From an optimization exercise on the open Yosys and OpenROAD flow, aimed at small area and a short achievable clock period; shortcuts taken in it are not production practice.
At most, simulation tests tie the RTL to the original design; equivalence was not proved.
The series may have gaps, and a smaller design here may also do less where the tests do not look.
The RTL of run 16 was laid out without a check of its function.
Power figures rest on the tool's default switching activity, not on a simulated workload.

<file path="design/flow/config.mk">
export PLATFORM = sky130hd
export DESIGN_NAME = final_top
export DESIGN_NICKNAME = final_top
export VERILOG_FILES = /design/flow/design.v
export SDC_FILE = /design/flow/constraint.sdc
export NUM_CORES = 4
export LEC_CHECK = 0
export CAP_MARGIN = 40
export CORE_MARGIN = 2
export CORE_UTILIZATION = 40
export SLEW_MARGIN = 30
</file>
<file path="design/flow/constraint.sdc">
create_clock -name core_clock -period 11.0 [get_ports {clk}]
set_input_delay 2.2000 -clock core_clock [delete_from_list [all_inputs] [get_ports {clk}]]
set_output_delay 2.2000 -clock core_clock [all_outputs]
set_load 0.01 [all_outputs]
</file>
<file path="design/flow/design.v">
module final_top (clk,reset,data1,data2,data3,data4,data5,data6,data7,data8,data9,data10,data11,data12,data13,data14,data15,data16,wr1,wr2,wr3,wr4,wr5,wr6,wr7,wr8,wr9,wr10,wr11,wr12,wr13,wr14,wr15,wr16,datao1,datao2,datao3,datao4,datao5,datao6,datao7,datao8,datao9,datao10,datao11,datao12,datao13,datao14,datao15,datao16);
input clk,reset;
input [7:0] data1,data2,data3,data4,data5,data6,data7,data8,data9,data10,data11,data12,data13,data14,data15,data16;
input wr1,wr2,wr3,wr4,wr5,wr6,wr7,wr8,wr9,wr10,wr11,wr12,wr13,wr14,wr15,wr16;
output [7:0] datao1,datao2,datao3,datao4,datao5,datao6,datao7,datao8,datao9,datao10,datao11,datao12,datao13,datao14,datao15,datao16;
wire [7:0] datao1,datao2,datao3,datao4,datao5,datao6,datao7,datao8,datao9,datao10,datao11,datao12,datao13,datao14,datao15,datao16;
wire rr1,rr2,rr3,rr4,rr5,rr6,rr7,rr8,rr9,rr10,rr11,rr12,rr13,rr14,rr15,rr16;
wire [7:0] data_fifo1_out,data_fifo2_out,data_fifo3_out,data_fifo4_out,data_fifo5_out,data_fifo6_out,data_fifo7_out,data_fifo8_out,data_fifo9_out,data_fifo10_out,data_fifo11_out,data_fifo12_out,data_fifo13_out,data_fifo14_out,data_fifo15_out,data_fifo16_out;
wire output_avail1,output_avail2,output_avail3,output_avail4,output_avail5,output_avail6,output_avail7,output_avail8,output_avail9,output_avail10,output_avail11,output_avail12,output_avail13,output_avail14,output_avail15,output_avail16;
wire schedulerenable;
wire rd_en1,rd_en2,rd_en3,rd_en4,rd_en5,rd_en6,rd_en7,rd_en8,rd_en9,rd_en10,rd_en11,rd_en12,rd_en13,rd_en14,rd_en15,rd_en16;
fifo i_fifo1 (
.clk (clk),
.reset (reset),
.iput_data (data1),
.rd_en (rd_en1),
.wr_en (wr1),
.output_avail (output_avail1),
.output_data (data_fifo1_out)
);
fifo i_fifo2 (
.clk (clk),
.reset (reset),
.iput_data (data2),
.rd_en (rd_en2),
.wr_en (wr2),
.output_avail (output_avail2),
.output_data (data_fifo2_out)
);
fifo i_fifo3 (
.clk (clk),
.reset (reset),
.iput_data (data3),
.rd_en (rd_en3),
.wr_en (wr3),
.output_avail (output_avail3),
.output_data (data_fifo3_out)
);
fifo i_fifo4 (
.clk (clk),
.reset (reset),
.iput_data (data4),
.rd_en (rd_en4),
.wr_en (wr4),
.output_avail (output_avail4),
.output_data (data_fifo4_out)
);
fifo i_fifo5 (
.clk (clk),
.reset (reset),
.iput_data (data5),
.rd_en (rd_en5),
.wr_en (wr5),
.output_avail (output_avail5),
.output_data (data_fifo5_out)
);
fifo i_fifo6 (
.clk (clk),
.reset (reset),
.iput_data (data6),
.rd_en (rd_en6),
.wr_en (wr6),
.output_avail (output_avail6),
.output_data (data_fifo6_out)
);
fifo i_fifo7 (
.clk (clk),
.reset (reset),
.iput_data (data7),
.rd_en (rd_en7),
.wr_en (wr7),
.output_avail (output_avail7),
.output_data (data_fifo7_out)
);
fifo i_fifo8 (
.clk (clk),
.reset (reset),
.iput_data (data8),
.rd_en (rd_en8),
.wr_en (wr8),
.output_avail (output_avail8),
.output_data (data_fifo8_out)
);
fifo i_fifo9 (
.clk (clk),
.reset (reset),
.iput_data (data9),
.rd_en (rd_en9),
.wr_en (wr9),
.output_avail (output_avail9),
.output_data (data_fifo9_out)
);
fifo i_fifo10 (
.clk (clk),
.reset (reset),
.iput_data (data10),
.rd_en (rd_en10),
.wr_en (wr10),
.output_avail (output_avail10),
.output_data (data_fifo10_out)
);
fifo i_fifo11 (
.clk (clk),
.reset (reset),
.iput_data (data11),
.rd_en (rd_en11),
.wr_en (wr11),
.output_avail (output_avail11),
.output_data (data_fifo11_out)
);
fifo i_fifo12 (
.clk (clk),
.reset (reset),
.iput_data (data12),
.rd_en (rd_en12),
.wr_en (wr12),
.output_avail (output_avail12),
.output_data (data_fifo12_out)
);
fifo i_fifo13 (
.clk (clk),
.reset (reset),
.iput_data (data13),
.rd_en (rd_en13),
.wr_en (wr13),
.output_avail (output_avail13),
.output_data (data_fifo13_out)
);
fifo i_fifo14 (
.clk (clk),
.reset (reset),
.iput_data (data14),
.rd_en (rd_en14),
.wr_en (wr14),
.output_avail (output_avail14),
.output_data (data_fifo14_out)
);
fifo i_fifo15 (
.clk (clk),
.reset (reset),
.iput_data (data15),
.rd_en (rd_en15),
.wr_en (wr15),
.output_avail (output_avail15),
.output_data (data_fifo15_out)
);
fifo i_fifo16 (
.clk (clk),
.reset (reset),
.iput_data (data16),
.rd_en (rd_en16),
.wr_en (wr16),
.output_avail (output_avail16),
.output_data (data_fifo16_out)
);
scheduler i_scheduler1 (
	.clk (clk),
	.reset (reset),
	.enable (1) ,
	.in_en1 (output_avail1) ,
	.in_en2 (output_avail2) ,
	.in_en3 (output_avail3) ,
	.in_en4 (output_avail4) ,
	.in_en5 (output_avail5) ,
	.in_en6 (output_avail6) ,
	.in_en7 (output_avail7) ,
	.in_en8 (output_avail8) ,
	.in_en9 (output_avail9) ,
	.in_en10 (output_avail10) ,
	.in_en11 (output_avail11) ,
	.in_en12 (output_avail12) ,
	.in_en13 (output_avail13) ,
	.in_en14 (output_avail14) ,
	.in_en15 (output_avail15) ,
	.in_en16 (output_avail16) ,
	.rr1    (rr1) ,
	.rr2    (rr2) ,
	.rr3    (rr3) ,
	.rr4    (rr4) ,
	.rr5    (rr5) ,
	.rr6    (rr6) ,
	.rr7    (rr7) ,
	.rr8    (rr8) ,
	.rr9    (rr9) ,
	.rr10    (rr10),
	.rr11    (rr11),
	.rr12    (rr12),
	.rr13    (rr13),
	.rr14    (rr14),
	.rr15    (rr15),
	.rr16    (rr16)
);
crossbar i_crossbar (
	.clk (clk),
	.reset (reset),
	.rr1(rr1),
	.rr2(rr2),
	.rr3(rr3),
	.rr4(rr4),
	.rr5(rr5),
	.rr6(rr6),
	.rr7(rr7),
	.rr8(rr8),
	.rr9(rr9),
	.rr10(rr10),
	.rr11    (rr11),
	.rr12    (rr12),
	.rr13    (rr13),
	.rr14    (rr14),
	.rr15    (rr15),
	.rr16    (rr16),
	.iput_data1(data_fifo1_out),
	.iput_data2(data_fifo2_out),
	.iput_data3(data_fifo3_out),
	.iput_data4(data_fifo4_out),
	.iput_data5(data_fifo5_out),
        .iput_data6(data_fifo6_out),
	.iput_data7(data_fifo7_out),
	.iput_data8(data_fifo8_out),
	.iput_data9(data_fifo9_out),
	.iput_data10(data_fifo10_out),
	.iput_data11(data_fifo11_out),
	.iput_data12(data_fifo12_out),
	.iput_data13(data_fifo13_out),
	.iput_data14(data_fifo14_out),
	.iput_data15(data_fifo15_out),
	.iput_data16(data_fifo16_out),
	.datao1(datao1),
	.datao2(datao2),
	.datao3(datao3),
	.datao4(datao4),
	.datao5(datao5),
	.datao6(datao6),
	.datao7(datao7),
	.datao8(datao8),
	.datao9(datao9),
	.datao10(datao10),
	.datao11(datao11),
	.datao12(datao12),
	.datao13(datao13),
	.datao14(datao14),
	.datao15(datao15),
	.datao16(datao16),
	.rd_en1(rd_en1),
	.rd_en2(rd_en2),
	.rd_en3(rd_en3),
	.rd_en4(rd_en4),
	.rd_en5(rd_en5),
	.rd_en6(rd_en6),
	.rd_en7(rd_en7),
	.rd_en8(rd_en8),
	.rd_en9(rd_en9),
	.rd_en10(rd_en10),
	.rd_en11(rd_en11),
	.rd_en12(rd_en12),
	.rd_en13(rd_en13),
	.rd_en14(rd_en14),
	.rd_en15(rd_en15),
	.rd_en16(rd_en16),
	.in_en1 (output_avail1) ,
	.in_en2 (output_avail2) ,
	.in_en3 (output_avail3) ,
	.in_en4 (output_avail4) ,
	.in_en5 (output_avail5) ,
	.in_en6 (output_avail6) ,
	.in_en7 (output_avail7) ,
	.in_en8 (output_avail8) ,
	.in_en9 (output_avail9) ,
	.in_en10 (output_avail10), 
	.in_en11 (output_avail11), 
	.in_en12 (output_avail12), 
	.in_en13 (output_avail13), 
	.in_en14 (output_avail14), 
	.in_en15 (output_avail15), 
	.in_en16 (output_avail16) 
   );
endmodule
module fifo (clk,reset,iput_data,rd_en,wr_en,wr_addr,rd_addr,output_data,output_avail);
input clk;
input reset;
input  [7:0] iput_data;
output [7:0] output_data; 
input [2:0]  wr_addr;
input [2:0]  rd_addr;
input   rd_en;
input  wr_en;
output output_avail;
wire cs_0;
wire we_0;
wire oe_0;
wire [2:0] address_0;
wire [2:0] address_0rd;
wire [7:0] data_0;
reg [7:0] data_0_out;
reg [7:0] mem [7:0];
reg  [2:0] wr_addr_int;
reg  [2:0] rd_addr_int;
wire  [7:0] iput_data_int;
integer             i;
always @ (posedge clk or negedge reset)
begin
  if(!reset)
   begin
     wr_addr_int <= 3'd0;
    end
   else if  (wr_en)
   begin
     wr_addr_int  <= wr_addr_int+1;
   end
end
always @ (posedge clk or negedge reset)
begin
  if(!reset)
   begin
     rd_addr_int <= 3'd0;
    end
   else if  (rd_en)
   begin
     rd_addr_int  <= rd_addr_int+1;
   end
end
	assign iput_data_int = iput_data;
assign output_avail = (wr_addr_int != rd_addr_int);
assign cs_0 =1'b1;
assign we_0 = |wr_en;
assign oe_0 = |rd_en;
assign address_0 = wr_addr_int;
assign address_0rd = rd_addr_int;
assign data_0 = iput_data_int;
always @ (posedge clk or negedge reset)
begin : MEM_WRITE
 if(!reset)
   begin
    for (i =0; i< 8;i= i+1 )
     mem[i] <= 8'd0;
  end
 else  if ( cs_0 && we_0 ) begin
     mem[address_0] <= data_0;
  end
end
assign output_data = mem[address_0rd];
endmodule
module scheduler (clk,reset,enable,in_en1,in_en2,in_en3,in_en4,in_en5,in_en6,in_en7,in_en8,in_en9,in_en10,in_en11,in_en12,in_en13,in_en14,in_en15,in_en16, rr1,rr2,rr3,rr4,rr5,rr6,rr7,rr8,rr9,rr10,rr11,rr12,rr13,rr14,rr15,rr16);
input clk;
input reset;
input  in_en1,in_en2,in_en3,in_en4,in_en5,in_en6,in_en7,in_en8,in_en9,in_en10,in_en11,in_en12,in_en13,in_en14,in_en15,in_en16;
output rr1,rr2,rr3,rr4,rr5,rr6,rr7,rr8,rr9,rr10,rr11,rr12,rr13,rr14,rr15,rr16;
input        enable;
reg  rr1,rr2,rr3,rr4,rr5,rr6,rr7,rr8,rr9,rr10,rr11,rr12,rr13,rr14,rr15,rr16;
reg  [3:0] count;
reg   enableff;
always @ (posedge clk or negedge reset)
begin
  if(!reset)
   begin
    count  <= 4'd0;
    end
   else if  (count==15)
   begin
     count   <= 0;
   end
   else if (enable)
   begin
     count   <= count+1;
   end
end
always @ (posedge clk or negedge reset)
begin
  if(!reset)
   begin
    enableff  <= 1'd0;
    end
   else if (enable)
   begin
     enableff  <= 1'd1;
   end
   else
   begin
     enableff  <= 1'd0;
   end
end
always @ (*)
begin
     rr1         = 1'd0;
     rr2         = 1'd0;
     rr3         = 1'd0;
     rr4         = 1'd0;
     rr5         = 1'd0;
     rr6         = 1'd0;
     rr7         = 1'd0;
     rr8         = 1'd0;
     rr9         = 1'd0;
     rr10        = 1'd0;
     rr11        = 1'd0;
     rr12        = 1'd0;
     rr13        = 1'd0;
     rr14        = 1'd0;
     rr15        = 1'd0;
     rr16        = 1'd0;
    if ( (enable) & (count==0))
   begin
     rr1         = 1'd1;    
   end
   else if ( (enable) & (count==1))
   begin
     rr2         = 1'd1;    
   end
   else if ( (enable) & (count==2))
   begin
     rr3         = 1'd1;    
   end
   else if ( (enable) & (count==3))
   begin
     rr4         = 1'd1;    
   end
   else if ( (enable) & (count==4))
   begin
     rr5         = 1'd1;    
   end
     else if ( (enable) & (count==5))
   begin
     rr6         = 1'd1;    
   end
    else if ( (enable) & (count==6))
   begin
     rr7         = 1'd1;    
   end
    else if ( (enable) & (count==7))
   begin
     rr8         = 1'd1;    
   end
    else if ( (enable) & (count==8))
   begin
     rr9         = 1'd1;    
   end
    else if ( (enable) & (count==9))
   begin
     rr10         = 1'd1;    
   end
    else if ( (enable) & (count==10))
   begin
     rr11         = 1'd1;    
   end
    else if ( (enable) & (count==11))
   begin
     rr12         = 1'd1;    
   end
    else if ( (enable) & (count==12))
   begin
     rr13         = 1'd1;    
   end
    else if ( (enable) & (count==13))
   begin
     rr14         = 1'd1;    
   end
    else if ( (enable) & (count==14))
   begin
     rr15         = 1'd1;    
   end
    else if ( (enable) & (count==15))
   begin
     rr16         = 1'd1;    
   end
   else
   begin
     rr1         = 1'd0;
     rr2         = 1'd0;
     rr3         = 1'd0;
     rr4         = 1'd0;
     rr5         = 1'd0;
     rr6         = 1'd0;
     rr7         = 1'd0;
     rr8         = 1'd0;
     rr9         = 1'd0;
     rr10        = 1'd0;
     rr11        = 1'd0;
     rr12        = 1'd0;
     rr13        = 1'd0;
     rr14        = 1'd0;
     rr15        = 1'd0;
    end
end
endmodule
module crossbar (clk,reset,rr1,rr2,rr3,rr4,rr5,rr6,rr7,rr8,rr9,rr10,rr11,rr12,rr13,rr14,rr15,rr16,iput_data1,iput_data2,iput_data3,iput_data4,iput_data5,iput_data6,iput_data7,iput_data8,iput_data9,iput_data10,iput_data11,iput_data12,iput_data13,iput_data14,iput_data15,iput_data16,datao1,datao2,datao3,datao4,datao5,datao6,datao7,datao8,datao9,datao10,datao11,datao12,datao13,datao14,datao15,datao16,
	        rd_en1,rd_en2,rd_en3,rd_en4,rd_en5,rd_en6,rd_en7,rd_en8,rd_en9,rd_en10,rd_en11,rd_en12,rd_en13,rd_en14,rd_en15,rd_en16,in_en1,in_en2,in_en3,in_en4,in_en5,in_en6,in_en7,in_en8,in_en9,in_en10,in_en11,in_en12,in_en13,in_en14,in_en15,in_en16);
input clk;
input reset;
input[7:0]  iput_data1,iput_data2,iput_data3,iput_data4,iput_data5, iput_data6,iput_data7,iput_data8,iput_data9,iput_data10,iput_data11,iput_data12,iput_data13,iput_data14,iput_data15,iput_data16;
input rr1,rr2,rr3,rr4,rr5,rr6,rr7,rr8,rr9,rr10,rr11,rr12,rr13,rr14,rr15,rr16;
input in_en1,in_en2,in_en3,in_en4,in_en5,in_en6,in_en7,in_en8,in_en9,in_en10,in_en11,in_en12,in_en13,in_en14,in_en15,in_en16;
output [7:0] datao1,datao2,datao3,datao4,datao5,datao6,datao7,datao8,datao9,datao10,datao11,datao12,datao13,datao14,datao15,datao16;
output  rd_en1,rd_en2,rd_en3,rd_en4,rd_en5,rd_en6,rd_en7,rd_en8,rd_en9,rd_en10,rd_en11,rd_en12,rd_en13,rd_en14,rd_en15,rd_en16;
wire [3:0] port1_addr,port2_addr,port3_addr,port4_addr,port5_addr,port6_addr,port7_addr,port8_addr,port9_addr,port10_addr,port11_addr,port12_addr,port13_addr,port14_addr,port15_addr,port16_addr;
assign port1_addr = iput_data1[3:0];
assign port2_addr = iput_data2[3:0];
assign port3_addr = iput_data3[3:0];
assign port4_addr = iput_data4[3:0];
assign port5_addr = iput_data5[3:0];
assign port6_addr = iput_data6[3:0];
assign port7_addr = iput_data7[3:0];
assign port8_addr = iput_data8[3:0];
assign port9_addr = iput_data9[3:0];
assign port10_addr = iput_data10[3:0];
assign port11_addr = iput_data11[3:0];
assign port12_addr = iput_data12[3:0];
assign port13_addr = iput_data13[3:0];
assign port14_addr = iput_data14[3:0];
assign port15_addr = iput_data15[3:0];
assign port16_addr = iput_data16[3:0];
assign   datao1 = (rr1 & in_en1 & (port1_addr ==0 ) ) ? iput_data1 :
	          (rr2 & in_en2 & (port2_addr ==0 )) ? iput_data2 :
		   (rr3 & in_en3  & (port3_addr ==0 )) ? iput_data3 :
		    (rr4 & in_en4 & (port4_addr ==0 )) ? iput_data4 :
		   (rr5 & in_en5 &  (port5_addr ==0 )) ? iput_data5 :
		  (rr6 & in_en6 & (port6_addr ==0 )) ? iput_data6 :
		 (rr7 & in_en7 & (port7_addr ==0 )) ? iput_data7 :
	          (rr8 & in_en8 & (port8_addr ==0 )) ? iput_data8 :
	          (rr9 & in_en9 & (port9_addr ==0 )) ? iput_data9 :
	          (rr10 & in_en10 & (port10_addr ==0 )) ? iput_data10 : 
	          (rr11 & in_en11 & (port11_addr ==0 )) ? iput_data11 : 
	          (rr12 & in_en12 & (port12_addr ==0 )) ? iput_data12 : 
	          (rr13 & in_en13 & (port13_addr ==0 )) ? iput_data13 : 
	          (rr14 & in_en14 & (port14_addr ==0 )) ? iput_data14 : 
	          (rr15 & in_en15 & (port15_addr ==0 )) ? iput_data15 : 
	          (rr16 & in_en16 & (port16_addr ==0 )) ? iput_data16 : 
		  '0;
assign   datao2 = (rr2 & in_en1 & (port1_addr ==1 ) ) ? iput_data1 :
	          (rr3 & in_en2 & (port2_addr ==1 )) ? iput_data2 :
		   (rr4 & in_en3  & (port3_addr ==1 )) ? iput_data3 :
		    (rr5 & in_en4 & (port4_addr ==1 )) ? iput_data4 :
		   (rr6 & in_en5 &  (port5_addr ==1 )) ? iput_data5 :
		  (rr7 & in_en6 & (port6_addr ==1 )) ? iput_data6 :
		 (rr8 & in_en7 & (port7_addr ==1 )) ? iput_data7 :
	          (rr9 & in_en8 & (port8_addr ==1 )) ? iput_data8 :
	          (rr10 & in_en9 & (port9_addr ==1 )) ? iput_data9 :
	          (rr11 & in_en10 & (port10_addr ==1 )) ? iput_data10 :
	          (rr12 & in_en11 & (port11_addr ==1 )) ? iput_data11 :
	          (rr13 & in_en12 & (port12_addr ==1 )) ? iput_data12 :
	          (rr14 & in_en13 & (port13_addr ==1 )) ? iput_data13 :
	          (rr15 & in_en14 & (port14_addr ==1 )) ? iput_data14 :
	          (rr16 & in_en15 & (port15_addr ==1 )) ? iput_data15 : 
	          (rr1 & in_en16 & (port16_addr ==1 )) ? iput_data16 : 
		  '0;
assign   datao3 = (rr3 & in_en1 & (port1_addr ==2 ) ) ? iput_data1 :
	          (rr4 & in_en2 & (port2_addr ==2 )) ? iput_data2 :
		   (rr5 & in_en3  & (port3_addr ==2 )) ? iput_data3 :
		    (rr6 & in_en4 & (port4_addr ==2 )) ? iput_data4 :
		   (rr7 & in_en5 &  (port5_addr ==2 )) ? iput_data5 :
		  (rr8 & in_en6 & (port6_addr ==2 )) ? iput_data6 :
		 (rr9 & in_en7 & (port7_addr ==2 )) ? iput_data7 :
	          (rr10 & in_en8 & (port8_addr ==2 )) ? iput_data8 :
	          (rr11 & in_en9 & (port9_addr ==2 )) ? iput_data9 :
	          (rr12 & in_en10 & (port10_addr ==2 )) ? iput_data10 :
	          (rr13 & in_en11 & (port11_addr ==2 )) ? iput_data11 :
	          (rr14 & in_en12 & (port12_addr ==2 )) ? iput_data12 :
	          (rr15 & in_en13 & (port13_addr ==2 )) ? iput_data13 :
	          (rr16 & in_en14 & (port14_addr ==2 )) ? iput_data14 :
	          (rr1 & in_en15 & (port15_addr ==2 )) ? iput_data15 :
	          (rr2 & in_en16 & (port16_addr ==2 )) ? iput_data16 : '0;
assign   datao4 = (rr4 & in_en1 & (port1_addr ==3 ) ) ? iput_data1 :
	          (rr5 & in_en2 & (port2_addr ==3 )) ? iput_data2 :
		   (rr6 & in_en3  & (port3_addr ==3 )) ? iput_data3 :
		    (rr7 & in_en4 & (port4_addr ==3 )) ? iput_data4 :
		   (rr8 & in_en5 &  (port5_addr ==3 )) ? iput_data5 :
		  (rr9 & in_en6 & (port6_addr ==3 )) ? iput_data6 :
		 (rr10 & in_en7 & (port7_addr ==3 )) ? iput_data7 :
		 (rr11 & in_en8 & (port8_addr ==3 )) ? iput_data8 :
		 (rr12 & in_en9 & (port9_addr ==3 )) ? iput_data9 :
		 (rr13 & in_en10 & (port10_addr ==3 )) ? iput_data10 :
		 (rr14 & in_en11 & (port11_addr ==3 )) ? iput_data11 :
		 (rr15 & in_en12 & (port12_addr ==3 )) ? iput_data12 :
	         (rr16 & in_en13 & (port13_addr ==3 )) ? iput_data13 :
	          (rr1 & in_en14 & (port14_addr ==3 )) ? iput_data14 :
	          (rr2 & in_en15 & (port15_addr ==3 )) ? iput_data15 :
	          (rr3 & in_en16 & (port16_addr ==3)) ? iput_data16 : '0;
assign   datao5 = (rr5 & in_en1 & (port1_addr ==4 ) ) ? iput_data1 :
	          (rr6 & in_en2 & (port2_addr ==4 )) ? iput_data2 :
		   (rr7 & in_en3  & (port3_addr ==4 )) ? iput_data3 :
		    (rr8 & in_en4 & (port4_addr ==4 )) ? iput_data4 :
		   (rr9 & in_en5 &  (port5_addr ==4 )) ? iput_data5 :
		  (rr10 & in_en6 & (port6_addr ==4 )) ? iput_data6 :
		  (rr11 & in_en7 & (port7_addr ==4 )) ? iput_data7 :
		  (rr12 & in_en8 & (port8_addr ==4 )) ? iput_data8 :
		  (rr13 & in_en9 & (port9_addr ==4 )) ? iput_data9 :
		  (rr14 & in_en10 & (port10_addr ==4 )) ? iput_data10 :
		  (rr15 & in_en11 & (port11_addr ==4 )) ? iput_data11 :
		 (rr16 & in_en12 & (port12_addr ==4 )) ? iput_data12 :
		 (rr1 & in_en13 & (port13_addr ==4 )) ? iput_data13 :
	          (rr2 & in_en14 & (port14_addr ==4 )) ? iput_data14 :
	          (rr3 & in_en15 & (port15_addr ==4 )) ? iput_data15 :
	          (rr4 & in_en16 & (port16_addr ==4 )) ? iput_data16 : '0;
assign   datao6 = (rr6 & in_en1 & (port1_addr ==5 ) ) ? iput_data1 :
	          (rr7 & in_en2 & (port2_addr ==5 )) ? iput_data2 :
		   (rr8 & in_en3  & (port3_addr ==5 )) ? iput_data3 :
		    (rr9 & in_en4 & (port4_addr ==5 )) ? iput_data4 :
		   (rr10 & in_en5 &  (port5_addr ==5 )) ? iput_data5 :
		  (rr11 & in_en6 & (port6_addr ==5 )) ? iput_data6 :
		  (rr12 & in_en7 & (port7_addr ==5 )) ? iput_data7 :
		  (rr13 & in_en8 & (port8_addr ==5 )) ? iput_data8 :
		  (rr14 & in_en9 & (port9_addr ==5 )) ? iput_data9 :
		  (rr15 & in_en10 & (port10_addr ==5 )) ? iput_data10 :
		  (rr16 & in_en11 & (port11_addr ==5 )) ? iput_data11 :
		 (rr1 & in_en12 & (port12_addr ==5 )) ? iput_data12 :
		 (rr2 & in_en13 & (port13_addr ==5 )) ? iput_data13 :
	          (rr3 & in_en14 & (port14_addr ==5 )) ? iput_data14 :
	          (rr4 & in_en15 & (port15_addr ==5 )) ? iput_data15 :
	          (rr5 & in_en16 & (port16_addr ==5 )) ? iput_data16 : '0;
assign   datao7 = (rr7 & in_en1 & (port1_addr ==6 ) ) ? iput_data1 :
	          (rr8 & in_en2 & (port2_addr ==6 )) ? iput_data2 :
		   (rr9 & in_en3  & (port3_addr ==6 )) ? iput_data3 :
		    (rr10 & in_en4 & (port4_addr ==6 )) ? iput_data4 :
		    (rr11 & in_en5 & (port5_addr ==6 )) ? iput_data5 :
		    (rr12 & in_en6 & (port6_addr ==6 )) ? iput_data6 :
		    (rr13 & in_en7 & (port7_addr ==6 )) ? iput_data7 :
		    (rr14 & in_en8 & (port8_addr ==6 )) ? iput_data8 :
		    (rr15 & in_en9 & (port9_addr ==6 )) ? iput_data9 :
		   (rr16 & in_en10 &  (port10_addr ==6 )) ? iput_data10 :
		   (rr1 & in_en11 &  (port11_addr ==6 )) ? iput_data11 :
		  (rr2 & in_en12 & (port12_addr ==6 )) ? iput_data12 :
		 (rr3 & in_en13 & (port13_addr ==6 )) ? iput_data13 :
	          (rr4 & in_en14 & (port14_addr ==6 )) ? iput_data14 :
	          (rr5 & in_en15 & (port15_addr ==6 )) ? iput_data15 :
	          (rr6 & in_en16 & (port16_addr ==6 )) ? iput_data16 : '0;
assign   datao8 = (rr8 & in_en1 & (port1_addr ==7 ) ) ? iput_data1 :
	          (rr9 & in_en2 & (port2_addr ==7 )) ? iput_data2 :
		   (rr10 & in_en3  & (port3_addr ==7 )) ? iput_data3 :
		   (rr11 & in_en4  & (port4_addr ==7 )) ? iput_data4 :
		   (rr12 & in_en5  & (port5_addr ==7 )) ? iput_data5 :
		   (rr13 & in_en6  & (port6_addr ==7 )) ? iput_data6 :
		   (rr14 & in_en7  & (port7_addr ==7 )) ? iput_data7 :
		   (rr15 & in_en8  & (port8_addr ==7 )) ? iput_data8 :
		    (rr16 & in_en9 & (port9_addr ==7 )) ? iput_data9 :
		    (rr1 & in_en10 & (port10_addr ==7 )) ? iput_data10 :
		   (rr2 & in_en11 &  (port11_addr ==7 )) ? iput_data11 :
		  (rr3 & in_en12 & (port12_addr ==7 )) ? iput_data12 :
		 (rr4 & in_en13 & (port13_addr ==7 )) ? iput_data13 :
	          (rr5 & in_en14 & (port14_addr ==7 )) ? iput_data14 :
	          (rr6 & in_en15 & (port15_addr ==7 )) ? iput_data15 :
	          (rr7 & in_en16 & (port16_addr ==7 )) ? iput_data16 : '0;
assign   datao9 = (rr9 & in_en1 & (port1_addr ==8 ) ) ? iput_data1 :
	          (rr10 & in_en2 & (port2_addr ==8 )) ? iput_data2 :
	          (rr11 & in_en3 & (port3_addr ==8 )) ? iput_data3 :
	          (rr12 & in_en4 & (port4_addr ==8 )) ? iput_data4 :
	          (rr13 & in_en5 & (port5_addr ==8 )) ? iput_data5 :
	          (rr14 & in_en6 & (port6_addr ==8 )) ? iput_data6 :
	          (rr15 & in_en7 & (port7_addr ==8 )) ? iput_data7 :
		   (rr16 & in_en8  & (port8_addr ==8 )) ? iput_data8 :
		   (rr1 & in_en9  & (port9_addr ==8 )) ? iput_data9 :
		    (rr2 & in_en10 & (port10_addr ==8 )) ? iput_data10 :
		   (rr3 & in_en11 &  (port11_addr ==8 )) ? iput_data11 :
		  (rr4 & in_en12 & (port12_addr ==8 )) ? iput_data12 :
		 (rr5 & in_en13 & (port13_addr ==8 )) ? iput_data13 :
	          (rr6 & in_en14 & (port14_addr ==8 )) ? iput_data14 :
	          (rr7 & in_en15 & (port15_addr ==8 )) ? iput_data15 :
	          (rr8 & in_en16 & (port16_addr ==8 )) ? iput_data16 : '0;
assign   datao10 = (rr10 & in_en1 &  (port1_addr ==9 )) ? iput_data1 :
                   (rr11 & in_en2 &  (port2_addr ==9 )) ? iput_data2 :
                   (rr12 & in_en3 &  (port3_addr ==9 )) ? iput_data3 :
                   (rr13 & in_en4 &  (port4_addr ==9 )) ? iput_data4 :
                   (rr14 & in_en5 &  (port5_addr ==9 )) ? iput_data5 :
                   (rr15 & in_en6 &  (port6_addr ==9 )) ? iput_data6 :
	          (rr16 & in_en7 &  (port7_addr ==9 )   ) ? iput_data7 :
	          (rr1 & in_en8 &  (port8_addr ==9 )   ) ? iput_data8 :
		   (rr2 & in_en9  &  (port9_addr ==9 )   ) ? iput_data9 :
		    (rr3 & in_en10 &   (port10_addr ==9 )  ) ? iput_data10 :
		   (rr4 & in_en11 &    (port11_addr ==9 ) ) ? iput_data11 :
		  (rr5 & in_en12 &   (port12_addr ==9 ) ) ? iput_data12 :
		 (rr6 & in_en13 &  (port13_addr ==9 )  ) ? iput_data13 :
	          (rr7 & in_en14 &   (port14_addr ==9 ) ) ? iput_data14 :
	          (rr8 & in_en15 &   (port15_addr ==9 ) ) ? iput_data15 :
	          (rr9 & in_en16 &  (port16_addr ==9 )  ) ? iput_data16 : '0;
  assign   datao11 = (rr11 & in_en1 &  (port1_addr ==10 )) ? iput_data1 :
                   (rr12 & in_en2 &  (port2_addr ==10 )) ? iput_data2 :
                   (rr13 & in_en3 &  (port3_addr ==10 )) ? iput_data3 :
                   (rr14 & in_en4 &  (port4_addr ==10 )) ? iput_data4 :
                   (rr15 & in_en5 &  (port5_addr ==10 )) ? iput_data5 :
                   (rr16 & in_en6 &  (port6_addr ==10 )) ? iput_data6 :
                   (rr1 & in_en7 &  (port7_addr ==10 )) ? iput_data7 :
	          (rr2 & in_en8 &  (port8_addr ==10 )   ) ? iput_data8 :
		   (rr3 & in_en9  &  (port9_addr ==10 )   ) ? iput_data9 :
		    (rr4 & in_en10 &   (port10_addr ==10 )  ) ? iput_data10 :
		   (rr5 & in_en11 &    (port11_addr ==10 ) ) ? iput_data11 :
		  (rr6 & in_en12 &   (port12_addr ==10 ) ) ? iput_data12 :
		 (rr7 & in_en13 &  (port13_addr ==10 )  ) ? iput_data13 :
	          (rr8 & in_en14 &   (port14_addr ==10 ) ) ? iput_data14 :
	          (rr9 & in_en15 &   (port15_addr ==10 ) ) ? iput_data15 :
	          (rr10 & in_en16 &  (port16_addr ==10 )  ) ? iput_data16 : '0;
  assign   datao12 = (rr12 & in_en1 &  (port1_addr ==11 )) ? iput_data1 :
                   (rr13 & in_en2 &  (port2_addr ==11 )) ? iput_data2 :
                   (rr14 & in_en3 &  (port3_addr ==11 )) ? iput_data3 :
                   (rr15 & in_en4 &  (port4_addr ==11 )) ? iput_data4 :
                   (rr16 & in_en5 &  (port5_addr ==11 )) ? iput_data5 :
                   (rr1 & in_en6 &  (port6_addr ==11 )) ? iput_data6 :
                   (rr2 & in_en7 &  (port7_addr ==11 )) ? iput_data7 :
	          (rr3 & in_en8 &  (port8_addr ==11 )   ) ? iput_data8 :
		   (rr4 & in_en9  &  (port9_addr ==11 )   ) ? iput_data9 :
		    (rr5 & in_en10 &   (port10_addr ==11 )  ) ? iput_data10 :
		   (rr6 & in_en11 &    (port11_addr ==11 ) ) ? iput_data11 :
		  (rr7 & in_en12 &   (port12_addr ==11 ) ) ? iput_data12 :
		 (rr8 & in_en13 &  (port13_addr ==11 )  ) ? iput_data13 :
	          (rr9 & in_en14 &   (port14_addr ==11 ) ) ? iput_data14 :
	          (rr10 & in_en15 &   (port15_addr ==11 ) ) ? iput_data15 :
	          (rr11 & in_en16 &  (port16_addr ==11 )  ) ? iput_data16 : '0;
  assign   datao13 = (rr13 & in_en1 &  (port1_addr ==12 )) ? iput_data1 :
                   (rr14 & in_en2 &  (port2_addr ==12 )) ? iput_data2 :
                   (rr15 & in_en3 &  (port3_addr ==12 )) ? iput_data3 :
                   (rr16 & in_en4 &  (port4_addr ==12 )) ? iput_data4 :
                   (rr1 & in_en5 &  (port5_addr ==12 )) ? iput_data5 :
                   (rr2 & in_en6 &  (port6_addr ==12 )) ? iput_data6 :
                   (rr3 & in_en7 &  (port7_addr ==12 )) ? iput_data7 :
	          (rr4 & in_en8 &  (port8_addr ==12 )   ) ? iput_data8 :
		   (rr5 & in_en9  &  (port9_addr ==12 )   ) ? iput_data9 :
		    (rr6 & in_en10 &   (port10_addr ==12 )  ) ? iput_data10 :
		   (rr7 & in_en11 &    (port11_addr ==12 ) ) ? iput_data11 :
		  (rr8 & in_en12 &   (port12_addr ==12 ) ) ? iput_data12 :
		 (rr9 & in_en13 &  (port13_addr ==12 )  ) ? iput_data13 :
	          (rr10 & in_en14 &   (port14_addr ==12 ) ) ? iput_data14 :
	          (rr11 & in_en15 &   (port15_addr ==12 ) ) ? iput_data15 :
	          (rr12 & in_en16 &  (port16_addr ==12 )  ) ? iput_data16 : '0;
  assign   datao14 = (rr14 & in_en1 &  (port1_addr ==13 )) ? iput_data1 :
                   (rr15 & in_en2 &  (port2_addr ==13 )) ? iput_data2 :
                   (rr16 & in_en3 &  (port3_addr ==13 )) ? iput_data3 :
                   (rr1 & in_en4 &  (port4_addr ==13 )) ? iput_data4 :
                   (rr2 & in_en5 &  (port5_addr ==13 )) ? iput_data5 :
                   (rr3 & in_en6 &  (port6_addr ==13 )) ? iput_data6 :
                   (rr4 & in_en7 &  (port7_addr ==13 )) ? iput_data7 :
	          (rr5 & in_en8 &  (port8_addr ==13 )   ) ? iput_data8 :
		   (rr6 & in_en9  &  (port9_addr ==13 )   ) ? iput_data9 :
		    (rr7 & in_en10 &   (port10_addr ==13 )  ) ? iput_data10 :
		   (rr8 & in_en11 &    (port11_addr ==13 ) ) ? iput_data11 :
		  (rr9 & in_en12 &   (port12_addr ==13 ) ) ? iput_data12 :
		 (rr10 & in_en13 &  (port13_addr ==13 )  ) ? iput_data13 :
	          (rr11 & in_en14 &   (port14_addr ==13 ) ) ? iput_data14 :
	          (rr12 & in_en15 &   (port15_addr ==13 ) ) ? iput_data15 :
	          (rr13 & in_en16 &  (port16_addr ==13 )  ) ? iput_data16 : '0;
  assign   datao15 = (rr15 & in_en1 &  (port1_addr ==14 )) ? iput_data1 :
                   (rr16 & in_en2 &  (port2_addr ==14 )) ? iput_data2 :
                   (rr1 & in_en3 &  (port3_addr ==14 )) ? iput_data3 :
                   (rr2 & in_en4 &  (port4_addr ==14 )) ? iput_data4 :
                   (rr3 & in_en5 &  (port5_addr ==14 )) ? iput_data5 :
                   (rr4 & in_en6 &  (port6_addr ==14 )) ? iput_data6 :
                   (rr5 & in_en7 &  (port7_addr ==14 )) ? iput_data7 :
	          (rr6 & in_en8 &  (port8_addr ==14 )   ) ? iput_data8 :
		   (rr7 & in_en9  &  (port9_addr ==14 )   ) ? iput_data9 :
		    (rr8 & in_en10 &   (port10_addr ==14 )  ) ? iput_data10 :
		   (rr9 & in_en11 &    (port11_addr ==14 ) ) ? iput_data11 :
		  (rr10 & in_en12 &   (port12_addr ==14 ) ) ? iput_data12 :
		 (rr11 & in_en13 &  (port13_addr ==14 )  ) ? iput_data13 :
	          (rr12 & in_en14 &   (port14_addr ==14 ) ) ? iput_data14 :
	          (rr13 & in_en15 &   (port15_addr ==14 ) ) ? iput_data15 :
	          (rr14 & in_en16 &  (port16_addr ==14 )  ) ? iput_data16 : '0;
 assign   datao16 = (rr16 & in_en1 &  (port1_addr ==15 )) ? iput_data1 :
                   (rr1 & in_en2 &  (port2_addr ==15 )) ? iput_data2 :
                   (rr2 & in_en3 &  (port3_addr ==15 )) ? iput_data3 :
                   (rr3 & in_en4 &  (port4_addr ==15 )) ? iput_data4 :
                   (rr4 & in_en5 &  (port5_addr ==15 )) ? iput_data5 :
                   (rr5 & in_en6 &  (port6_addr ==15 )) ? iput_data6 :
                   (rr6 & in_en7 &  (port7_addr ==15 )) ? iput_data7 :
	          (rr7 & in_en8 &  (port8_addr ==15 )   ) ? iput_data8 :
		   (rr8 & in_en9  &  (port9_addr ==15 )   ) ? iput_data9 :
		    (rr9 & in_en10 &   (port10_addr ==15 )  ) ? iput_data10 :
		   (rr10 & in_en11 &    (port11_addr ==15 ) ) ? iput_data11 :
		  (rr11 & in_en12 &   (port12_addr ==15 ) ) ? iput_data12 :
		 (rr12 & in_en13 &  (port13_addr ==15 )  ) ? iput_data13 :
	          (rr13 & in_en14 &   (port14_addr ==15 ) ) ? iput_data14 :
	          (rr14 & in_en15 &   (port15_addr ==15 ) ) ? iput_data15 :
	          (rr15 & in_en16 &  (port16_addr ==15 )  ) ? iput_data16 : '0;
assign rd_en1 = (  (rr1 & in_en1 & (port1_addr == 0 ) ) | (rr2 & in_en1 & (port1_addr ==1 ) ) |
                   (rr3 & in_en1 & (port1_addr == 2 ) ) | (rr4 & in_en1 & (port1_addr ==3 ) ) |
                   (rr5 & in_en1 & (port1_addr == 4 ) ) | (rr6 & in_en1 & (port1_addr ==5 ) ) |
                   (rr7 & in_en1 & (port1_addr == 6 ) ) | (rr8 & in_en1 & (port1_addr ==7 ) ) |
                   (rr9 & in_en1 & (port1_addr == 8 ) ) | (rr10 & in_en1 & (port1_addr ==9 ) ) |
	           (rr11 & in_en1 & (port1_addr == 10 ) ) | (rr12 & in_en1 & (port1_addr ==11 ) ) |
	           (rr13 & in_en1 & (port1_addr == 12 ) ) | (rr14 & in_en1 & (port1_addr ==13 ) ) |
	           (rr15 & in_en1 & (port1_addr == 14 ) ) | (rr16 & in_en1 & (port1_addr ==15 ) ) 
	   );
assign rd_en2 = (  (rr2 & in_en2 & (port2_addr == 0 ) ) | (rr3 & in_en2 & (port2_addr ==1 ) ) |
                   (rr4 & in_en2 & (port2_addr == 2 ) ) | (rr5 & in_en2 & (port2_addr ==3 ) ) |
                   (rr6 & in_en2 & (port2_addr == 4 ) ) | (rr7 & in_en2 & (port2_addr ==5 ) ) |
                   (rr8 & in_en2 & (port2_addr == 6 ) ) | (rr9 & in_en2 & (port2_addr ==7 ) ) |
                   (rr10 & in_en2 & (port2_addr == 8 ) ) | (rr11 & in_en2 & (port2_addr ==9 ) ) | 
                   (rr12 & in_en2 & (port2_addr == 10 ) ) | (rr13 & in_en2 & (port2_addr ==11 ) ) | 
                   (rr14 & in_en2 & (port2_addr == 12 ) ) | (rr15 & in_en2 & (port2_addr ==13 ) ) | 
                   (rr16 & in_en2 & (port2_addr == 14 ) ) | (rr1 & in_en2 & (port2_addr ==15 ) )  
	   );
assign rd_en3 = (  (rr3 & in_en3 & (port3_addr == 0 ) ) | (rr4 & in_en3 & (port3_addr ==1 ) ) |
                   (rr5 & in_en3 & (port3_addr == 2 ) ) | (rr6 & in_en3 & (port3_addr ==3 ) ) |
                   (rr7 & in_en3 & (port3_addr == 4 ) ) | (rr8 & in_en3 & (port3_addr ==5 ) ) |
                   (rr9 & in_en3 & (port3_addr == 6 ) ) | (rr10 & in_en3 & (port3_addr ==7 ) ) |
                   (rr11 & in_en3 & (port3_addr == 8 ) ) | (rr12 & in_en3 & (port3_addr ==9 ) )  |
                   (rr13 & in_en3 & (port3_addr == 10 ) ) | (rr14 & in_en3 & (port3_addr ==11 ) )  |
                   (rr15 & in_en3 & (port3_addr == 12 ) ) | (rr16 & in_en3 & (port3_addr ==13 ) )  |
                   (rr1 & in_en3 & (port3_addr == 14 ) ) | (rr2 & in_en3 & (port3_addr ==15 ) )  
	   );
assign rd_en4 = (  (rr4 & in_en4 & (port4_addr == 0 ) ) | (rr5 & in_en4 & (port4_addr ==1 ) ) |
                   (rr6 & in_en4 & (port4_addr == 2 ) ) | (rr7 & in_en4 & (port4_addr ==3 ) ) |
                   (rr8 & in_en4 & (port4_addr == 4 ) ) | (rr9 & in_en4 & (port4_addr ==5 ) ) |
                   (rr10 & in_en4 & (port4_addr == 6 ) ) | (rr11 & in_en4 & (port4_addr ==7 ) ) |
                   (rr12 & in_en4 & (port4_addr == 8 ) ) | (rr13 & in_en4 & (port4_addr ==9 ) )  |
                   (rr14 & in_en4 & (port4_addr == 10 ) ) | (rr15 & in_en4 & (port4_addr ==11 ) )  |
                   (rr16 & in_en4 & (port4_addr == 12 ) ) | (rr1 & in_en4 & (port4_addr ==13 ) )  |
                   (rr2 & in_en4 & (port4_addr == 14 ) ) | (rr3 & in_en4 & (port4_addr ==15 ) )  
	   );
assign rd_en5 = (  (rr5 & in_en5 & (port5_addr == 0 ) ) | (rr6 & in_en5 & (port5_addr ==1 ) ) |
                   (rr7 & in_en5 & (port5_addr == 2 ) ) | (rr8 & in_en5 & (port5_addr ==3 ) ) |
                   (rr9 & in_en5 & (port5_addr == 4 ) ) | (rr10 & in_en5 & (port5_addr ==5 ) ) |
                   (rr11 & in_en5 & (port5_addr == 6 ) ) | (rr12 & in_en5 & (port5_addr ==7 ) ) |
                   (rr13 & in_en5 & (port5_addr == 8 ) ) | (rr14 & in_en5 & (port5_addr ==9 ) ) | 
                   (rr15 & in_en5 & (port5_addr == 10 ) ) | (rr16 & in_en5 & (port5_addr ==11 ) ) | 
                   (rr1 & in_en5 & (port5_addr == 12 ) ) | (rr2 & in_en5 & (port5_addr ==13 ) ) | 
                   (rr3 & in_en5 & (port5_addr == 14 ) ) | (rr4 & in_en5 & (port5_addr ==15 ) ) 
	   );
assign rd_en6 = (  (rr6 & in_en6 & (port6_addr == 0 ) ) | (rr7 & in_en6 & (port6_addr ==1 ) ) |
                   (rr8 & in_en6 & (port6_addr == 2 ) ) | (rr9 & in_en6 & (port6_addr ==3 ) ) |
                   (rr10 & in_en6 & (port6_addr == 4 ) ) | (rr11 & in_en6 & (port6_addr ==5 ) ) |
                   (rr12 & in_en6 & (port6_addr == 6 ) ) | (rr13 & in_en6 & (port6_addr ==7 ) ) |
                   (rr14 & in_en6 & (port6_addr == 8 ) ) | (rr15 & in_en6 & (port6_addr ==9 ) ) |
                   (rr16 & in_en6 & (port6_addr == 10 ) ) | (rr1 & in_en6 & (port6_addr ==11 ) ) |
                   (rr2 & in_en6 & (port6_addr == 12 ) ) | (rr3 & in_en6 & (port6_addr ==13 ) ) |
                   (rr4 & in_en6 & (port6_addr == 14 ) ) | (rr5 & in_en6 & (port6_addr ==15 ) ) 
	   );
assign rd_en7 = (  (rr7 & in_en7 & (port7_addr == 0 ) ) | (rr8 & in_en7 & (port7_addr ==1 ) ) |
                   (rr9 & in_en7 & (port7_addr == 2 ) ) | (rr10 & in_en7 & (port7_addr ==3 ) ) |
                   (rr11 & in_en7 & (port7_addr == 4 ) ) | (rr12 & in_en7 & (port7_addr ==5 ) ) |
                   (rr13 & in_en7 & (port7_addr == 6 ) ) | (rr14 & in_en7 & (port7_addr ==7 ) ) |
                   (rr15 & in_en7 & (port7_addr == 8 ) ) | (rr16 & in_en7 & (port7_addr ==9 ) ) |
                   (rr1 & in_en7 & (port7_addr == 10 ) ) | (rr2 & in_en7 & (port7_addr ==11 ) ) |
                   (rr3 & in_en7 & (port7_addr == 12 ) ) | (rr4 & in_en7 & (port7_addr ==13 ) ) |
                   (rr5 & in_en7 & (port7_addr == 14 ) ) | (rr6 & in_en7 & (port7_addr ==15 ) ) 
	   );
assign rd_en8 = (  (rr8 & in_en8 & (port8_addr == 0 ) ) | (rr9 & in_en8 & (port8_addr ==1 ) ) |
                   (rr10 & in_en8 & (port8_addr == 2 ) ) | (rr11 & in_en8 & (port8_addr ==3 ) ) |
                   (rr12 & in_en8 & (port8_addr == 4 ) ) | (rr13 & in_en8 & (port8_addr ==5 ) ) |
                   (rr14 & in_en8 & (port8_addr == 6 ) ) | (rr15 & in_en8 & (port8_addr ==7 ) ) |
                   (rr16 & in_en8 & (port8_addr == 8 ) ) | (rr1 & in_en8 & (port8_addr ==9 ) ) |
                   (rr2 & in_en8 & (port8_addr == 10 ) ) | (rr3 & in_en8 & (port8_addr ==11 ) ) |
                   (rr4 & in_en8 & (port8_addr == 12 ) ) | (rr5 & in_en8 & (port8_addr ==13 ) ) |
                   (rr6 & in_en8 & (port8_addr == 14 ) ) | (rr7 & in_en8 & (port8_addr ==15 ) ) 
	   );
assign rd_en9 = (  (rr9 & in_en9 & (port9_addr == 0 ) ) | (rr10 & in_en9 & (port9_addr ==1 ) ) |
                   (rr11 & in_en9 & (port9_addr == 2 ) ) | (rr12 & in_en9 & (port9_addr ==3 ) ) |
                   (rr13 & in_en9 & (port9_addr == 4 ) ) | (rr14 & in_en9 & (port9_addr ==5 ) ) |
                   (rr15 & in_en9 & (port9_addr == 6 ) ) | (rr16 & in_en9 & (port9_addr ==7 ) ) |
                   (rr1 & in_en9 & (port9_addr == 8 ) ) | (rr2 & in_en9 & (port9_addr ==9 ) ) |
                   (rr3 & in_en9 & (port9_addr == 10 ) ) | (rr4 & in_en9 & (port9_addr ==11 ) ) |
                   (rr5 & in_en9 & (port9_addr == 12 ) ) | (rr6 & in_en9 & (port9_addr ==13 ) ) |
                   (rr7 & in_en9 & (port9_addr == 14 ) ) | (rr8 & in_en9 & (port9_addr ==15 ) ) 
	   );
assign rd_en10 = (  (rr10 & in_en10 & (port10_addr == 0 ) ) | (rr11 & in_en10 & (port10_addr ==1 ) ) |
                   (rr12 & in_en10 & (port10_addr == 2 ) ) | (rr13 & in_en10 & (port10_addr ==3 ) ) |
                   (rr14 & in_en10 & (port10_addr == 4 ) ) | (rr15 & in_en10 & (port10_addr ==5 ) ) |
                   (rr16 & in_en10 & (port10_addr == 6 ) ) | (rr1 & in_en10 & (port10_addr ==7 ) ) |
                   (rr2 & in_en10 & (port10_addr == 8 ) ) | (rr3 & in_en10 & (port10_addr ==9 ) ) |
                   (rr4 & in_en10 & (port10_addr == 10 ) ) | (rr5 & in_en10 & (port10_addr ==11 ) ) |
                   (rr6 & in_en10 & (port10_addr == 12 ) ) | (rr7 & in_en10 & (port10_addr ==13 ) ) |
                   (rr8 & in_en10 & (port10_addr == 14 ) ) | (rr9 & in_en10 & (port10_addr ==15 ) ) 
	   );
assign rd_en11 = (  (rr11 & in_en11 & (port11_addr == 0 ) ) | (rr12 & in_en11 & (port11_addr ==1 ) ) |
                   (rr13 & in_en11 & (port11_addr == 2 ) ) | (rr14 & in_en11 & (port11_addr ==3 ) ) |
                   (rr15 & in_en11 & (port11_addr == 4 ) ) | (rr16 & in_en11 & (port11_addr ==5 ) ) |
                   (rr1 & in_en11 & (port11_addr == 6 ) ) | (rr2 & in_en11 & (port11_addr ==7 ) ) |
                   (rr3 & in_en11 & (port11_addr == 8 ) ) | (rr4 & in_en11 & (port11_addr ==9 ) ) |
                   (rr5 & in_en11 & (port11_addr == 10 ) ) | (rr6 & in_en11 & (port11_addr ==11 ) ) |
                   (rr7 & in_en11 & (port11_addr == 12 ) ) | (rr8 & in_en11 & (port11_addr ==13 ) ) |
                   (rr9 & in_en11 & (port11_addr == 14 ) ) | (rr10 & in_en11 & (port11_addr ==15 ) ) 
	   );
assign rd_en12 = (  (rr12 & in_en12 & (port12_addr == 0 ) ) | (rr13 & in_en12 & (port12_addr ==1 ) ) |
                   (rr14 & in_en12 & (port12_addr == 2 ) ) | (rr15 & in_en12 & (port12_addr ==3 ) ) |
                   (rr16 & in_en12 & (port12_addr == 4 ) ) | (rr1 & in_en12 & (port12_addr ==5 ) ) |
                   (rr2 & in_en12 & (port12_addr == 6 ) ) | (rr3 & in_en12 & (port12_addr ==7 ) ) |
                   (rr4 & in_en12 & (port12_addr == 8 ) ) | (rr5 & in_en12 & (port12_addr ==9 ) ) |
                   (rr6 & in_en12 & (port12_addr == 10 ) ) | (rr7 & in_en12 & (port12_addr ==11 ) ) |
                   (rr8 & in_en12 & (port12_addr == 12 ) ) | (rr9 & in_en12 & (port12_addr ==13 ) ) |
                   (rr10 & in_en12 & (port12_addr == 14 ) ) | (rr11 & in_en12 & (port12_addr ==15 ) ) 
	   );
assign rd_en13 = (  (rr13 & in_en13 & (port13_addr == 0 ) ) | (rr14 & in_en13 & (port13_addr ==1 ) ) |
                   (rr15 & in_en13 & (port13_addr == 2 ) ) | (rr16 & in_en13 & (port13_addr ==3 ) ) |
                   (rr1 & in_en13 & (port13_addr == 4 ) ) | (rr2 & in_en13 & (port13_addr ==5 ) ) |
                   (rr3 & in_en13 & (port13_addr == 6 ) ) | (rr4 & in_en13 & (port13_addr ==7 ) ) |
                   (rr5 & in_en13 & (port13_addr == 8 ) ) | (rr6 & in_en13 & (port13_addr ==9 ) ) |
                   (rr7 & in_en13 & (port13_addr == 10 ) ) | (rr8 & in_en13 & (port13_addr ==11 ) ) |
                   (rr9 & in_en13 & (port13_addr == 12 ) ) | (rr10 & in_en13 & (port13_addr ==13 ) ) |
                   (rr11 & in_en13 & (port13_addr == 14 ) ) | (rr12 & in_en13 & (port13_addr ==15 ) ) 
	   );
assign rd_en14 = (  (rr14 & in_en14 & (port14_addr == 0 ) ) | (rr15 & in_en14 & (port14_addr ==1 ) ) |
                   (rr16 & in_en14 & (port14_addr == 2 ) ) | (rr1 & in_en14 & (port14_addr ==3 ) ) |
                   (rr2 & in_en14 & (port14_addr == 4 ) ) | (rr3 & in_en14 & (port14_addr ==5 ) ) |
                   (rr4 & in_en14 & (port14_addr == 6 ) ) | (rr5 & in_en14 & (port14_addr ==7 ) ) |
                   (rr6 & in_en14 & (port14_addr == 8 ) ) | (rr7 & in_en14 & (port14_addr ==9 ) ) |
                   (rr8 & in_en14 & (port14_addr == 10 ) ) | (rr9 & in_en14 & (port14_addr ==11 ) ) |
                   (rr10 & in_en14 & (port14_addr == 12 ) ) | (rr11 & in_en14 & (port14_addr ==13 ) ) |
                   (rr12 & in_en14 & (port14_addr == 14 ) ) | (rr13 & in_en14 & (port14_addr ==15 ) ) 
	   );
assign rd_en15 = (  (rr15 & in_en15 & (port15_addr == 0 ) ) | (rr16 & in_en15 & (port15_addr ==1 ) ) |
                   (rr1 & in_en15 & (port15_addr == 2 ) ) | (rr2 & in_en15 & (port15_addr ==3 ) ) |
                   (rr3 & in_en15 & (port15_addr == 4 ) ) | (rr4 & in_en15 & (port15_addr ==5 ) ) |
                   (rr5 & in_en15 & (port15_addr == 6 ) ) | (rr6 & in_en15 & (port15_addr ==7 ) ) |
                   (rr7 & in_en15 & (port15_addr == 8 ) ) | (rr8 & in_en15 & (port15_addr ==9 ) ) |
                   (rr9 & in_en15 & (port15_addr == 10 ) ) | (rr10 & in_en15 & (port15_addr ==11 ) ) |
                   (rr11 & in_en15 & (port15_addr == 12 ) ) | (rr12 & in_en15 & (port15_addr ==13 ) ) |
                   (rr13 & in_en15 & (port15_addr == 14 ) ) | (rr14 & in_en15 & (port15_addr ==15 ) ) 
	   );
assign rd_en16 = (  (rr16 & in_en16 & (port16_addr == 0 ) ) | (rr1 & in_en16 & (port16_addr ==1 ) ) |
                   (rr2 & in_en16 & (port16_addr == 2 ) ) | (rr3 & in_en16 & (port16_addr ==3 ) ) |
                   (rr4 & in_en16 & (port16_addr == 4 ) ) | (rr5 & in_en16 & (port16_addr ==5 ) ) |
                   (rr6 & in_en16 & (port16_addr == 6 ) ) | (rr7 & in_en16 & (port16_addr ==7 ) ) |
                   (rr8 & in_en16 & (port16_addr == 8 ) ) | (rr9 & in_en16 & (port16_addr ==9 ) ) |
                   (rr10 & in_en16 & (port16_addr == 10 ) ) | (rr11 & in_en16 & (port16_addr ==11 ) ) |
                   (rr12 & in_en16 & (port16_addr == 12 ) ) | (rr13 & in_en16 & (port16_addr ==13 ) ) |
                   (rr14 & in_en16 & (port16_addr == 14 ) ) | (rr15 & in_en16 & (port16_addr ==15 ) ) 
	   );
endmodule
</file>
<file path="design/flow/run.sh">
#!/bin/bash
# synth_recipe.tcl (not shown) runs the flow's synth.tcl, then flattens the netlist and writes it again
# the make line also repeats each setting of config.mk as NAME=value (left out here)
make -C /OpenROAD-flow-scripts/flow DESIGN_CONFIG=/design/flow/config.mk WORK_HOME=/design/flow/orfs CLKGATE_MAP_FILE= SYNTH_SCRIPT=/design/flow/synth_recipe.tcl finish
</file>
==> impl_results.md, run 1 <==
- Root Driver: clkbuf_16
- Min Hold Slack: 498 ps
- Status: finished clean
- Fin. max-slew vios: 0
- Clock Sinks: 1124
- Core footprint: 160000 um^2
- Worst-path fanout max: 21
- Most frequent cell after synthesis: dfrtp_1
- Setup repair bufs after CTS: 0
- Synth area leaders: dfrtp_1, mux2_2, ha_1
- Cell Chain, Critical Path: inv_1 > ha_1 > or4_4 > or2_0 > buf_4 > a31o_2 > nor2_1 > nand3_1 > o211ai_1 > nor2_1 > o21ai_0 > a21oi_1 > o21ai_0 > clkdlybuf4s50_1
- Crit path buffers/inverters: 3
- Cell family with most CP delay: compound AO/OA/AOI/OAI gates
- Die area: 164000 um^2
- Total Wirelength: 293 mm
- Met2 GRT Util: 0.527
- Final critical-path share of the clock period: 0.841
- Commonest non-fill, non-tap cell in the layout: dfrtp_1
- Mapped Cells: 6031
- # port buffers: 241
- Clock Skews: 27.8 ps
- Starting Density: 0.401
- Ports: 274
- Sequential area share after synthesis: 0.438
- DR DRC count: 0
- Final nets: 6658
- Worst IR Drop VDD: 0.283 mV
- Die extent in x: 405 um
- Startpoint Class: flop
- Synthesized area per cell: 10.6 um^2
- Final hold violations: 0
- Share of cells above drive strength 1: 0.256
- GR Util met3: 0.0892
- Clock slew at reported path FFs: 60 ps
- Syn. warnings: 4
- GR Layer Usage met1: 0.463
- Ys async rst share: 1.00
- Number of global-route vias before repair: 54500
- Global Route Usage Sum: 0.352
- Headroom to the max-slew limit: 0.290
- GR peak layer: met2
- Most frequent cells in the layout: dfrtp_1, mux2_2, nand2_1, nand3_1, nor2_1
- FILL cells: 14900
- Post-route ant nets: 0
- Max Cap Violations: 0
run 1: cells by family after synthesis:
| group | share of synthesized area |
|---|---|
| adder cells (fa/ha/maj) | 0.0382 |
| AND/OR/NAND/NOR | 0.126 |
| XOR/XNOR | 0.0110 |
| multiplexers | 0.200 |
| other | 0.0000584 |
| flip-flops | 0.438 |
| AO/OA/AOI/OAI | 0.155 |
| buffers and inverters | 0.0317 |
run 1: where the power goes:
group          switching [W]  leakage [nW]  internal (W)
Clock                0.00178          2.03       0.00244
Sequential           0.00136          13.5       0.00622
Combinational         0.0103          16.0       0.00519
Total                 0.0134          31.6        0.0139
run 1: per-stage QoR:
stage	instance area [um^2]	util	total power (W)	worst slack, ps	instances
2_1_floorplan	64300	-	0.0157	4590	6062
3_3_place_gp	69400	0.434	0.0221	2730	8209
3_5_place_dp	69800	0.436	0.0224	2740	8248
4_1_cts	74000	0.463	0.0268	1870	8474
5_1_grt	74200	0.464	0.0282	1580	8497
6_report	74300	0.464	0.0273	1750	8504
run 1: layout make-up:
| type | instances | area share |
|---|---|---|
| antenna | 8 | 0.000270 |
| clock buffer | 189 | 0.0501 |
| clock inverter | 37 | 0.00632 |
| inverter | 150 | 0.00758 |
| multi-input combinational | 4437 | 0.464 |
| sequential | 1124 | 0.379 |
| tap | 2086 | 0.0351 |
| timing repair buffer | 473 | 0.0582 |
run 1: final timing paths:
| path | slack (ps) | cells after the start | from | end |
|---|---|---|---|---|
| worst max-delay path | 1750 | 14 | i_fifo14.rd_addr_int[2] | datao16[5] |
| worst min-delay path | 500 | 1 | i_scheduler1.count[0] | i_scheduler1.count[0] |
| worst max register to register | 5890 | 13 | i_fifo12.rd_addr_int[2] | i_fifo12.rd_addr_int[1] |
| worst min register to register | 500 | 1 | i_scheduler1.count[0] | i_scheduler1.count[0] |
| max in group asynchronous | 7520 | 5 | reset | i_fifo14.mem[1][0] |
| min in group asynchronous | 1310 | 1 | reset | i_fifo2.mem[2][7] |
run 1: routing by layer:
metal  share of wire  up-vias
met5         0.00012        -
met4           0.064        6
met3           0.088      786
met2            0.43     2825
met1            0.42    28600
li1                -    23600
**Run 1: cell area per tile**

Drawn at 1 px/um. The die is cut into 20 by 20 equal tiles; dark blue is low, red is high, 0 to 100% covered.
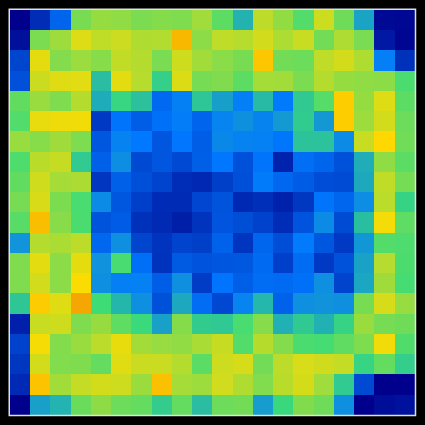
The fullest tile reaches 81%. The mean over all tiles is 44%. 2.0% of the tiles are nearly empty. The emptiest ninth of the die: middle. 2.5% of the tiles are over 75% full.

**Run 1: critical path on the layout**

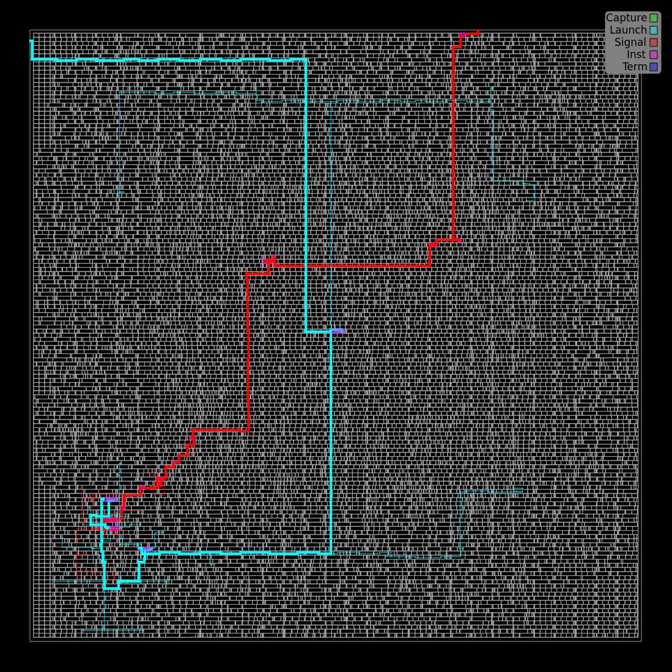
final worst slack: 1750 ps
final core utilization: 0.464
Tmin final: 9250 ps
TNS Setup: 0 ps
Finished Layout Cells: 8504

**Run 1: routed metal, one color a layer**

Drawn at 1.5 px/um.
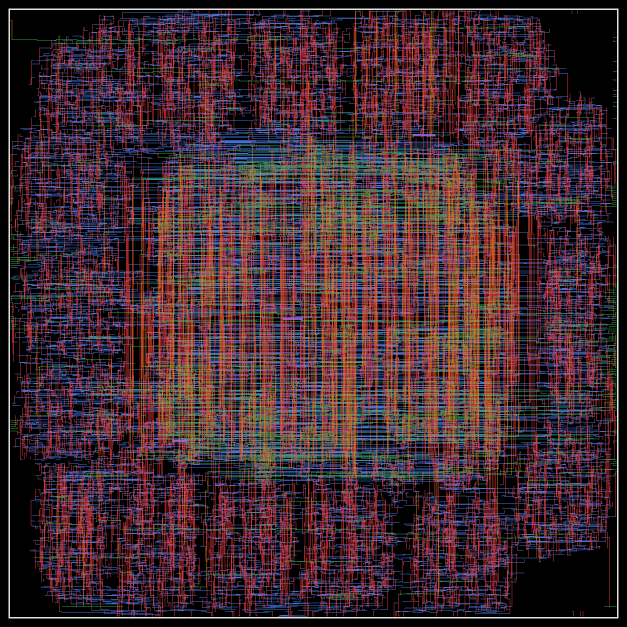
M5: marked purple, wire length 34.0 um. M3: marked green, wire length 25.9 mm. M2: marked red, wire length 127 mm. M4: marked orange, wire length 18700 um. M1: marked blue, wire length 122 mm.

**Run 1: routed metal per tile**

Drawn at 1 px/um. The die is cut into 20 by 20 equal tiles; dark blue is low, red is high, scaled to the fullest tile. Values are wire area over tile area, all layers added.
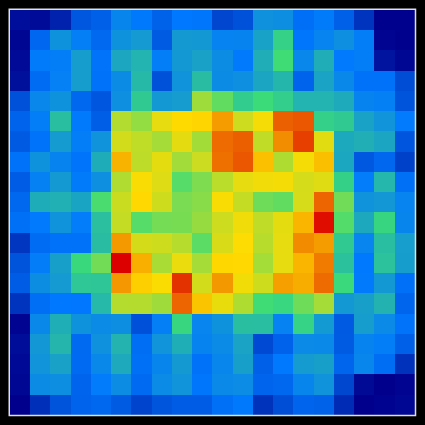

==> run 2: a larger rewrite; changed files in full <==
removed: design/flow/run.sh
==> design/flow/design.v <==
module final_top (clk,reset,data1,data2,data3,data4,data5,data6,data7,data8,data9,data10,data11,data12,data13,data14,data15,data16,wr1,wr2,wr3,wr4,wr5,wr6,wr7,wr8,wr9,wr10,wr11,wr12,wr13,wr14,wr15,wr16,datao1,datao2,datao3,datao4,datao5,datao6,datao7,datao8,datao9,datao10,datao11,datao12,datao13,datao14,datao15,datao16);
input clk, reset;
input [7:0] data1,data2,data3,data4,data5,data6,data7,data8,data9,data10,data11,data12,data13,data14,data15,data16;
input wr1,wr2,wr3,wr4,wr5,wr6,wr7,wr8,wr9,wr10,wr11,wr12,wr13,wr14,wr15,wr16;
output [7:0] datao1,datao2,datao3,datao4,datao5,datao6,datao7,datao8,datao9,datao10,datao11,datao12,datao13,datao14,datao15,datao16;
wire [127:0] din = {data16,data15,data14,data13,data12,data11,data10,data9,data8,data7,data6,data5,data4,data3,data2,data1};
wire [15:0] wrv = {wr16,wr15,wr14,wr13,wr12,wr11,wr10,wr9,wr8,wr7,wr6,wr5,wr4,wr3,wr2,wr1};
wire [127:0] dout;
assign datao1 = dout[7:0];
assign datao2 = dout[15:8];
assign datao3 = dout[23:16];
assign datao4 = dout[31:24];
assign datao5 = dout[39:32];
assign datao6 = dout[47:40];
assign datao7 = dout[55:48];
assign datao8 = dout[63:56];
assign datao9 = dout[71:64];
assign datao10 = dout[79:72];
assign datao11 = dout[87:80];
assign datao12 = dout[95:88];
assign datao13 = dout[103:96];
assign datao14 = dout[111:104];
assign datao15 = dout[119:112];
assign datao16 = dout[127:120];
reg [3:0] c;
always @(posedge clk or negedge reset)
  if (!reset) c <= 4'd0;
  else        c <= c + 4'd1;
wire [143:0] g;      
genvar j;
generate for (j = 0; j < 16; j = j + 1) begin : q
  reg  [7:0] e [0:6];
  reg  [2:0] n;
  reg        pop;
  wire [7:0] d  = din[8*j+7:8*j];
  wire       w  = wrv[j];
  wire [2:0] m  = n - {2'd0, pop};    
  wire [7:0] en [0:6];                
  genvar k;
  for (k = 0; k < 7; k = k + 1) begin : s
    wire ld = (m == k);
    wire sh = pop & ~ld;
    wire hd = ~pop & ~ld;
    wire [7:0] nx = (k == 6) ? d : e[(k + 1) % 7];
    assign en[k] = ({8{ld}} & d) | ({8{sh}} & nx) | ({8{hd}} & e[k]);
    always @(posedge clk)
      e[k] <= en[k];
  end
  wire       byp = (m == 3'd0);
  wire [7:0] hn  = en[0];             
  wire [3:0] want = c + 4'd1 - j;
  wire       mn  = (~byp | w) & (hn[3:0] == want);
  assign g[9*j+8:9*j] = {mn, hn};
  always @(posedge clk or negedge reset)
    if (!reset) begin
      n <= 3'd0; pop <= 1'b0;
    end else begin
      n   <= m + {2'd0, w};
      pop <= mn;
    end
end endgenerate
wire [79:0] z0, z1, z2, z3, z4;
genvar o;
generate for (o = 0; o < 16; o = o + 1) begin : r
  assign z0[5*o+4:5*o] = {g[9*((17 - o) % 16)+8:9*((17 - o) % 16)+4]};
  assign z1[5*o+4:5*o] = c[0] ? z0[5*((o + 15) % 16)+4:5*((o + 15) % 16)] : z0[5*o+4:5*o];
  assign z2[5*o+4:5*o] = c[1] ? z1[5*((o + 14) % 16)+4:5*((o + 14) % 16)] : z1[5*o+4:5*o];
  assign z3[5*o+4:5*o] = c[2] ? z2[5*((o + 12) % 16)+4:5*((o + 12) % 16)] : z2[5*o+4:5*o];
  assign z4[5*o+4:5*o] = c[3] ? z3[5*((o + 8) % 16)+4:5*((o + 8) % 16)] : z3[5*o+4:5*o];
  reg [3:0] hi;      
  always @(posedge clk or negedge reset)
    if (!reset) hi <= 4'd0;
    else        hi <= z4[5*o+3:5*o] & {4{z4[5*o+4]}};
  assign dout[8*o+7:8*o+4] = hi;
  genvar b;
  for (b = 0; b < 4; b = b + 1) begin : lo
    if (o & (1 << b)) begin : one
      obit f (.clk(clk), .reset(reset), .d(z4[5*o+4]), .q(dout[8*o+b]));
    end else begin : zero
      assign dout[8*o+b] = 1'b0;
    end
  end
end endgenerate
endmodule
module obit (clk, reset, d, q);
input clk, reset, d;
output q;
reg q;
always @(posedge clk or negedge reset)
  if (!reset) q <= 1'b0;
  else        q <= d;
endmodule
==> design/flow/flow/run.sh <==
#!/bin/bash
# Standard synthesis, then the standard layout steps with plain buffers on
# the ports and a larger setup repair margin, so that repair_timing works
# towards a shorter period than the clock's.
set -e
bash standard.sh synth > synth.log 2>&1
export SETUP_SLACK_MARGIN=${MARGIN:-7.5}
export BUFFER_PORTS_ARGS="-buffer_cell sky130_fd_sc_hd__buf_2"
bash standard.sh finish > layout.log 2>&1
==> design/flow/standard.sh <==
#!/bin/bash
# synth_recipe.tcl (not shown) runs the flow's synth.tcl, then flattens the netlist and writes it again
# the make line also repeats each setting of config.mk as NAME=value (left out here)
make -C /OpenROAD-flow-scripts/flow DESIGN_CONFIG=/design/flow/config.mk WORK_HOME=/design/flow/orfs CLKGATE_MAP_FILE= SYNTH_SCRIPT=/design/flow/synth_recipe.tcl "${@:-finish}"
==> design/flow/config.mk <==
export PLATFORM = sky130hd
export DESIGN_NAME = final_top
export DESIGN_NICKNAME = final_top
export VERILOG_FILES = /design/flow/design.v
export SDC_FILE = /design/flow/constraint.sdc
export NUM_CORES = 4
export LEC_CHECK = 0
export ABC_AREA = 1
export CAP_MARGIN = 40
export CORE_MARGIN = 2
export CORE_UTILIZATION = 40
export SLEW_MARGIN = 30
export SYNTH_HIERARCHICAL = 1
**Run 2: routed metal per tile**

Drawn at 1 px/um. The die is cut into 34 by 34 equal tiles; dark blue is low, red is high, scaled to the fullest tile. Values are wire area over tile area, all layers added.
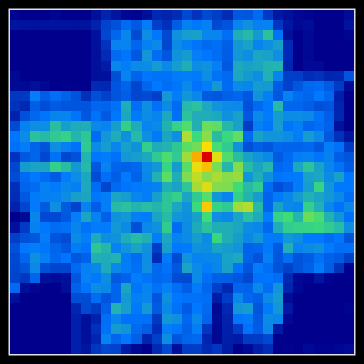
The densest ninth of the die: middle. The emptiest ninth of the die: top left. The mean over all tiles is 0.19. The fullest tile reaches 0.85.

**Run 2: cell area per tile**

Drawn at 1 px/um. The die is cut into 34 by 34 equal tiles; dark blue is low, red is high, 0 to 100% covered.
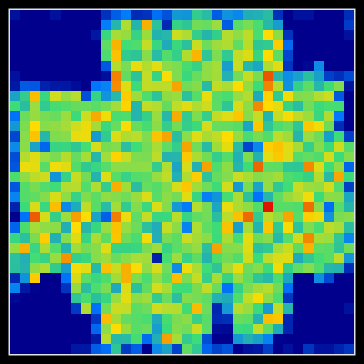
The fullest tile reaches 98%. The mean over all tiles is 43%. 17% of the tiles are nearly empty. The emptiest ninth of the die: top left. 5.9% of the tiles are over 75% full.

**Run 2: critical path on the layout**

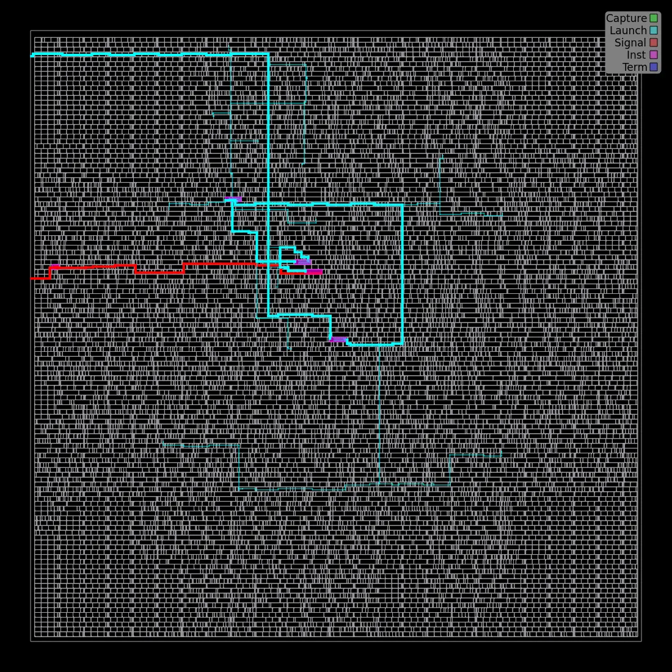
final core utilization: 0.465
final worst slack: 7460 ps

==> impl_results.md, run 2 <==
- Cell Chain, Critical Path: buf_6
- Cell family with most CP delay: flip-flops
- Commonest non-fill, non-tap cell in the layout: nand2_1
- Clock share of power: 0.215
- Final hold violations: 0
- Reg2reg path depth: 13
- Synth area leaders: dfxtp_1, nand2_1, dfrtp_1
- Die extent in x: 344 um
- Tmin final: 3540 ps
- Max Cap Violations: 0
- Clock slew at reported path FFs: 60 ps
- Crit Reg-Reg Endpoint: r[2].hi[1]
- Global Route Usage Sum: 0.226
- Final critical-path share of the clock period: 0.322
- Sw frac: 0.412
- Headroom to the max-slew limit: 0.409
- Worst slack at placement: 6660 ps
- Status: finished clean
- Sequential area share after synthesis: 0.477
- Synthesized area per cell: 8.12 um^2
- Share of cells above drive strength 1: 0.128
- DR DRC count: 0
- R2R setup slack: 7610 ps
- Root Driver: clkbuf_16
- Most frequent cell after synthesis: nand2_1
- NetSw: 0.00736 W
- Clock Sinks: 1060
- Clock-net power: 0.00383 W
- Sequential power: 0.00656 W
- Combinational Power Share: 0.418
- Cell Int Power: 0.0105 W
- Die area: 118000 um^2
- Ports: 274
- Comb group: 0.00745 W
- Pwr top: combinational logic
- TNS Setup: 0 ps
- Worst-path fanout max: 1
- Core footprint: 115000 um^2
- Worst IR Drop VDD: 0.186 mV
- CP Depth: 1
- FILL cells: 11400
- Final nets: 6164
- Most frequent cells in the layout: nand2_1, dfxtp_1, inv_1, nand3_1, o211ai_1
-- run 2: cell count changes after synthesis, moves of 283 or more --
cell,before,now
o211ai_1,55,402
nand2_1,405,1634
dfrtp_1,1124,164
inv_1,147,586
mux2_2,1110,0
nand3_1,298,581
dfxtp_1,0,896
-- run 2: area by class of cell --
class	count	area, um^2	area share
diodes	3	7.51	0.000141
clock buffers	178	3450	0.0648
clock inverters	32	299	0.00562
inverters	642	2410	0.0454
multi-input cells	3825	21000	0.394
flip-flops and latches	1060	22100	0.415
well taps	1512	1890	0.0355
repair buffers	304	2090	0.0393
-- run 2: per-layer routing --
layer	vias up	routed length [um]	GRT usage
met4	8	4430	0.0748
li1	19900	-	-
met1	18700	61300	0.304
met2	1008	61700	0.365
met5	-	46	0
met3	236	8500	0.0414
-- run 2: cell families after synthesis --
| group | count (synthesis) | synth area share |
|---|---|---|
| mux | 113 | 0.0245 |
| compound gates | 888 | 0.142 |
| buf+inv | 838 | 0.0736 |
| other cells | 1 | 0.0000811 |
| flops | 1060 | 0.477 |
| simple gates | 2703 | 0.259 |
| fa+ha+maj | 70 | 0.0190 |
| xor+xnor | 19 | 0.00441 |
-- run 2: how the worst min path moves through the flow --
stage	start	end	slack (ps)	depth (start not counted)
floorplan	q[0].e[4][0]	q[0].e[3][0]	440	2
global placement	q[6].e[4][0]	q[6].e[3][0]	450	2
detailed placement	q[7].e[5][5]	q[7].e[5][5]	450	2
CTS	q[0].e[4][5]	q[0].e[3][5]	460	2
global route	q[0].e[4][5]	q[0].e[3][5]	480	2
finish	q[0].e[4][0]	q[0].e[3][0]	450	2
-- run 2: per-module statistics from Yosys, one instance, submodules excluded --
module | cells | copies in the design | area [um^2] | flip-flops and latches
obit | 1 | 32 | 25.0 | 1
final_top | 5660 | 1 | 45400 | 1028
-- run 2: timing repair --
action	in CTS	in global routing
pin swaps	3	20
cloned	1	1
setup buffers	13	22
setup endpoints to repair	172	166
resized for setup	64	43
-- run 2: stage by stage --
step / hold slack (ps) / instances / total power [W] / instance area [um^2] / util
after global placement: 446 / 7300 / 0.0137 / 48600 / 0.424
final: 454 / 7556 / 0.0178 / 53200 / 0.465
after global routing: 481 / 7555 / 0.0193 / 53200 / 0.465
after CTS: 463 / 7529 / 0.0178 / 52800 / 0.461
after floorplan: 436 / 5723 / 0.0118 / 46300 / -
after detailed placement: 450 / 7305 / 0.0138 / 48700 / 0.425
**Run 2: cells by drive strength**

Drawn at 1.5 px/um.
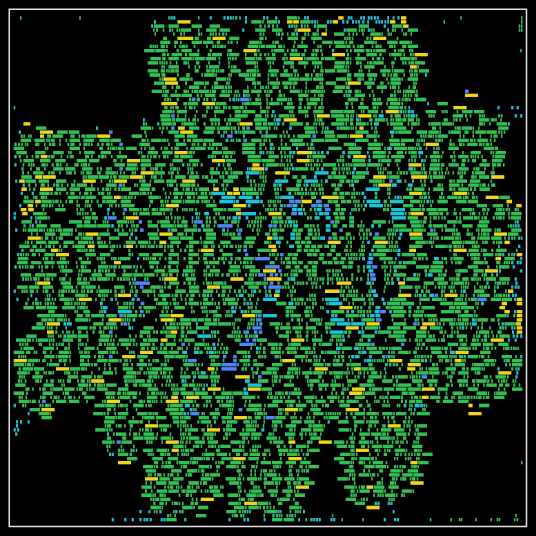

==> run 3: changes to the inputs <==
--- a/design/flow/config.mk
+++ b/design/flow/config.mk
@@ -11,2 +11,4 @@
 export CORE_UTILIZATION = 40
+export CTS_CLUSTER_DIAMETER = 80
+export CTS_CLUSTER_SIZE = 24
 export SLEW_MARGIN = 30
**Run 3: cells by drive strength**

Drawn at 1.5 px/um.
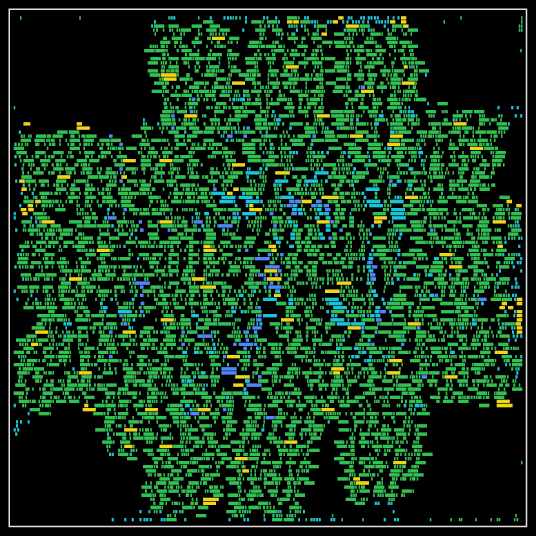
x6 and larger: marked yellow, cells 118, share 2.0%. x3 and x4: marked blue, cells 91, share 1.5%. x2: marked cyan, cells 474, share 8.0%. x1 and smaller: marked green, cells 5247, share 88%.

**Run 3: register map, names as in the netlist**

Drawn at 1.5 px/um. Other sequential cells in the stronger gray, the rest of the logic in the fainter gray.
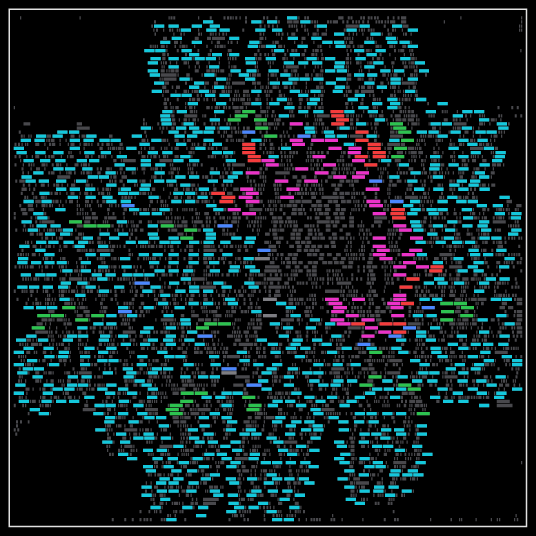
r.hi: marked magenta, placed flops 64. q.pop: marked blue, placed flops 16. q.e: marked cyan, placed flops 896, where spread over the die. q.n: marked green, placed flops 48. r.lo.one.f.q: marked red, placed flops 32.
Another 4 sequential cells are not colored.

**Run 3: critical path on the layout**

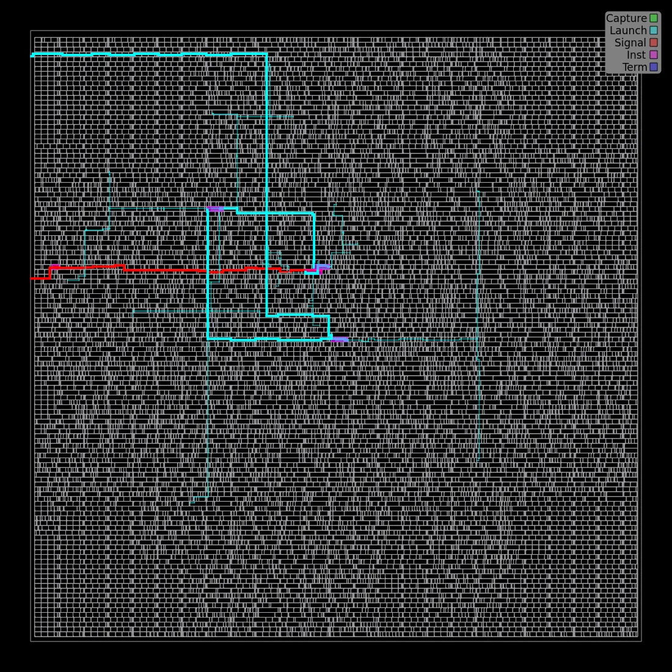
final worst slack: 7460 ps
Tmin final: 3540 ps

==> impl_results.md, run 3 <==
- Status: finished clean
- R2R setup slack: 7620 ps
- Synthesized area per cell: 8.12 um^2
- Ys async rst share: 0.155
- Fin. max-slew vios: 0
- Main combinational cell family by area after synthesis: simple AND/OR/NAND/NOR gates
- Min Hold Slack: 451 ps
- Number of global-route vias before repair: 36800
- Cell Chain, Critical Path: buf_6
- DR top layer: met5
- Post-route ant nets: 0
- Core footprint: 115000 um^2
- Total Wirelength: 134 mm
- Most frequent cell after synthesis: nand2_1
- Worst IR Drop VDD: 0.145 mV
- GR Layer Usage met1: 0.302
- Met2 WL: 61.3 mm
- Clock slew at reported path FFs: 100 ps
- Sequential area share after synthesis: 0.477
- Starting Density: 0.404
- DR DRC count: 0
- Crit Reg-Reg Endpoint: r[3].hi[1]
- GR Util met3: 0.0341
- Cell family with most CP delay: flip-flops
- Ports: 274
- Met2 GRT Util: 0.362
- Routed wl met3: 8.00 mm
- Multi-input logic area: 21000 um^2
- Max Cap Violations: 0
- Synth area leaders: dfxtp_1, nand2_1, dfrtp_1
- Worst hold path cell count: 2
- Final hold violations: 0
- WL/cell: 18.0 um
- Beginning of the worst register-to-register path: c[1]
- Clock Skews: 28.3 ps
- Startpoint Class: flop
- Rows: 124
- Synth Area in XOR/XNOR: 0.00441
- Syn. warnings: 24
- Mapped Cells: 5692
- WL met1: 60.9 mm
- Most frequent cells in the layout: nand2_1, dfxtp_1, inv_1, nand3_1, o211ai_1
- Mux share of post-synthesis cell area: 0.0245
- FILL cells: 11600
- Commonest non-fill, non-tap cell in the layout: nand2_1
- Reg2reg path depth: 18
- Global Route Usage Sum: 0.221
- Final nets: 6105
- FF+latch area: 22100 um^2
- Hold_sp: q[4].e[4][5]
- Share of cells above drive strength 1: 0.115
- Headroom to the max-slew limit: 0.399
- # port buffers: 241
- Synth Area in Simple Gates: 0.259
- Root Driver: clkbuf_16
[run 3: cell count changes in the layout (fill, tap and decap cells not counted), moves of 3 or more]
cell        delta
clkbuf_16     -61
clkbuf_8      -21
clkbuf_1      -15
clkinv_2       -8
buf_6          -7
buf_2          +4
clkinv_1       -3
clkinvlp_4     -3
nand3_2        +3
[run 3: worst max path at each step]
stage | to | start | cells past startpoint | slack [ps]
floorplan | r[13].lo[0].one.f.q | wr3 | 9 | 7710
global placement | r[1].hi[2] | c[0] | 18 | 6590
detailed placement | r[12].hi[2] | data6[6] | 9 | 6660
CTS | datao4[5] | r[3].hi[1] | 1 | 7440
global route | datao4[5] | r[3].hi[1] | 1 | 7450
finish | datao4[6] | r[3].hi[2] | 1 | 7460
[run 3: final cells by class]
class,instances,share of cell area
clock inverter,18,0.00468
clock buffer,80,0.0305
multi-input combinational,3825,0.409
inverter,642,0.0471
tap,1512,0.0369
timing repair buffer,305,0.0406
antenna,4,0.000195
sequential,1060,0.431
[run 3: cell families after synthesis]
kind of cell	count (synthesis)
flip-flops	1060
XOR/XNOR	19
buffers and inverters	838
multiplexers	113
AO/OA/AOI/OAI	888
other	1
adder cells (fa/ha/maj)	70
AND/OR/NAND/NOR	2703
[run 3: per-module statistics from Yosys, one instance, submodules excluded]
| module | cells | times used | flops+latches | area [um^2] |
|---|---|---|---|---|
| final_top | 5660 | 1 | 1028 | 45400 |
| obit | 1 | 32 | 1 | 25.0 |
[run 3: report_power, final]
group | total, W | internal [W] | leakage, nW | switching [W]
Clock | 0.00243 | 0.00109 | 0.881 | 0.00134
Combinational | 0.00744 | 0.00250 | 12.5 | 0.00494
Sequential | 0.00654 | 0.00573 | 9.62 | 0.000815
[run 3: per-stage QoR]
stage / util / instance area (um^2) / setup slack, ps / power (W) / instances
after floorplan: - / 46300 / 7710 / 0.0118 / 5723
after global placement: 0.424 / 48600 / 6590 / 0.0137 / 7300
after detailed placement: 0.425 / 48700 / 6660 / 0.0138 / 7305
after CTS: 0.444 / 50800 / 7440 / 0.0163 / 7413
after global routing: 0.448 / 51300 / 7450 / 0.0178 / 7444
final: 0.448 / 51300 / 7460 / 0.0164 / 7446
[run 3: repair_timing]
item	4_1_cts	5_1_grt
cloned	1	1
endpoints found under the setup margin	182	150
setup buffers	9	27
pin swaps	2	27
gates resized for setup	60	43
**Run 3: cell area per tile**

Drawn at 1 px/um. The die is cut into 34 by 34 equal tiles; dark blue is low, red is high, 0 to 100% covered.
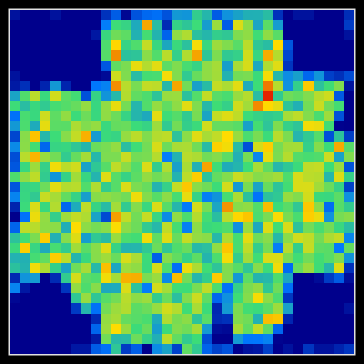

==> run 4: changes to the inputs <==
--- a/design/flow/config.mk
+++ b/design/flow/config.mk
@@ -10,3 +10,3 @@
 export CORE_MARGIN = 2
-export CORE_UTILIZATION = 40
+export CORE_UTILIZATION = 70
 export CTS_CLUSTER_DIAMETER = 80
**Run 4: cell area per tile**

Drawn at 1.5 px/um. The die is cut into 26 by 26 equal tiles; dark blue is low, red is high, 0 to 100% covered.
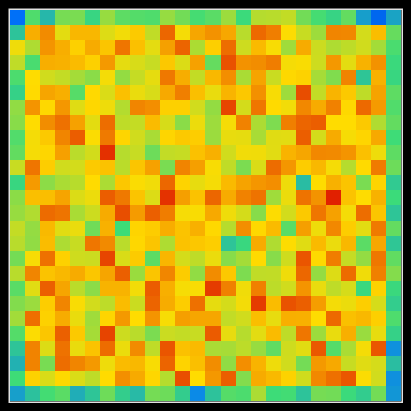
46% of the tiles are over 75% full. The mean over all tiles is 72%. The fullest tile reaches 96%.

**Run 4: cells by drive strength**

Drawn at 2 px/um.
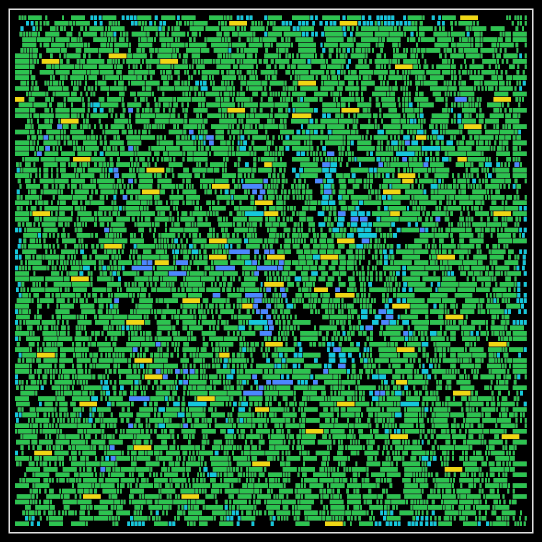
x6 and larger: marked yellow, cells 70, share 1.2%. x1 and smaller: marked green, cells 5274, share 89%. x3 and x4: marked blue, cells 96, share 1.6%. x2: marked cyan, cells 484, share 8.2%.

==> impl_results.md, run 4 <==
- Reg2reg path depth: 15
- Rows: 94
- # port buffers: 241
- Syn. warnings: 24
- Sequential area share after synthesis: 0.477
- Max Cap Violations: 0
- Crit Reg-Reg Endpoint: r[10].hi[2]
- Starting Density: 0.705
- Mapped Cells: 5692
- Core footprint: 65500 um^2
- Final critical-path share of the clock period: 0.318
- Share of cells above drive strength 1: 0.110
- Worst IR Drop VDD: 0.212 mV
- Total Wirelength: 123 mm
- Min Hold Slack: 468 ps
- Die extent in x: 261 um
- FILL cells: 5091
- WL/cell: 18.1 um
- Multi-input logic area: 21000 um^2
- Global Route Usage Sum: 0.352
- Die area: 68100 um^2
- Final nets: 6109
- Fin. max-slew vios: 0
- Root Driver: clkbuf_16
- Synth area leaders: dfxtp_1, nand2_1, dfrtp_1
- Finished Layout Cells: 6790
- Status: finished clean
- Worst hold path cell count: 2
- TNS Setup: 0 ps
- Final hold violations: 0
- Ys async rst share: 0.155
- Commonest non-fill, non-tap cell in the layout: nand2_1
- FF+latch area: 22100 um^2
- Headroom to the max-slew limit: 0.414
- Inst Count DP: 6654
- Most frequent cells in the layout: nand2_1, dfxtp_1, inv_1, nand3_1, o211ai_1
- Post-route ant nets: 0
- Worst-path fanout max: 6
- Ports: 274
- Beginning of the worst register-to-register path: q[1].pop
- DR DRC count: 0
- Most frequent cell after synthesis: nand2_1
- Clock Sinks: 1060
**Run 4: register map, names as in the netlist**

Drawn at 2 px/um. Other sequential cells in the stronger gray, the rest of the logic in the fainter gray.
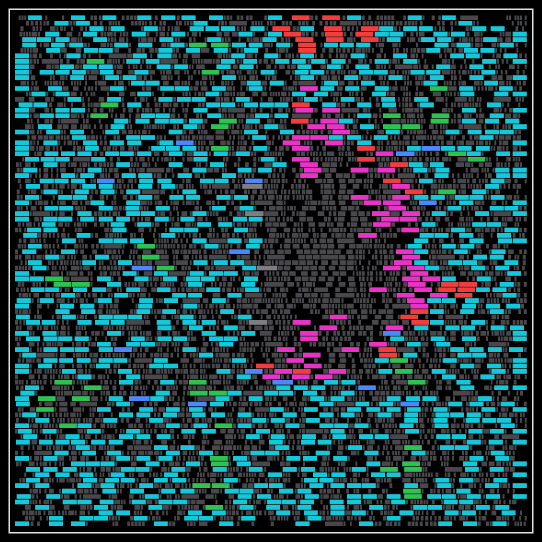
q.n: marked green, placed flops 48, where spread over the die. r.hi: marked magenta, placed flops 64. q.pop: marked blue, placed flops 16. q.e: marked cyan, placed flops 896, where spread over the die. r.lo.one.f.q: marked red, placed flops 32.

[run 4: cell counts after synthesis]
Identical to the previous run, type by type.
[run 4: layout make-up]
type,instances,share of cell area
repair buffers,314,0.0387
inverters,642,0.0484
clock buffers,79,0.0285
flip-flops and latches,1060,0.442
clock inverters,4,0.000977
multi-input cells,3825,0.420
diodes,2,0.000100
well taps,864,0.0216
[run 4: worst max-delay path by stage]
stage	slack (ps)	from	end	depth (start not counted)
finish	7510	data10[4]	r[11].hi[0]	9
global route	7450	data10[6]	r[8].hi[2]	11
CTS	7500	c[0]	r[15].hi[1]	19
detailed placement	6720	c[1]	r[14].hi[1]	14
global placement	6680	c[1]	r[12].hi[2]	13
floorplan	7710	wr3	r[13].lo[0].one.f.q	9
[run 4: through the flow]
| stage | total power (W) | area [um^2] | setup WS (ps) | util |
|---|---|---|---|---|
| floorplan | 0.0118 | 46300 | 7710 | - |
| global placement | 0.0134 | 47800 | 6680 | 0.729 |
| detailed placement | 0.0137 | 47900 | 6720 | 0.730 |
| CTS | 0.0159 | 49500 | 7500 | 0.755 |
| global route | 0.0173 | 49900 | 7450 | 0.762 |
| finish | 0.0161 | 50000 | 7510 | 0.763 |
[run 4: worst max-delay path, cell delays in order]
cell and delay, ps:
buf_2 90, inv_1 150, o211ai_1 610, mux2i_1 200
mux2i_1 360, nand2_1 140, nand3_1 110, nand2_1 70
nor2_2 120
[run 4: layer usage]
| metal | vias to the layer above | GRT usage | wire (um) |
|---|---|---|---|
| met4 | 16 | 0.150 | 6050 |
| met2 | 1415 | 0.577 | 56700 |
| met5 | - | 0 | 107 |
| met1 | 19100 | 0.461 | 50900 |
| met3 | 347 | 0.0629 | 9430 |
| li1 | 19700 | - | - |
[run 4: power by group]
group	leakage, nW	internal (W)	switching [W]
Clock	0.703	0.000901	0.00123
Combinational	12.5	0.00248	0.00498
Sequential	9.66	0.00573	0.000794
[run 4: cells by family after synthesis]
kind of cell	after synthesis	share of synthesized area
other	1	0.0000811
buffers and inverters	838	0.0736
and+or+nand+nor	2703	0.259
muxes	113	0.0245
adders and majority gates	70	0.0190
AOI/OAI and AO/OA	888	0.142
DFF	1060	0.477
xor gates and xnor gates	19	0.00441
[run 4: what timing repair did]
action / CTS / global route
buffers inserted: 11 / 36
gates resized for setup: 16 / 24
setup endpoints to repair: 98 / 96
pin swaps: 3 / 27
gates cloned: 0 / 2
**Run 4: critical path on the layout**

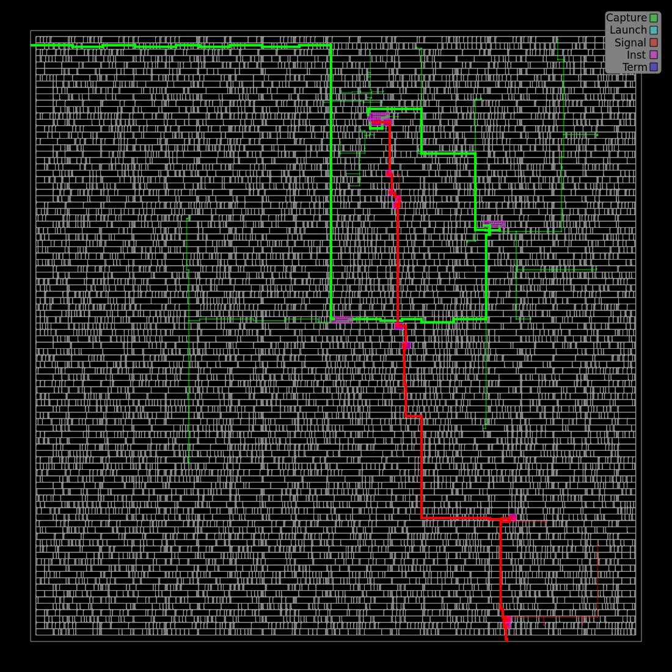

==> run 5: changes to the inputs <==
--- a/design/flow/config.mk
+++ b/design/flow/config.mk
@@ -10,3 +10,3 @@
 export CORE_MARGIN = 2
-export CORE_UTILIZATION = 70
+export CORE_UTILIZATION = 60
 export CTS_CLUSTER_DIAMETER = 80
**Run 5: critical path on the layout**

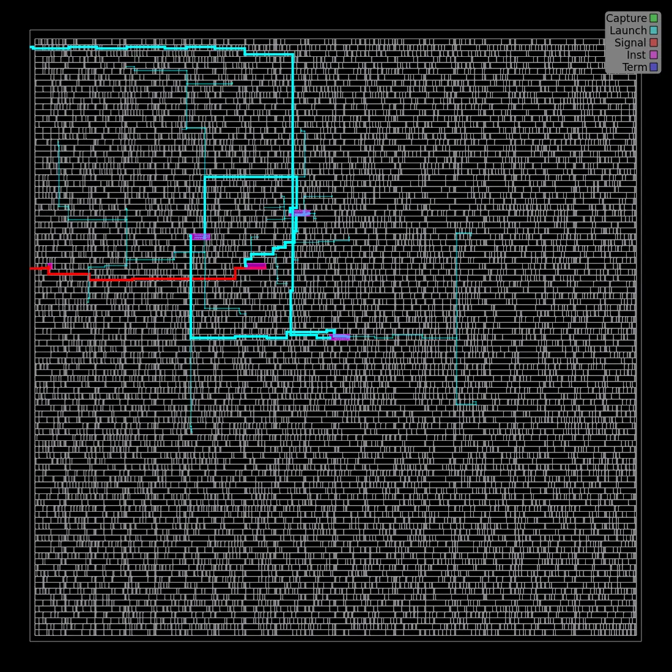
Tmin final: 3520 ps
Finished Layout Cells: 6954
final worst slack: 7480 ps
final core utilization: 0.659

**Run 5: cell area per tile**

Drawn at 1.5 px/um. The die is cut into 28 by 28 equal tiles; dark blue is low, red is high, 0 to 100% covered.
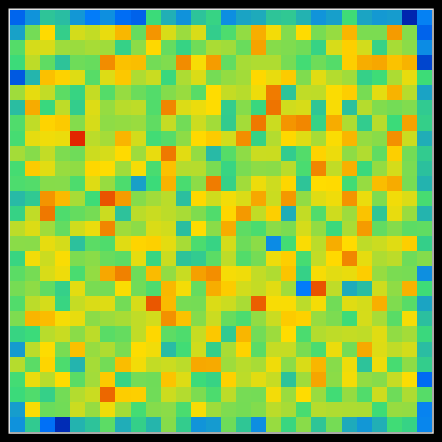
The mean over all tiles is 62%. 16% of the tiles are over 75% full. The fullest tile reaches 96%.

==> impl_results.md, run 5 <==
- Sequential area share after synthesis: 0.477
- Crit Reg-Reg Endpoint: r[13].lo[2].one.f.q
- Starting Density: 0.607
- Max incr delay on CP: 480 ps
- WL met1: 55.4 mm
- Syn. warnings: 24
- Met2 WL: 60.6 mm
- Routed wl met3: 9.34 mm
- Cell Chain, Critical Path: buf_2
- Clock slew at reported path FFs: 100 ps
- Cell family with most CP delay: flip-flops
- Met2 GRT Util: 0.530
- Post-route ant nets: 0
- GR Util met3: 0.0561
- Final hold violations: 0
- Ports: 274
- Global Route Usage Sum: 0.319
- Root Driver: clkbuf_16
- Beginning of the worst register-to-register path: c[2]
- Most frequent cells in the layout: nand2_1, dfxtp_1, inv_1, nand3_1, o211ai_1
- Crit path buffers/inverters: 1
- Worst hold path cell count: 2
- Mapped Cells: 5692
- Worst-path fanout max: 1
- Die area: 79300 um^2
- Status: finished clean
- Die extent in x: 282 um
- GR Layer Usage met1: 0.423
- TNS Setup: 0 ps
- Hold_sp: q[2].e[4][2]
- Headroom to the max-slew limit: 0.472
- Number of global-route vias before repair: 36800
- Most frequent cell after synthesis: nand2_1
- Fin. max-slew vios: 0
- Clock Skews: 36.0 ps
- Synthesized area per cell: 8.12 um^2
- DR top layer: met5
- Commonest non-fill, non-tap cell in the layout: nand2_1
- Final critical-path share of the clock period: 0.320
- CP max-delay cell: dfrtp_1
- Sequential share of power: 0.403
- Combinational Power Share: 0.463
- NetSw: 0.00707 W
- Synth area leaders: dfxtp_1, nand2_1, dfrtp_1
- Share of cells above drive strength 1: 0.109
- Cell Int Power: 0.00912 W
- Ys async rst share: 0.155
- Clock share of power: 0.134
- # port buffers: 241
- Core footprint: 76100 um^2
- Reg2reg path depth: 19
**Run 5: cells by drive strength**

Drawn at 2 px/um.
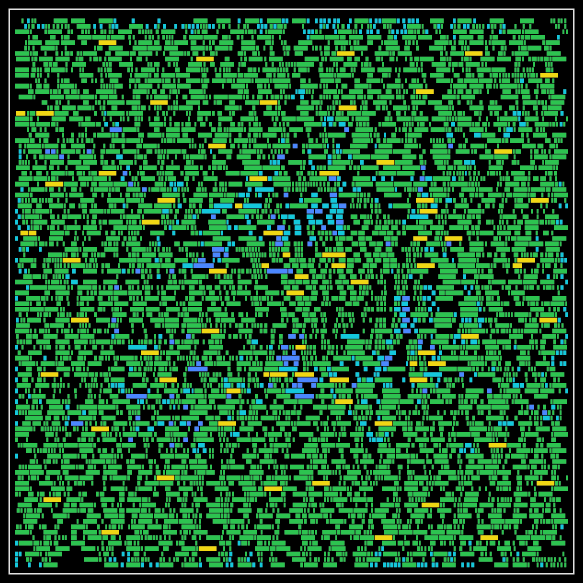
x2: marked cyan, cells 486, share 8.2%. x6 and larger: marked yellow, cells 73, share 1.2%. x3 and x4: marked blue, cells 89, share 1.5%. x1 and smaller: marked green, cells 5275, share 89%.

run 5: cell types whose count changed in the layout (fill, tap and decap cells not counted), moves of 3 or more:
cell / delta
dfrtp_2: +3
buf_4: -6
clkbuf_1: +4
buf_6: +4
run 5: area by class of cell:
| type | instances | area (um^2) |
|---|---|---|
| diodes | 1 | 2.50 |
| clock inverters | 3 | 40.0 |
| well taps | 1030 | 1290 |
| clock buffers | 83 | 1450 |
| repair buffers | 310 | 1920 |
| multi-input cells | 3825 | 21000 |
| flip-flops and latches | 1060 | 22100 |
| inverters | 642 | 2420 |
| fillers | 6789 | 25900 |
run 5: kinds of logic (layout without fill, tap and decap cells):
family	Yosys count	in the layout	share of synthesized area
and+or+nand+nor	2703	2703	0.259
DFF	1060	1060	0.477
AOI/OAI and AO/OA	888	888	0.142
buffers and inverters	838	1038	0.0736
muxes	113	113	0.0245
adders and majority gates	70	70	0.0190
xor gates and xnor gates	19	19	0.00441
other	1	33	0.0000811
run 5: metrics by stage:
step / setup slack (ps) / total power (W) / util / instance area (um^2) / hold WS, ps
finish: 7480 / 0.0162 / 0.659 / 50200 / 467
global route: 7460 / 0.0175 / 0.659 / 50200 / 491
floorplan: 7710 / 0.0118 / - / 46300 / 436
CTS: 7500 / 0.0160 / 0.654 / 49700 / 472
global placement: 6730 / 0.0136 / 0.631 / 48000 / 443
detailed placement: 6690 / 0.0138 / 0.632 / 48100 / 447
run 5: what timing repair did:
| action | 4_1_cts | 5_1_grt |
|---|---|---|
| setup buffers | 12 | 27 |
| cloned | 1 | 1 |
| pin swaps | 2 | 23 |
| resized for setup | 19 | 34 |
| endpoints found under the setup margin | 101 | 101 |
run 5: worst max path at each step:
stage | start | end | depth (start not counted)
finish | r[11].lo[1].one.f.q | datao12[1] | 1
global route | q[6].pop | r[13].hi[2] | 17
CTS | data15[4] | r[7].hi[0] | 9
detailed placement | c[2] | r[11].hi[0] | 20
global placement | c[2] | r[15].hi[3] | 20
floorplan | wr3 | r[13].lo[0].one.f.q | 9
run 5: power groups by stage:
stage	clock network (W)	logic (W)	registers (W)
3_5_place_dp	0	0.00727	0.00657
3_3_place_gp	0	0.00708	0.00655
5_1_grt	0.00234	0.00844	0.00668
4_1_cts	0.00221	0.00731	0.00650
2_1_floorplan	0	0.00548	0.00635
6_report	0.00218	0.00750	0.00652
**Run 5: register map, names as in the netlist**

Drawn at 1.5 px/um. Other sequential cells in the stronger gray, the rest of the logic in the fainter gray.
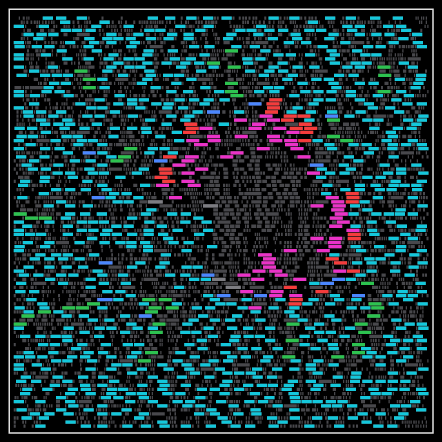

==> run 6: changes to the inputs <==
--- a/design/flow/flow/run.sh
+++ b/design/flow/flow/run.sh
@@ -6,3 +6,3 @@
 bash standard.sh synth > synth.log 2>&1
-export SETUP_SLACK_MARGIN=${MARGIN:-7.5}
+export SETUP_SLACK_MARGIN=${MARGIN:-7.8}
 export BUFFER_PORTS_ARGS="-buffer_cell sky130_fd_sc_hd__buf_2"
**Run 6: register map, names as in the netlist**

Drawn at 1.5 px/um. Other sequential cells in the stronger gray, the rest of the logic in the fainter gray.
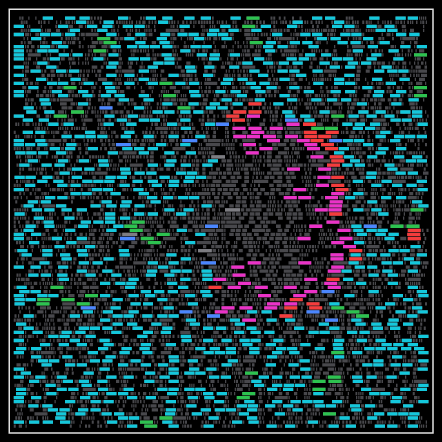
q.e: marked cyan, placed flops 896, where spread over the die. r.lo.one.f.q: marked red, placed flops 32. q.pop: marked blue, placed flops 16. q.n: marked green, placed flops 48, where spread over the die. r.hi: marked magenta, placed flops 64.

**Run 6: cell area per tile**

Drawn at 1.5 px/um. The die is cut into 28 by 28 equal tiles; dark blue is low, red is high, 0 to 100% covered.
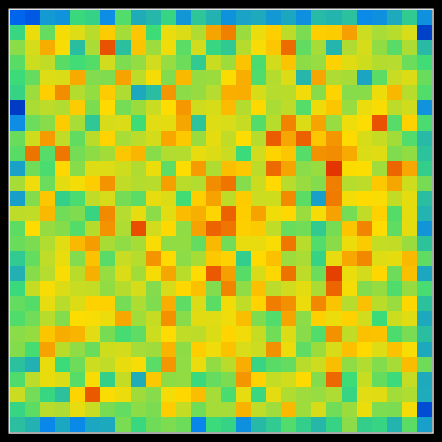
24% of the tiles are over 75% full. The mean over all tiles is 65%. The fullest tile reaches 94%.

==> impl_results.md, run 6 <==
- Status: finished clean
- Ys async rst share: 0.155
- DR DRC count: 0
- Synth area leaders: dfxtp_1, nand2_1, dfrtp_1
- Worst IR Drop VDD: 0.213 mV
- Die area: 79300 um^2
- Total Wirelength: 131 mm
- Fin. max-slew vios: 0
- Final hold violations: 0
- Die extent in x: 282 um
- Number of global-route vias before repair: 37300
- Cell Chain, Critical Path: buf_2
- Syn. warnings: 24
- Final nets: 6193
- Sequential area share after synthesis: 0.477
- Commonest non-fill, non-tap cell in the layout: nand2_1
- Share of cells above drive strength 1: 0.156
- Clock Sinks: 1060
- Crit path buffers/inverters: 1
- Final core utilization: 0.689
- Final critical-path share of the clock period: 0.319
- WL/cell: 18.6 um
- TNS Setup: 0 ps
- Worst-path fanout max: 1
- Ports: 274
- Clock slew at reported path FFs: 100 ps
- Clock Skews: 40.8 ps
- Root Driver: clkbuf_16
- Post-route ant nets: 0
- Global Route Usage Sum: 0.317
- Cell family with most CP delay: flip-flops
- Rows: 101
- Mapped Cells: 5692
- Max incr delay on CP: 480 ps
- CP max-delay cell: dfrtp_1
**Run 6: critical path on the layout**

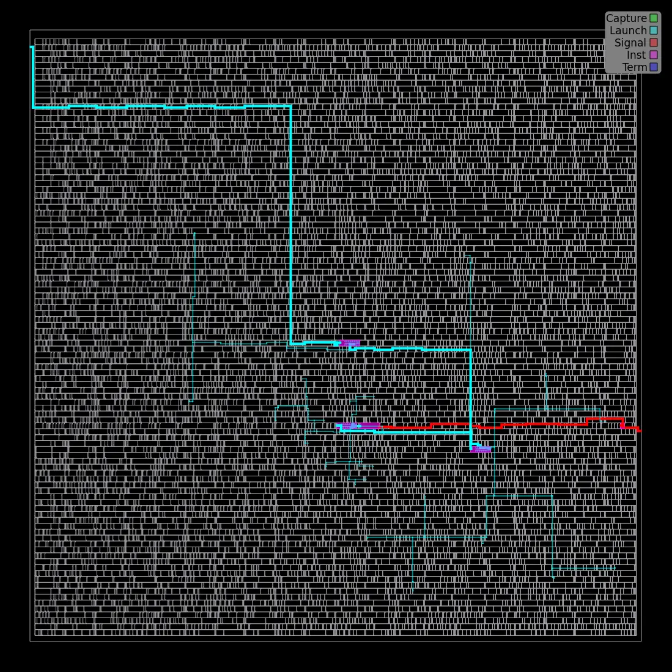
Finished Layout Cells: 7042
final worst slack: 7490 ps

run 6: modules after synthesis, one instance, submodules excluded:
module | cell area (um^2) | cells inside | flops+latches
final_top | 45400 | 5660 | 1028
obit | 25.0 | 1 | 1
run 6: cell type report:
| cell class | instances | area [um^2] | area share |
|---|---|---|---|
| Clock buffer | 77 | 1450 | 0.0276 |
| Antenna cell | 2 | 5.00 | 0.0000954 |
| Inverter | 642 | 2430 | 0.0463 |
| Sequential cell | 1060 | 22100 | 0.421 |
| Clock inverter | 10 | 95.1 | 0.00181 |
| Multi-Input combinational cell | 3830 | 22200 | 0.424 |
| Tap cell | 1030 | 1290 | 0.0246 |
| Timing Repair Buffer | 391 | 2860 | 0.0546 |
run 6: kinds of logic after synthesis:
logic type / Yosys count / share of synthesized area
other cells: 1 / 0.0000811
buf+inv: 838 / 0.0736
fa+ha+maj: 70 / 0.0190
compound gates: 888 / 0.142
flops: 1060 / 0.477
mux: 113 / 0.0245
xor+xnor: 19 / 0.00441
simple gates: 2703 / 0.259
run 6: worst paths after layout:
path | startpoint | end | slack (ps) | cells past startpoint
worst max-delay path | r[0].hi[0] | datao1[4] | 7490 | 1
worst min-delay path | q[2].e[4][1] | q[2].e[3][1] | 460 | 2
worst max register to register | c[2] | r[7].hi[3] | 7880 | 20
worst min register to register | q[2].e[4][1] | q[2].e[3][1] | 460 | 2
max in group asynchronous | reset | c[2] | 8510 | 3
min in group asynchronous | reset | q[5].n[1] | 1470 | 1
run 6: metrics by stage:
stage          instance area, um^2  power (W)  hold WS, ps  setup slack (ps)  std cells
2_1_floorplan                46800     0.0119          436              7750       5723
3_3_place_gp                 48500     0.0137          444              6480       6818
3_5_place_dp                 48600     0.0139          445              6780       6824
4_1_cts                      51000     0.0164          467              7500       6974
5_1_grt                      52400     0.0182          494              7500       7042
6_report                     52400     0.0169          464              7490       7042
run 6: metal layers:
metal  vias up  global-route usage  wire, um
met1     19300               0.422     57200
met3       268              0.0476      7620
met2      1143               0.522     61100
met4         8               0.117      4940
li1      19900                   -         -
met5         -                   0        51
run 6: power by group:
group / internal (W) / switching, W / leakage, nW
clock: 0.000931 / 0.00127 / 0.743
sequential: 0.00572 / 0.000780 / 9.66
combinational: 0.00288 / 0.00531 / 13.3
total: 0.00953 / 0.00736 / 23.7
**Run 6: routed metal per tile**

Drawn at 1.5 px/um. The die is cut into 28 by 28 equal tiles; dark blue is low, red is high, scaled to the fullest tile. Values are wire area over tile area, all layers added.
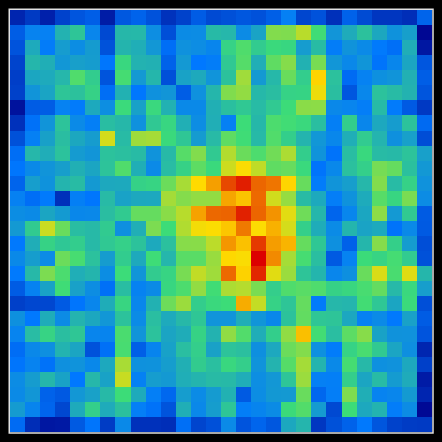

==> run 7: changes to the inputs <==
--- a/design/flow/flow/run.sh
+++ b/design/flow/flow/run.sh
@@ -6,3 +6,3 @@
 bash standard.sh synth > synth.log 2>&1
-export SETUP_SLACK_MARGIN=${MARGIN:-7.8}
+export SETUP_SLACK_MARGIN=${MARGIN:-8.1}
 export BUFFER_PORTS_ARGS="-buffer_cell sky130_fd_sc_hd__buf_2"
**Run 7: routed metal per tile**

Drawn at 1.5 px/um. The die is cut into 28 by 28 equal tiles; dark blue is low, red is high, scaled to the fullest tile. Values are wire area over tile area, all layers added.
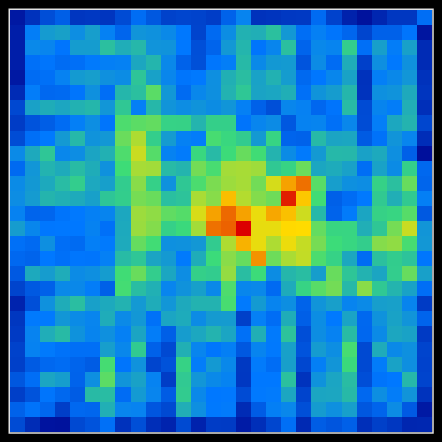
The fullest tile reaches 0.85. 13% of the tiles are over half the peak. The mean over all tiles is 0.28. The densest ninth of the die: middle.

**Run 7: critical path on the layout**

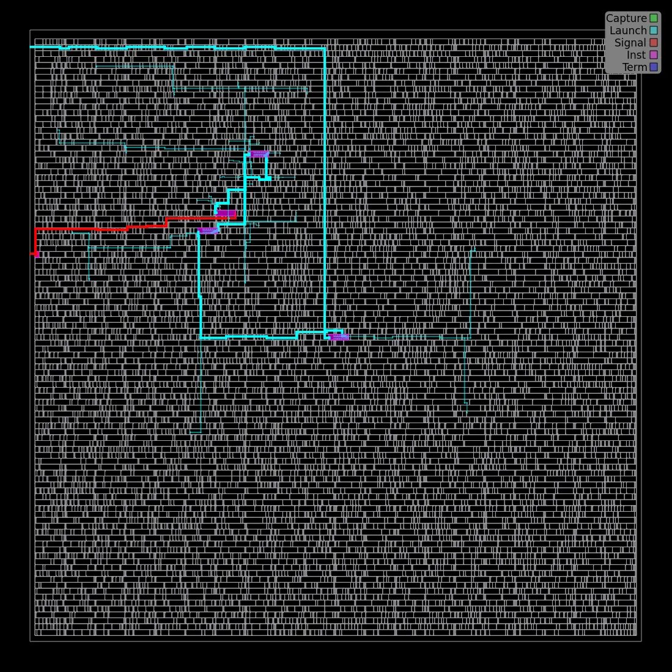
Tmin final: 3500 ps
final worst slack: 7500 ps
Finished Layout Cells: 7107
final core utilization: 0.719

**Run 7: cell area per tile**

Drawn at 1.5 px/um. The die is cut into 28 by 28 equal tiles; dark blue is low, red is high, 0 to 100% covered.
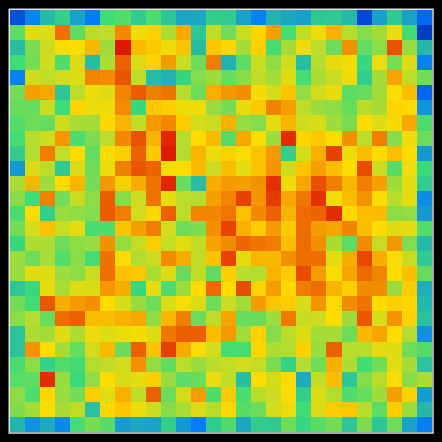
The fullest tile reaches 98%. The mean over all tiles is 67%. 35% of the tiles are over 75% full.

==> impl_results.md, run 7 <==
- Status: finished clean
- CP max-delay cell: dfrtp_1
- Hold EP: q[14].e[3][6]
- Cell Chain, Critical Path: buf_2
- Total Wirelength: 134 mm
- Post-layout total power: 0.0176 W
- Core footprint: 76100 um^2
- Largest net degree at the start of global routing: 90
- Max Cap Violations: 0
- Final nets: 6262
- Clock Sinks: 1060
- Reg2reg path depth: 17
- DR DRC count: 0
- Commonest non-fill, non-tap cell in the layout: nand2_1
- Startpoint Class: flop
- Fin. max-slew vios: 0
- # port buffers: 241
- Starting Density: 0.607
- Die area: 79300 um^2
- Rows: 101
- Number of global-route vias before repair: 37800
- Syn. warnings: 24
- TNS Setup: 0 ps
- Worst IR Drop VDD: 0.196 mV
- Worst hold path cell count: 2
- Final critical-path share of the clock period: 0.318
- Hold_sp: q[14].e[4][6]
- Beginning of the worst register-to-register path: q[2].pop
- Share of cells above drive strength 1: 0.201
- Root Driver: clkbuf_16
- Sequential area share after synthesis: 0.477
- R2R setup slack: 7900 ps
- Worst-path fanout max: 1
- Clock Skews: 31.7 ps
- Max incr delay on CP: 470 ps
- Most frequent cells in the layout: nand2_1, dfxtp_1, inv_1, nand3_1, o211ai_1
- Global Route Usage Sum: 0.321
- Clock slew at reported path FFs: 100 ps
- Min Hold Slack: 466 ps
- Mapped Cells: 5692
- Synthesized area per cell: 8.12 um^2
- Final hold violations: 0
- Headroom to the max-slew limit: 0.372
- Most frequent cell after synthesis: nand2_1
- Synth area leaders: dfxtp_1, nand2_1, dfrtp_1
- Crit path buffers/inverters: 1
- Ports: 274
- FILL cells: 6197
- WL/cell: 18.9 um
- Cell family with most CP delay: flip-flops
- Biggest regs: q.e x896, r.hi x64, q.n x48
- Post-route ant nets: 0
- Die extent in x: 282 um
run 7: cell counts after synthesis:
No cell type changed its count.
run 7: tightest hold or removal path: stages, from the launching register on:
cell      delay (ps)
dfxtp_1          340
nand2_1           50
o221ai_1          60
run 7: logic make-up after synthesis:
| logic type | count (synthesis) | share of synthesized area |
|---|---|---|
| compound gates | 888 | 0.142 |
| xor+xnor | 19 | 0.00441 |
| fa+ha+maj | 70 | 0.0190 |
| buf+inv | 838 | 0.0736 |
| flops | 1060 | 0.477 |
| mux | 113 | 0.0245 |
| other cells | 1 | 0.0000811 |
| simple gates | 2703 | 0.259 |
run 7: routing by layer:
metal,global-route usage,up-vias,wire length [um],part of all wire
met2,0.520,1344,61900,0.46
met1,0.419,19400,55700,0.42
met4,0.127,0,5620,0.042
li1,-,20000,-,-
met3,0.0688,331,10800,0.081
met5,0,-,0,0
run 7: how the worst max path moves through the flow:
stage                              startpoint                  end  slack, ps  cells past startpoint
final                     r[11].lo[0].one.f.q           datao12[0]       7500                      1
after CTS                 r[10].lo[3].one.f.q           datao11[3]       7510                      1
after detailed placement                 c[1]          r[13].hi[2]       6690                     17
after floorplan                     data12[3]  r[11].lo[0].one.f.q       7750                     10
after global routing       r[7].lo[1].one.f.q            datao8[1]       7490                      1
after global placement                   c[1]          r[13].hi[2]       6740                     19
run 7: area by class of cell:
class | instances | area (um^2) | share of cell area
clock inverter | 6 | 71.3 | 0.00130
multi-input combinational | 3828 | 23500 | 0.430
inverter | 642 | 2470 | 0.0452
clock buffer | 76 | 1440 | 0.0264
timing repair buffer | 463 | 3800 | 0.0695
antenna | 2 | 5.00 | 0.0000916
sequential | 1060 | 22100 | 0.404
tap | 1030 | 1290 | 0.0236
run 7: stage by stage:
step	util	area, um^2	cells
after floorplan	-	46900	5723
after global placement	0.638	48600	6818
after detailed placement	0.639	48600	6820
after CTS	0.690	52500	7013
after global routing	0.719	54700	7107
final	0.719	54700	7107
run 7: repair_timing:
action | CTS | global route
gates resized for setup | 365 | 355
setup endpoints to repair | 255 | 204
gates cloned | 3 | 7
pin swaps | 189 | 182
buffers inserted | 108 | 85
run 7: power by group:
part	internal [W]	switching, W
clock network	0.000943	0.00125
logic	0.00327	0.00566
registers	0.00572	0.000790
total	0.00993	0.00770
**Run 7: register map, names as in the netlist**

Drawn at 1.5 px/um. Other sequential cells in the stronger gray, the rest of the logic in the fainter gray.
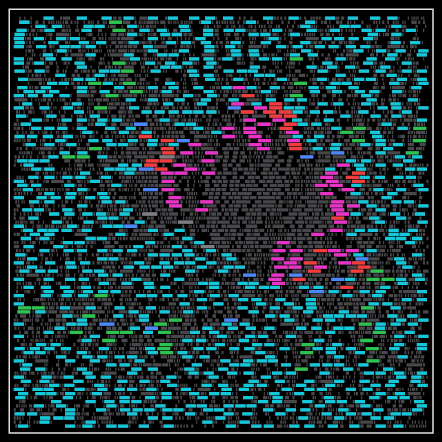

==> run 8: changes to the inputs <==
--- a/design/flow/design.v
+++ b/design/flow/design.v
@@ -40,3 +40,3 @@
   for (k = 0; k < 7; k = k + 1) begin : s
-    wire ld = (m == k);
+    wire ld = (m <= k);
     wire sh = pop & ~ld;
--- a/design/flow/flow/run.sh
+++ b/design/flow/flow/run.sh
@@ -6,3 +6,3 @@
 bash standard.sh synth > synth.log 2>&1
-export SETUP_SLACK_MARGIN=${MARGIN:-8.1}
+export SETUP_SLACK_MARGIN=${MARGIN:-7.3}
 export BUFFER_PORTS_ARGS="-buffer_cell sky130_fd_sc_hd__buf_2"
**Run 8: register map, names as in the netlist**

Drawn at 1.5 px/um. Other sequential cells in the stronger gray, the rest of the logic in the fainter gray.
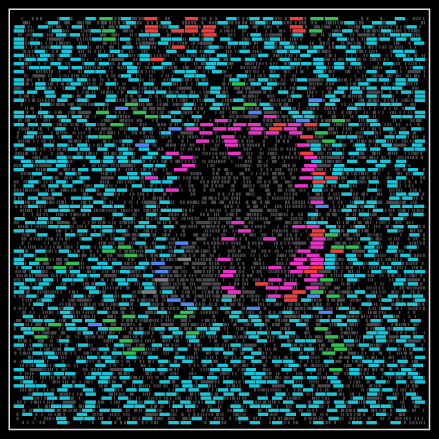
q.e: marked cyan, placed flops 896, where spread over the die. q.n: marked green, placed flops 48, where spread over the die. r.hi: marked magenta, placed flops 64. r.lo.one.f.q: marked red, placed flops 32. q.pop: marked blue, placed flops 16.
Another 4 sequential cells are not colored.

**Run 8: cells by drive strength**

Drawn at 2 px/um.
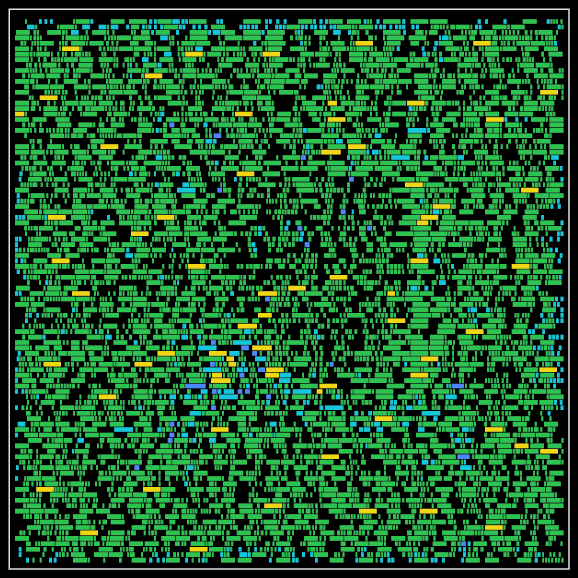
x3 and x4: marked blue, cells 30, share 0.49%. x1 and smaller: marked green, cells 5619, share 92%. x2: marked cyan, cells 405, share 6.6%. x6 and larger: marked yellow, cells 70, share 1.1%.

==> impl_results.md, run 8 <==
- Number of global-route vias before repair: 37300
- TNS Setup: 0 ps
- Synth Area in Compound Gates: 0.101
- FF+latch area: 22100 um^2
- Headroom to the max-slew limit: 0.423
- Share of cells above drive strength 1: 0.0825
- Met2 GRT Util: 0.493
- Multi-input logic area: 20900 um^2
- WL/cell: 18.0 um
- FILL cells: 6734
- Status: finished clean
- Die H: 279 um
- Clock Skews: 27.1 ps
- Die area: 77900 um^2
- Post-route ant nets: 0
- Startpoint Class: flop
- Max Cap Violations: 0
- Synth Area in XOR/XNOR: 0.00510
- GR peak layer: met2
- Global Route Usage Sum: 0.322
- Worst IR Drop VDD: 0.179 mV
- Rows: 100
- Cell Chain, Critical Path: buf_16 > ha_2 > inv_1 > nand2_1 > nand2_2 > ha_2 > inv_1 > nand4_1 > nand2_1 > nor2_1 > nand4_1 > nand3_1 > nand3_1 > nand3_1 > nand2_2 > inv_1
- Adder-Cell Fraction of Synth Area: 0.0193
- Synth Area in Simple Gates: 0.316
- Most frequent cell after synthesis: nand2_1
- Main combinational cell family by area after synthesis: simple AND/OR/NAND/NOR gates
- Clock Sinks: 1060
- Worst-path fanout max: 40
- Commonest non-fill, non-tap cell in the layout: nand2_1
- GR Util met3: 0.0565
- Inst Count DP: 6993
- # port buffers: 241
- Ys async rst share: 0.155
- Finished Layout Cells: 7096
- Cell family with most CP delay: simple AND/OR/NAND/NOR gates
- Final hold violations: 0
- Mux share of post-synthesis cell area: 0.0163
- Final critical-path share of the clock period: 0.326
- Die extent in x: 279 um
- DR DRC count: 0
- Largest net degree at the start of global routing: 82
- Final nets: 6308
- Vias: 40300
- Ports: 274
- Biggest regs: q.e x896, r.hi x64, q.n x48
- Tmin final: 3590 ps
- Mapped Cells: 5894
- Total Wirelength: 128 mm
- Most frequent cells in the layout: nand2_1, dfxtp_1, nand3_1, nor2_1, inv_1
- GR Layer Usage met1: 0.452
- Max incr delay on CP: 520 ps
- Core footprint: 74700 um^2
- Synthesized area per cell: 7.71 um^2
**Run 8: cell area per tile**

Drawn at 1.5 px/um. The die is cut into 28 by 28 equal tiles; dark blue is low, red is high, 0 to 100% covered.
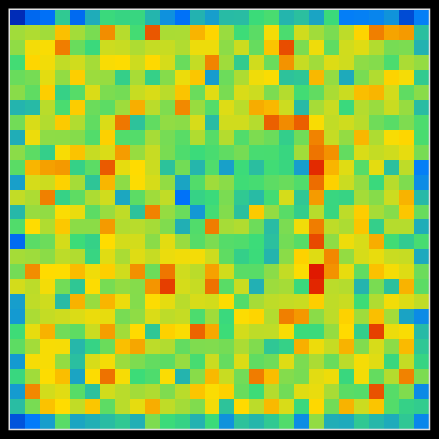
16% of the tiles are over 75% full. The fullest tile reaches 97%. The mean over all tiles is 62%.

==> run 8: final cells by class <==
cell class	count	area share
Sequential cell	1060	0.449
Multi-Input combinational cell	4229	0.426
Inverter	474	0.0363
Antenna cell	3	0.000153
Clock inverter	8	0.00155
Timing Repair Buffer	275	0.0331
Tap cell	969	0.0247
Clock buffer	78	0.0291
==> run 8: final timing paths <==
path	start	end	slack, ps	cells past startpoint
setup / recovery	c[1]	r[15].lo[2].one.f.q	7410	16
hold / removal	q[3].e[4][6]	q[3].e[4][6]	460	2
setup reg to reg	c[1]	r[15].lo[2].one.f.q	7410	16
hold reg to reg	q[3].e[4][6]	q[3].e[4][6]	460	2
max in group asynchronous	reset	q[9].pop	8520	3
min in group asynchronous	reset	q[13].pop	1480	1
==> run 8: timing repair <==
action	4_1_cts	5_1_grt
setup buffers	3	9
gates resized for setup	11	28
gates cloned	0	1
endpoints found under the setup margin	96	96
pin swaps	0	6
hold buffers	0	0
==> run 8: cell families after synthesis <==
group / after synthesis
AOI/OAI and AO/OA: 633
xor gates and xnor gates: 23
adders and majority gates: 70
buffers and inverters: 636
DFF: 1060
muxes: 72
other: 1
and+or+nand+nor: 3399
==> run 8: metal layers <==
layer,wire [um],vias to the layer above
met4,4940,14
met5,154,-
li1,-,20000
met1,57900,18800
met3,9410,231
met2,55300,1304
==> run 8: report_power, final <==
part | switching [W] | internal, W
combinational | 0.00475 | 0.00223
sequential | 0.000935 | 0.00576
clock | 0.00125 | 0.000918
==> run 8: per-module statistics from Yosys, one instance, submodules excluded <==
module	times used	area, um^2
final_top	1	44600
obit	32	25.0
==> run 8: worst min-delay path: cells and delay by family (launching register included) <==
kind	cells	cell delay (ps)
AND/OR/NAND/NOR	2	100
flip-flops	1	330
==> run 8: per-stage QoR <==
| step | hold WS, ps | worst slack [ps] | util | total power, W | instance area, um^2 |
|---|---|---|---|---|---|
| floorplan | 425 | 7600 | - | 0.0116 | 45500 |
| global placement | 434 | 6680 | 0.632 | 0.0134 | 47200 |
| detailed placement | 439 | 6700 | 0.634 | 0.0136 | 47300 |
| CTS | 462 | 7310 | 0.655 | 0.0158 | 48900 |
| global route | 481 | 7300 | 0.658 | 0.0171 | 49100 |
| finish | 461 | 7410 | 0.658 | 0.0159 | 49100 |
**Run 8: critical path on the layout**

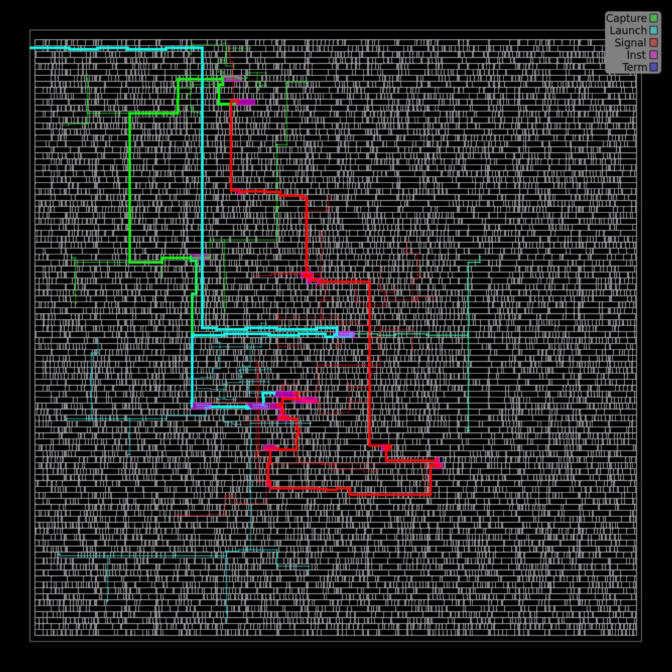

==> run 9: changes to the inputs <==
--- a/design/flow/flow/run.sh
+++ b/design/flow/flow/run.sh
@@ -6,3 +6,3 @@
 bash standard.sh synth > synth.log 2>&1
-export SETUP_SLACK_MARGIN=${MARGIN:-7.3}
+export SETUP_SLACK_MARGIN=${MARGIN:-7.6}
 export BUFFER_PORTS_ARGS="-buffer_cell sky130_fd_sc_hd__buf_2"
**Run 9: critical path on the layout**

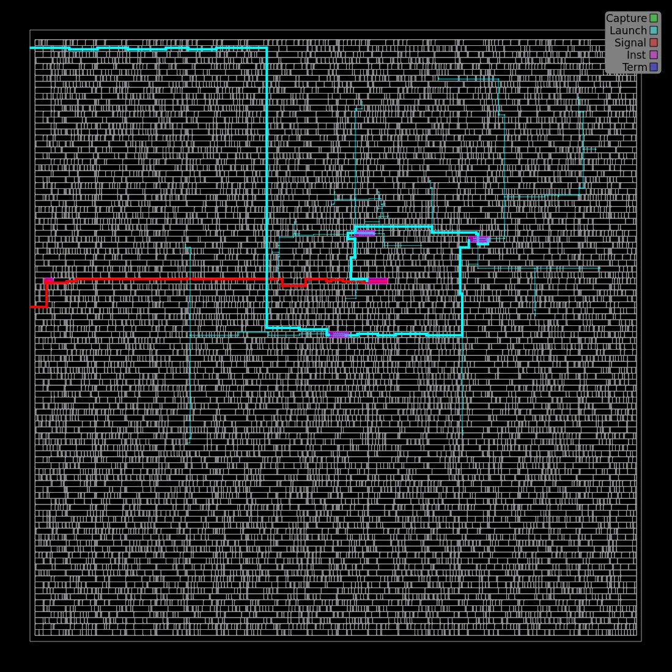
Tmin final: 3500 ps
Finished Layout Cells: 7133

**Run 9: register map, names as in the netlist**

Drawn at 1.5 px/um. Other sequential cells in the stronger gray, the rest of the logic in the fainter gray.
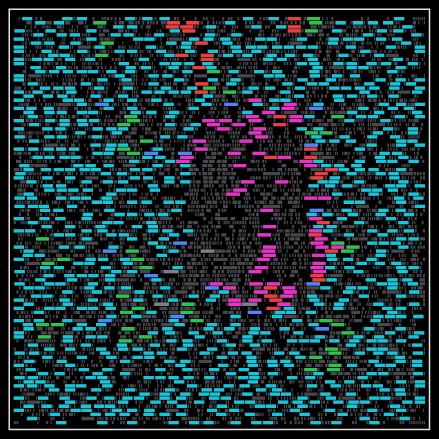
q.e: marked cyan, placed flops 896, where spread over the die. q.n: marked green, placed flops 48, where spread over the die. r.lo.one.f.q: marked red, placed flops 32. q.pop: marked blue, placed flops 16. r.hi: marked magenta, placed flops 64.
Another 4 sequential cells are not colored.

==> impl_results.md, run 9 <==
- Status: finished clean
- Clock Sinks: 1060
- Synthesized area per cell: 7.71 um^2
- Die area: 77900 um^2
- Worst-path fanout max: 1
- Hold-fix buffers at CTS: 0
- Headroom to the max-slew limit: 0.445
- Commonest non-fill, non-tap cell in the layout: nand2_1
- Vias: 40600
- Worst slack at placement: 6640 ps
- Most frequent cells in the layout: nand2_1, dfxtp_1, nand3_1, o211ai_1, nor2_1
- Max incr delay on CP: 490 ps
- Mapped Cells: 5894
- Number of global-route vias before repair: 37100
- Reg2reg path depth: 17
- Root Driver: clkbuf_16
- WL/cell: 18.1 um
- # port buffers: 241
- Cell family with most CP delay: flip-flops
- Crit Reg-Reg Endpoint: r[1].hi[1]
- Worst IR Drop VDD: 0.203 mV
- Worst hold path cell count: 2
- Cell Chain, Critical Path: buf_6
- Final hold violations: 0
- Ports: 274
- Die extent in x: 279 um
- Fin. max-slew vios: 0
**Run 9: cell area per tile**

Drawn at 1.5 px/um. The die is cut into 28 by 28 equal tiles; dark blue is low, red is high, 0 to 100% covered.
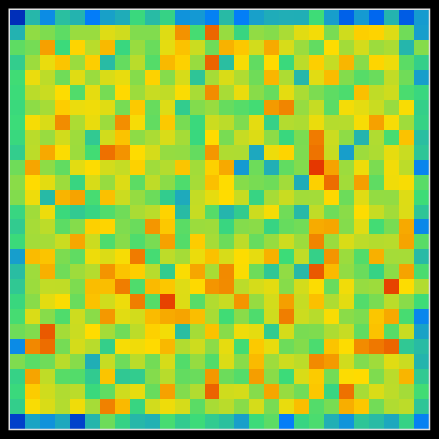
The mean over all tiles is 63%. The fullest tile reaches 94%. 19% of the tiles are over 75% full.

## run 9: power breakdown
part	total [W]	switching (W)	leakage [nW]	internal, W
Clock	0.00217	0.00124	0.718	0.000924
Sequential	0.00672	0.000954	9.66	0.00576
Combinational	0.00716	0.00481	12.7	0.00235
Total	0.0160	0.00701	23.0	0.00903
## run 9: what timing repair did
action,CTS,global route
endpoints found under the setup margin,235,285
setup buffers,14,41
resized for setup,60,131
gates cloned,2,0
pin swaps,16,52
## run 9: metrics by stage
step	total power, W	hold slack (ps)	util
4_1_cts	0.0158	448	0.658
5_1_grt	0.0173	470	0.669
3_3_place_gp	0.0134	436	0.632
3_5_place_dp	0.0136	439	0.633
6_report	0.0160	444	0.669
2_1_floorplan	0.0116	425	-
## run 9: Yosys stat by module (local to each module, per instance)
module     flops+latches  times used  cell area [um^2]  cells inside
final_top           1028           1             44600          5862
obit                   1          32              25.0             1
## run 9: final cells by class
cell class / count / area, um^2
diodes: 4 / 10.0
inverters: 474 / 1800
multi-input cells: 4229 / 21300
repair buffers: 315 / 2060
clock inverters: 6 / 77.6
fillers: 6583 / 24700
flip-flops and latches: 1060 / 22100
well taps: 969 / 1210
clock buffers: 76 / 1410
## run 9: cell families after synthesis
group | count (synthesis) | share of synthesized area
compound gates | 633 | 0.101
xor+xnor | 23 | 0.00510
fa+ha+maj | 70 | 0.0193
buf+inv | 636 | 0.0575
flops | 1060 | 0.485
mux | 72 | 0.0163
other cells | 1 | 0.0000826
simple gates | 3399 | 0.316
## run 9: routing by layer
metal | track usage | vias up | share of wire
met5 | 0 | - | 0.00057
met4 | 0.111 | 10 | 0.036
met3 | 0.0517 | 272 | 0.080
met2 | 0.507 | 1427 | 0.44
met1 | 0.451 | 18900 | 0.44
li1 | - | 20000 | -
## run 9: worst max-delay path by stage
stage / slack, ps / cells past startpoint / startpoint / end
finish: 7500 / 1 / r[13].hi[3] / datao14[7]
global route: 7480 / 1 / r[5].hi[3] / datao6[7]
CTS: 7500 / 1 / r[13].hi[3] / datao14[7]
detailed placement: 6640 / 13 / data14[1] / r[14].hi[3]
global placement: 6700 / 13 / data14[1] / r[14].lo[1].one.f.q
floorplan: 7610 / 12 / data12[1] / r[4].hi[0]
**Run 9: routed metal per tile**

Drawn at 1.5 px/um. The die is cut into 28 by 28 equal tiles; dark blue is low, red is high, scaled to the fullest tile. Values are wire area over tile area, all layers added.
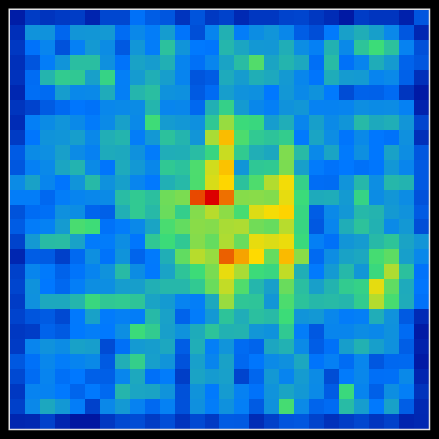

==> run 10: changes to the inputs <==
--- a/design/flow/flow/run.sh
+++ b/design/flow/flow/run.sh
@@ -6,3 +6,3 @@
 bash standard.sh synth > synth.log 2>&1
-export SETUP_SLACK_MARGIN=${MARGIN:-7.6}
+export SETUP_SLACK_MARGIN=${MARGIN:-7.7}
 export BUFFER_PORTS_ARGS="-buffer_cell sky130_fd_sc_hd__buf_2"
**Run 10: routed metal per tile**

Drawn at 1.5 px/um. The die is cut into 28 by 28 equal tiles; dark blue is low, red is high, scaled to the fullest tile. Values are wire area over tile area, all layers added.
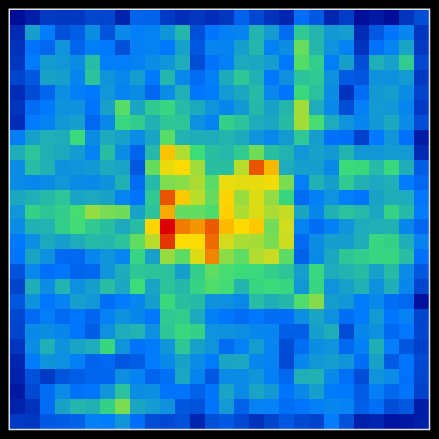
The fullest tile reaches 0.83. The densest ninth of the die: middle. 11% of the tiles are over half the peak. The mean over all tiles is 0.28.

**Run 10: register map, names as in the netlist**

Drawn at 1.5 px/um. Other sequential cells in the stronger gray, the rest of the logic in the fainter gray.
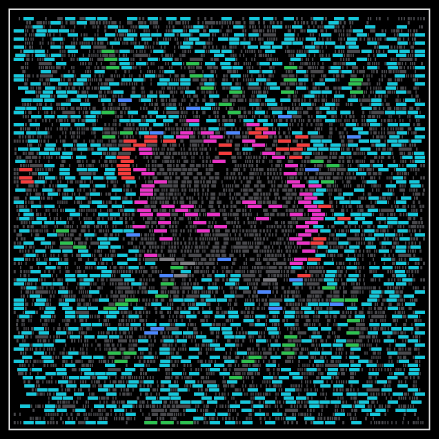
r.lo.one.f.q: marked red, placed flops 32. r.hi: marked magenta, placed flops 64, where middle. q.n: marked green, placed flops 48. q.e: marked cyan, placed flops 896, where spread over the die. q.pop: marked blue, placed flops 16.

**Run 10: cell area per tile**

Drawn at 1.5 px/um. The die is cut into 28 by 28 equal tiles; dark blue is low, red is high, 0 to 100% covered.
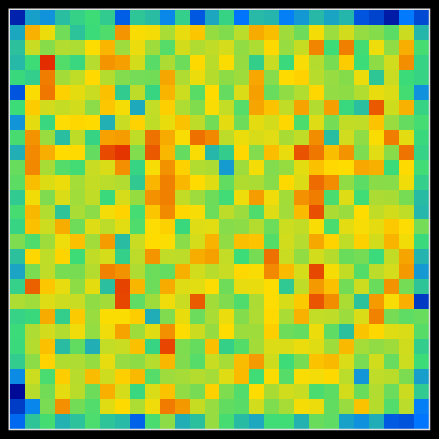
The mean over all tiles is 64%. 23% of the tiles are over 75% full. The fullest tile reaches 95%.

==> impl_results.md, run 10 <==
- Status: finished clean
- Die area: 77900 um^2
- Cell Chain, Critical Path: buf_2
- Max Cap Violations: 0
- Global Route Usage Sum: 0.323
- Clock slew at reported path FFs: 100 ps
- Max incr delay on CP: 460 ps
- NetSw: 0.00712 W
- WL/cell: 18.2 um
- Cell family with most CP delay: flip-flops
- Fin. max-slew vios: 0
- Synthesized area per cell: 7.71 um^2
- Ports: 274
- FILL cells: 6495
- Share of cells above drive strength 1: 0.124
- Start point of the critical path: r[2].lo[1].one.f.q
- TNS Setup: 0 ps
- Rows: 100
- Worst setup path endpoint: datao3[1]
- Root Driver: clkbuf_16
- Clock Skews: 26.0 ps
- Worst IR Drop VDD: 0.186 mV
- Die H: 279 um
- Combinational Power Share: 0.454
- Ys async rst share: 0.155
- CP Depth: 1
- Sw frac: 0.438
- Finished Layout Cells: 7156
## run 10: changes by cell type in the layout (fill, tap and decap cells not counted), sizes merged, moves of 2 or more
cell	before	now
buf	310	336
clkbuf	79	83
bufbuf	2	0
diode	4	1
## run 10: modules after synthesis, one instance, submodules excluded
module | copies in the design | cell area, um^2 | cells inside
obit | 32 | 25.0 | 1
final_top | 1 | 44600 | 5862
## run 10: cell type report
class,count,area (um^2),area share
tap,969,1210,0.0239
sequential,1060,22100,0.435
clock inverter,4,46.3,0.000912
antenna,1,2.50,0.0000493
timing repair buffer,337,2250,0.0442
inverter,474,1860,0.0367
clock buffer,82,1450,0.0285
multi-input combinational,4229,21900,0.431
## run 10: kinds of logic (layout without fill, tap and decap cells)
group	after synthesis	count (layout)	synth area share
AND/OR/NAND/NOR	3399	3399	0.316
flip-flops	1060	1060	0.485
buffers and inverters	636	897	0.0575
AO/OA/AOI/OAI	633	633	0.101
multiplexers	72	72	0.0163
adder cells (fa/ha/maj)	70	70	0.0193
XOR/XNOR	23	23	0.00510
other	1	33	0.0000826
## run 10: power groups by stage
stage	registers, W	logic (W)	clock network (W)
2_1_floorplan	0.00648	0.00511	0
3_3_place_gp	0.00674	0.00665	0
3_5_place_dp	0.00675	0.00683	0
4_1_cts	0.00669	0.00694	0.00220
5_1_grt	0.00688	0.00828	0.00234
6_report	0.00671	0.00739	0.00216
## run 10: repair_timing
| item | 4_1_cts | 5_1_grt |
|---|---|---|
| setup buffers | 23 | 57 |
| setup endpoints to repair | 202 | 277 |
| pin swaps | 26 | 109 |
| hold endpoints to repair | 0 | 0 |
| gates resized for setup | 83 | 229 |
## run 10: layer usage
metal / up-vias / global-route usage / wire, um
li1: 20100 / - / -
met1: 19100 / 0.463 / 58300
met2: 1450 / 0.486 / 56200
met3: 238 / 0.0586 / 10600
met4: 2 / 0.117 / 4840
met5: - / 0.00500 / 55
## run 10: stage by stage
stage | setup WS [ps] | hold slack [ps] | area, um^2 | power, W
final | 7520 | 454 | 50800 | 0.0163
after global routing | 7510 | 472 | 50800 | 0.0175
after CTS | 7520 | 460 | 49400 | 0.0158
after detailed placement | 6860 | 439 | 47400 | 0.0136
after global placement | 6920 | 436 | 47400 | 0.0134
after floorplan | 7680 | 425 | 45700 | 0.0116
## run 10: worst min-delay path, delay by kind of cell (launching register included)
family,cells,cell delay (ps)
and+or+nand+nor,2,100
DFF,1,330
**Run 10: cells by drive strength**

Drawn at 2 px/um.
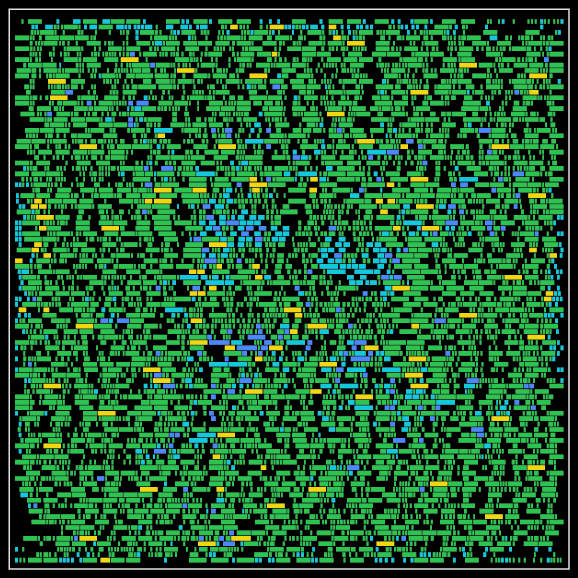

==> run 11: changes to the inputs <==
--- a/design/flow/flow/run.sh
+++ b/design/flow/flow/run.sh
@@ -6,3 +6,3 @@
 bash standard.sh synth > synth.log 2>&1
-export SETUP_SLACK_MARGIN=${MARGIN:-7.7}
+export SETUP_SLACK_MARGIN=${MARGIN:-7.5}
 export BUFFER_PORTS_ARGS="-buffer_cell sky130_fd_sc_hd__buf_2"
--- a/design/flow/config.mk
+++ b/design/flow/config.mk
@@ -12,3 +12,3 @@
 export CTS_CLUSTER_DIAMETER = 80
-export CTS_CLUSTER_SIZE = 24
+export CTS_CLUSTER_SIZE = 28
 export SLEW_MARGIN = 30
**Run 11: cells by drive strength**

Drawn at 2 px/um.
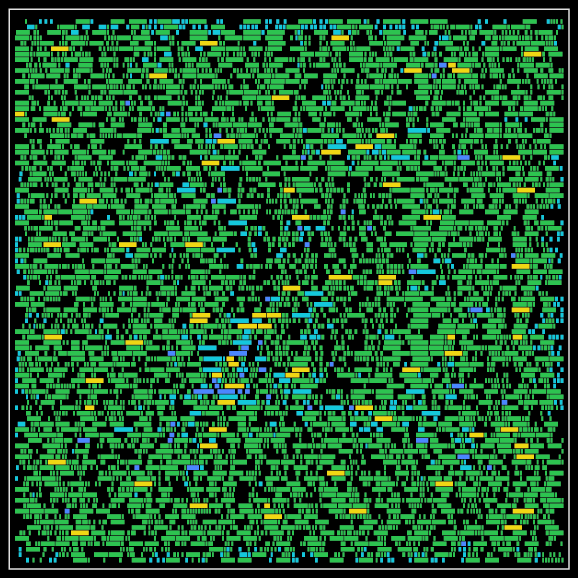
x1 and smaller: marked green, cells 5555, share 91%. x3 and x4: marked blue, cells 46, share 0.75%. x6 and larger: marked yellow, cells 73, share 1.2%. x2: marked cyan, cells 449, share 7.3%.

**Run 11: critical path on the layout**

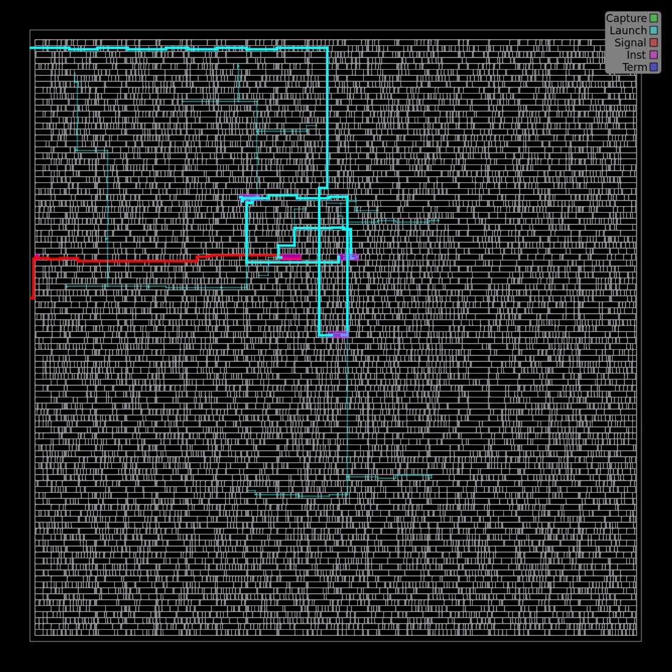
Finished Layout Cells: 7096
Tmin final: 3500 ps
final core utilization: 0.661
final worst slack: 7500 ps

**Run 11: cell area per tile**

Drawn at 1.5 px/um. The die is cut into 28 by 28 equal tiles; dark blue is low, red is high, 0 to 100% covered.
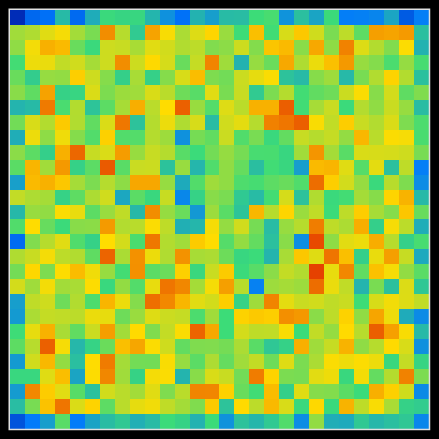
18% of the tiles are over 75% full. The fullest tile reaches 93%. The mean over all tiles is 62%.

==> impl_results.md, run 11 <==
- Power Density: 323 nW/um^2
- Worst-path fanout max: 1
- Final instance area: 49400 um^2
- Most frequent cells in the layout: nand2_1, dfxtp_1, nand3_1, nor2_1, o211ai_1
- Adder-Cell Fraction of Synth Area: 0.0193
- Final nets: 6307
- Starting Density: 0.608
- Synthesized area per cell: 7.71 um^2
- DR DRC count: 0
- Headroom to the max-slew limit: 0.424
- Commonest non-fill, non-tap cell in the layout: nand2_1
- Clock Latency Late Sink: 640 ps
- Cell Chain, Critical Path: buf_2
- Hold-fix buffers at CTS: 0
- Syn. warnings: 24
- Most frequent cell after synthesis: nand2_1
- Die extent in x: 279 um
- Max incr delay on CP: 480 ps
- Status: finished clean
- Synth Area in XOR/XNOR: 0.00510
- Global Route Usage Sum: 0.322
- Final hold violations: 0
- Final critical-path share of the clock period: 0.318
- Vias: 40300
- Share of cells above drive strength 1: 0.0928
- Crit path buffers/inverters: 1
- Synth area leaders: dfxtp_1, nand2_1, dfrtp_1
- Total Wirelength: 128 mm
- Mapped Cells: 5894
- HPWL Detailed: 96.3 mm
- # port buffers: 241
- Placement Cell Area: 47300 um^2
- CP max-delay cell: dfrtp_1
- Clock slew at reported path FFs: 110 ps
- Biggest regs: q.e x896, r.hi x64, q.n x48
- Die H: 279 um
- Post-synth design cell area: 45400 um^2
- TNS Setup: 0 ps
- Sequential area share after synthesis: 0.485
- Ports: 274
- Core footprint: 74700 um^2
- Fin. max-slew vios: 0
- Die area: 77900 um^2
- Worst IR Drop VDD: 0.178 mV
- WL/cell: 18.0 um
- Min Hold Slack: 464 ps
- Initial antenna violation count: 10
- Mux share of post-synthesis cell area: 0.0163
- Inst Count DP: 6993
- Number of global-route vias before repair: 37200
- Root Driver: clkbuf_16
- Startpoint Class: flop
- Ys async rst share: 0.155
- Synth Area in Simple Gates: 0.316
-- run 11: cell counts after synthesis --
No cell type changed its count.
-- run 11: power by group --
part	switching [W]	internal [W]
clock	0.00127	0.000905
combinational	0.00479	0.00228
sequential	0.000935	0.00576
total	0.00699	0.00894
-- run 11: per-module statistics from Yosys, one instance, submodules excluded --
module     area (um^2)  copies in the design
final_top        44600                     1
obit              25.0                    32
-- run 11: final timing paths --
path | from | end | slack [ps] | cells past startpoint
min reg2reg | q[13].e[6][3] | q[13].e[5][3] | 460 | 2
max | r[7].hi[3] | datao8[7] | 7500 | 1
max in group asynchronous | reset | q[9].pop | 8510 | 3
max reg2reg | c[2] | r[14].hi[2] | 7600 | 16
min | q[13].e[6][3] | q[13].e[5][3] | 460 | 2
min in group asynchronous | reset | q[15].n[0] | 1480 | 1
-- run 11: routing by layer --
metal | global-route usage | part of all wire | up-vias
met3 | 0.0511 | 0.070 | 232
met2 | 0.499 | 0.44 | 1307
met4 | 0.111 | 0.038 | 10
li1 | - | - | 19900
met1 | 0.458 | 0.46 | 18800
met5 | 0 | 0.00050 | -
-- run 11: timing repair --
item,CTS,global route
cloned,1,0
pin swaps,2,23
resized for setup,22,84
setup buffers,7,9
endpoints found under the hold margin,0,0
setup endpoints to repair,96,129
-- run 11: stage by stage --
step / power (W) / setup WS, ps
final: 0.0159 / 7500
after global placement: 0.0134 / 6680
after floorplan: 0.0116 / 7600
after detailed placement: 0.0136 / 6700
after global routing: 0.0172 / 7430
after CTS: 0.0158 / 7500
-- run 11: logic make-up (layout without fill, tap and decap cells) --
| group | Yosys count | in the layout |
|---|---|---|
| simple gates | 3399 | 3399 |
| other cells | 1 | 36 |
| buf+inv | 636 | 834 |
| xor+xnor | 23 | 23 |
| compound gates | 633 | 633 |
| flops | 1060 | 1060 |
| mux | 72 | 72 |
| fa+ha+maj | 70 | 70 |
-- run 11: layout make-up --
type	count	area (um^2)
Sequential cell	1060	22100
Clock buffer	69	1340
Timing Repair Buffer	279	1670
Fill cell	6686	25300
Inverter	474	1790
Tap cell	969	1210
Antenna cell	4	10.0
Clock inverter	12	151
Multi-Input combinational cell	4229	21100
**Run 11: routed metal per tile**

Drawn at 1.5 px/um. The die is cut into 28 by 28 equal tiles; dark blue is low, red is high, scaled to the fullest tile. Values are wire area over tile area, all layers added.
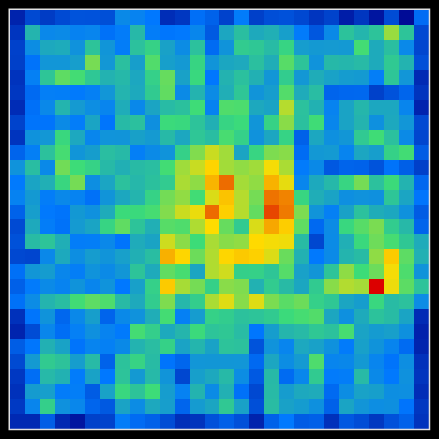

==> run 12: changes to the inputs <==
--- a/design/flow/config.mk
+++ b/design/flow/config.mk
@@ -12,3 +12,4 @@
 export CTS_CLUSTER_DIAMETER = 80
-export CTS_CLUSTER_SIZE = 28
+export CTS_CLUSTER_SIZE = 24
+export GPL_TIMING_DRIVEN = 0
 export SLEW_MARGIN = 30
**Run 12: routed metal per tile**

Drawn at 1.5 px/um. The die is cut into 28 by 28 equal tiles; dark blue is low, red is high, scaled to the fullest tile. Values are wire area over tile area, all layers added.
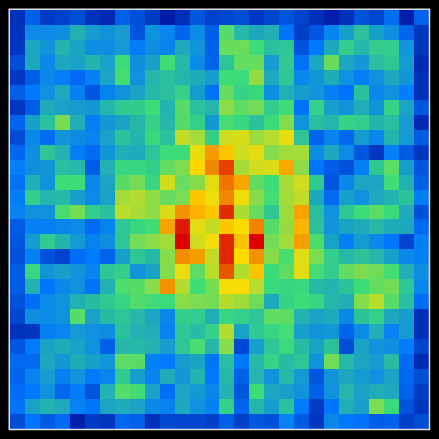
22% of the tiles are over half the peak. The fullest tile reaches 0.77. The densest ninth of the die: middle. The mean over all tiles is 0.30.

**Run 12: register map, names as in the netlist**

Drawn at 1.5 px/um. Other sequential cells in the stronger gray, the rest of the logic in the fainter gray.
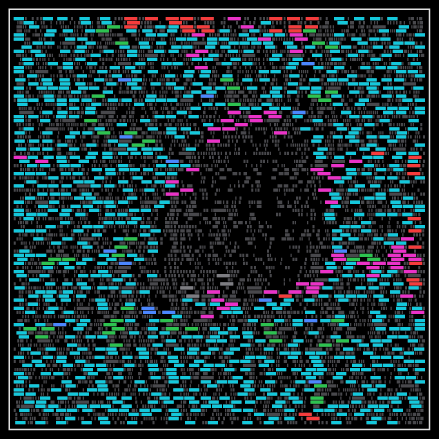
q.pop: marked blue, placed flops 16. r.lo.one.f.q: marked red, placed flops 32, where spread over the die. q.e: marked cyan, placed flops 896, where spread over the die. r.hi: marked magenta, placed flops 64. q.n: marked green, placed flops 48, where spread over the die.

**Run 12: cells by drive strength**

Drawn at 2 px/um.
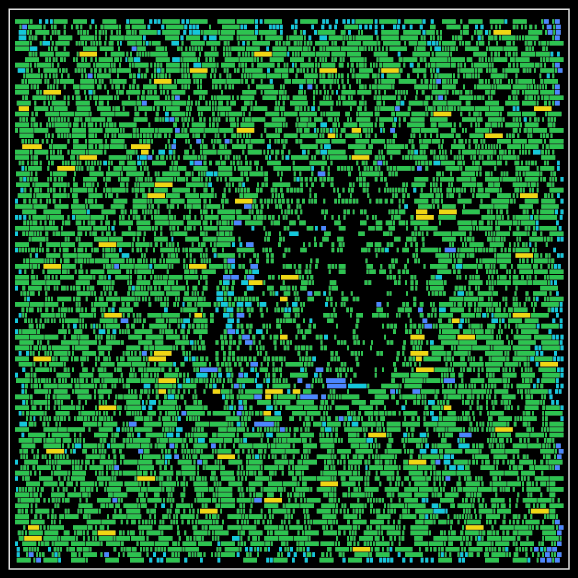
x1 and smaller: marked green, cells 5681, share 90%. x2: marked cyan, cells 441, share 7.0%. x6 and larger: marked yellow, cells 73, share 1.2%. x3 and x4: marked blue, cells 106, share 1.7%.

==> impl_results.md, run 12 <==
- Inst Count DP: 7142
- Die H: 279 um
- Commonest non-fill, non-tap cell in the layout: nand2_1
- Status: finished clean
- Finished Layout Cells: 7274
- Hold-fix buffers at CTS: 0
- Post-route ant nets: 0
- Most frequent cell after synthesis: nand2_1
- Max Cap Violations: 0
- Number of global-route vias before repair: 38600
- TNS Setup: 0 ps
- Synthesized area per cell: 7.71 um^2
- # port buffers: 241
- Power Density: 321 nW/um^2
- Starting Density: 0.608
- Biggest regs: q.e x896, r.hi x64, q.n x48
- Root Driver: clkbuf_16
- Clock Sinks: 1060
- Crit path buffers/inverters: 1
- Initial antenna violation count: 10
- HPWL Detailed: 104 mm
- Final nets: 6478
- Mapped Cells: 5894
- Largest net degree at the start of global routing: 70
- Clock Latency Late Sink: 660 ps
- Synth area leaders: dfxtp_1, nand2_1, dfrtp_1
- Post-layout total power: 0.0162 W
- Sequential area share after synthesis: 0.485
- Most frequent cells in the layout: nand2_1, dfxtp_1, nand3_1, o211ai_1, inv_1
- Final hold violations: 0
- Clock Skews: 39.2 ps
- Tmin final: 3490 ps
- Cell Chain, Critical Path: buf_2 > nand3_1 > nand3_1 > nand2_1 > nand2_1 > nor2_1 > nand4_1 > nand3_1 > nand3_1 > nand3_2 > nand2_4 > nor2_4
- Fin. max-slew vios: 0
- Cell family with most CP delay: simple AND/OR/NAND/NOR gates
- Share of cells above drive strength 1: 0.0984
- Global Route Usage Sum: 0.346
- Die area: 77900 um^2
- Core footprint: 74700 um^2
- Worst-path fanout max: 5
-- run 12: worst min-delay path, cell delays in order, from the launching register on --
cell and delay (ps):
dfxtp_1 330, nand2_1 50, o221ai_1 50
-- run 12: final cells by class --
class,count,area [um^2]
flip-flops and latches,1060,22000
plain buffers,162,847
clock buffers,86,1440
inverters,474,1780
repair buffers,284,1590
fillers,6470,24400
well taps,969,1210
diodes,4,10.0
multi-input cells,4229,21300
clock inverters,6,75.1
-- run 12: what timing repair did --
item / in CTS / in global routing
setup buffers: 8 / 24
endpoints found under the setup margin: 96 / 97
pin swaps: 11 / 35
gates cloned: 0 / 0
resized for setup: 34 / 64
-- run 12: metal layers --
| layer | part of all wire | GRT usage | vias up | routed length, um |
|---|---|---|---|---|
| li1 | - | - | 20300 | - |
| met1 | 0.42 | 0.462 | 19500 | 58400 |
| met2 | 0.44 | 0.543 | 1524 | 60400 |
| met5 | 0.00049 | 0 | - | 67 |
| met3 | 0.086 | 0.0730 | 334 | 11800 |
| met4 | 0.050 | 0.152 | 10 | 6900 |
-- run 12: metrics by stage --
stage	setup WS [ps]	instance area, um^2	util	hold slack (ps)
floorplan	7600	45500	-	425
global placement	4800	48000	0.642	431
detailed placement	6510	48100	0.644	443
CTS	7500	49800	0.667	459
global route	7430	50200	0.673	482
finish	7510	50200	0.673	455
-- run 12: logic make-up (layout without fill, tap and decap cells) --
logic type,count (synthesis),in the layout,synth area share
AOI/OAI and AO/OA,633,633,0.101
xor gates and xnor gates,23,23,0.00510
adders and majority gates,70,70,0.0193
buffers and inverters,636,1012,0.0575
DFF,1060,1060,0.485
muxes,72,72,0.0163
other,1,36,0.0000826
and+or+nand+nor,3399,3399,0.316
-- run 12: report_power, final --
part           switching (W)  internal (W)
registers           0.000869       0.00576
logic                0.00497       0.00239
clock network        0.00125      0.000912
-- run 12: final timing paths --
kind,start,endpoint,slack [ps],cells past startpoint
worst max-delay path,data8[0],r[11].hi[2],7510,12
worst min-delay path,q[4].e[4][2],q[4].e[3][2],460,2
worst max register to register,c[1],r[11].hi[2],7540,13
worst min register to register,q[4].e[4][2],q[4].e[3][2],460,2
max in group asynchronous,reset,r[6].lo[2].one.f.q,8830,2
min in group asynchronous,reset,q[13].pop,1420,1
-- run 12: per-module statistics from Yosys, one instance, submodules excluded --
module,copies in the design,flops+latches
final_top,1,1028
obit,32,1
**Run 12: critical path on the layout**

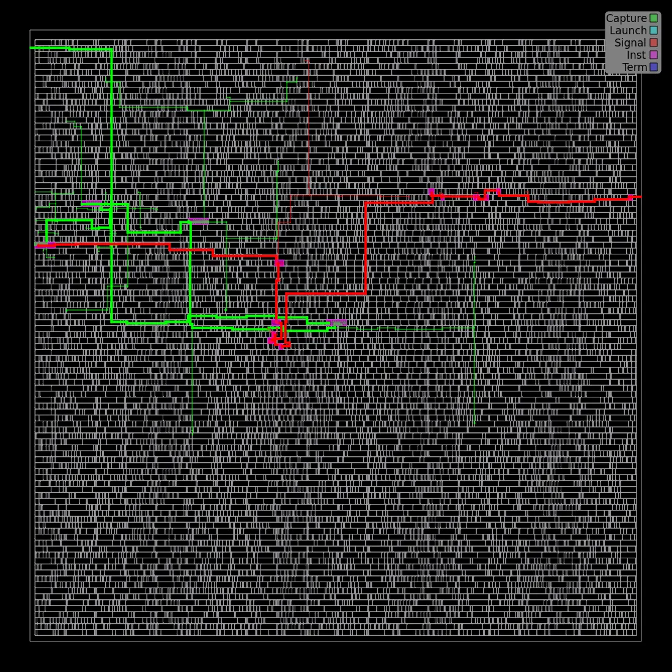

==> run 13: changes to the inputs <==
--- a/design/flow/config.mk
+++ b/design/flow/config.mk
@@ -13,3 +13,2 @@
 export CTS_CLUSTER_SIZE = 24
-export GPL_TIMING_DRIVEN = 0
 export SLEW_MARGIN = 30
**Run 13: critical path on the layout**

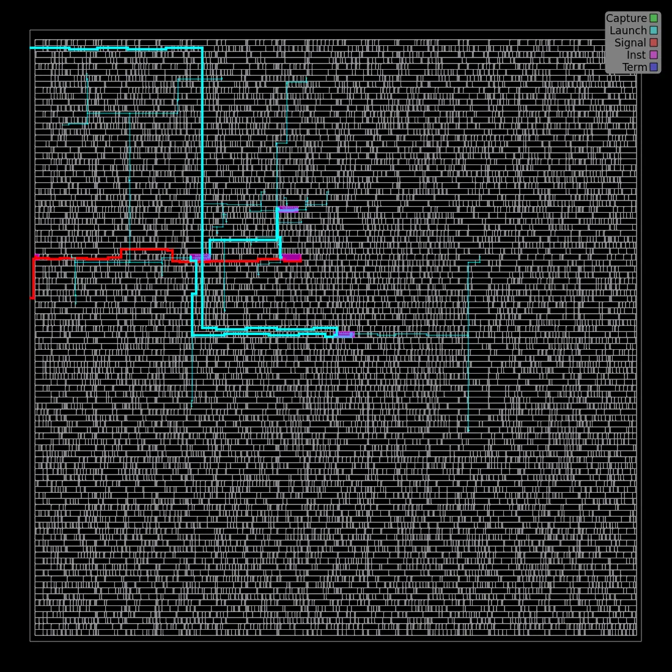
final worst slack: 7490 ps
final core utilization: 0.661
Finished Layout Cells: 7107
Tmin final: 3510 ps

**Run 13: routed metal per tile**

Drawn at 1.5 px/um. The die is cut into 28 by 28 equal tiles; dark blue is low, red is high, scaled to the fullest tile. Values are wire area over tile area, all layers added.
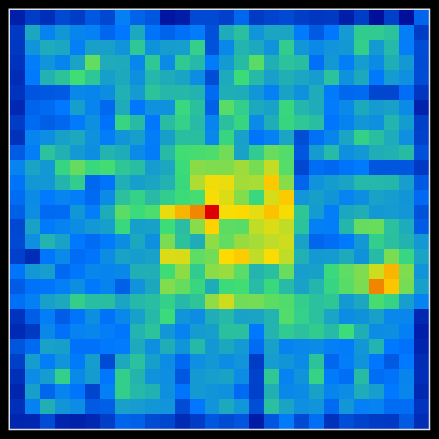
The fullest tile reaches 0.80. 12% of the tiles are over half the peak. The mean over all tiles is 0.27. The densest ninth of the die: middle.

**Run 13: register map, names as in the netlist**

Drawn at 1.5 px/um. Other sequential cells in the stronger gray, the rest of the logic in the fainter gray.
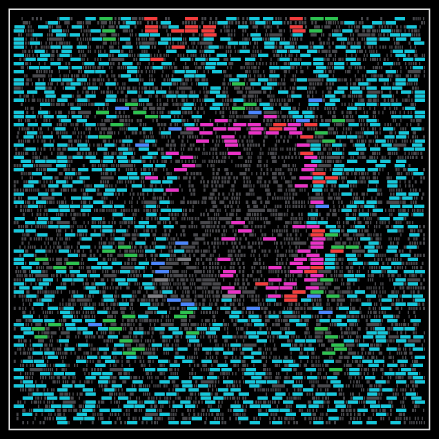
r.hi: marked magenta, placed flops 64. q.pop: marked blue, placed flops 16. q.n: marked green, placed flops 48, where spread over the die. q.e: marked cyan, placed flops 896, where spread over the die. r.lo.one.f.q: marked red, placed flops 32.
Another 4 sequential cells are not colored.

==> impl_results.md, run 13 <==
- Starting Density: 0.608
- Cell Chain, Critical Path: buf_2
- Post-synth design cell area: 45400 um^2
- Status: finished clean
- Post-layout total power: 0.0159 W
- Global Route Usage Sum: 0.323
- Max Cap Violations: 0
- Worst-path fanout max: 1
- Hold_sp: q[8].e[5][1]
- Placement Cell Area: 47300 um^2
- Clock Sinks: 1060
- Worst IR Drop VDD: 0.179 mV
- Core footprint: 74700 um^2
- FF+latch area: 22100 um^2
- Largest net degree at the start of global routing: 82
- Share of cells above drive strength 1: 0.0918
- Cell Int Power: 0.00895 W
- Worst slack at placement: 6700 ps
- Worst hold path cell count: 2
- Reg2reg path depth: 18
- Inst Count DP: 6993
- Crit Reg-Reg Endpoint: r[3].lo[0].one.f.q
- Synthesized area per cell: 7.71 um^2
- Synth Area in Compound Gates: 0.101
- Number of global-route vias before repair: 37300
- Root Driver: clkbuf_16
- Ys async rst share: 0.155
- Sequential area share after synthesis: 0.485
- Initial antenna violation count: 12
- Clock share of power: 0.136
- Die H: 279 um
- Synth Area in XOR/XNOR: 0.00510
- Max incr delay on CP: 480 ps
- Cell family with most CP delay: flip-flops
- Startpoint Class: flop
- Synth area leaders: dfxtp_1, nand2_1, dfrtp_1
- Rows: 100
- HPWL Detailed: 96.3 mm
- Beginning of the worst register-to-register path: c[1]
- Min Hold Slack: 461 ps
- Adder-Cell Fraction of Synth Area: 0.0193
- DR top layer: met5
- Main combinational cell family by area after synthesis: simple AND/OR/NAND/NOR gates
- Mapped Cells: 5894
- Hold EP: q[8].e[4][1]
## run 13: logic make-up (layout without fill, tap and decap cells)
| logic type | Yosys count | after routing |
|---|---|---|
| xor+xnor | 23 | 23 |
| buf+inv | 636 | 845 |
| mux | 72 | 72 |
| flops | 1060 | 1060 |
| other cells | 1 | 36 |
| compound gates | 633 | 633 |
| fa+ha+maj | 70 | 70 |
| simple gates | 3399 | 3399 |
## run 13: Yosys stat by module, one instance, submodules excluded
module | cells inside | flops+latches | area [um^2] | times used
obit | 1 | 1 | 25.0 | 32
final_top | 5862 | 1028 | 44600 | 1
## run 13: worst register-to-register path, cell delays in order, from the launching register on
cell and delay, ps:
dfrtp_2 470, buf_12 210, ha_4 190, inv_1 70, nand2_1 70, nand2_2 240
ha_2 300, nand2_1 60, nand2_1 80, nand2_2 160, nand4_1 160, nand2_1 60
nor2_1 220, nand4_1 310, nand3_2 160, nand3_1 110, nand3_1 130, nand2_2 150
inv_1 150
## run 13: power groups by stage
stage	combinational, W	clock (W)	sequential (W)
2_1_floorplan	0.00509	0	0.00647
3_3_place_gp	0.00668	0	0.00672
3_5_place_dp	0.00685	0	0.00673
4_1_cts	0.00689	0.00221	0.00667
5_1_grt	0.00798	0.00234	0.00689
6_report	0.00706	0.00217	0.00670
## run 13: metal layers
layer  up-vias  GRT usage
met5         -    0.00688
met4        14      0.125
met3       244     0.0589
met2      1278      0.494
met1     18800      0.452
li1      20000          -
## run 13: timing repair
action / CTS / global route
endpoints found under the hold margin: 0 / 0
setup buffers: 7 / 15
setup endpoints to repair: 97 / 127
cloned: 1 / 0
gates resized for setup: 21 / 77
pin swaps: 2 / 24
## run 13: worst max path at each step
stage                from                  end  slack (ps)  cells after the start
6_report       r[7].hi[3]            datao8[7]        7490                      1
5_1_grt         data12[2]           r[0].hi[3]        7440                     15
4_1_cts          q[0].pop  r[15].lo[0].one.f.q        7500                     16
3_5_place_dp    data14[1]  r[14].lo[2].one.f.q        6700                     13
3_3_place_gp    data14[1]          r[14].hi[3]        6680                     13
2_1_floorplan   data15[1]           r[1].hi[0]        7600                     13
## run 13: final cells by class
cell class / count / share of cell area
flip-flops and latches: 1060 / 0.447
multi-input cells: 4229 / 0.427
inverters: 474 / 0.0361
repair buffers: 285 / 0.0343
clock buffers: 78 / 0.0290
well taps: 969 / 0.0245
clock inverters: 8 / 0.00155
diodes: 4 / 0.000203
**Run 13: cells by drive strength**

Drawn at 2 px/um.
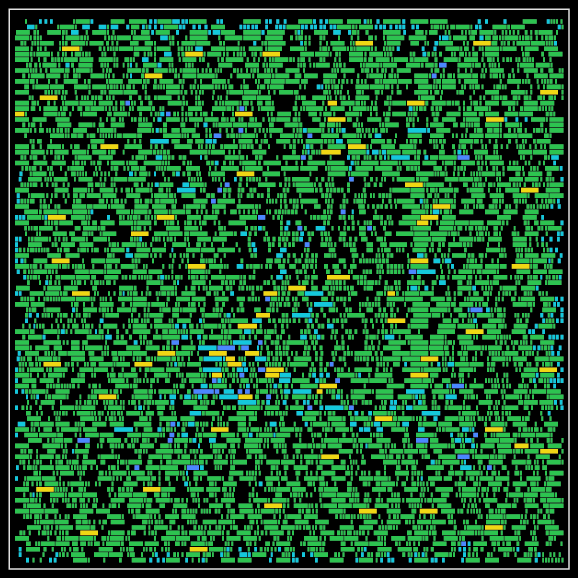

==> run 14: changes to the inputs <==
--- a/design/flow/config.mk
+++ b/design/flow/config.mk
@@ -13,2 +13,3 @@
 export CTS_CLUSTER_SIZE = 24
+export PLACE_DENSITY = 0.72
 export SLEW_MARGIN = 30
**Run 14: cells by drive strength**

Drawn at 2 px/um.
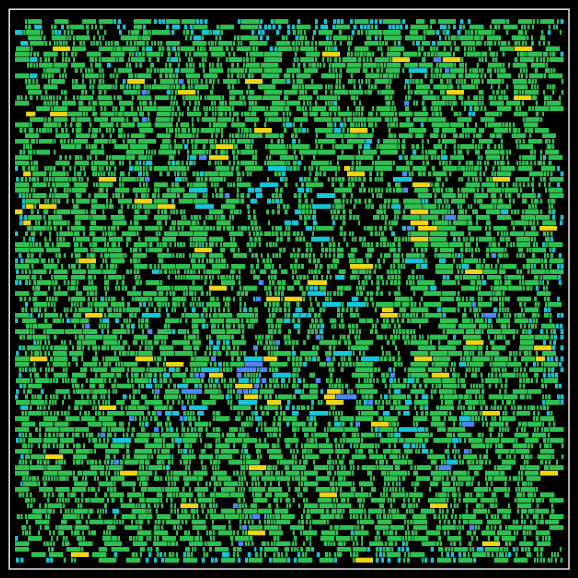
x1 and smaller: marked green, cells 5552, share 90%. x2: marked cyan, cells 456, share 7.4%. x6 and larger: marked yellow, cells 74, share 1.2%. x3 and x4: marked blue, cells 57, share 0.93%.

**Run 14: cell area per tile**

Drawn at 1.5 px/um. The die is cut into 28 by 28 equal tiles; dark blue is low, red is high, 0 to 100% covered.
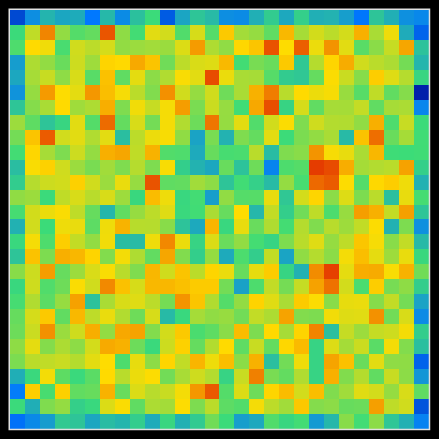
The fullest tile reaches 93%. 18% of the tiles are over 75% full. The mean over all tiles is 62%.

==> impl_results.md, run 14 <==
- Clock Skews: 26.1 ps
- Die H: 279 um
- Post-route ant nets: 0
- Final hold violations: 0
- Cell Chain, Critical Path: buf_2
- Ports: 274
- Worst slack at placement: 6680 ps
- Met2 GRT Util: 0.516
- Die area: 77900 um^2
- R2R setup slack: 7590 ps
- DR DRC count: 0
- Clock share of power: 0.138
- Crit Reg-Reg Endpoint: r[8].hi[3]
- Vias: 40400
- Max incr delay on CP: 460 ps
- Syn. warnings: 24
- Clock slew at reported path FFs: 90 ps
- Headroom to the max-slew limit: 0.402
- TNS Setup: 0 ps
- Power Density: 322 nW/um^2
- HPWL Detailed: 96.1 mm
- Worst hold path cell count: 2
- Root Driver: clkbuf_16
- Clock Sinks: 1060
- Final critical-path share of the clock period: 0.316
- Rows: 100
- GR Util met3: 0.0438
- Status: finished clean
- Global Route Usage Sum: 0.321
- Most frequent cells in the layout: nand2_1, dfxtp_1, nand3_1, nor2_1, o211ai_1
- Cell family with most CP delay: flip-flops
- Hold EP: q[13].e[5][7]
**Run 14: register map, names as in the netlist**

Drawn at 1.5 px/um. Other sequential cells in the stronger gray, the rest of the logic in the fainter gray.
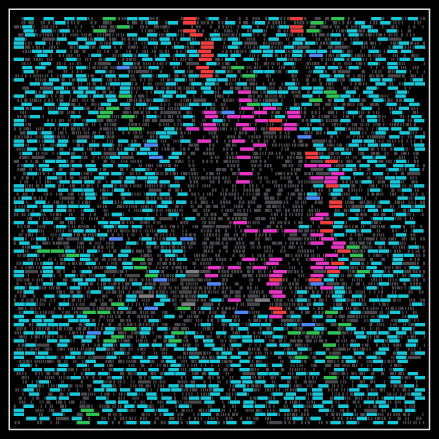
r.lo.one.f.q: marked red, placed flops 32. r.hi: marked magenta, placed flops 64. q.pop: marked blue, placed flops 16. q.e: marked cyan, placed flops 896, where spread over the die. q.n: marked green, placed flops 48.

run 14: changes by cell type in the layout (fill, tap and decap cells not counted), moves of 5 or more:
cell / delta
nand3_2: +10
buf_2: -5
dfrtp_2: +5
dfrtp_1: -6
buf_4: +5
nand3_1: -6
inv_1: -5
run 14: kinds of logic after synthesis:
logic type	synth area share
AO/OA/AOI/OAI	0.101
adder cells (fa/ha/maj)	0.0193
AND/OR/NAND/NOR	0.316
flip-flops	0.485
XOR/XNOR	0.00510
multiplexers	0.0163
buffers and inverters	0.0575
other	0.0000826
run 14: per-stage QoR:
stage | power, W | utilization | instance area, um^2 | instances
global placement | 0.0134 | 0.632 | 47200 | 6985
detailed placement | 0.0136 | 0.633 | 47300 | 6991
floorplan | 0.0116 | - | 45500 | 5925
finish | 0.0159 | 0.663 | 49500 | 7111
global route | 0.0172 | 0.663 | 49500 | 7110
CTS | 0.0158 | 0.657 | 49100 | 7092
run 14: modules after synthesis, one instance, submodules excluded:
module | times used | area, um^2 | cells | flip-flops and latches
final_top | 1 | 44600 | 5862 | 1028
obit | 32 | 25.0 | 1 | 1
run 14: power by group through the flow:
stage               clock network [W]  logic, W  registers [W]
floorplan                           0   0.00509        0.00647
global placement                    0   0.00668        0.00672
detailed placement                  0   0.00685        0.00674
CTS                           0.00224   0.00688        0.00667
global route                  0.00237   0.00793        0.00689
finish                        0.00220   0.00704        0.00670
run 14: metal layers:
| metal | part of all wire | up-vias |
|---|---|---|
| met3 | 0.073 | 233 |
| met1 | 0.44 | 18900 |
| met2 | 0.45 | 1309 |
| met5 | 0.00045 | - |
| met4 | 0.035 | 8 |
| li1 | - | 20000 |
run 14: worst min-delay path: cells and delay by family, from the launching register on:
family / cells / cell delay (ps)
flip-flops: 1 / 330
AND/OR/NAND/NOR: 2 / 100
run 14: layout make-up:
type	count	area (um^2)
fill	6752	25200
sequential	1060	22100
multi-input combinational	4229	21100
inverter	474	1790
timing repair buffer	289	1750
clock buffer	78	1470
tap	969	1210
clock inverter	9	78.8
antenna	3	7.51
run 14: what timing repair did:
| item | CTS | global route |
|---|---|---|
| setup buffers | 13 | 12 |
| resized for setup | 27 | 84 |
| endpoints found under the setup margin | 104 | 114 |
| pin swaps | 9 | 27 |
| gates cloned | 1 | 0 |
**Run 14: routed metal per tile**

Drawn at 1.5 px/um. The die is cut into 28 by 28 equal tiles; dark blue is low, red is high, scaled to the fullest tile. Values are wire area over tile area, all layers added.
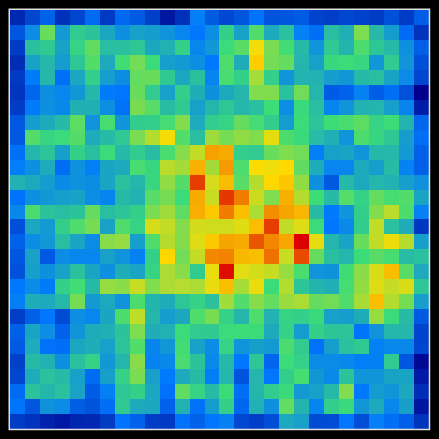

==> run 15: changes to the inputs <==
--- a/design/flow/design.v
+++ b/design/flow/design.v
@@ -69,24 +69,13 @@
   assign z4[5*o+4:5*o] = c[3] ? z3[5*((o + 8) % 16)+4:5*((o + 8) % 16)] : z3[5*o+4:5*o];
+  reg       mt;      
   reg [3:0] hi;      
   always @(posedge clk or negedge reset)
-    if (!reset) hi <= 4'd0;
-    else        hi <= z4[5*o+3:5*o] & {4{z4[5*o+4]}};
-  assign dout[8*o+7:8*o+4] = hi;
-  genvar b;
-  for (b = 0; b < 4; b = b + 1) begin : lo
-    if (o & (1 << b)) begin : one
-      obit f (.clk(clk), .reset(reset), .d(z4[5*o+4]), .q(dout[8*o+b]));
-    end else begin : zero
-      assign dout[8*o+b] = 1'b0;
+    if (!reset) begin
+      mt <= 1'b0; hi <= 4'd0;
+    end else begin
+      mt <= z4[5*o+4];
+      hi <= z4[5*o+3:5*o] & {4{z4[5*o+4]}};
     end
-  end
+  assign dout[8*o+7:8*o] = {hi, o[3] & mt, o[2] & mt, o[1] & mt, o[0] & mt};
 end endgenerate
 endmodule
-module obit (clk, reset, d, q);
-input clk, reset, d;
-output q;
-reg q;
-always @(posedge clk or negedge reset)
-  if (!reset) q <= 1'b0;
-  else        q <= d;
-endmodule
==> design/flow/run.sh (new file) <==
#!/bin/bash
# synth_recipe.tcl (not shown) runs the flow's synth.tcl, then flattens the netlist and writes it again
# the make line also repeats each setting of config.mk as NAME=value (left out here)
make -C /OpenROAD-flow-scripts/flow DESIGN_CONFIG=/design/flow/config.mk WORK_HOME=/design/flow/orfs CLKGATE_MAP_FILE= SYNTH_SCRIPT=/design/flow/synth_recipe.tcl finish
--- a/design/flow/config.mk
+++ b/design/flow/config.mk
@@ -13,4 +13,3 @@
 export CTS_CLUSTER_SIZE = 24
-export PLACE_DENSITY = 0.72
+export SETUP_SLACK_MARGIN = 5
 export SLEW_MARGIN = 30
-export SYNTH_HIERARCHICAL = 1
removed: design/flow/flow/run.sh
removed: design/flow/standard.sh
**Run 15: routed metal per tile**

Drawn at 1.5 px/um. The die is cut into 28 by 28 equal tiles; dark blue is low, red is high, scaled to the fullest tile. Values are wire area over tile area, all layers added.
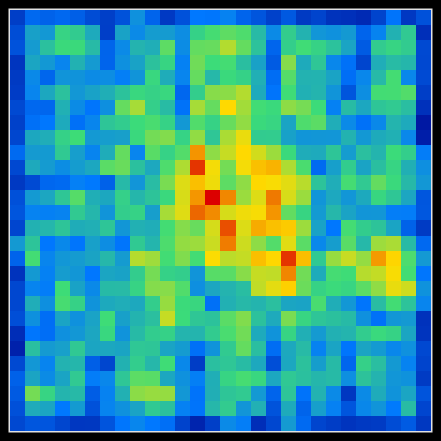
The densest ninth of the die: middle. 24% of the tiles are over half the peak. The mean over all tiles is 0.26.

**Run 15: cell area per tile**

Drawn at 1.5 px/um. The die is cut into 28 by 28 equal tiles; dark blue is low, red is high, 0 to 100% covered.
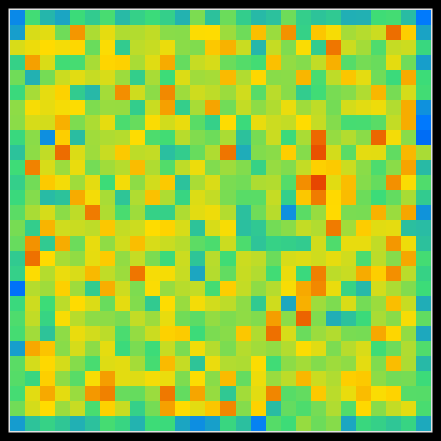
The fullest tile reaches 92%. The mean over all tiles is 62%. 16% of the tiles are over 75% full.

==> impl_results.md, run 15 <==
- Placement Cell Area: 48800 um^2
- Min Hold Slack: 456 ps
- Global Route Usage Sum: 0.318
- Sw frac: 0.437
- Clock-net power: 0.00217 W
- Comb group: 0.00719 W
- Commonest non-fill, non-tap cell in the layout: nand2_1
- Status: finished clean
- Worst slack at placement: 6400 ps
- Largest net degree at the start of global routing: 80
- Max Cap Violations: 0
- Synth area leaders: dfxtp_1, nand2_1, dfrtp_1
- Synthesized area per cell: 7.79 um^2
- Combinational Power Share: 0.450
- Met2 GRT Util: 0.515
- Ports: 274
- Tmin final: 4450 ps
- Clock slew at reported path FFs: 100 ps
- Post-route ant nets: 0
- Cell Int Power: 0.00899 W
- Starting Density: 0.605
- Power Density: 317 nW/um^2
- Sequential area share after synthesis: 0.471
- Worst-path fanout max: 48
- Clock share of power: 0.136
- Number of global-route vias before repair: 37500
- Fin. max-slew vios: 0
- Start point of the critical path: c[2]
- Sequential share of power: 0.414
- GR peak layer: met2
- Clock Sinks: 1043
**Run 15: critical path on the layout**

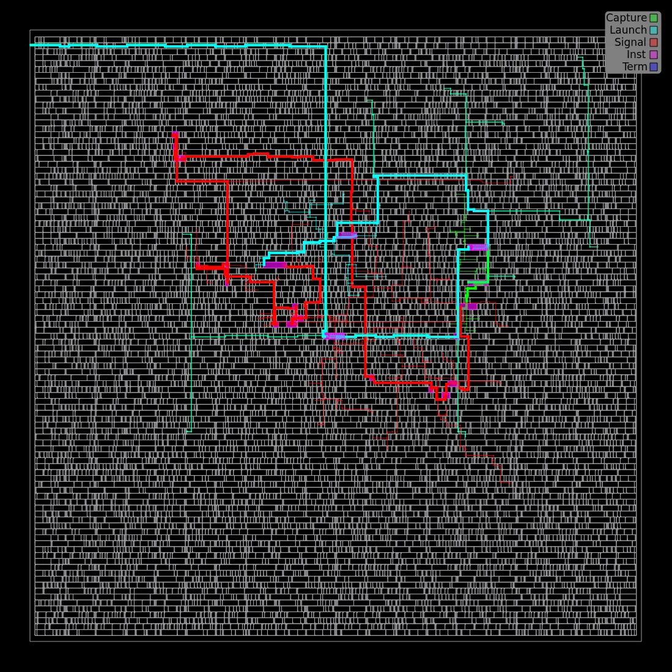
final worst slack: 6550 ps
final core utilization: 0.664

==> run 15: changes by cell type after synthesis, sizes merged, moves of 9 or more <==
cell    previous run  this run
buf               95       134
clkbuf            67        55
dfrtp            164       147
nand3            788       814
nor2             449       440
o211ai           419       374
o221ai            77       100
==> run 15: cells by family after synthesis <==
family / share of synthesized area
simple gates: 0.328
flops: 0.471
buf+inv: 0.0623
compound gates: 0.0962
mux: 0.0183
fa+ha+maj: 0.0191
xor+xnor: 0.00504
other cells: 0.0000817
==> run 15: per-stage QoR <==
step | util | power [W]
6_report | 0.664 | 0.0160
5_1_grt | 0.664 | 0.0172
4_1_cts | 0.664 | 0.0159
3_5_place_dp | 0.644 | 0.0138
3_3_place_gp | 0.642 | 0.0135
2_1_floorplan | - | 0.0117
==> run 15: worst paths after layout <==
| path | to | slack [ps] | cells past startpoint |
|---|---|---|---|
| max | r[14].hi[0] | 6550 | 18 |
| min | q[2].e[4][1] | 460 | 2 |
| max reg2reg | r[14].hi[0] | 6550 | 18 |
| min reg2reg | q[2].e[4][1] | 460 | 2 |
| max in group asynchronous | q[1].n[1] | 8290 | 4 |
| min in group asynchronous | q[10].n[0] | 1580 | 1 |
==> run 15: routing by layer <==
metal | vias up | share of wire | wire length (um)
li1 | 19800 | - | -
met1 | 18800 | 0.44 | 55800
met2 | 1282 | 0.46 | 57600
met3 | 259 | 0.066 | 8310
met4 | 4 | 0.039 | 4900
met5 | - | 0.00018 | 23
==> run 15: area by class of cell <==
cell class / instances / area (um^2) / share of cell area
diodes: 1 / 2.50 / 0.0000497
clock buffers: 81 / 1450 / 0.0288
clock inverters: 6 / 67.6 / 0.00134
inverters: 477 / 1790 / 0.0356
multi-input cells: 4215 / 21500 / 0.428
flip-flops and latches: 1043 / 21600 / 0.429
well taps: 978 / 1220 / 0.0243
repair buffers: 262 / 2660 / 0.0527
==> run 15: worst max-delay path, cell delays in order (launching register included) <==
cell     delay (ps)
dfrtp_4         790
buf_4           590
ha_1            290
nand2_1          80
nand2_2         160
nand2_2         250
inv_2           220
nand2_1          70
nand2_1         400
inv_2            40
nand2_1          70
nand2_1          60
nor2_2          140
nand4_1         400
nand3_1         300
nand3_1         170
nand3_2         150
nand2_4          90
nor2_2           90
**Run 15: cells by drive strength**

Drawn at 2 px/um.
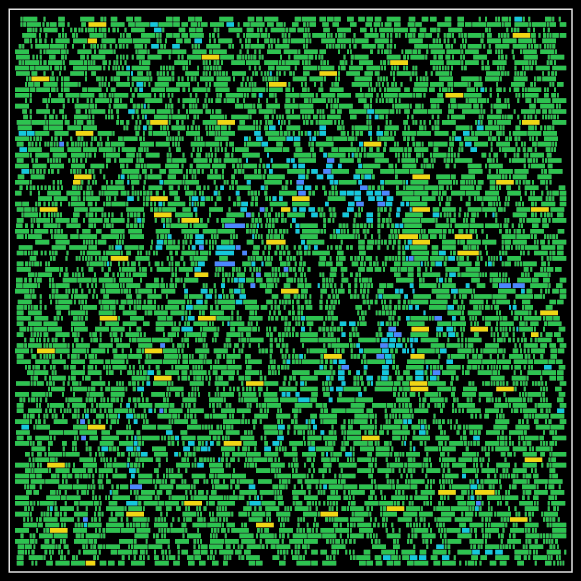

==> run 16: changes to the inputs <==
--- a/design/flow/design.v
+++ b/design/flow/design.v
@@ -37,6 +37,5 @@
   wire [2:0] m  = n - {2'd0, pop};    
-  wire [7:0] en [0:6];                
   genvar k;
   for (k = 0; k < 7; k = k + 1) begin : s
-    wire ld = (m <= k);
+    wire ld = (m == k);
     wire sh = pop & ~ld;
@@ -44,8 +43,7 @@
     wire [7:0] nx = (k == 6) ? d : e[(k + 1) % 7];
-    assign en[k] = ({8{ld}} & d) | ({8{sh}} & nx) | ({8{hd}} & e[k]);
     always @(posedge clk)
-      e[k] <= en[k];
+      e[k] <= ({8{ld}} & d) | ({8{sh}} & nx) | ({8{hd}} & e[k]);
   end
   wire       byp = (m == 3'd0);
-  wire [7:0] hn  = en[0];             
+  wire [7:0] hn  = byp ? d : (pop ? e[1] : e[0]);
   wire [3:0] want = c + 4'd1 - j;
@@ -61,21 +59,16 @@
 end endgenerate
-wire [79:0] z0, z1, z2, z3, z4;
+wire [143:0] z0, z1, z2, z3, z4;
+reg [127:0] oreg;
 genvar o;
 generate for (o = 0; o < 16; o = o + 1) begin : r
-  assign z0[5*o+4:5*o] = {g[9*((17 - o) % 16)+8:9*((17 - o) % 16)+4]};
-  assign z1[5*o+4:5*o] = c[0] ? z0[5*((o + 15) % 16)+4:5*((o + 15) % 16)] : z0[5*o+4:5*o];
-  assign z2[5*o+4:5*o] = c[1] ? z1[5*((o + 14) % 16)+4:5*((o + 14) % 16)] : z1[5*o+4:5*o];
-  assign z3[5*o+4:5*o] = c[2] ? z2[5*((o + 12) % 16)+4:5*((o + 12) % 16)] : z2[5*o+4:5*o];
-  assign z4[5*o+4:5*o] = c[3] ? z3[5*((o + 8) % 16)+4:5*((o + 8) % 16)] : z3[5*o+4:5*o];
-  reg       mt;      
-  reg [3:0] hi;      
+  assign z0[9*o+8:9*o] = g[9*((17 - o) % 16)+8:9*((17 - o) % 16)];
+  assign z1[9*o+8:9*o] = c[0] ? z0[9*((o + 15) % 16)+8:9*((o + 15) % 16)] : z0[9*o+8:9*o];
+  assign z2[9*o+8:9*o] = c[1] ? z1[9*((o + 14) % 16)+8:9*((o + 14) % 16)] : z1[9*o+8:9*o];
+  assign z3[9*o+8:9*o] = c[2] ? z2[9*((o + 12) % 16)+8:9*((o + 12) % 16)] : z2[9*o+8:9*o];
+  assign z4[9*o+8:9*o] = c[3] ? z3[9*((o + 8) % 16)+8:9*((o + 8) % 16)] : z3[9*o+8:9*o];
   always @(posedge clk or negedge reset)
-    if (!reset) begin
-      mt <= 1'b0; hi <= 4'd0;
-    end else begin
-      mt <= z4[5*o+4];
-      hi <= z4[5*o+3:5*o] & {4{z4[5*o+4]}};
-    end
-  assign dout[8*o+7:8*o] = {hi, o[3] & mt, o[2] & mt, o[1] & mt, o[0] & mt};
+    if (!reset) oreg[8*o+7:8*o] <= 8'd0;
+    else        oreg[8*o+7:8*o] <= z4[9*o+7:9*o] & {8{z4[9*o+8]}};
 end endgenerate
+assign dout = oreg;
 endmodule
--- a/design/flow/config.mk
+++ b/design/flow/config.mk
@@ -10,6 +10,3 @@
 export CORE_MARGIN = 2
-export CORE_UTILIZATION = 60
-export CTS_CLUSTER_DIAMETER = 80
-export CTS_CLUSTER_SIZE = 24
-export SETUP_SLACK_MARGIN = 5
+export CORE_UTILIZATION = 40
 export SLEW_MARGIN = 30
**Run 16: cells by drive strength**

Drawn at 1.5 px/um.
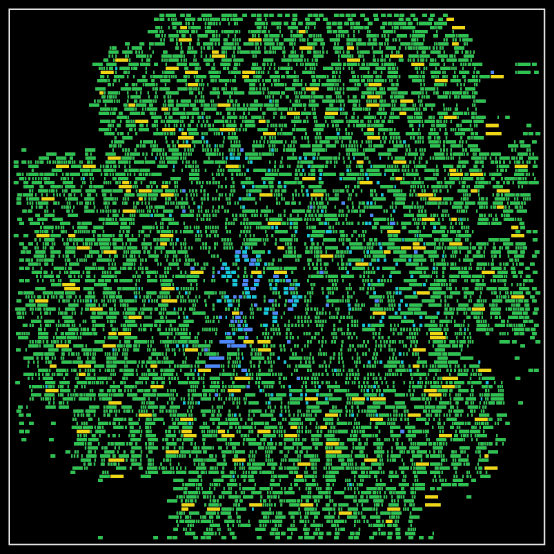
x2: marked cyan, cells 227, share 3.3%. x3 and x4: marked blue, cells 56, share 0.82%. x6 and larger: marked yellow, cells 181, share 2.6%. x1 and smaller: marked green, cells 6395, share 93%.

**Run 16: register map, names as in the netlist**

Drawn at 1.5 px/um. Other cells in gray.
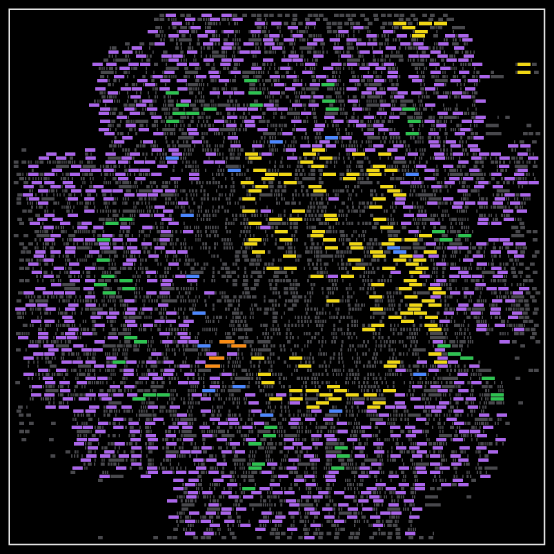
q.n: marked green, placed flops 48, where spread over the die. c: marked orange, placed flops 4. q.pop: marked blue, placed flops 16. q.e: marked purple, placed flops 896, where spread over the die. oreg: marked yellow, placed flops 128.

==> impl_results.md, run 16 <==
- Status: finished clean
- Headroom to the max-slew limit: 0.438
- Most frequent cell after synthesis: nand2_1
- Starting Density: 0.401
- Beginning of the worst register-to-register path: c[1]
- Mapped Cells: 6536
- Crit path buffers/inverters: 3
- Synthesized area per cell: 7.57 um^2
- Biggest regs: q.e x896, oreg x128, q.n x48
- WL/cell: 19.2 um
- Syn. warnings: 17
- Tmin final: 4600 ps
- Ports: 274
- Inst Count DP: 8270
- TNS Setup: 0 ps
- Rows: 129
- Start point of the critical path: c[1]
- FF+latch area: 22900 um^2
- Initial antenna violation count: 4
- Hold-fix buffers at CTS: 0
- Mux share of post-synthesis cell area: 0.00789
- Cell family with most CP delay: simple AND/OR/NAND/NOR gates
- Most frequent cells in the layout: nand2_1, dfxtp_1, inv_1, nand3_1, o21ai_0
- Cell Chain, Critical Path: buf_12 > ha_1 > inv_2 > nor2_2 > nor2_4 > inv_2 > nand2_1 > nand3_1 > nor2_1 > nand3_1 > nand3_1 > nand3_1 > nand3_2 > nand2_4 > nor2_2
- Final critical-path share of the clock period: 0.418
- Max Cap Violations: 0
- Number of global-route vias before repair: 42700
- Max incr delay on CP: 740 ps
**Run 16: routed metal per tile**

Drawn at 1 px/um. The die is cut into 36 by 36 equal tiles; dark blue is low, red is high, scaled to the fullest tile. Values are wire area over tile area, all layers added.
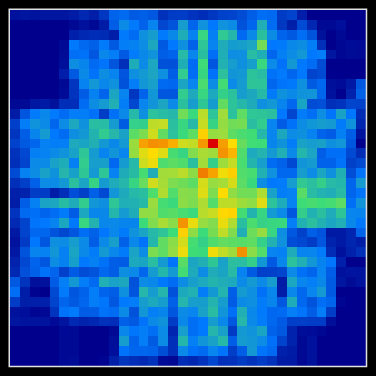
The mean over all tiles is 0.21. The fullest tile reaches 0.78. 12% of the tiles are nearly empty. 12% of the tiles are over half the peak. The densest ninth of the die: middle.

## run 16: cell count changes after synthesis, moves of 66 or more
cell / change
nor2_1: -100
nand2_1: -97
inv_1: +359
buf_4: -70
o21ai_0: +442
nand4_1: -66
o221ai_1: +178
nand3_2: -74
## run 16: cell families after synthesis
logic type,after synthesis
AND/OR/NAND/NOR,3136
AO/OA/AOI/OAI,1168
flip-flops,1092
buffers and inverters,1017
adder cells (fa/ha/maj),66
multiplexers,39
XOR/XNOR,17
other,1
## run 16: cell type report
class                   instances  share of cell area
inverters                     809              0.0526
multi-input cells            4434               0.393
clock buffers                 178              0.0615
clock inverters                44              0.0106
diodes                          2           0.0000864
repair buffers                302              0.0520
well taps                    1637              0.0354
flip-flops and latches       1092               0.395
## run 16: stage by stage
stage / hold slack, ps / setup slack, ps / area [um^2] / total power [W] / util
final: 464 / 6400 / 57900 / 0.0205 / 0.470
after global routing: 475 / 6310 / 57900 / 0.0221 / 0.470
after CTS: 465 / 6370 / 57900 / 0.0205 / 0.469
after detailed placement: 450 / 6080 / 53700 / 0.0162 / 0.435
after global placement: 449 / 6080 / 53600 / 0.0160 / 0.435
after floorplan: 436 / 7560 / 49500 / 0.0132 / -
## run 16: worst reg2reg max path, stage by stage (launching register included)
cell	delay [ps]
dfrtp_4	740
buf_12	280
ha_1	290
inv_2	410
nor2_2	140
nor2_4	600
inv_2	410
nand2_1	180
nand3_1	100
nor2_1	160
nand3_1	250
nand3_1	310
nand3_1	180
nand3_2	130
nand2_4	180
nor2_2	150
## run 16: final timing paths
kind                           endpoint  slack [ps]  cells past startpoint
max                           oreg[108]        6400                     15
min                        q[5].e[3][5]         460                      2
max reg2reg                   oreg[108]        6400                     15
min reg2reg                q[5].e[3][5]         460                      2
max in group asynchronous          c[3]        8350                      2
min in group asynchronous      oreg[32]        1360                      1
## run 16: per-layer routing
layer | vias up | wire length (um) | share of wire | global-route usage
li1 | 22400 | - | - | -
met4 | 0 | 6810 | 0.042 | 0.103
met2 | 1518 | 71500 | 0.44 | 0.393
met3 | 310 | 11800 | 0.073 | 0.0460
met5 | - | 0 | 0 | 0
met1 | 21700 | 72800 | 0.45 | 0.342
## run 16: power breakdown
| group | internal [W] | switching, W |
|---|---|---|
| Clock | 0.00252 | 0.00171 |
| Sequential | 0.00595 | 0.000914 |
| Combinational | 0.00303 | 0.00643 |
| Total | 0.0115 | 0.00905 |

## Gallery

Critical path on the layout.
Plate I
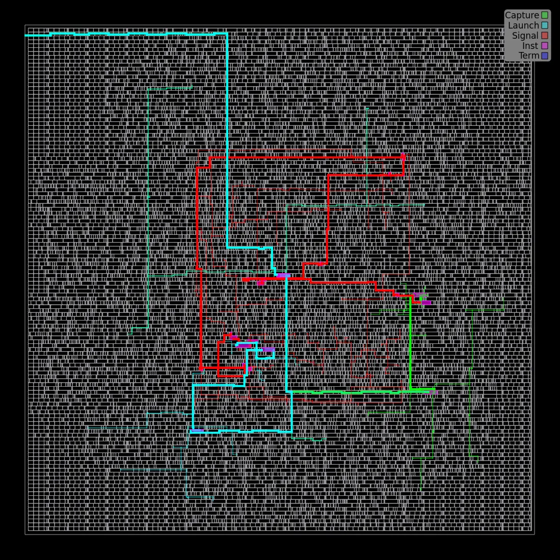
Plate II
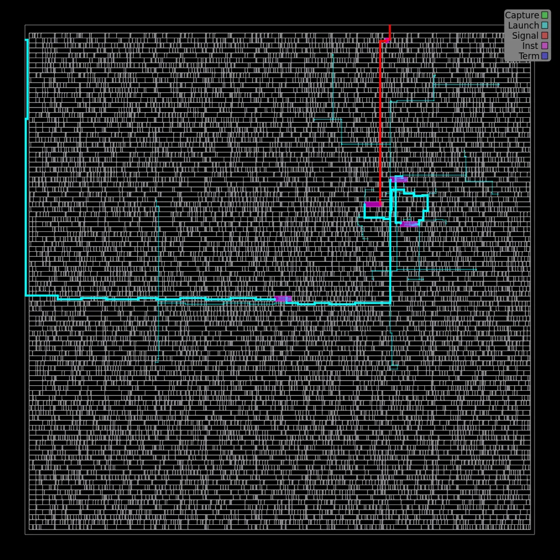
| from | picture |
|---|---|
| run 16 | Plate I |
| run 10 | Plate II |
- highest utilization: Plate II


==> gallery <==
Cells by drive strength.
(a)
Drawn at 1.5 px/um.
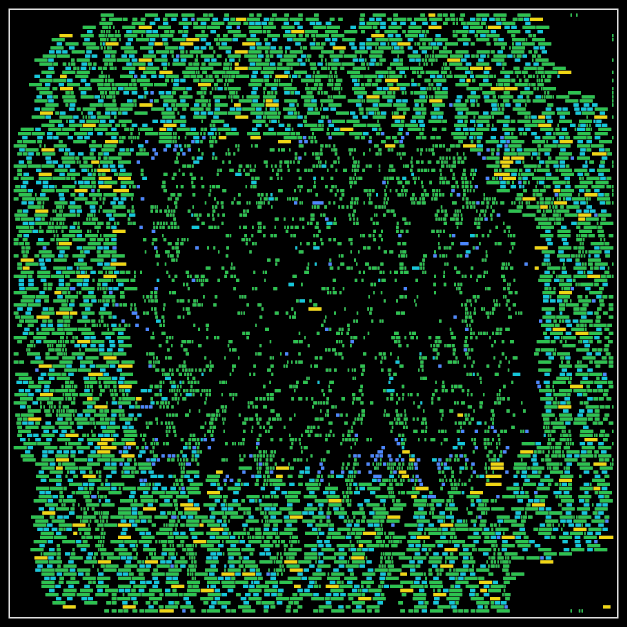
(b)
Drawn at 2 px/um.
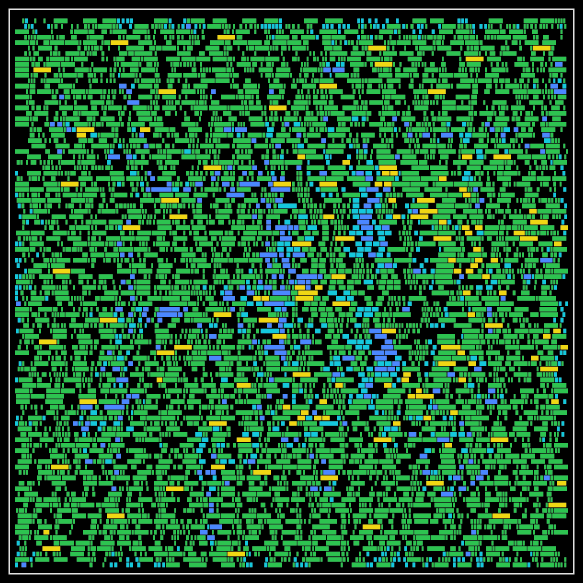
(c)
Drawn at 2 px/um.
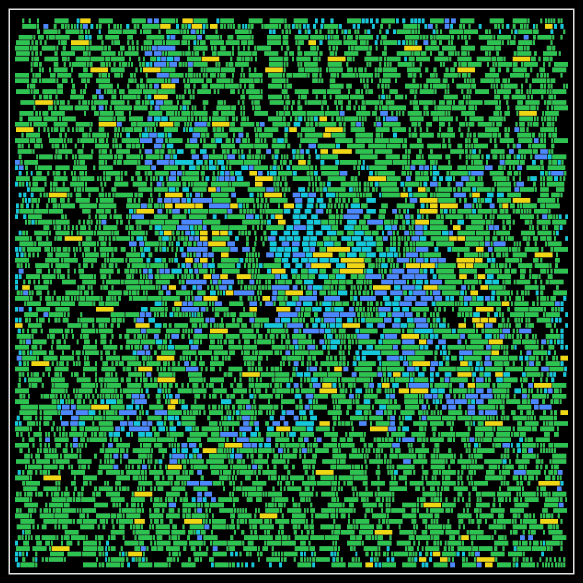
(d)
Drawn at 2 px/um.
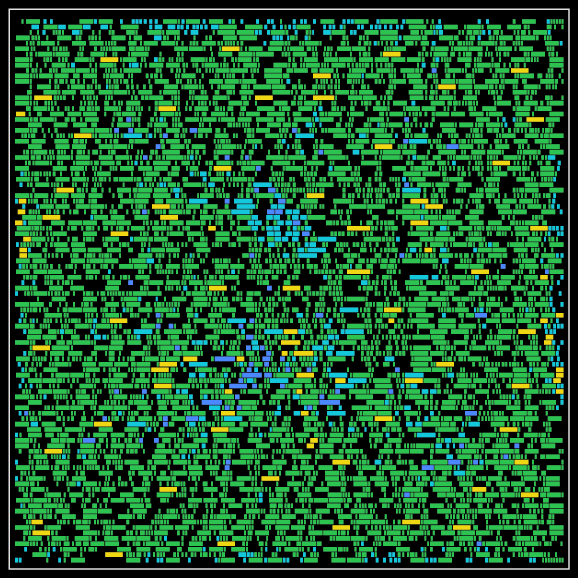
- largest die: (a)
- most cells: (a)
| picture | from |
|---|---|
| (c) | run 7 |
| (d) | run 9 |
| (a) | run 1 |
| (b) | run 6 |

## static timing again, ports no longer ideal
How much do the figures lean on ideal ports? The routed layouts below were timed once more, with nothing changed but the port constraints. Step 1: set_driving_cell puts a clkbuf_16 on clk and a buf_2 on each other input, an assumption about the parent block. Step 2 moves the port delays by t, midway between the first and last clock arrival at a register: inputs arrive t later, outputs are due t later. That takes back most of the time a late clock gives input paths. Slacks: no drivers / after step 1 / after step 2; pairs: no drivers / after step 1.
run	t (ns)	slack for setup (ns)	worst register clock-pin slew, ns
run 1	0.869	1.753 / 1.662 / 2.531	0.07 / 0.07
run 2	0.770	7.456 / 7.381 / 6.791	0.06 / 0.06
run 3	0.754	7.464 / 7.389 / 6.865	0.10 / 0.10
run 4	0.719	7.507 / 7.457 / 6.834	0.10 / 0.10
run 5	0.714	7.484 / 7.414 / 6.874	0.11 / 0.11
run 6	0.720	7.494 / 7.422 / 7.099	0.11 / 0.11
run 7	0.708	7.503 / 7.432 / 7.095	0.10 / 0.10
run 8	0.699	7.415 / 7.405 / 6.771	0.10 / 0.10
run 9	0.702	7.501 / 7.433 / 6.954	0.10 / 0.10
run 10	0.702	7.524 / 7.457 / 7.001	0.10 / 0.10
run 11	0.704	7.501 / 7.430 / 6.890	0.11 / 0.11
run 12	0.714	7.507 / 7.459 / 6.845	0.10 / 0.10
run 13	0.700	7.490 / 7.419 / 6.921	0.10 / 0.10
run 14	0.699	7.521 / 7.452 / 6.907	0.10 / 0.10
run 15	0.706	6.547 / 6.547 / 6.352	0.10 / 0.10
run 16	0.835	6.397 / 6.397 / 5.995	0.06 / 0.06
After both steps setup and hold are still met in every run listed. The setup slack of run 4, which loses most, moves by -0.050 ns with the drivers and by -0.673 ns with both steps.
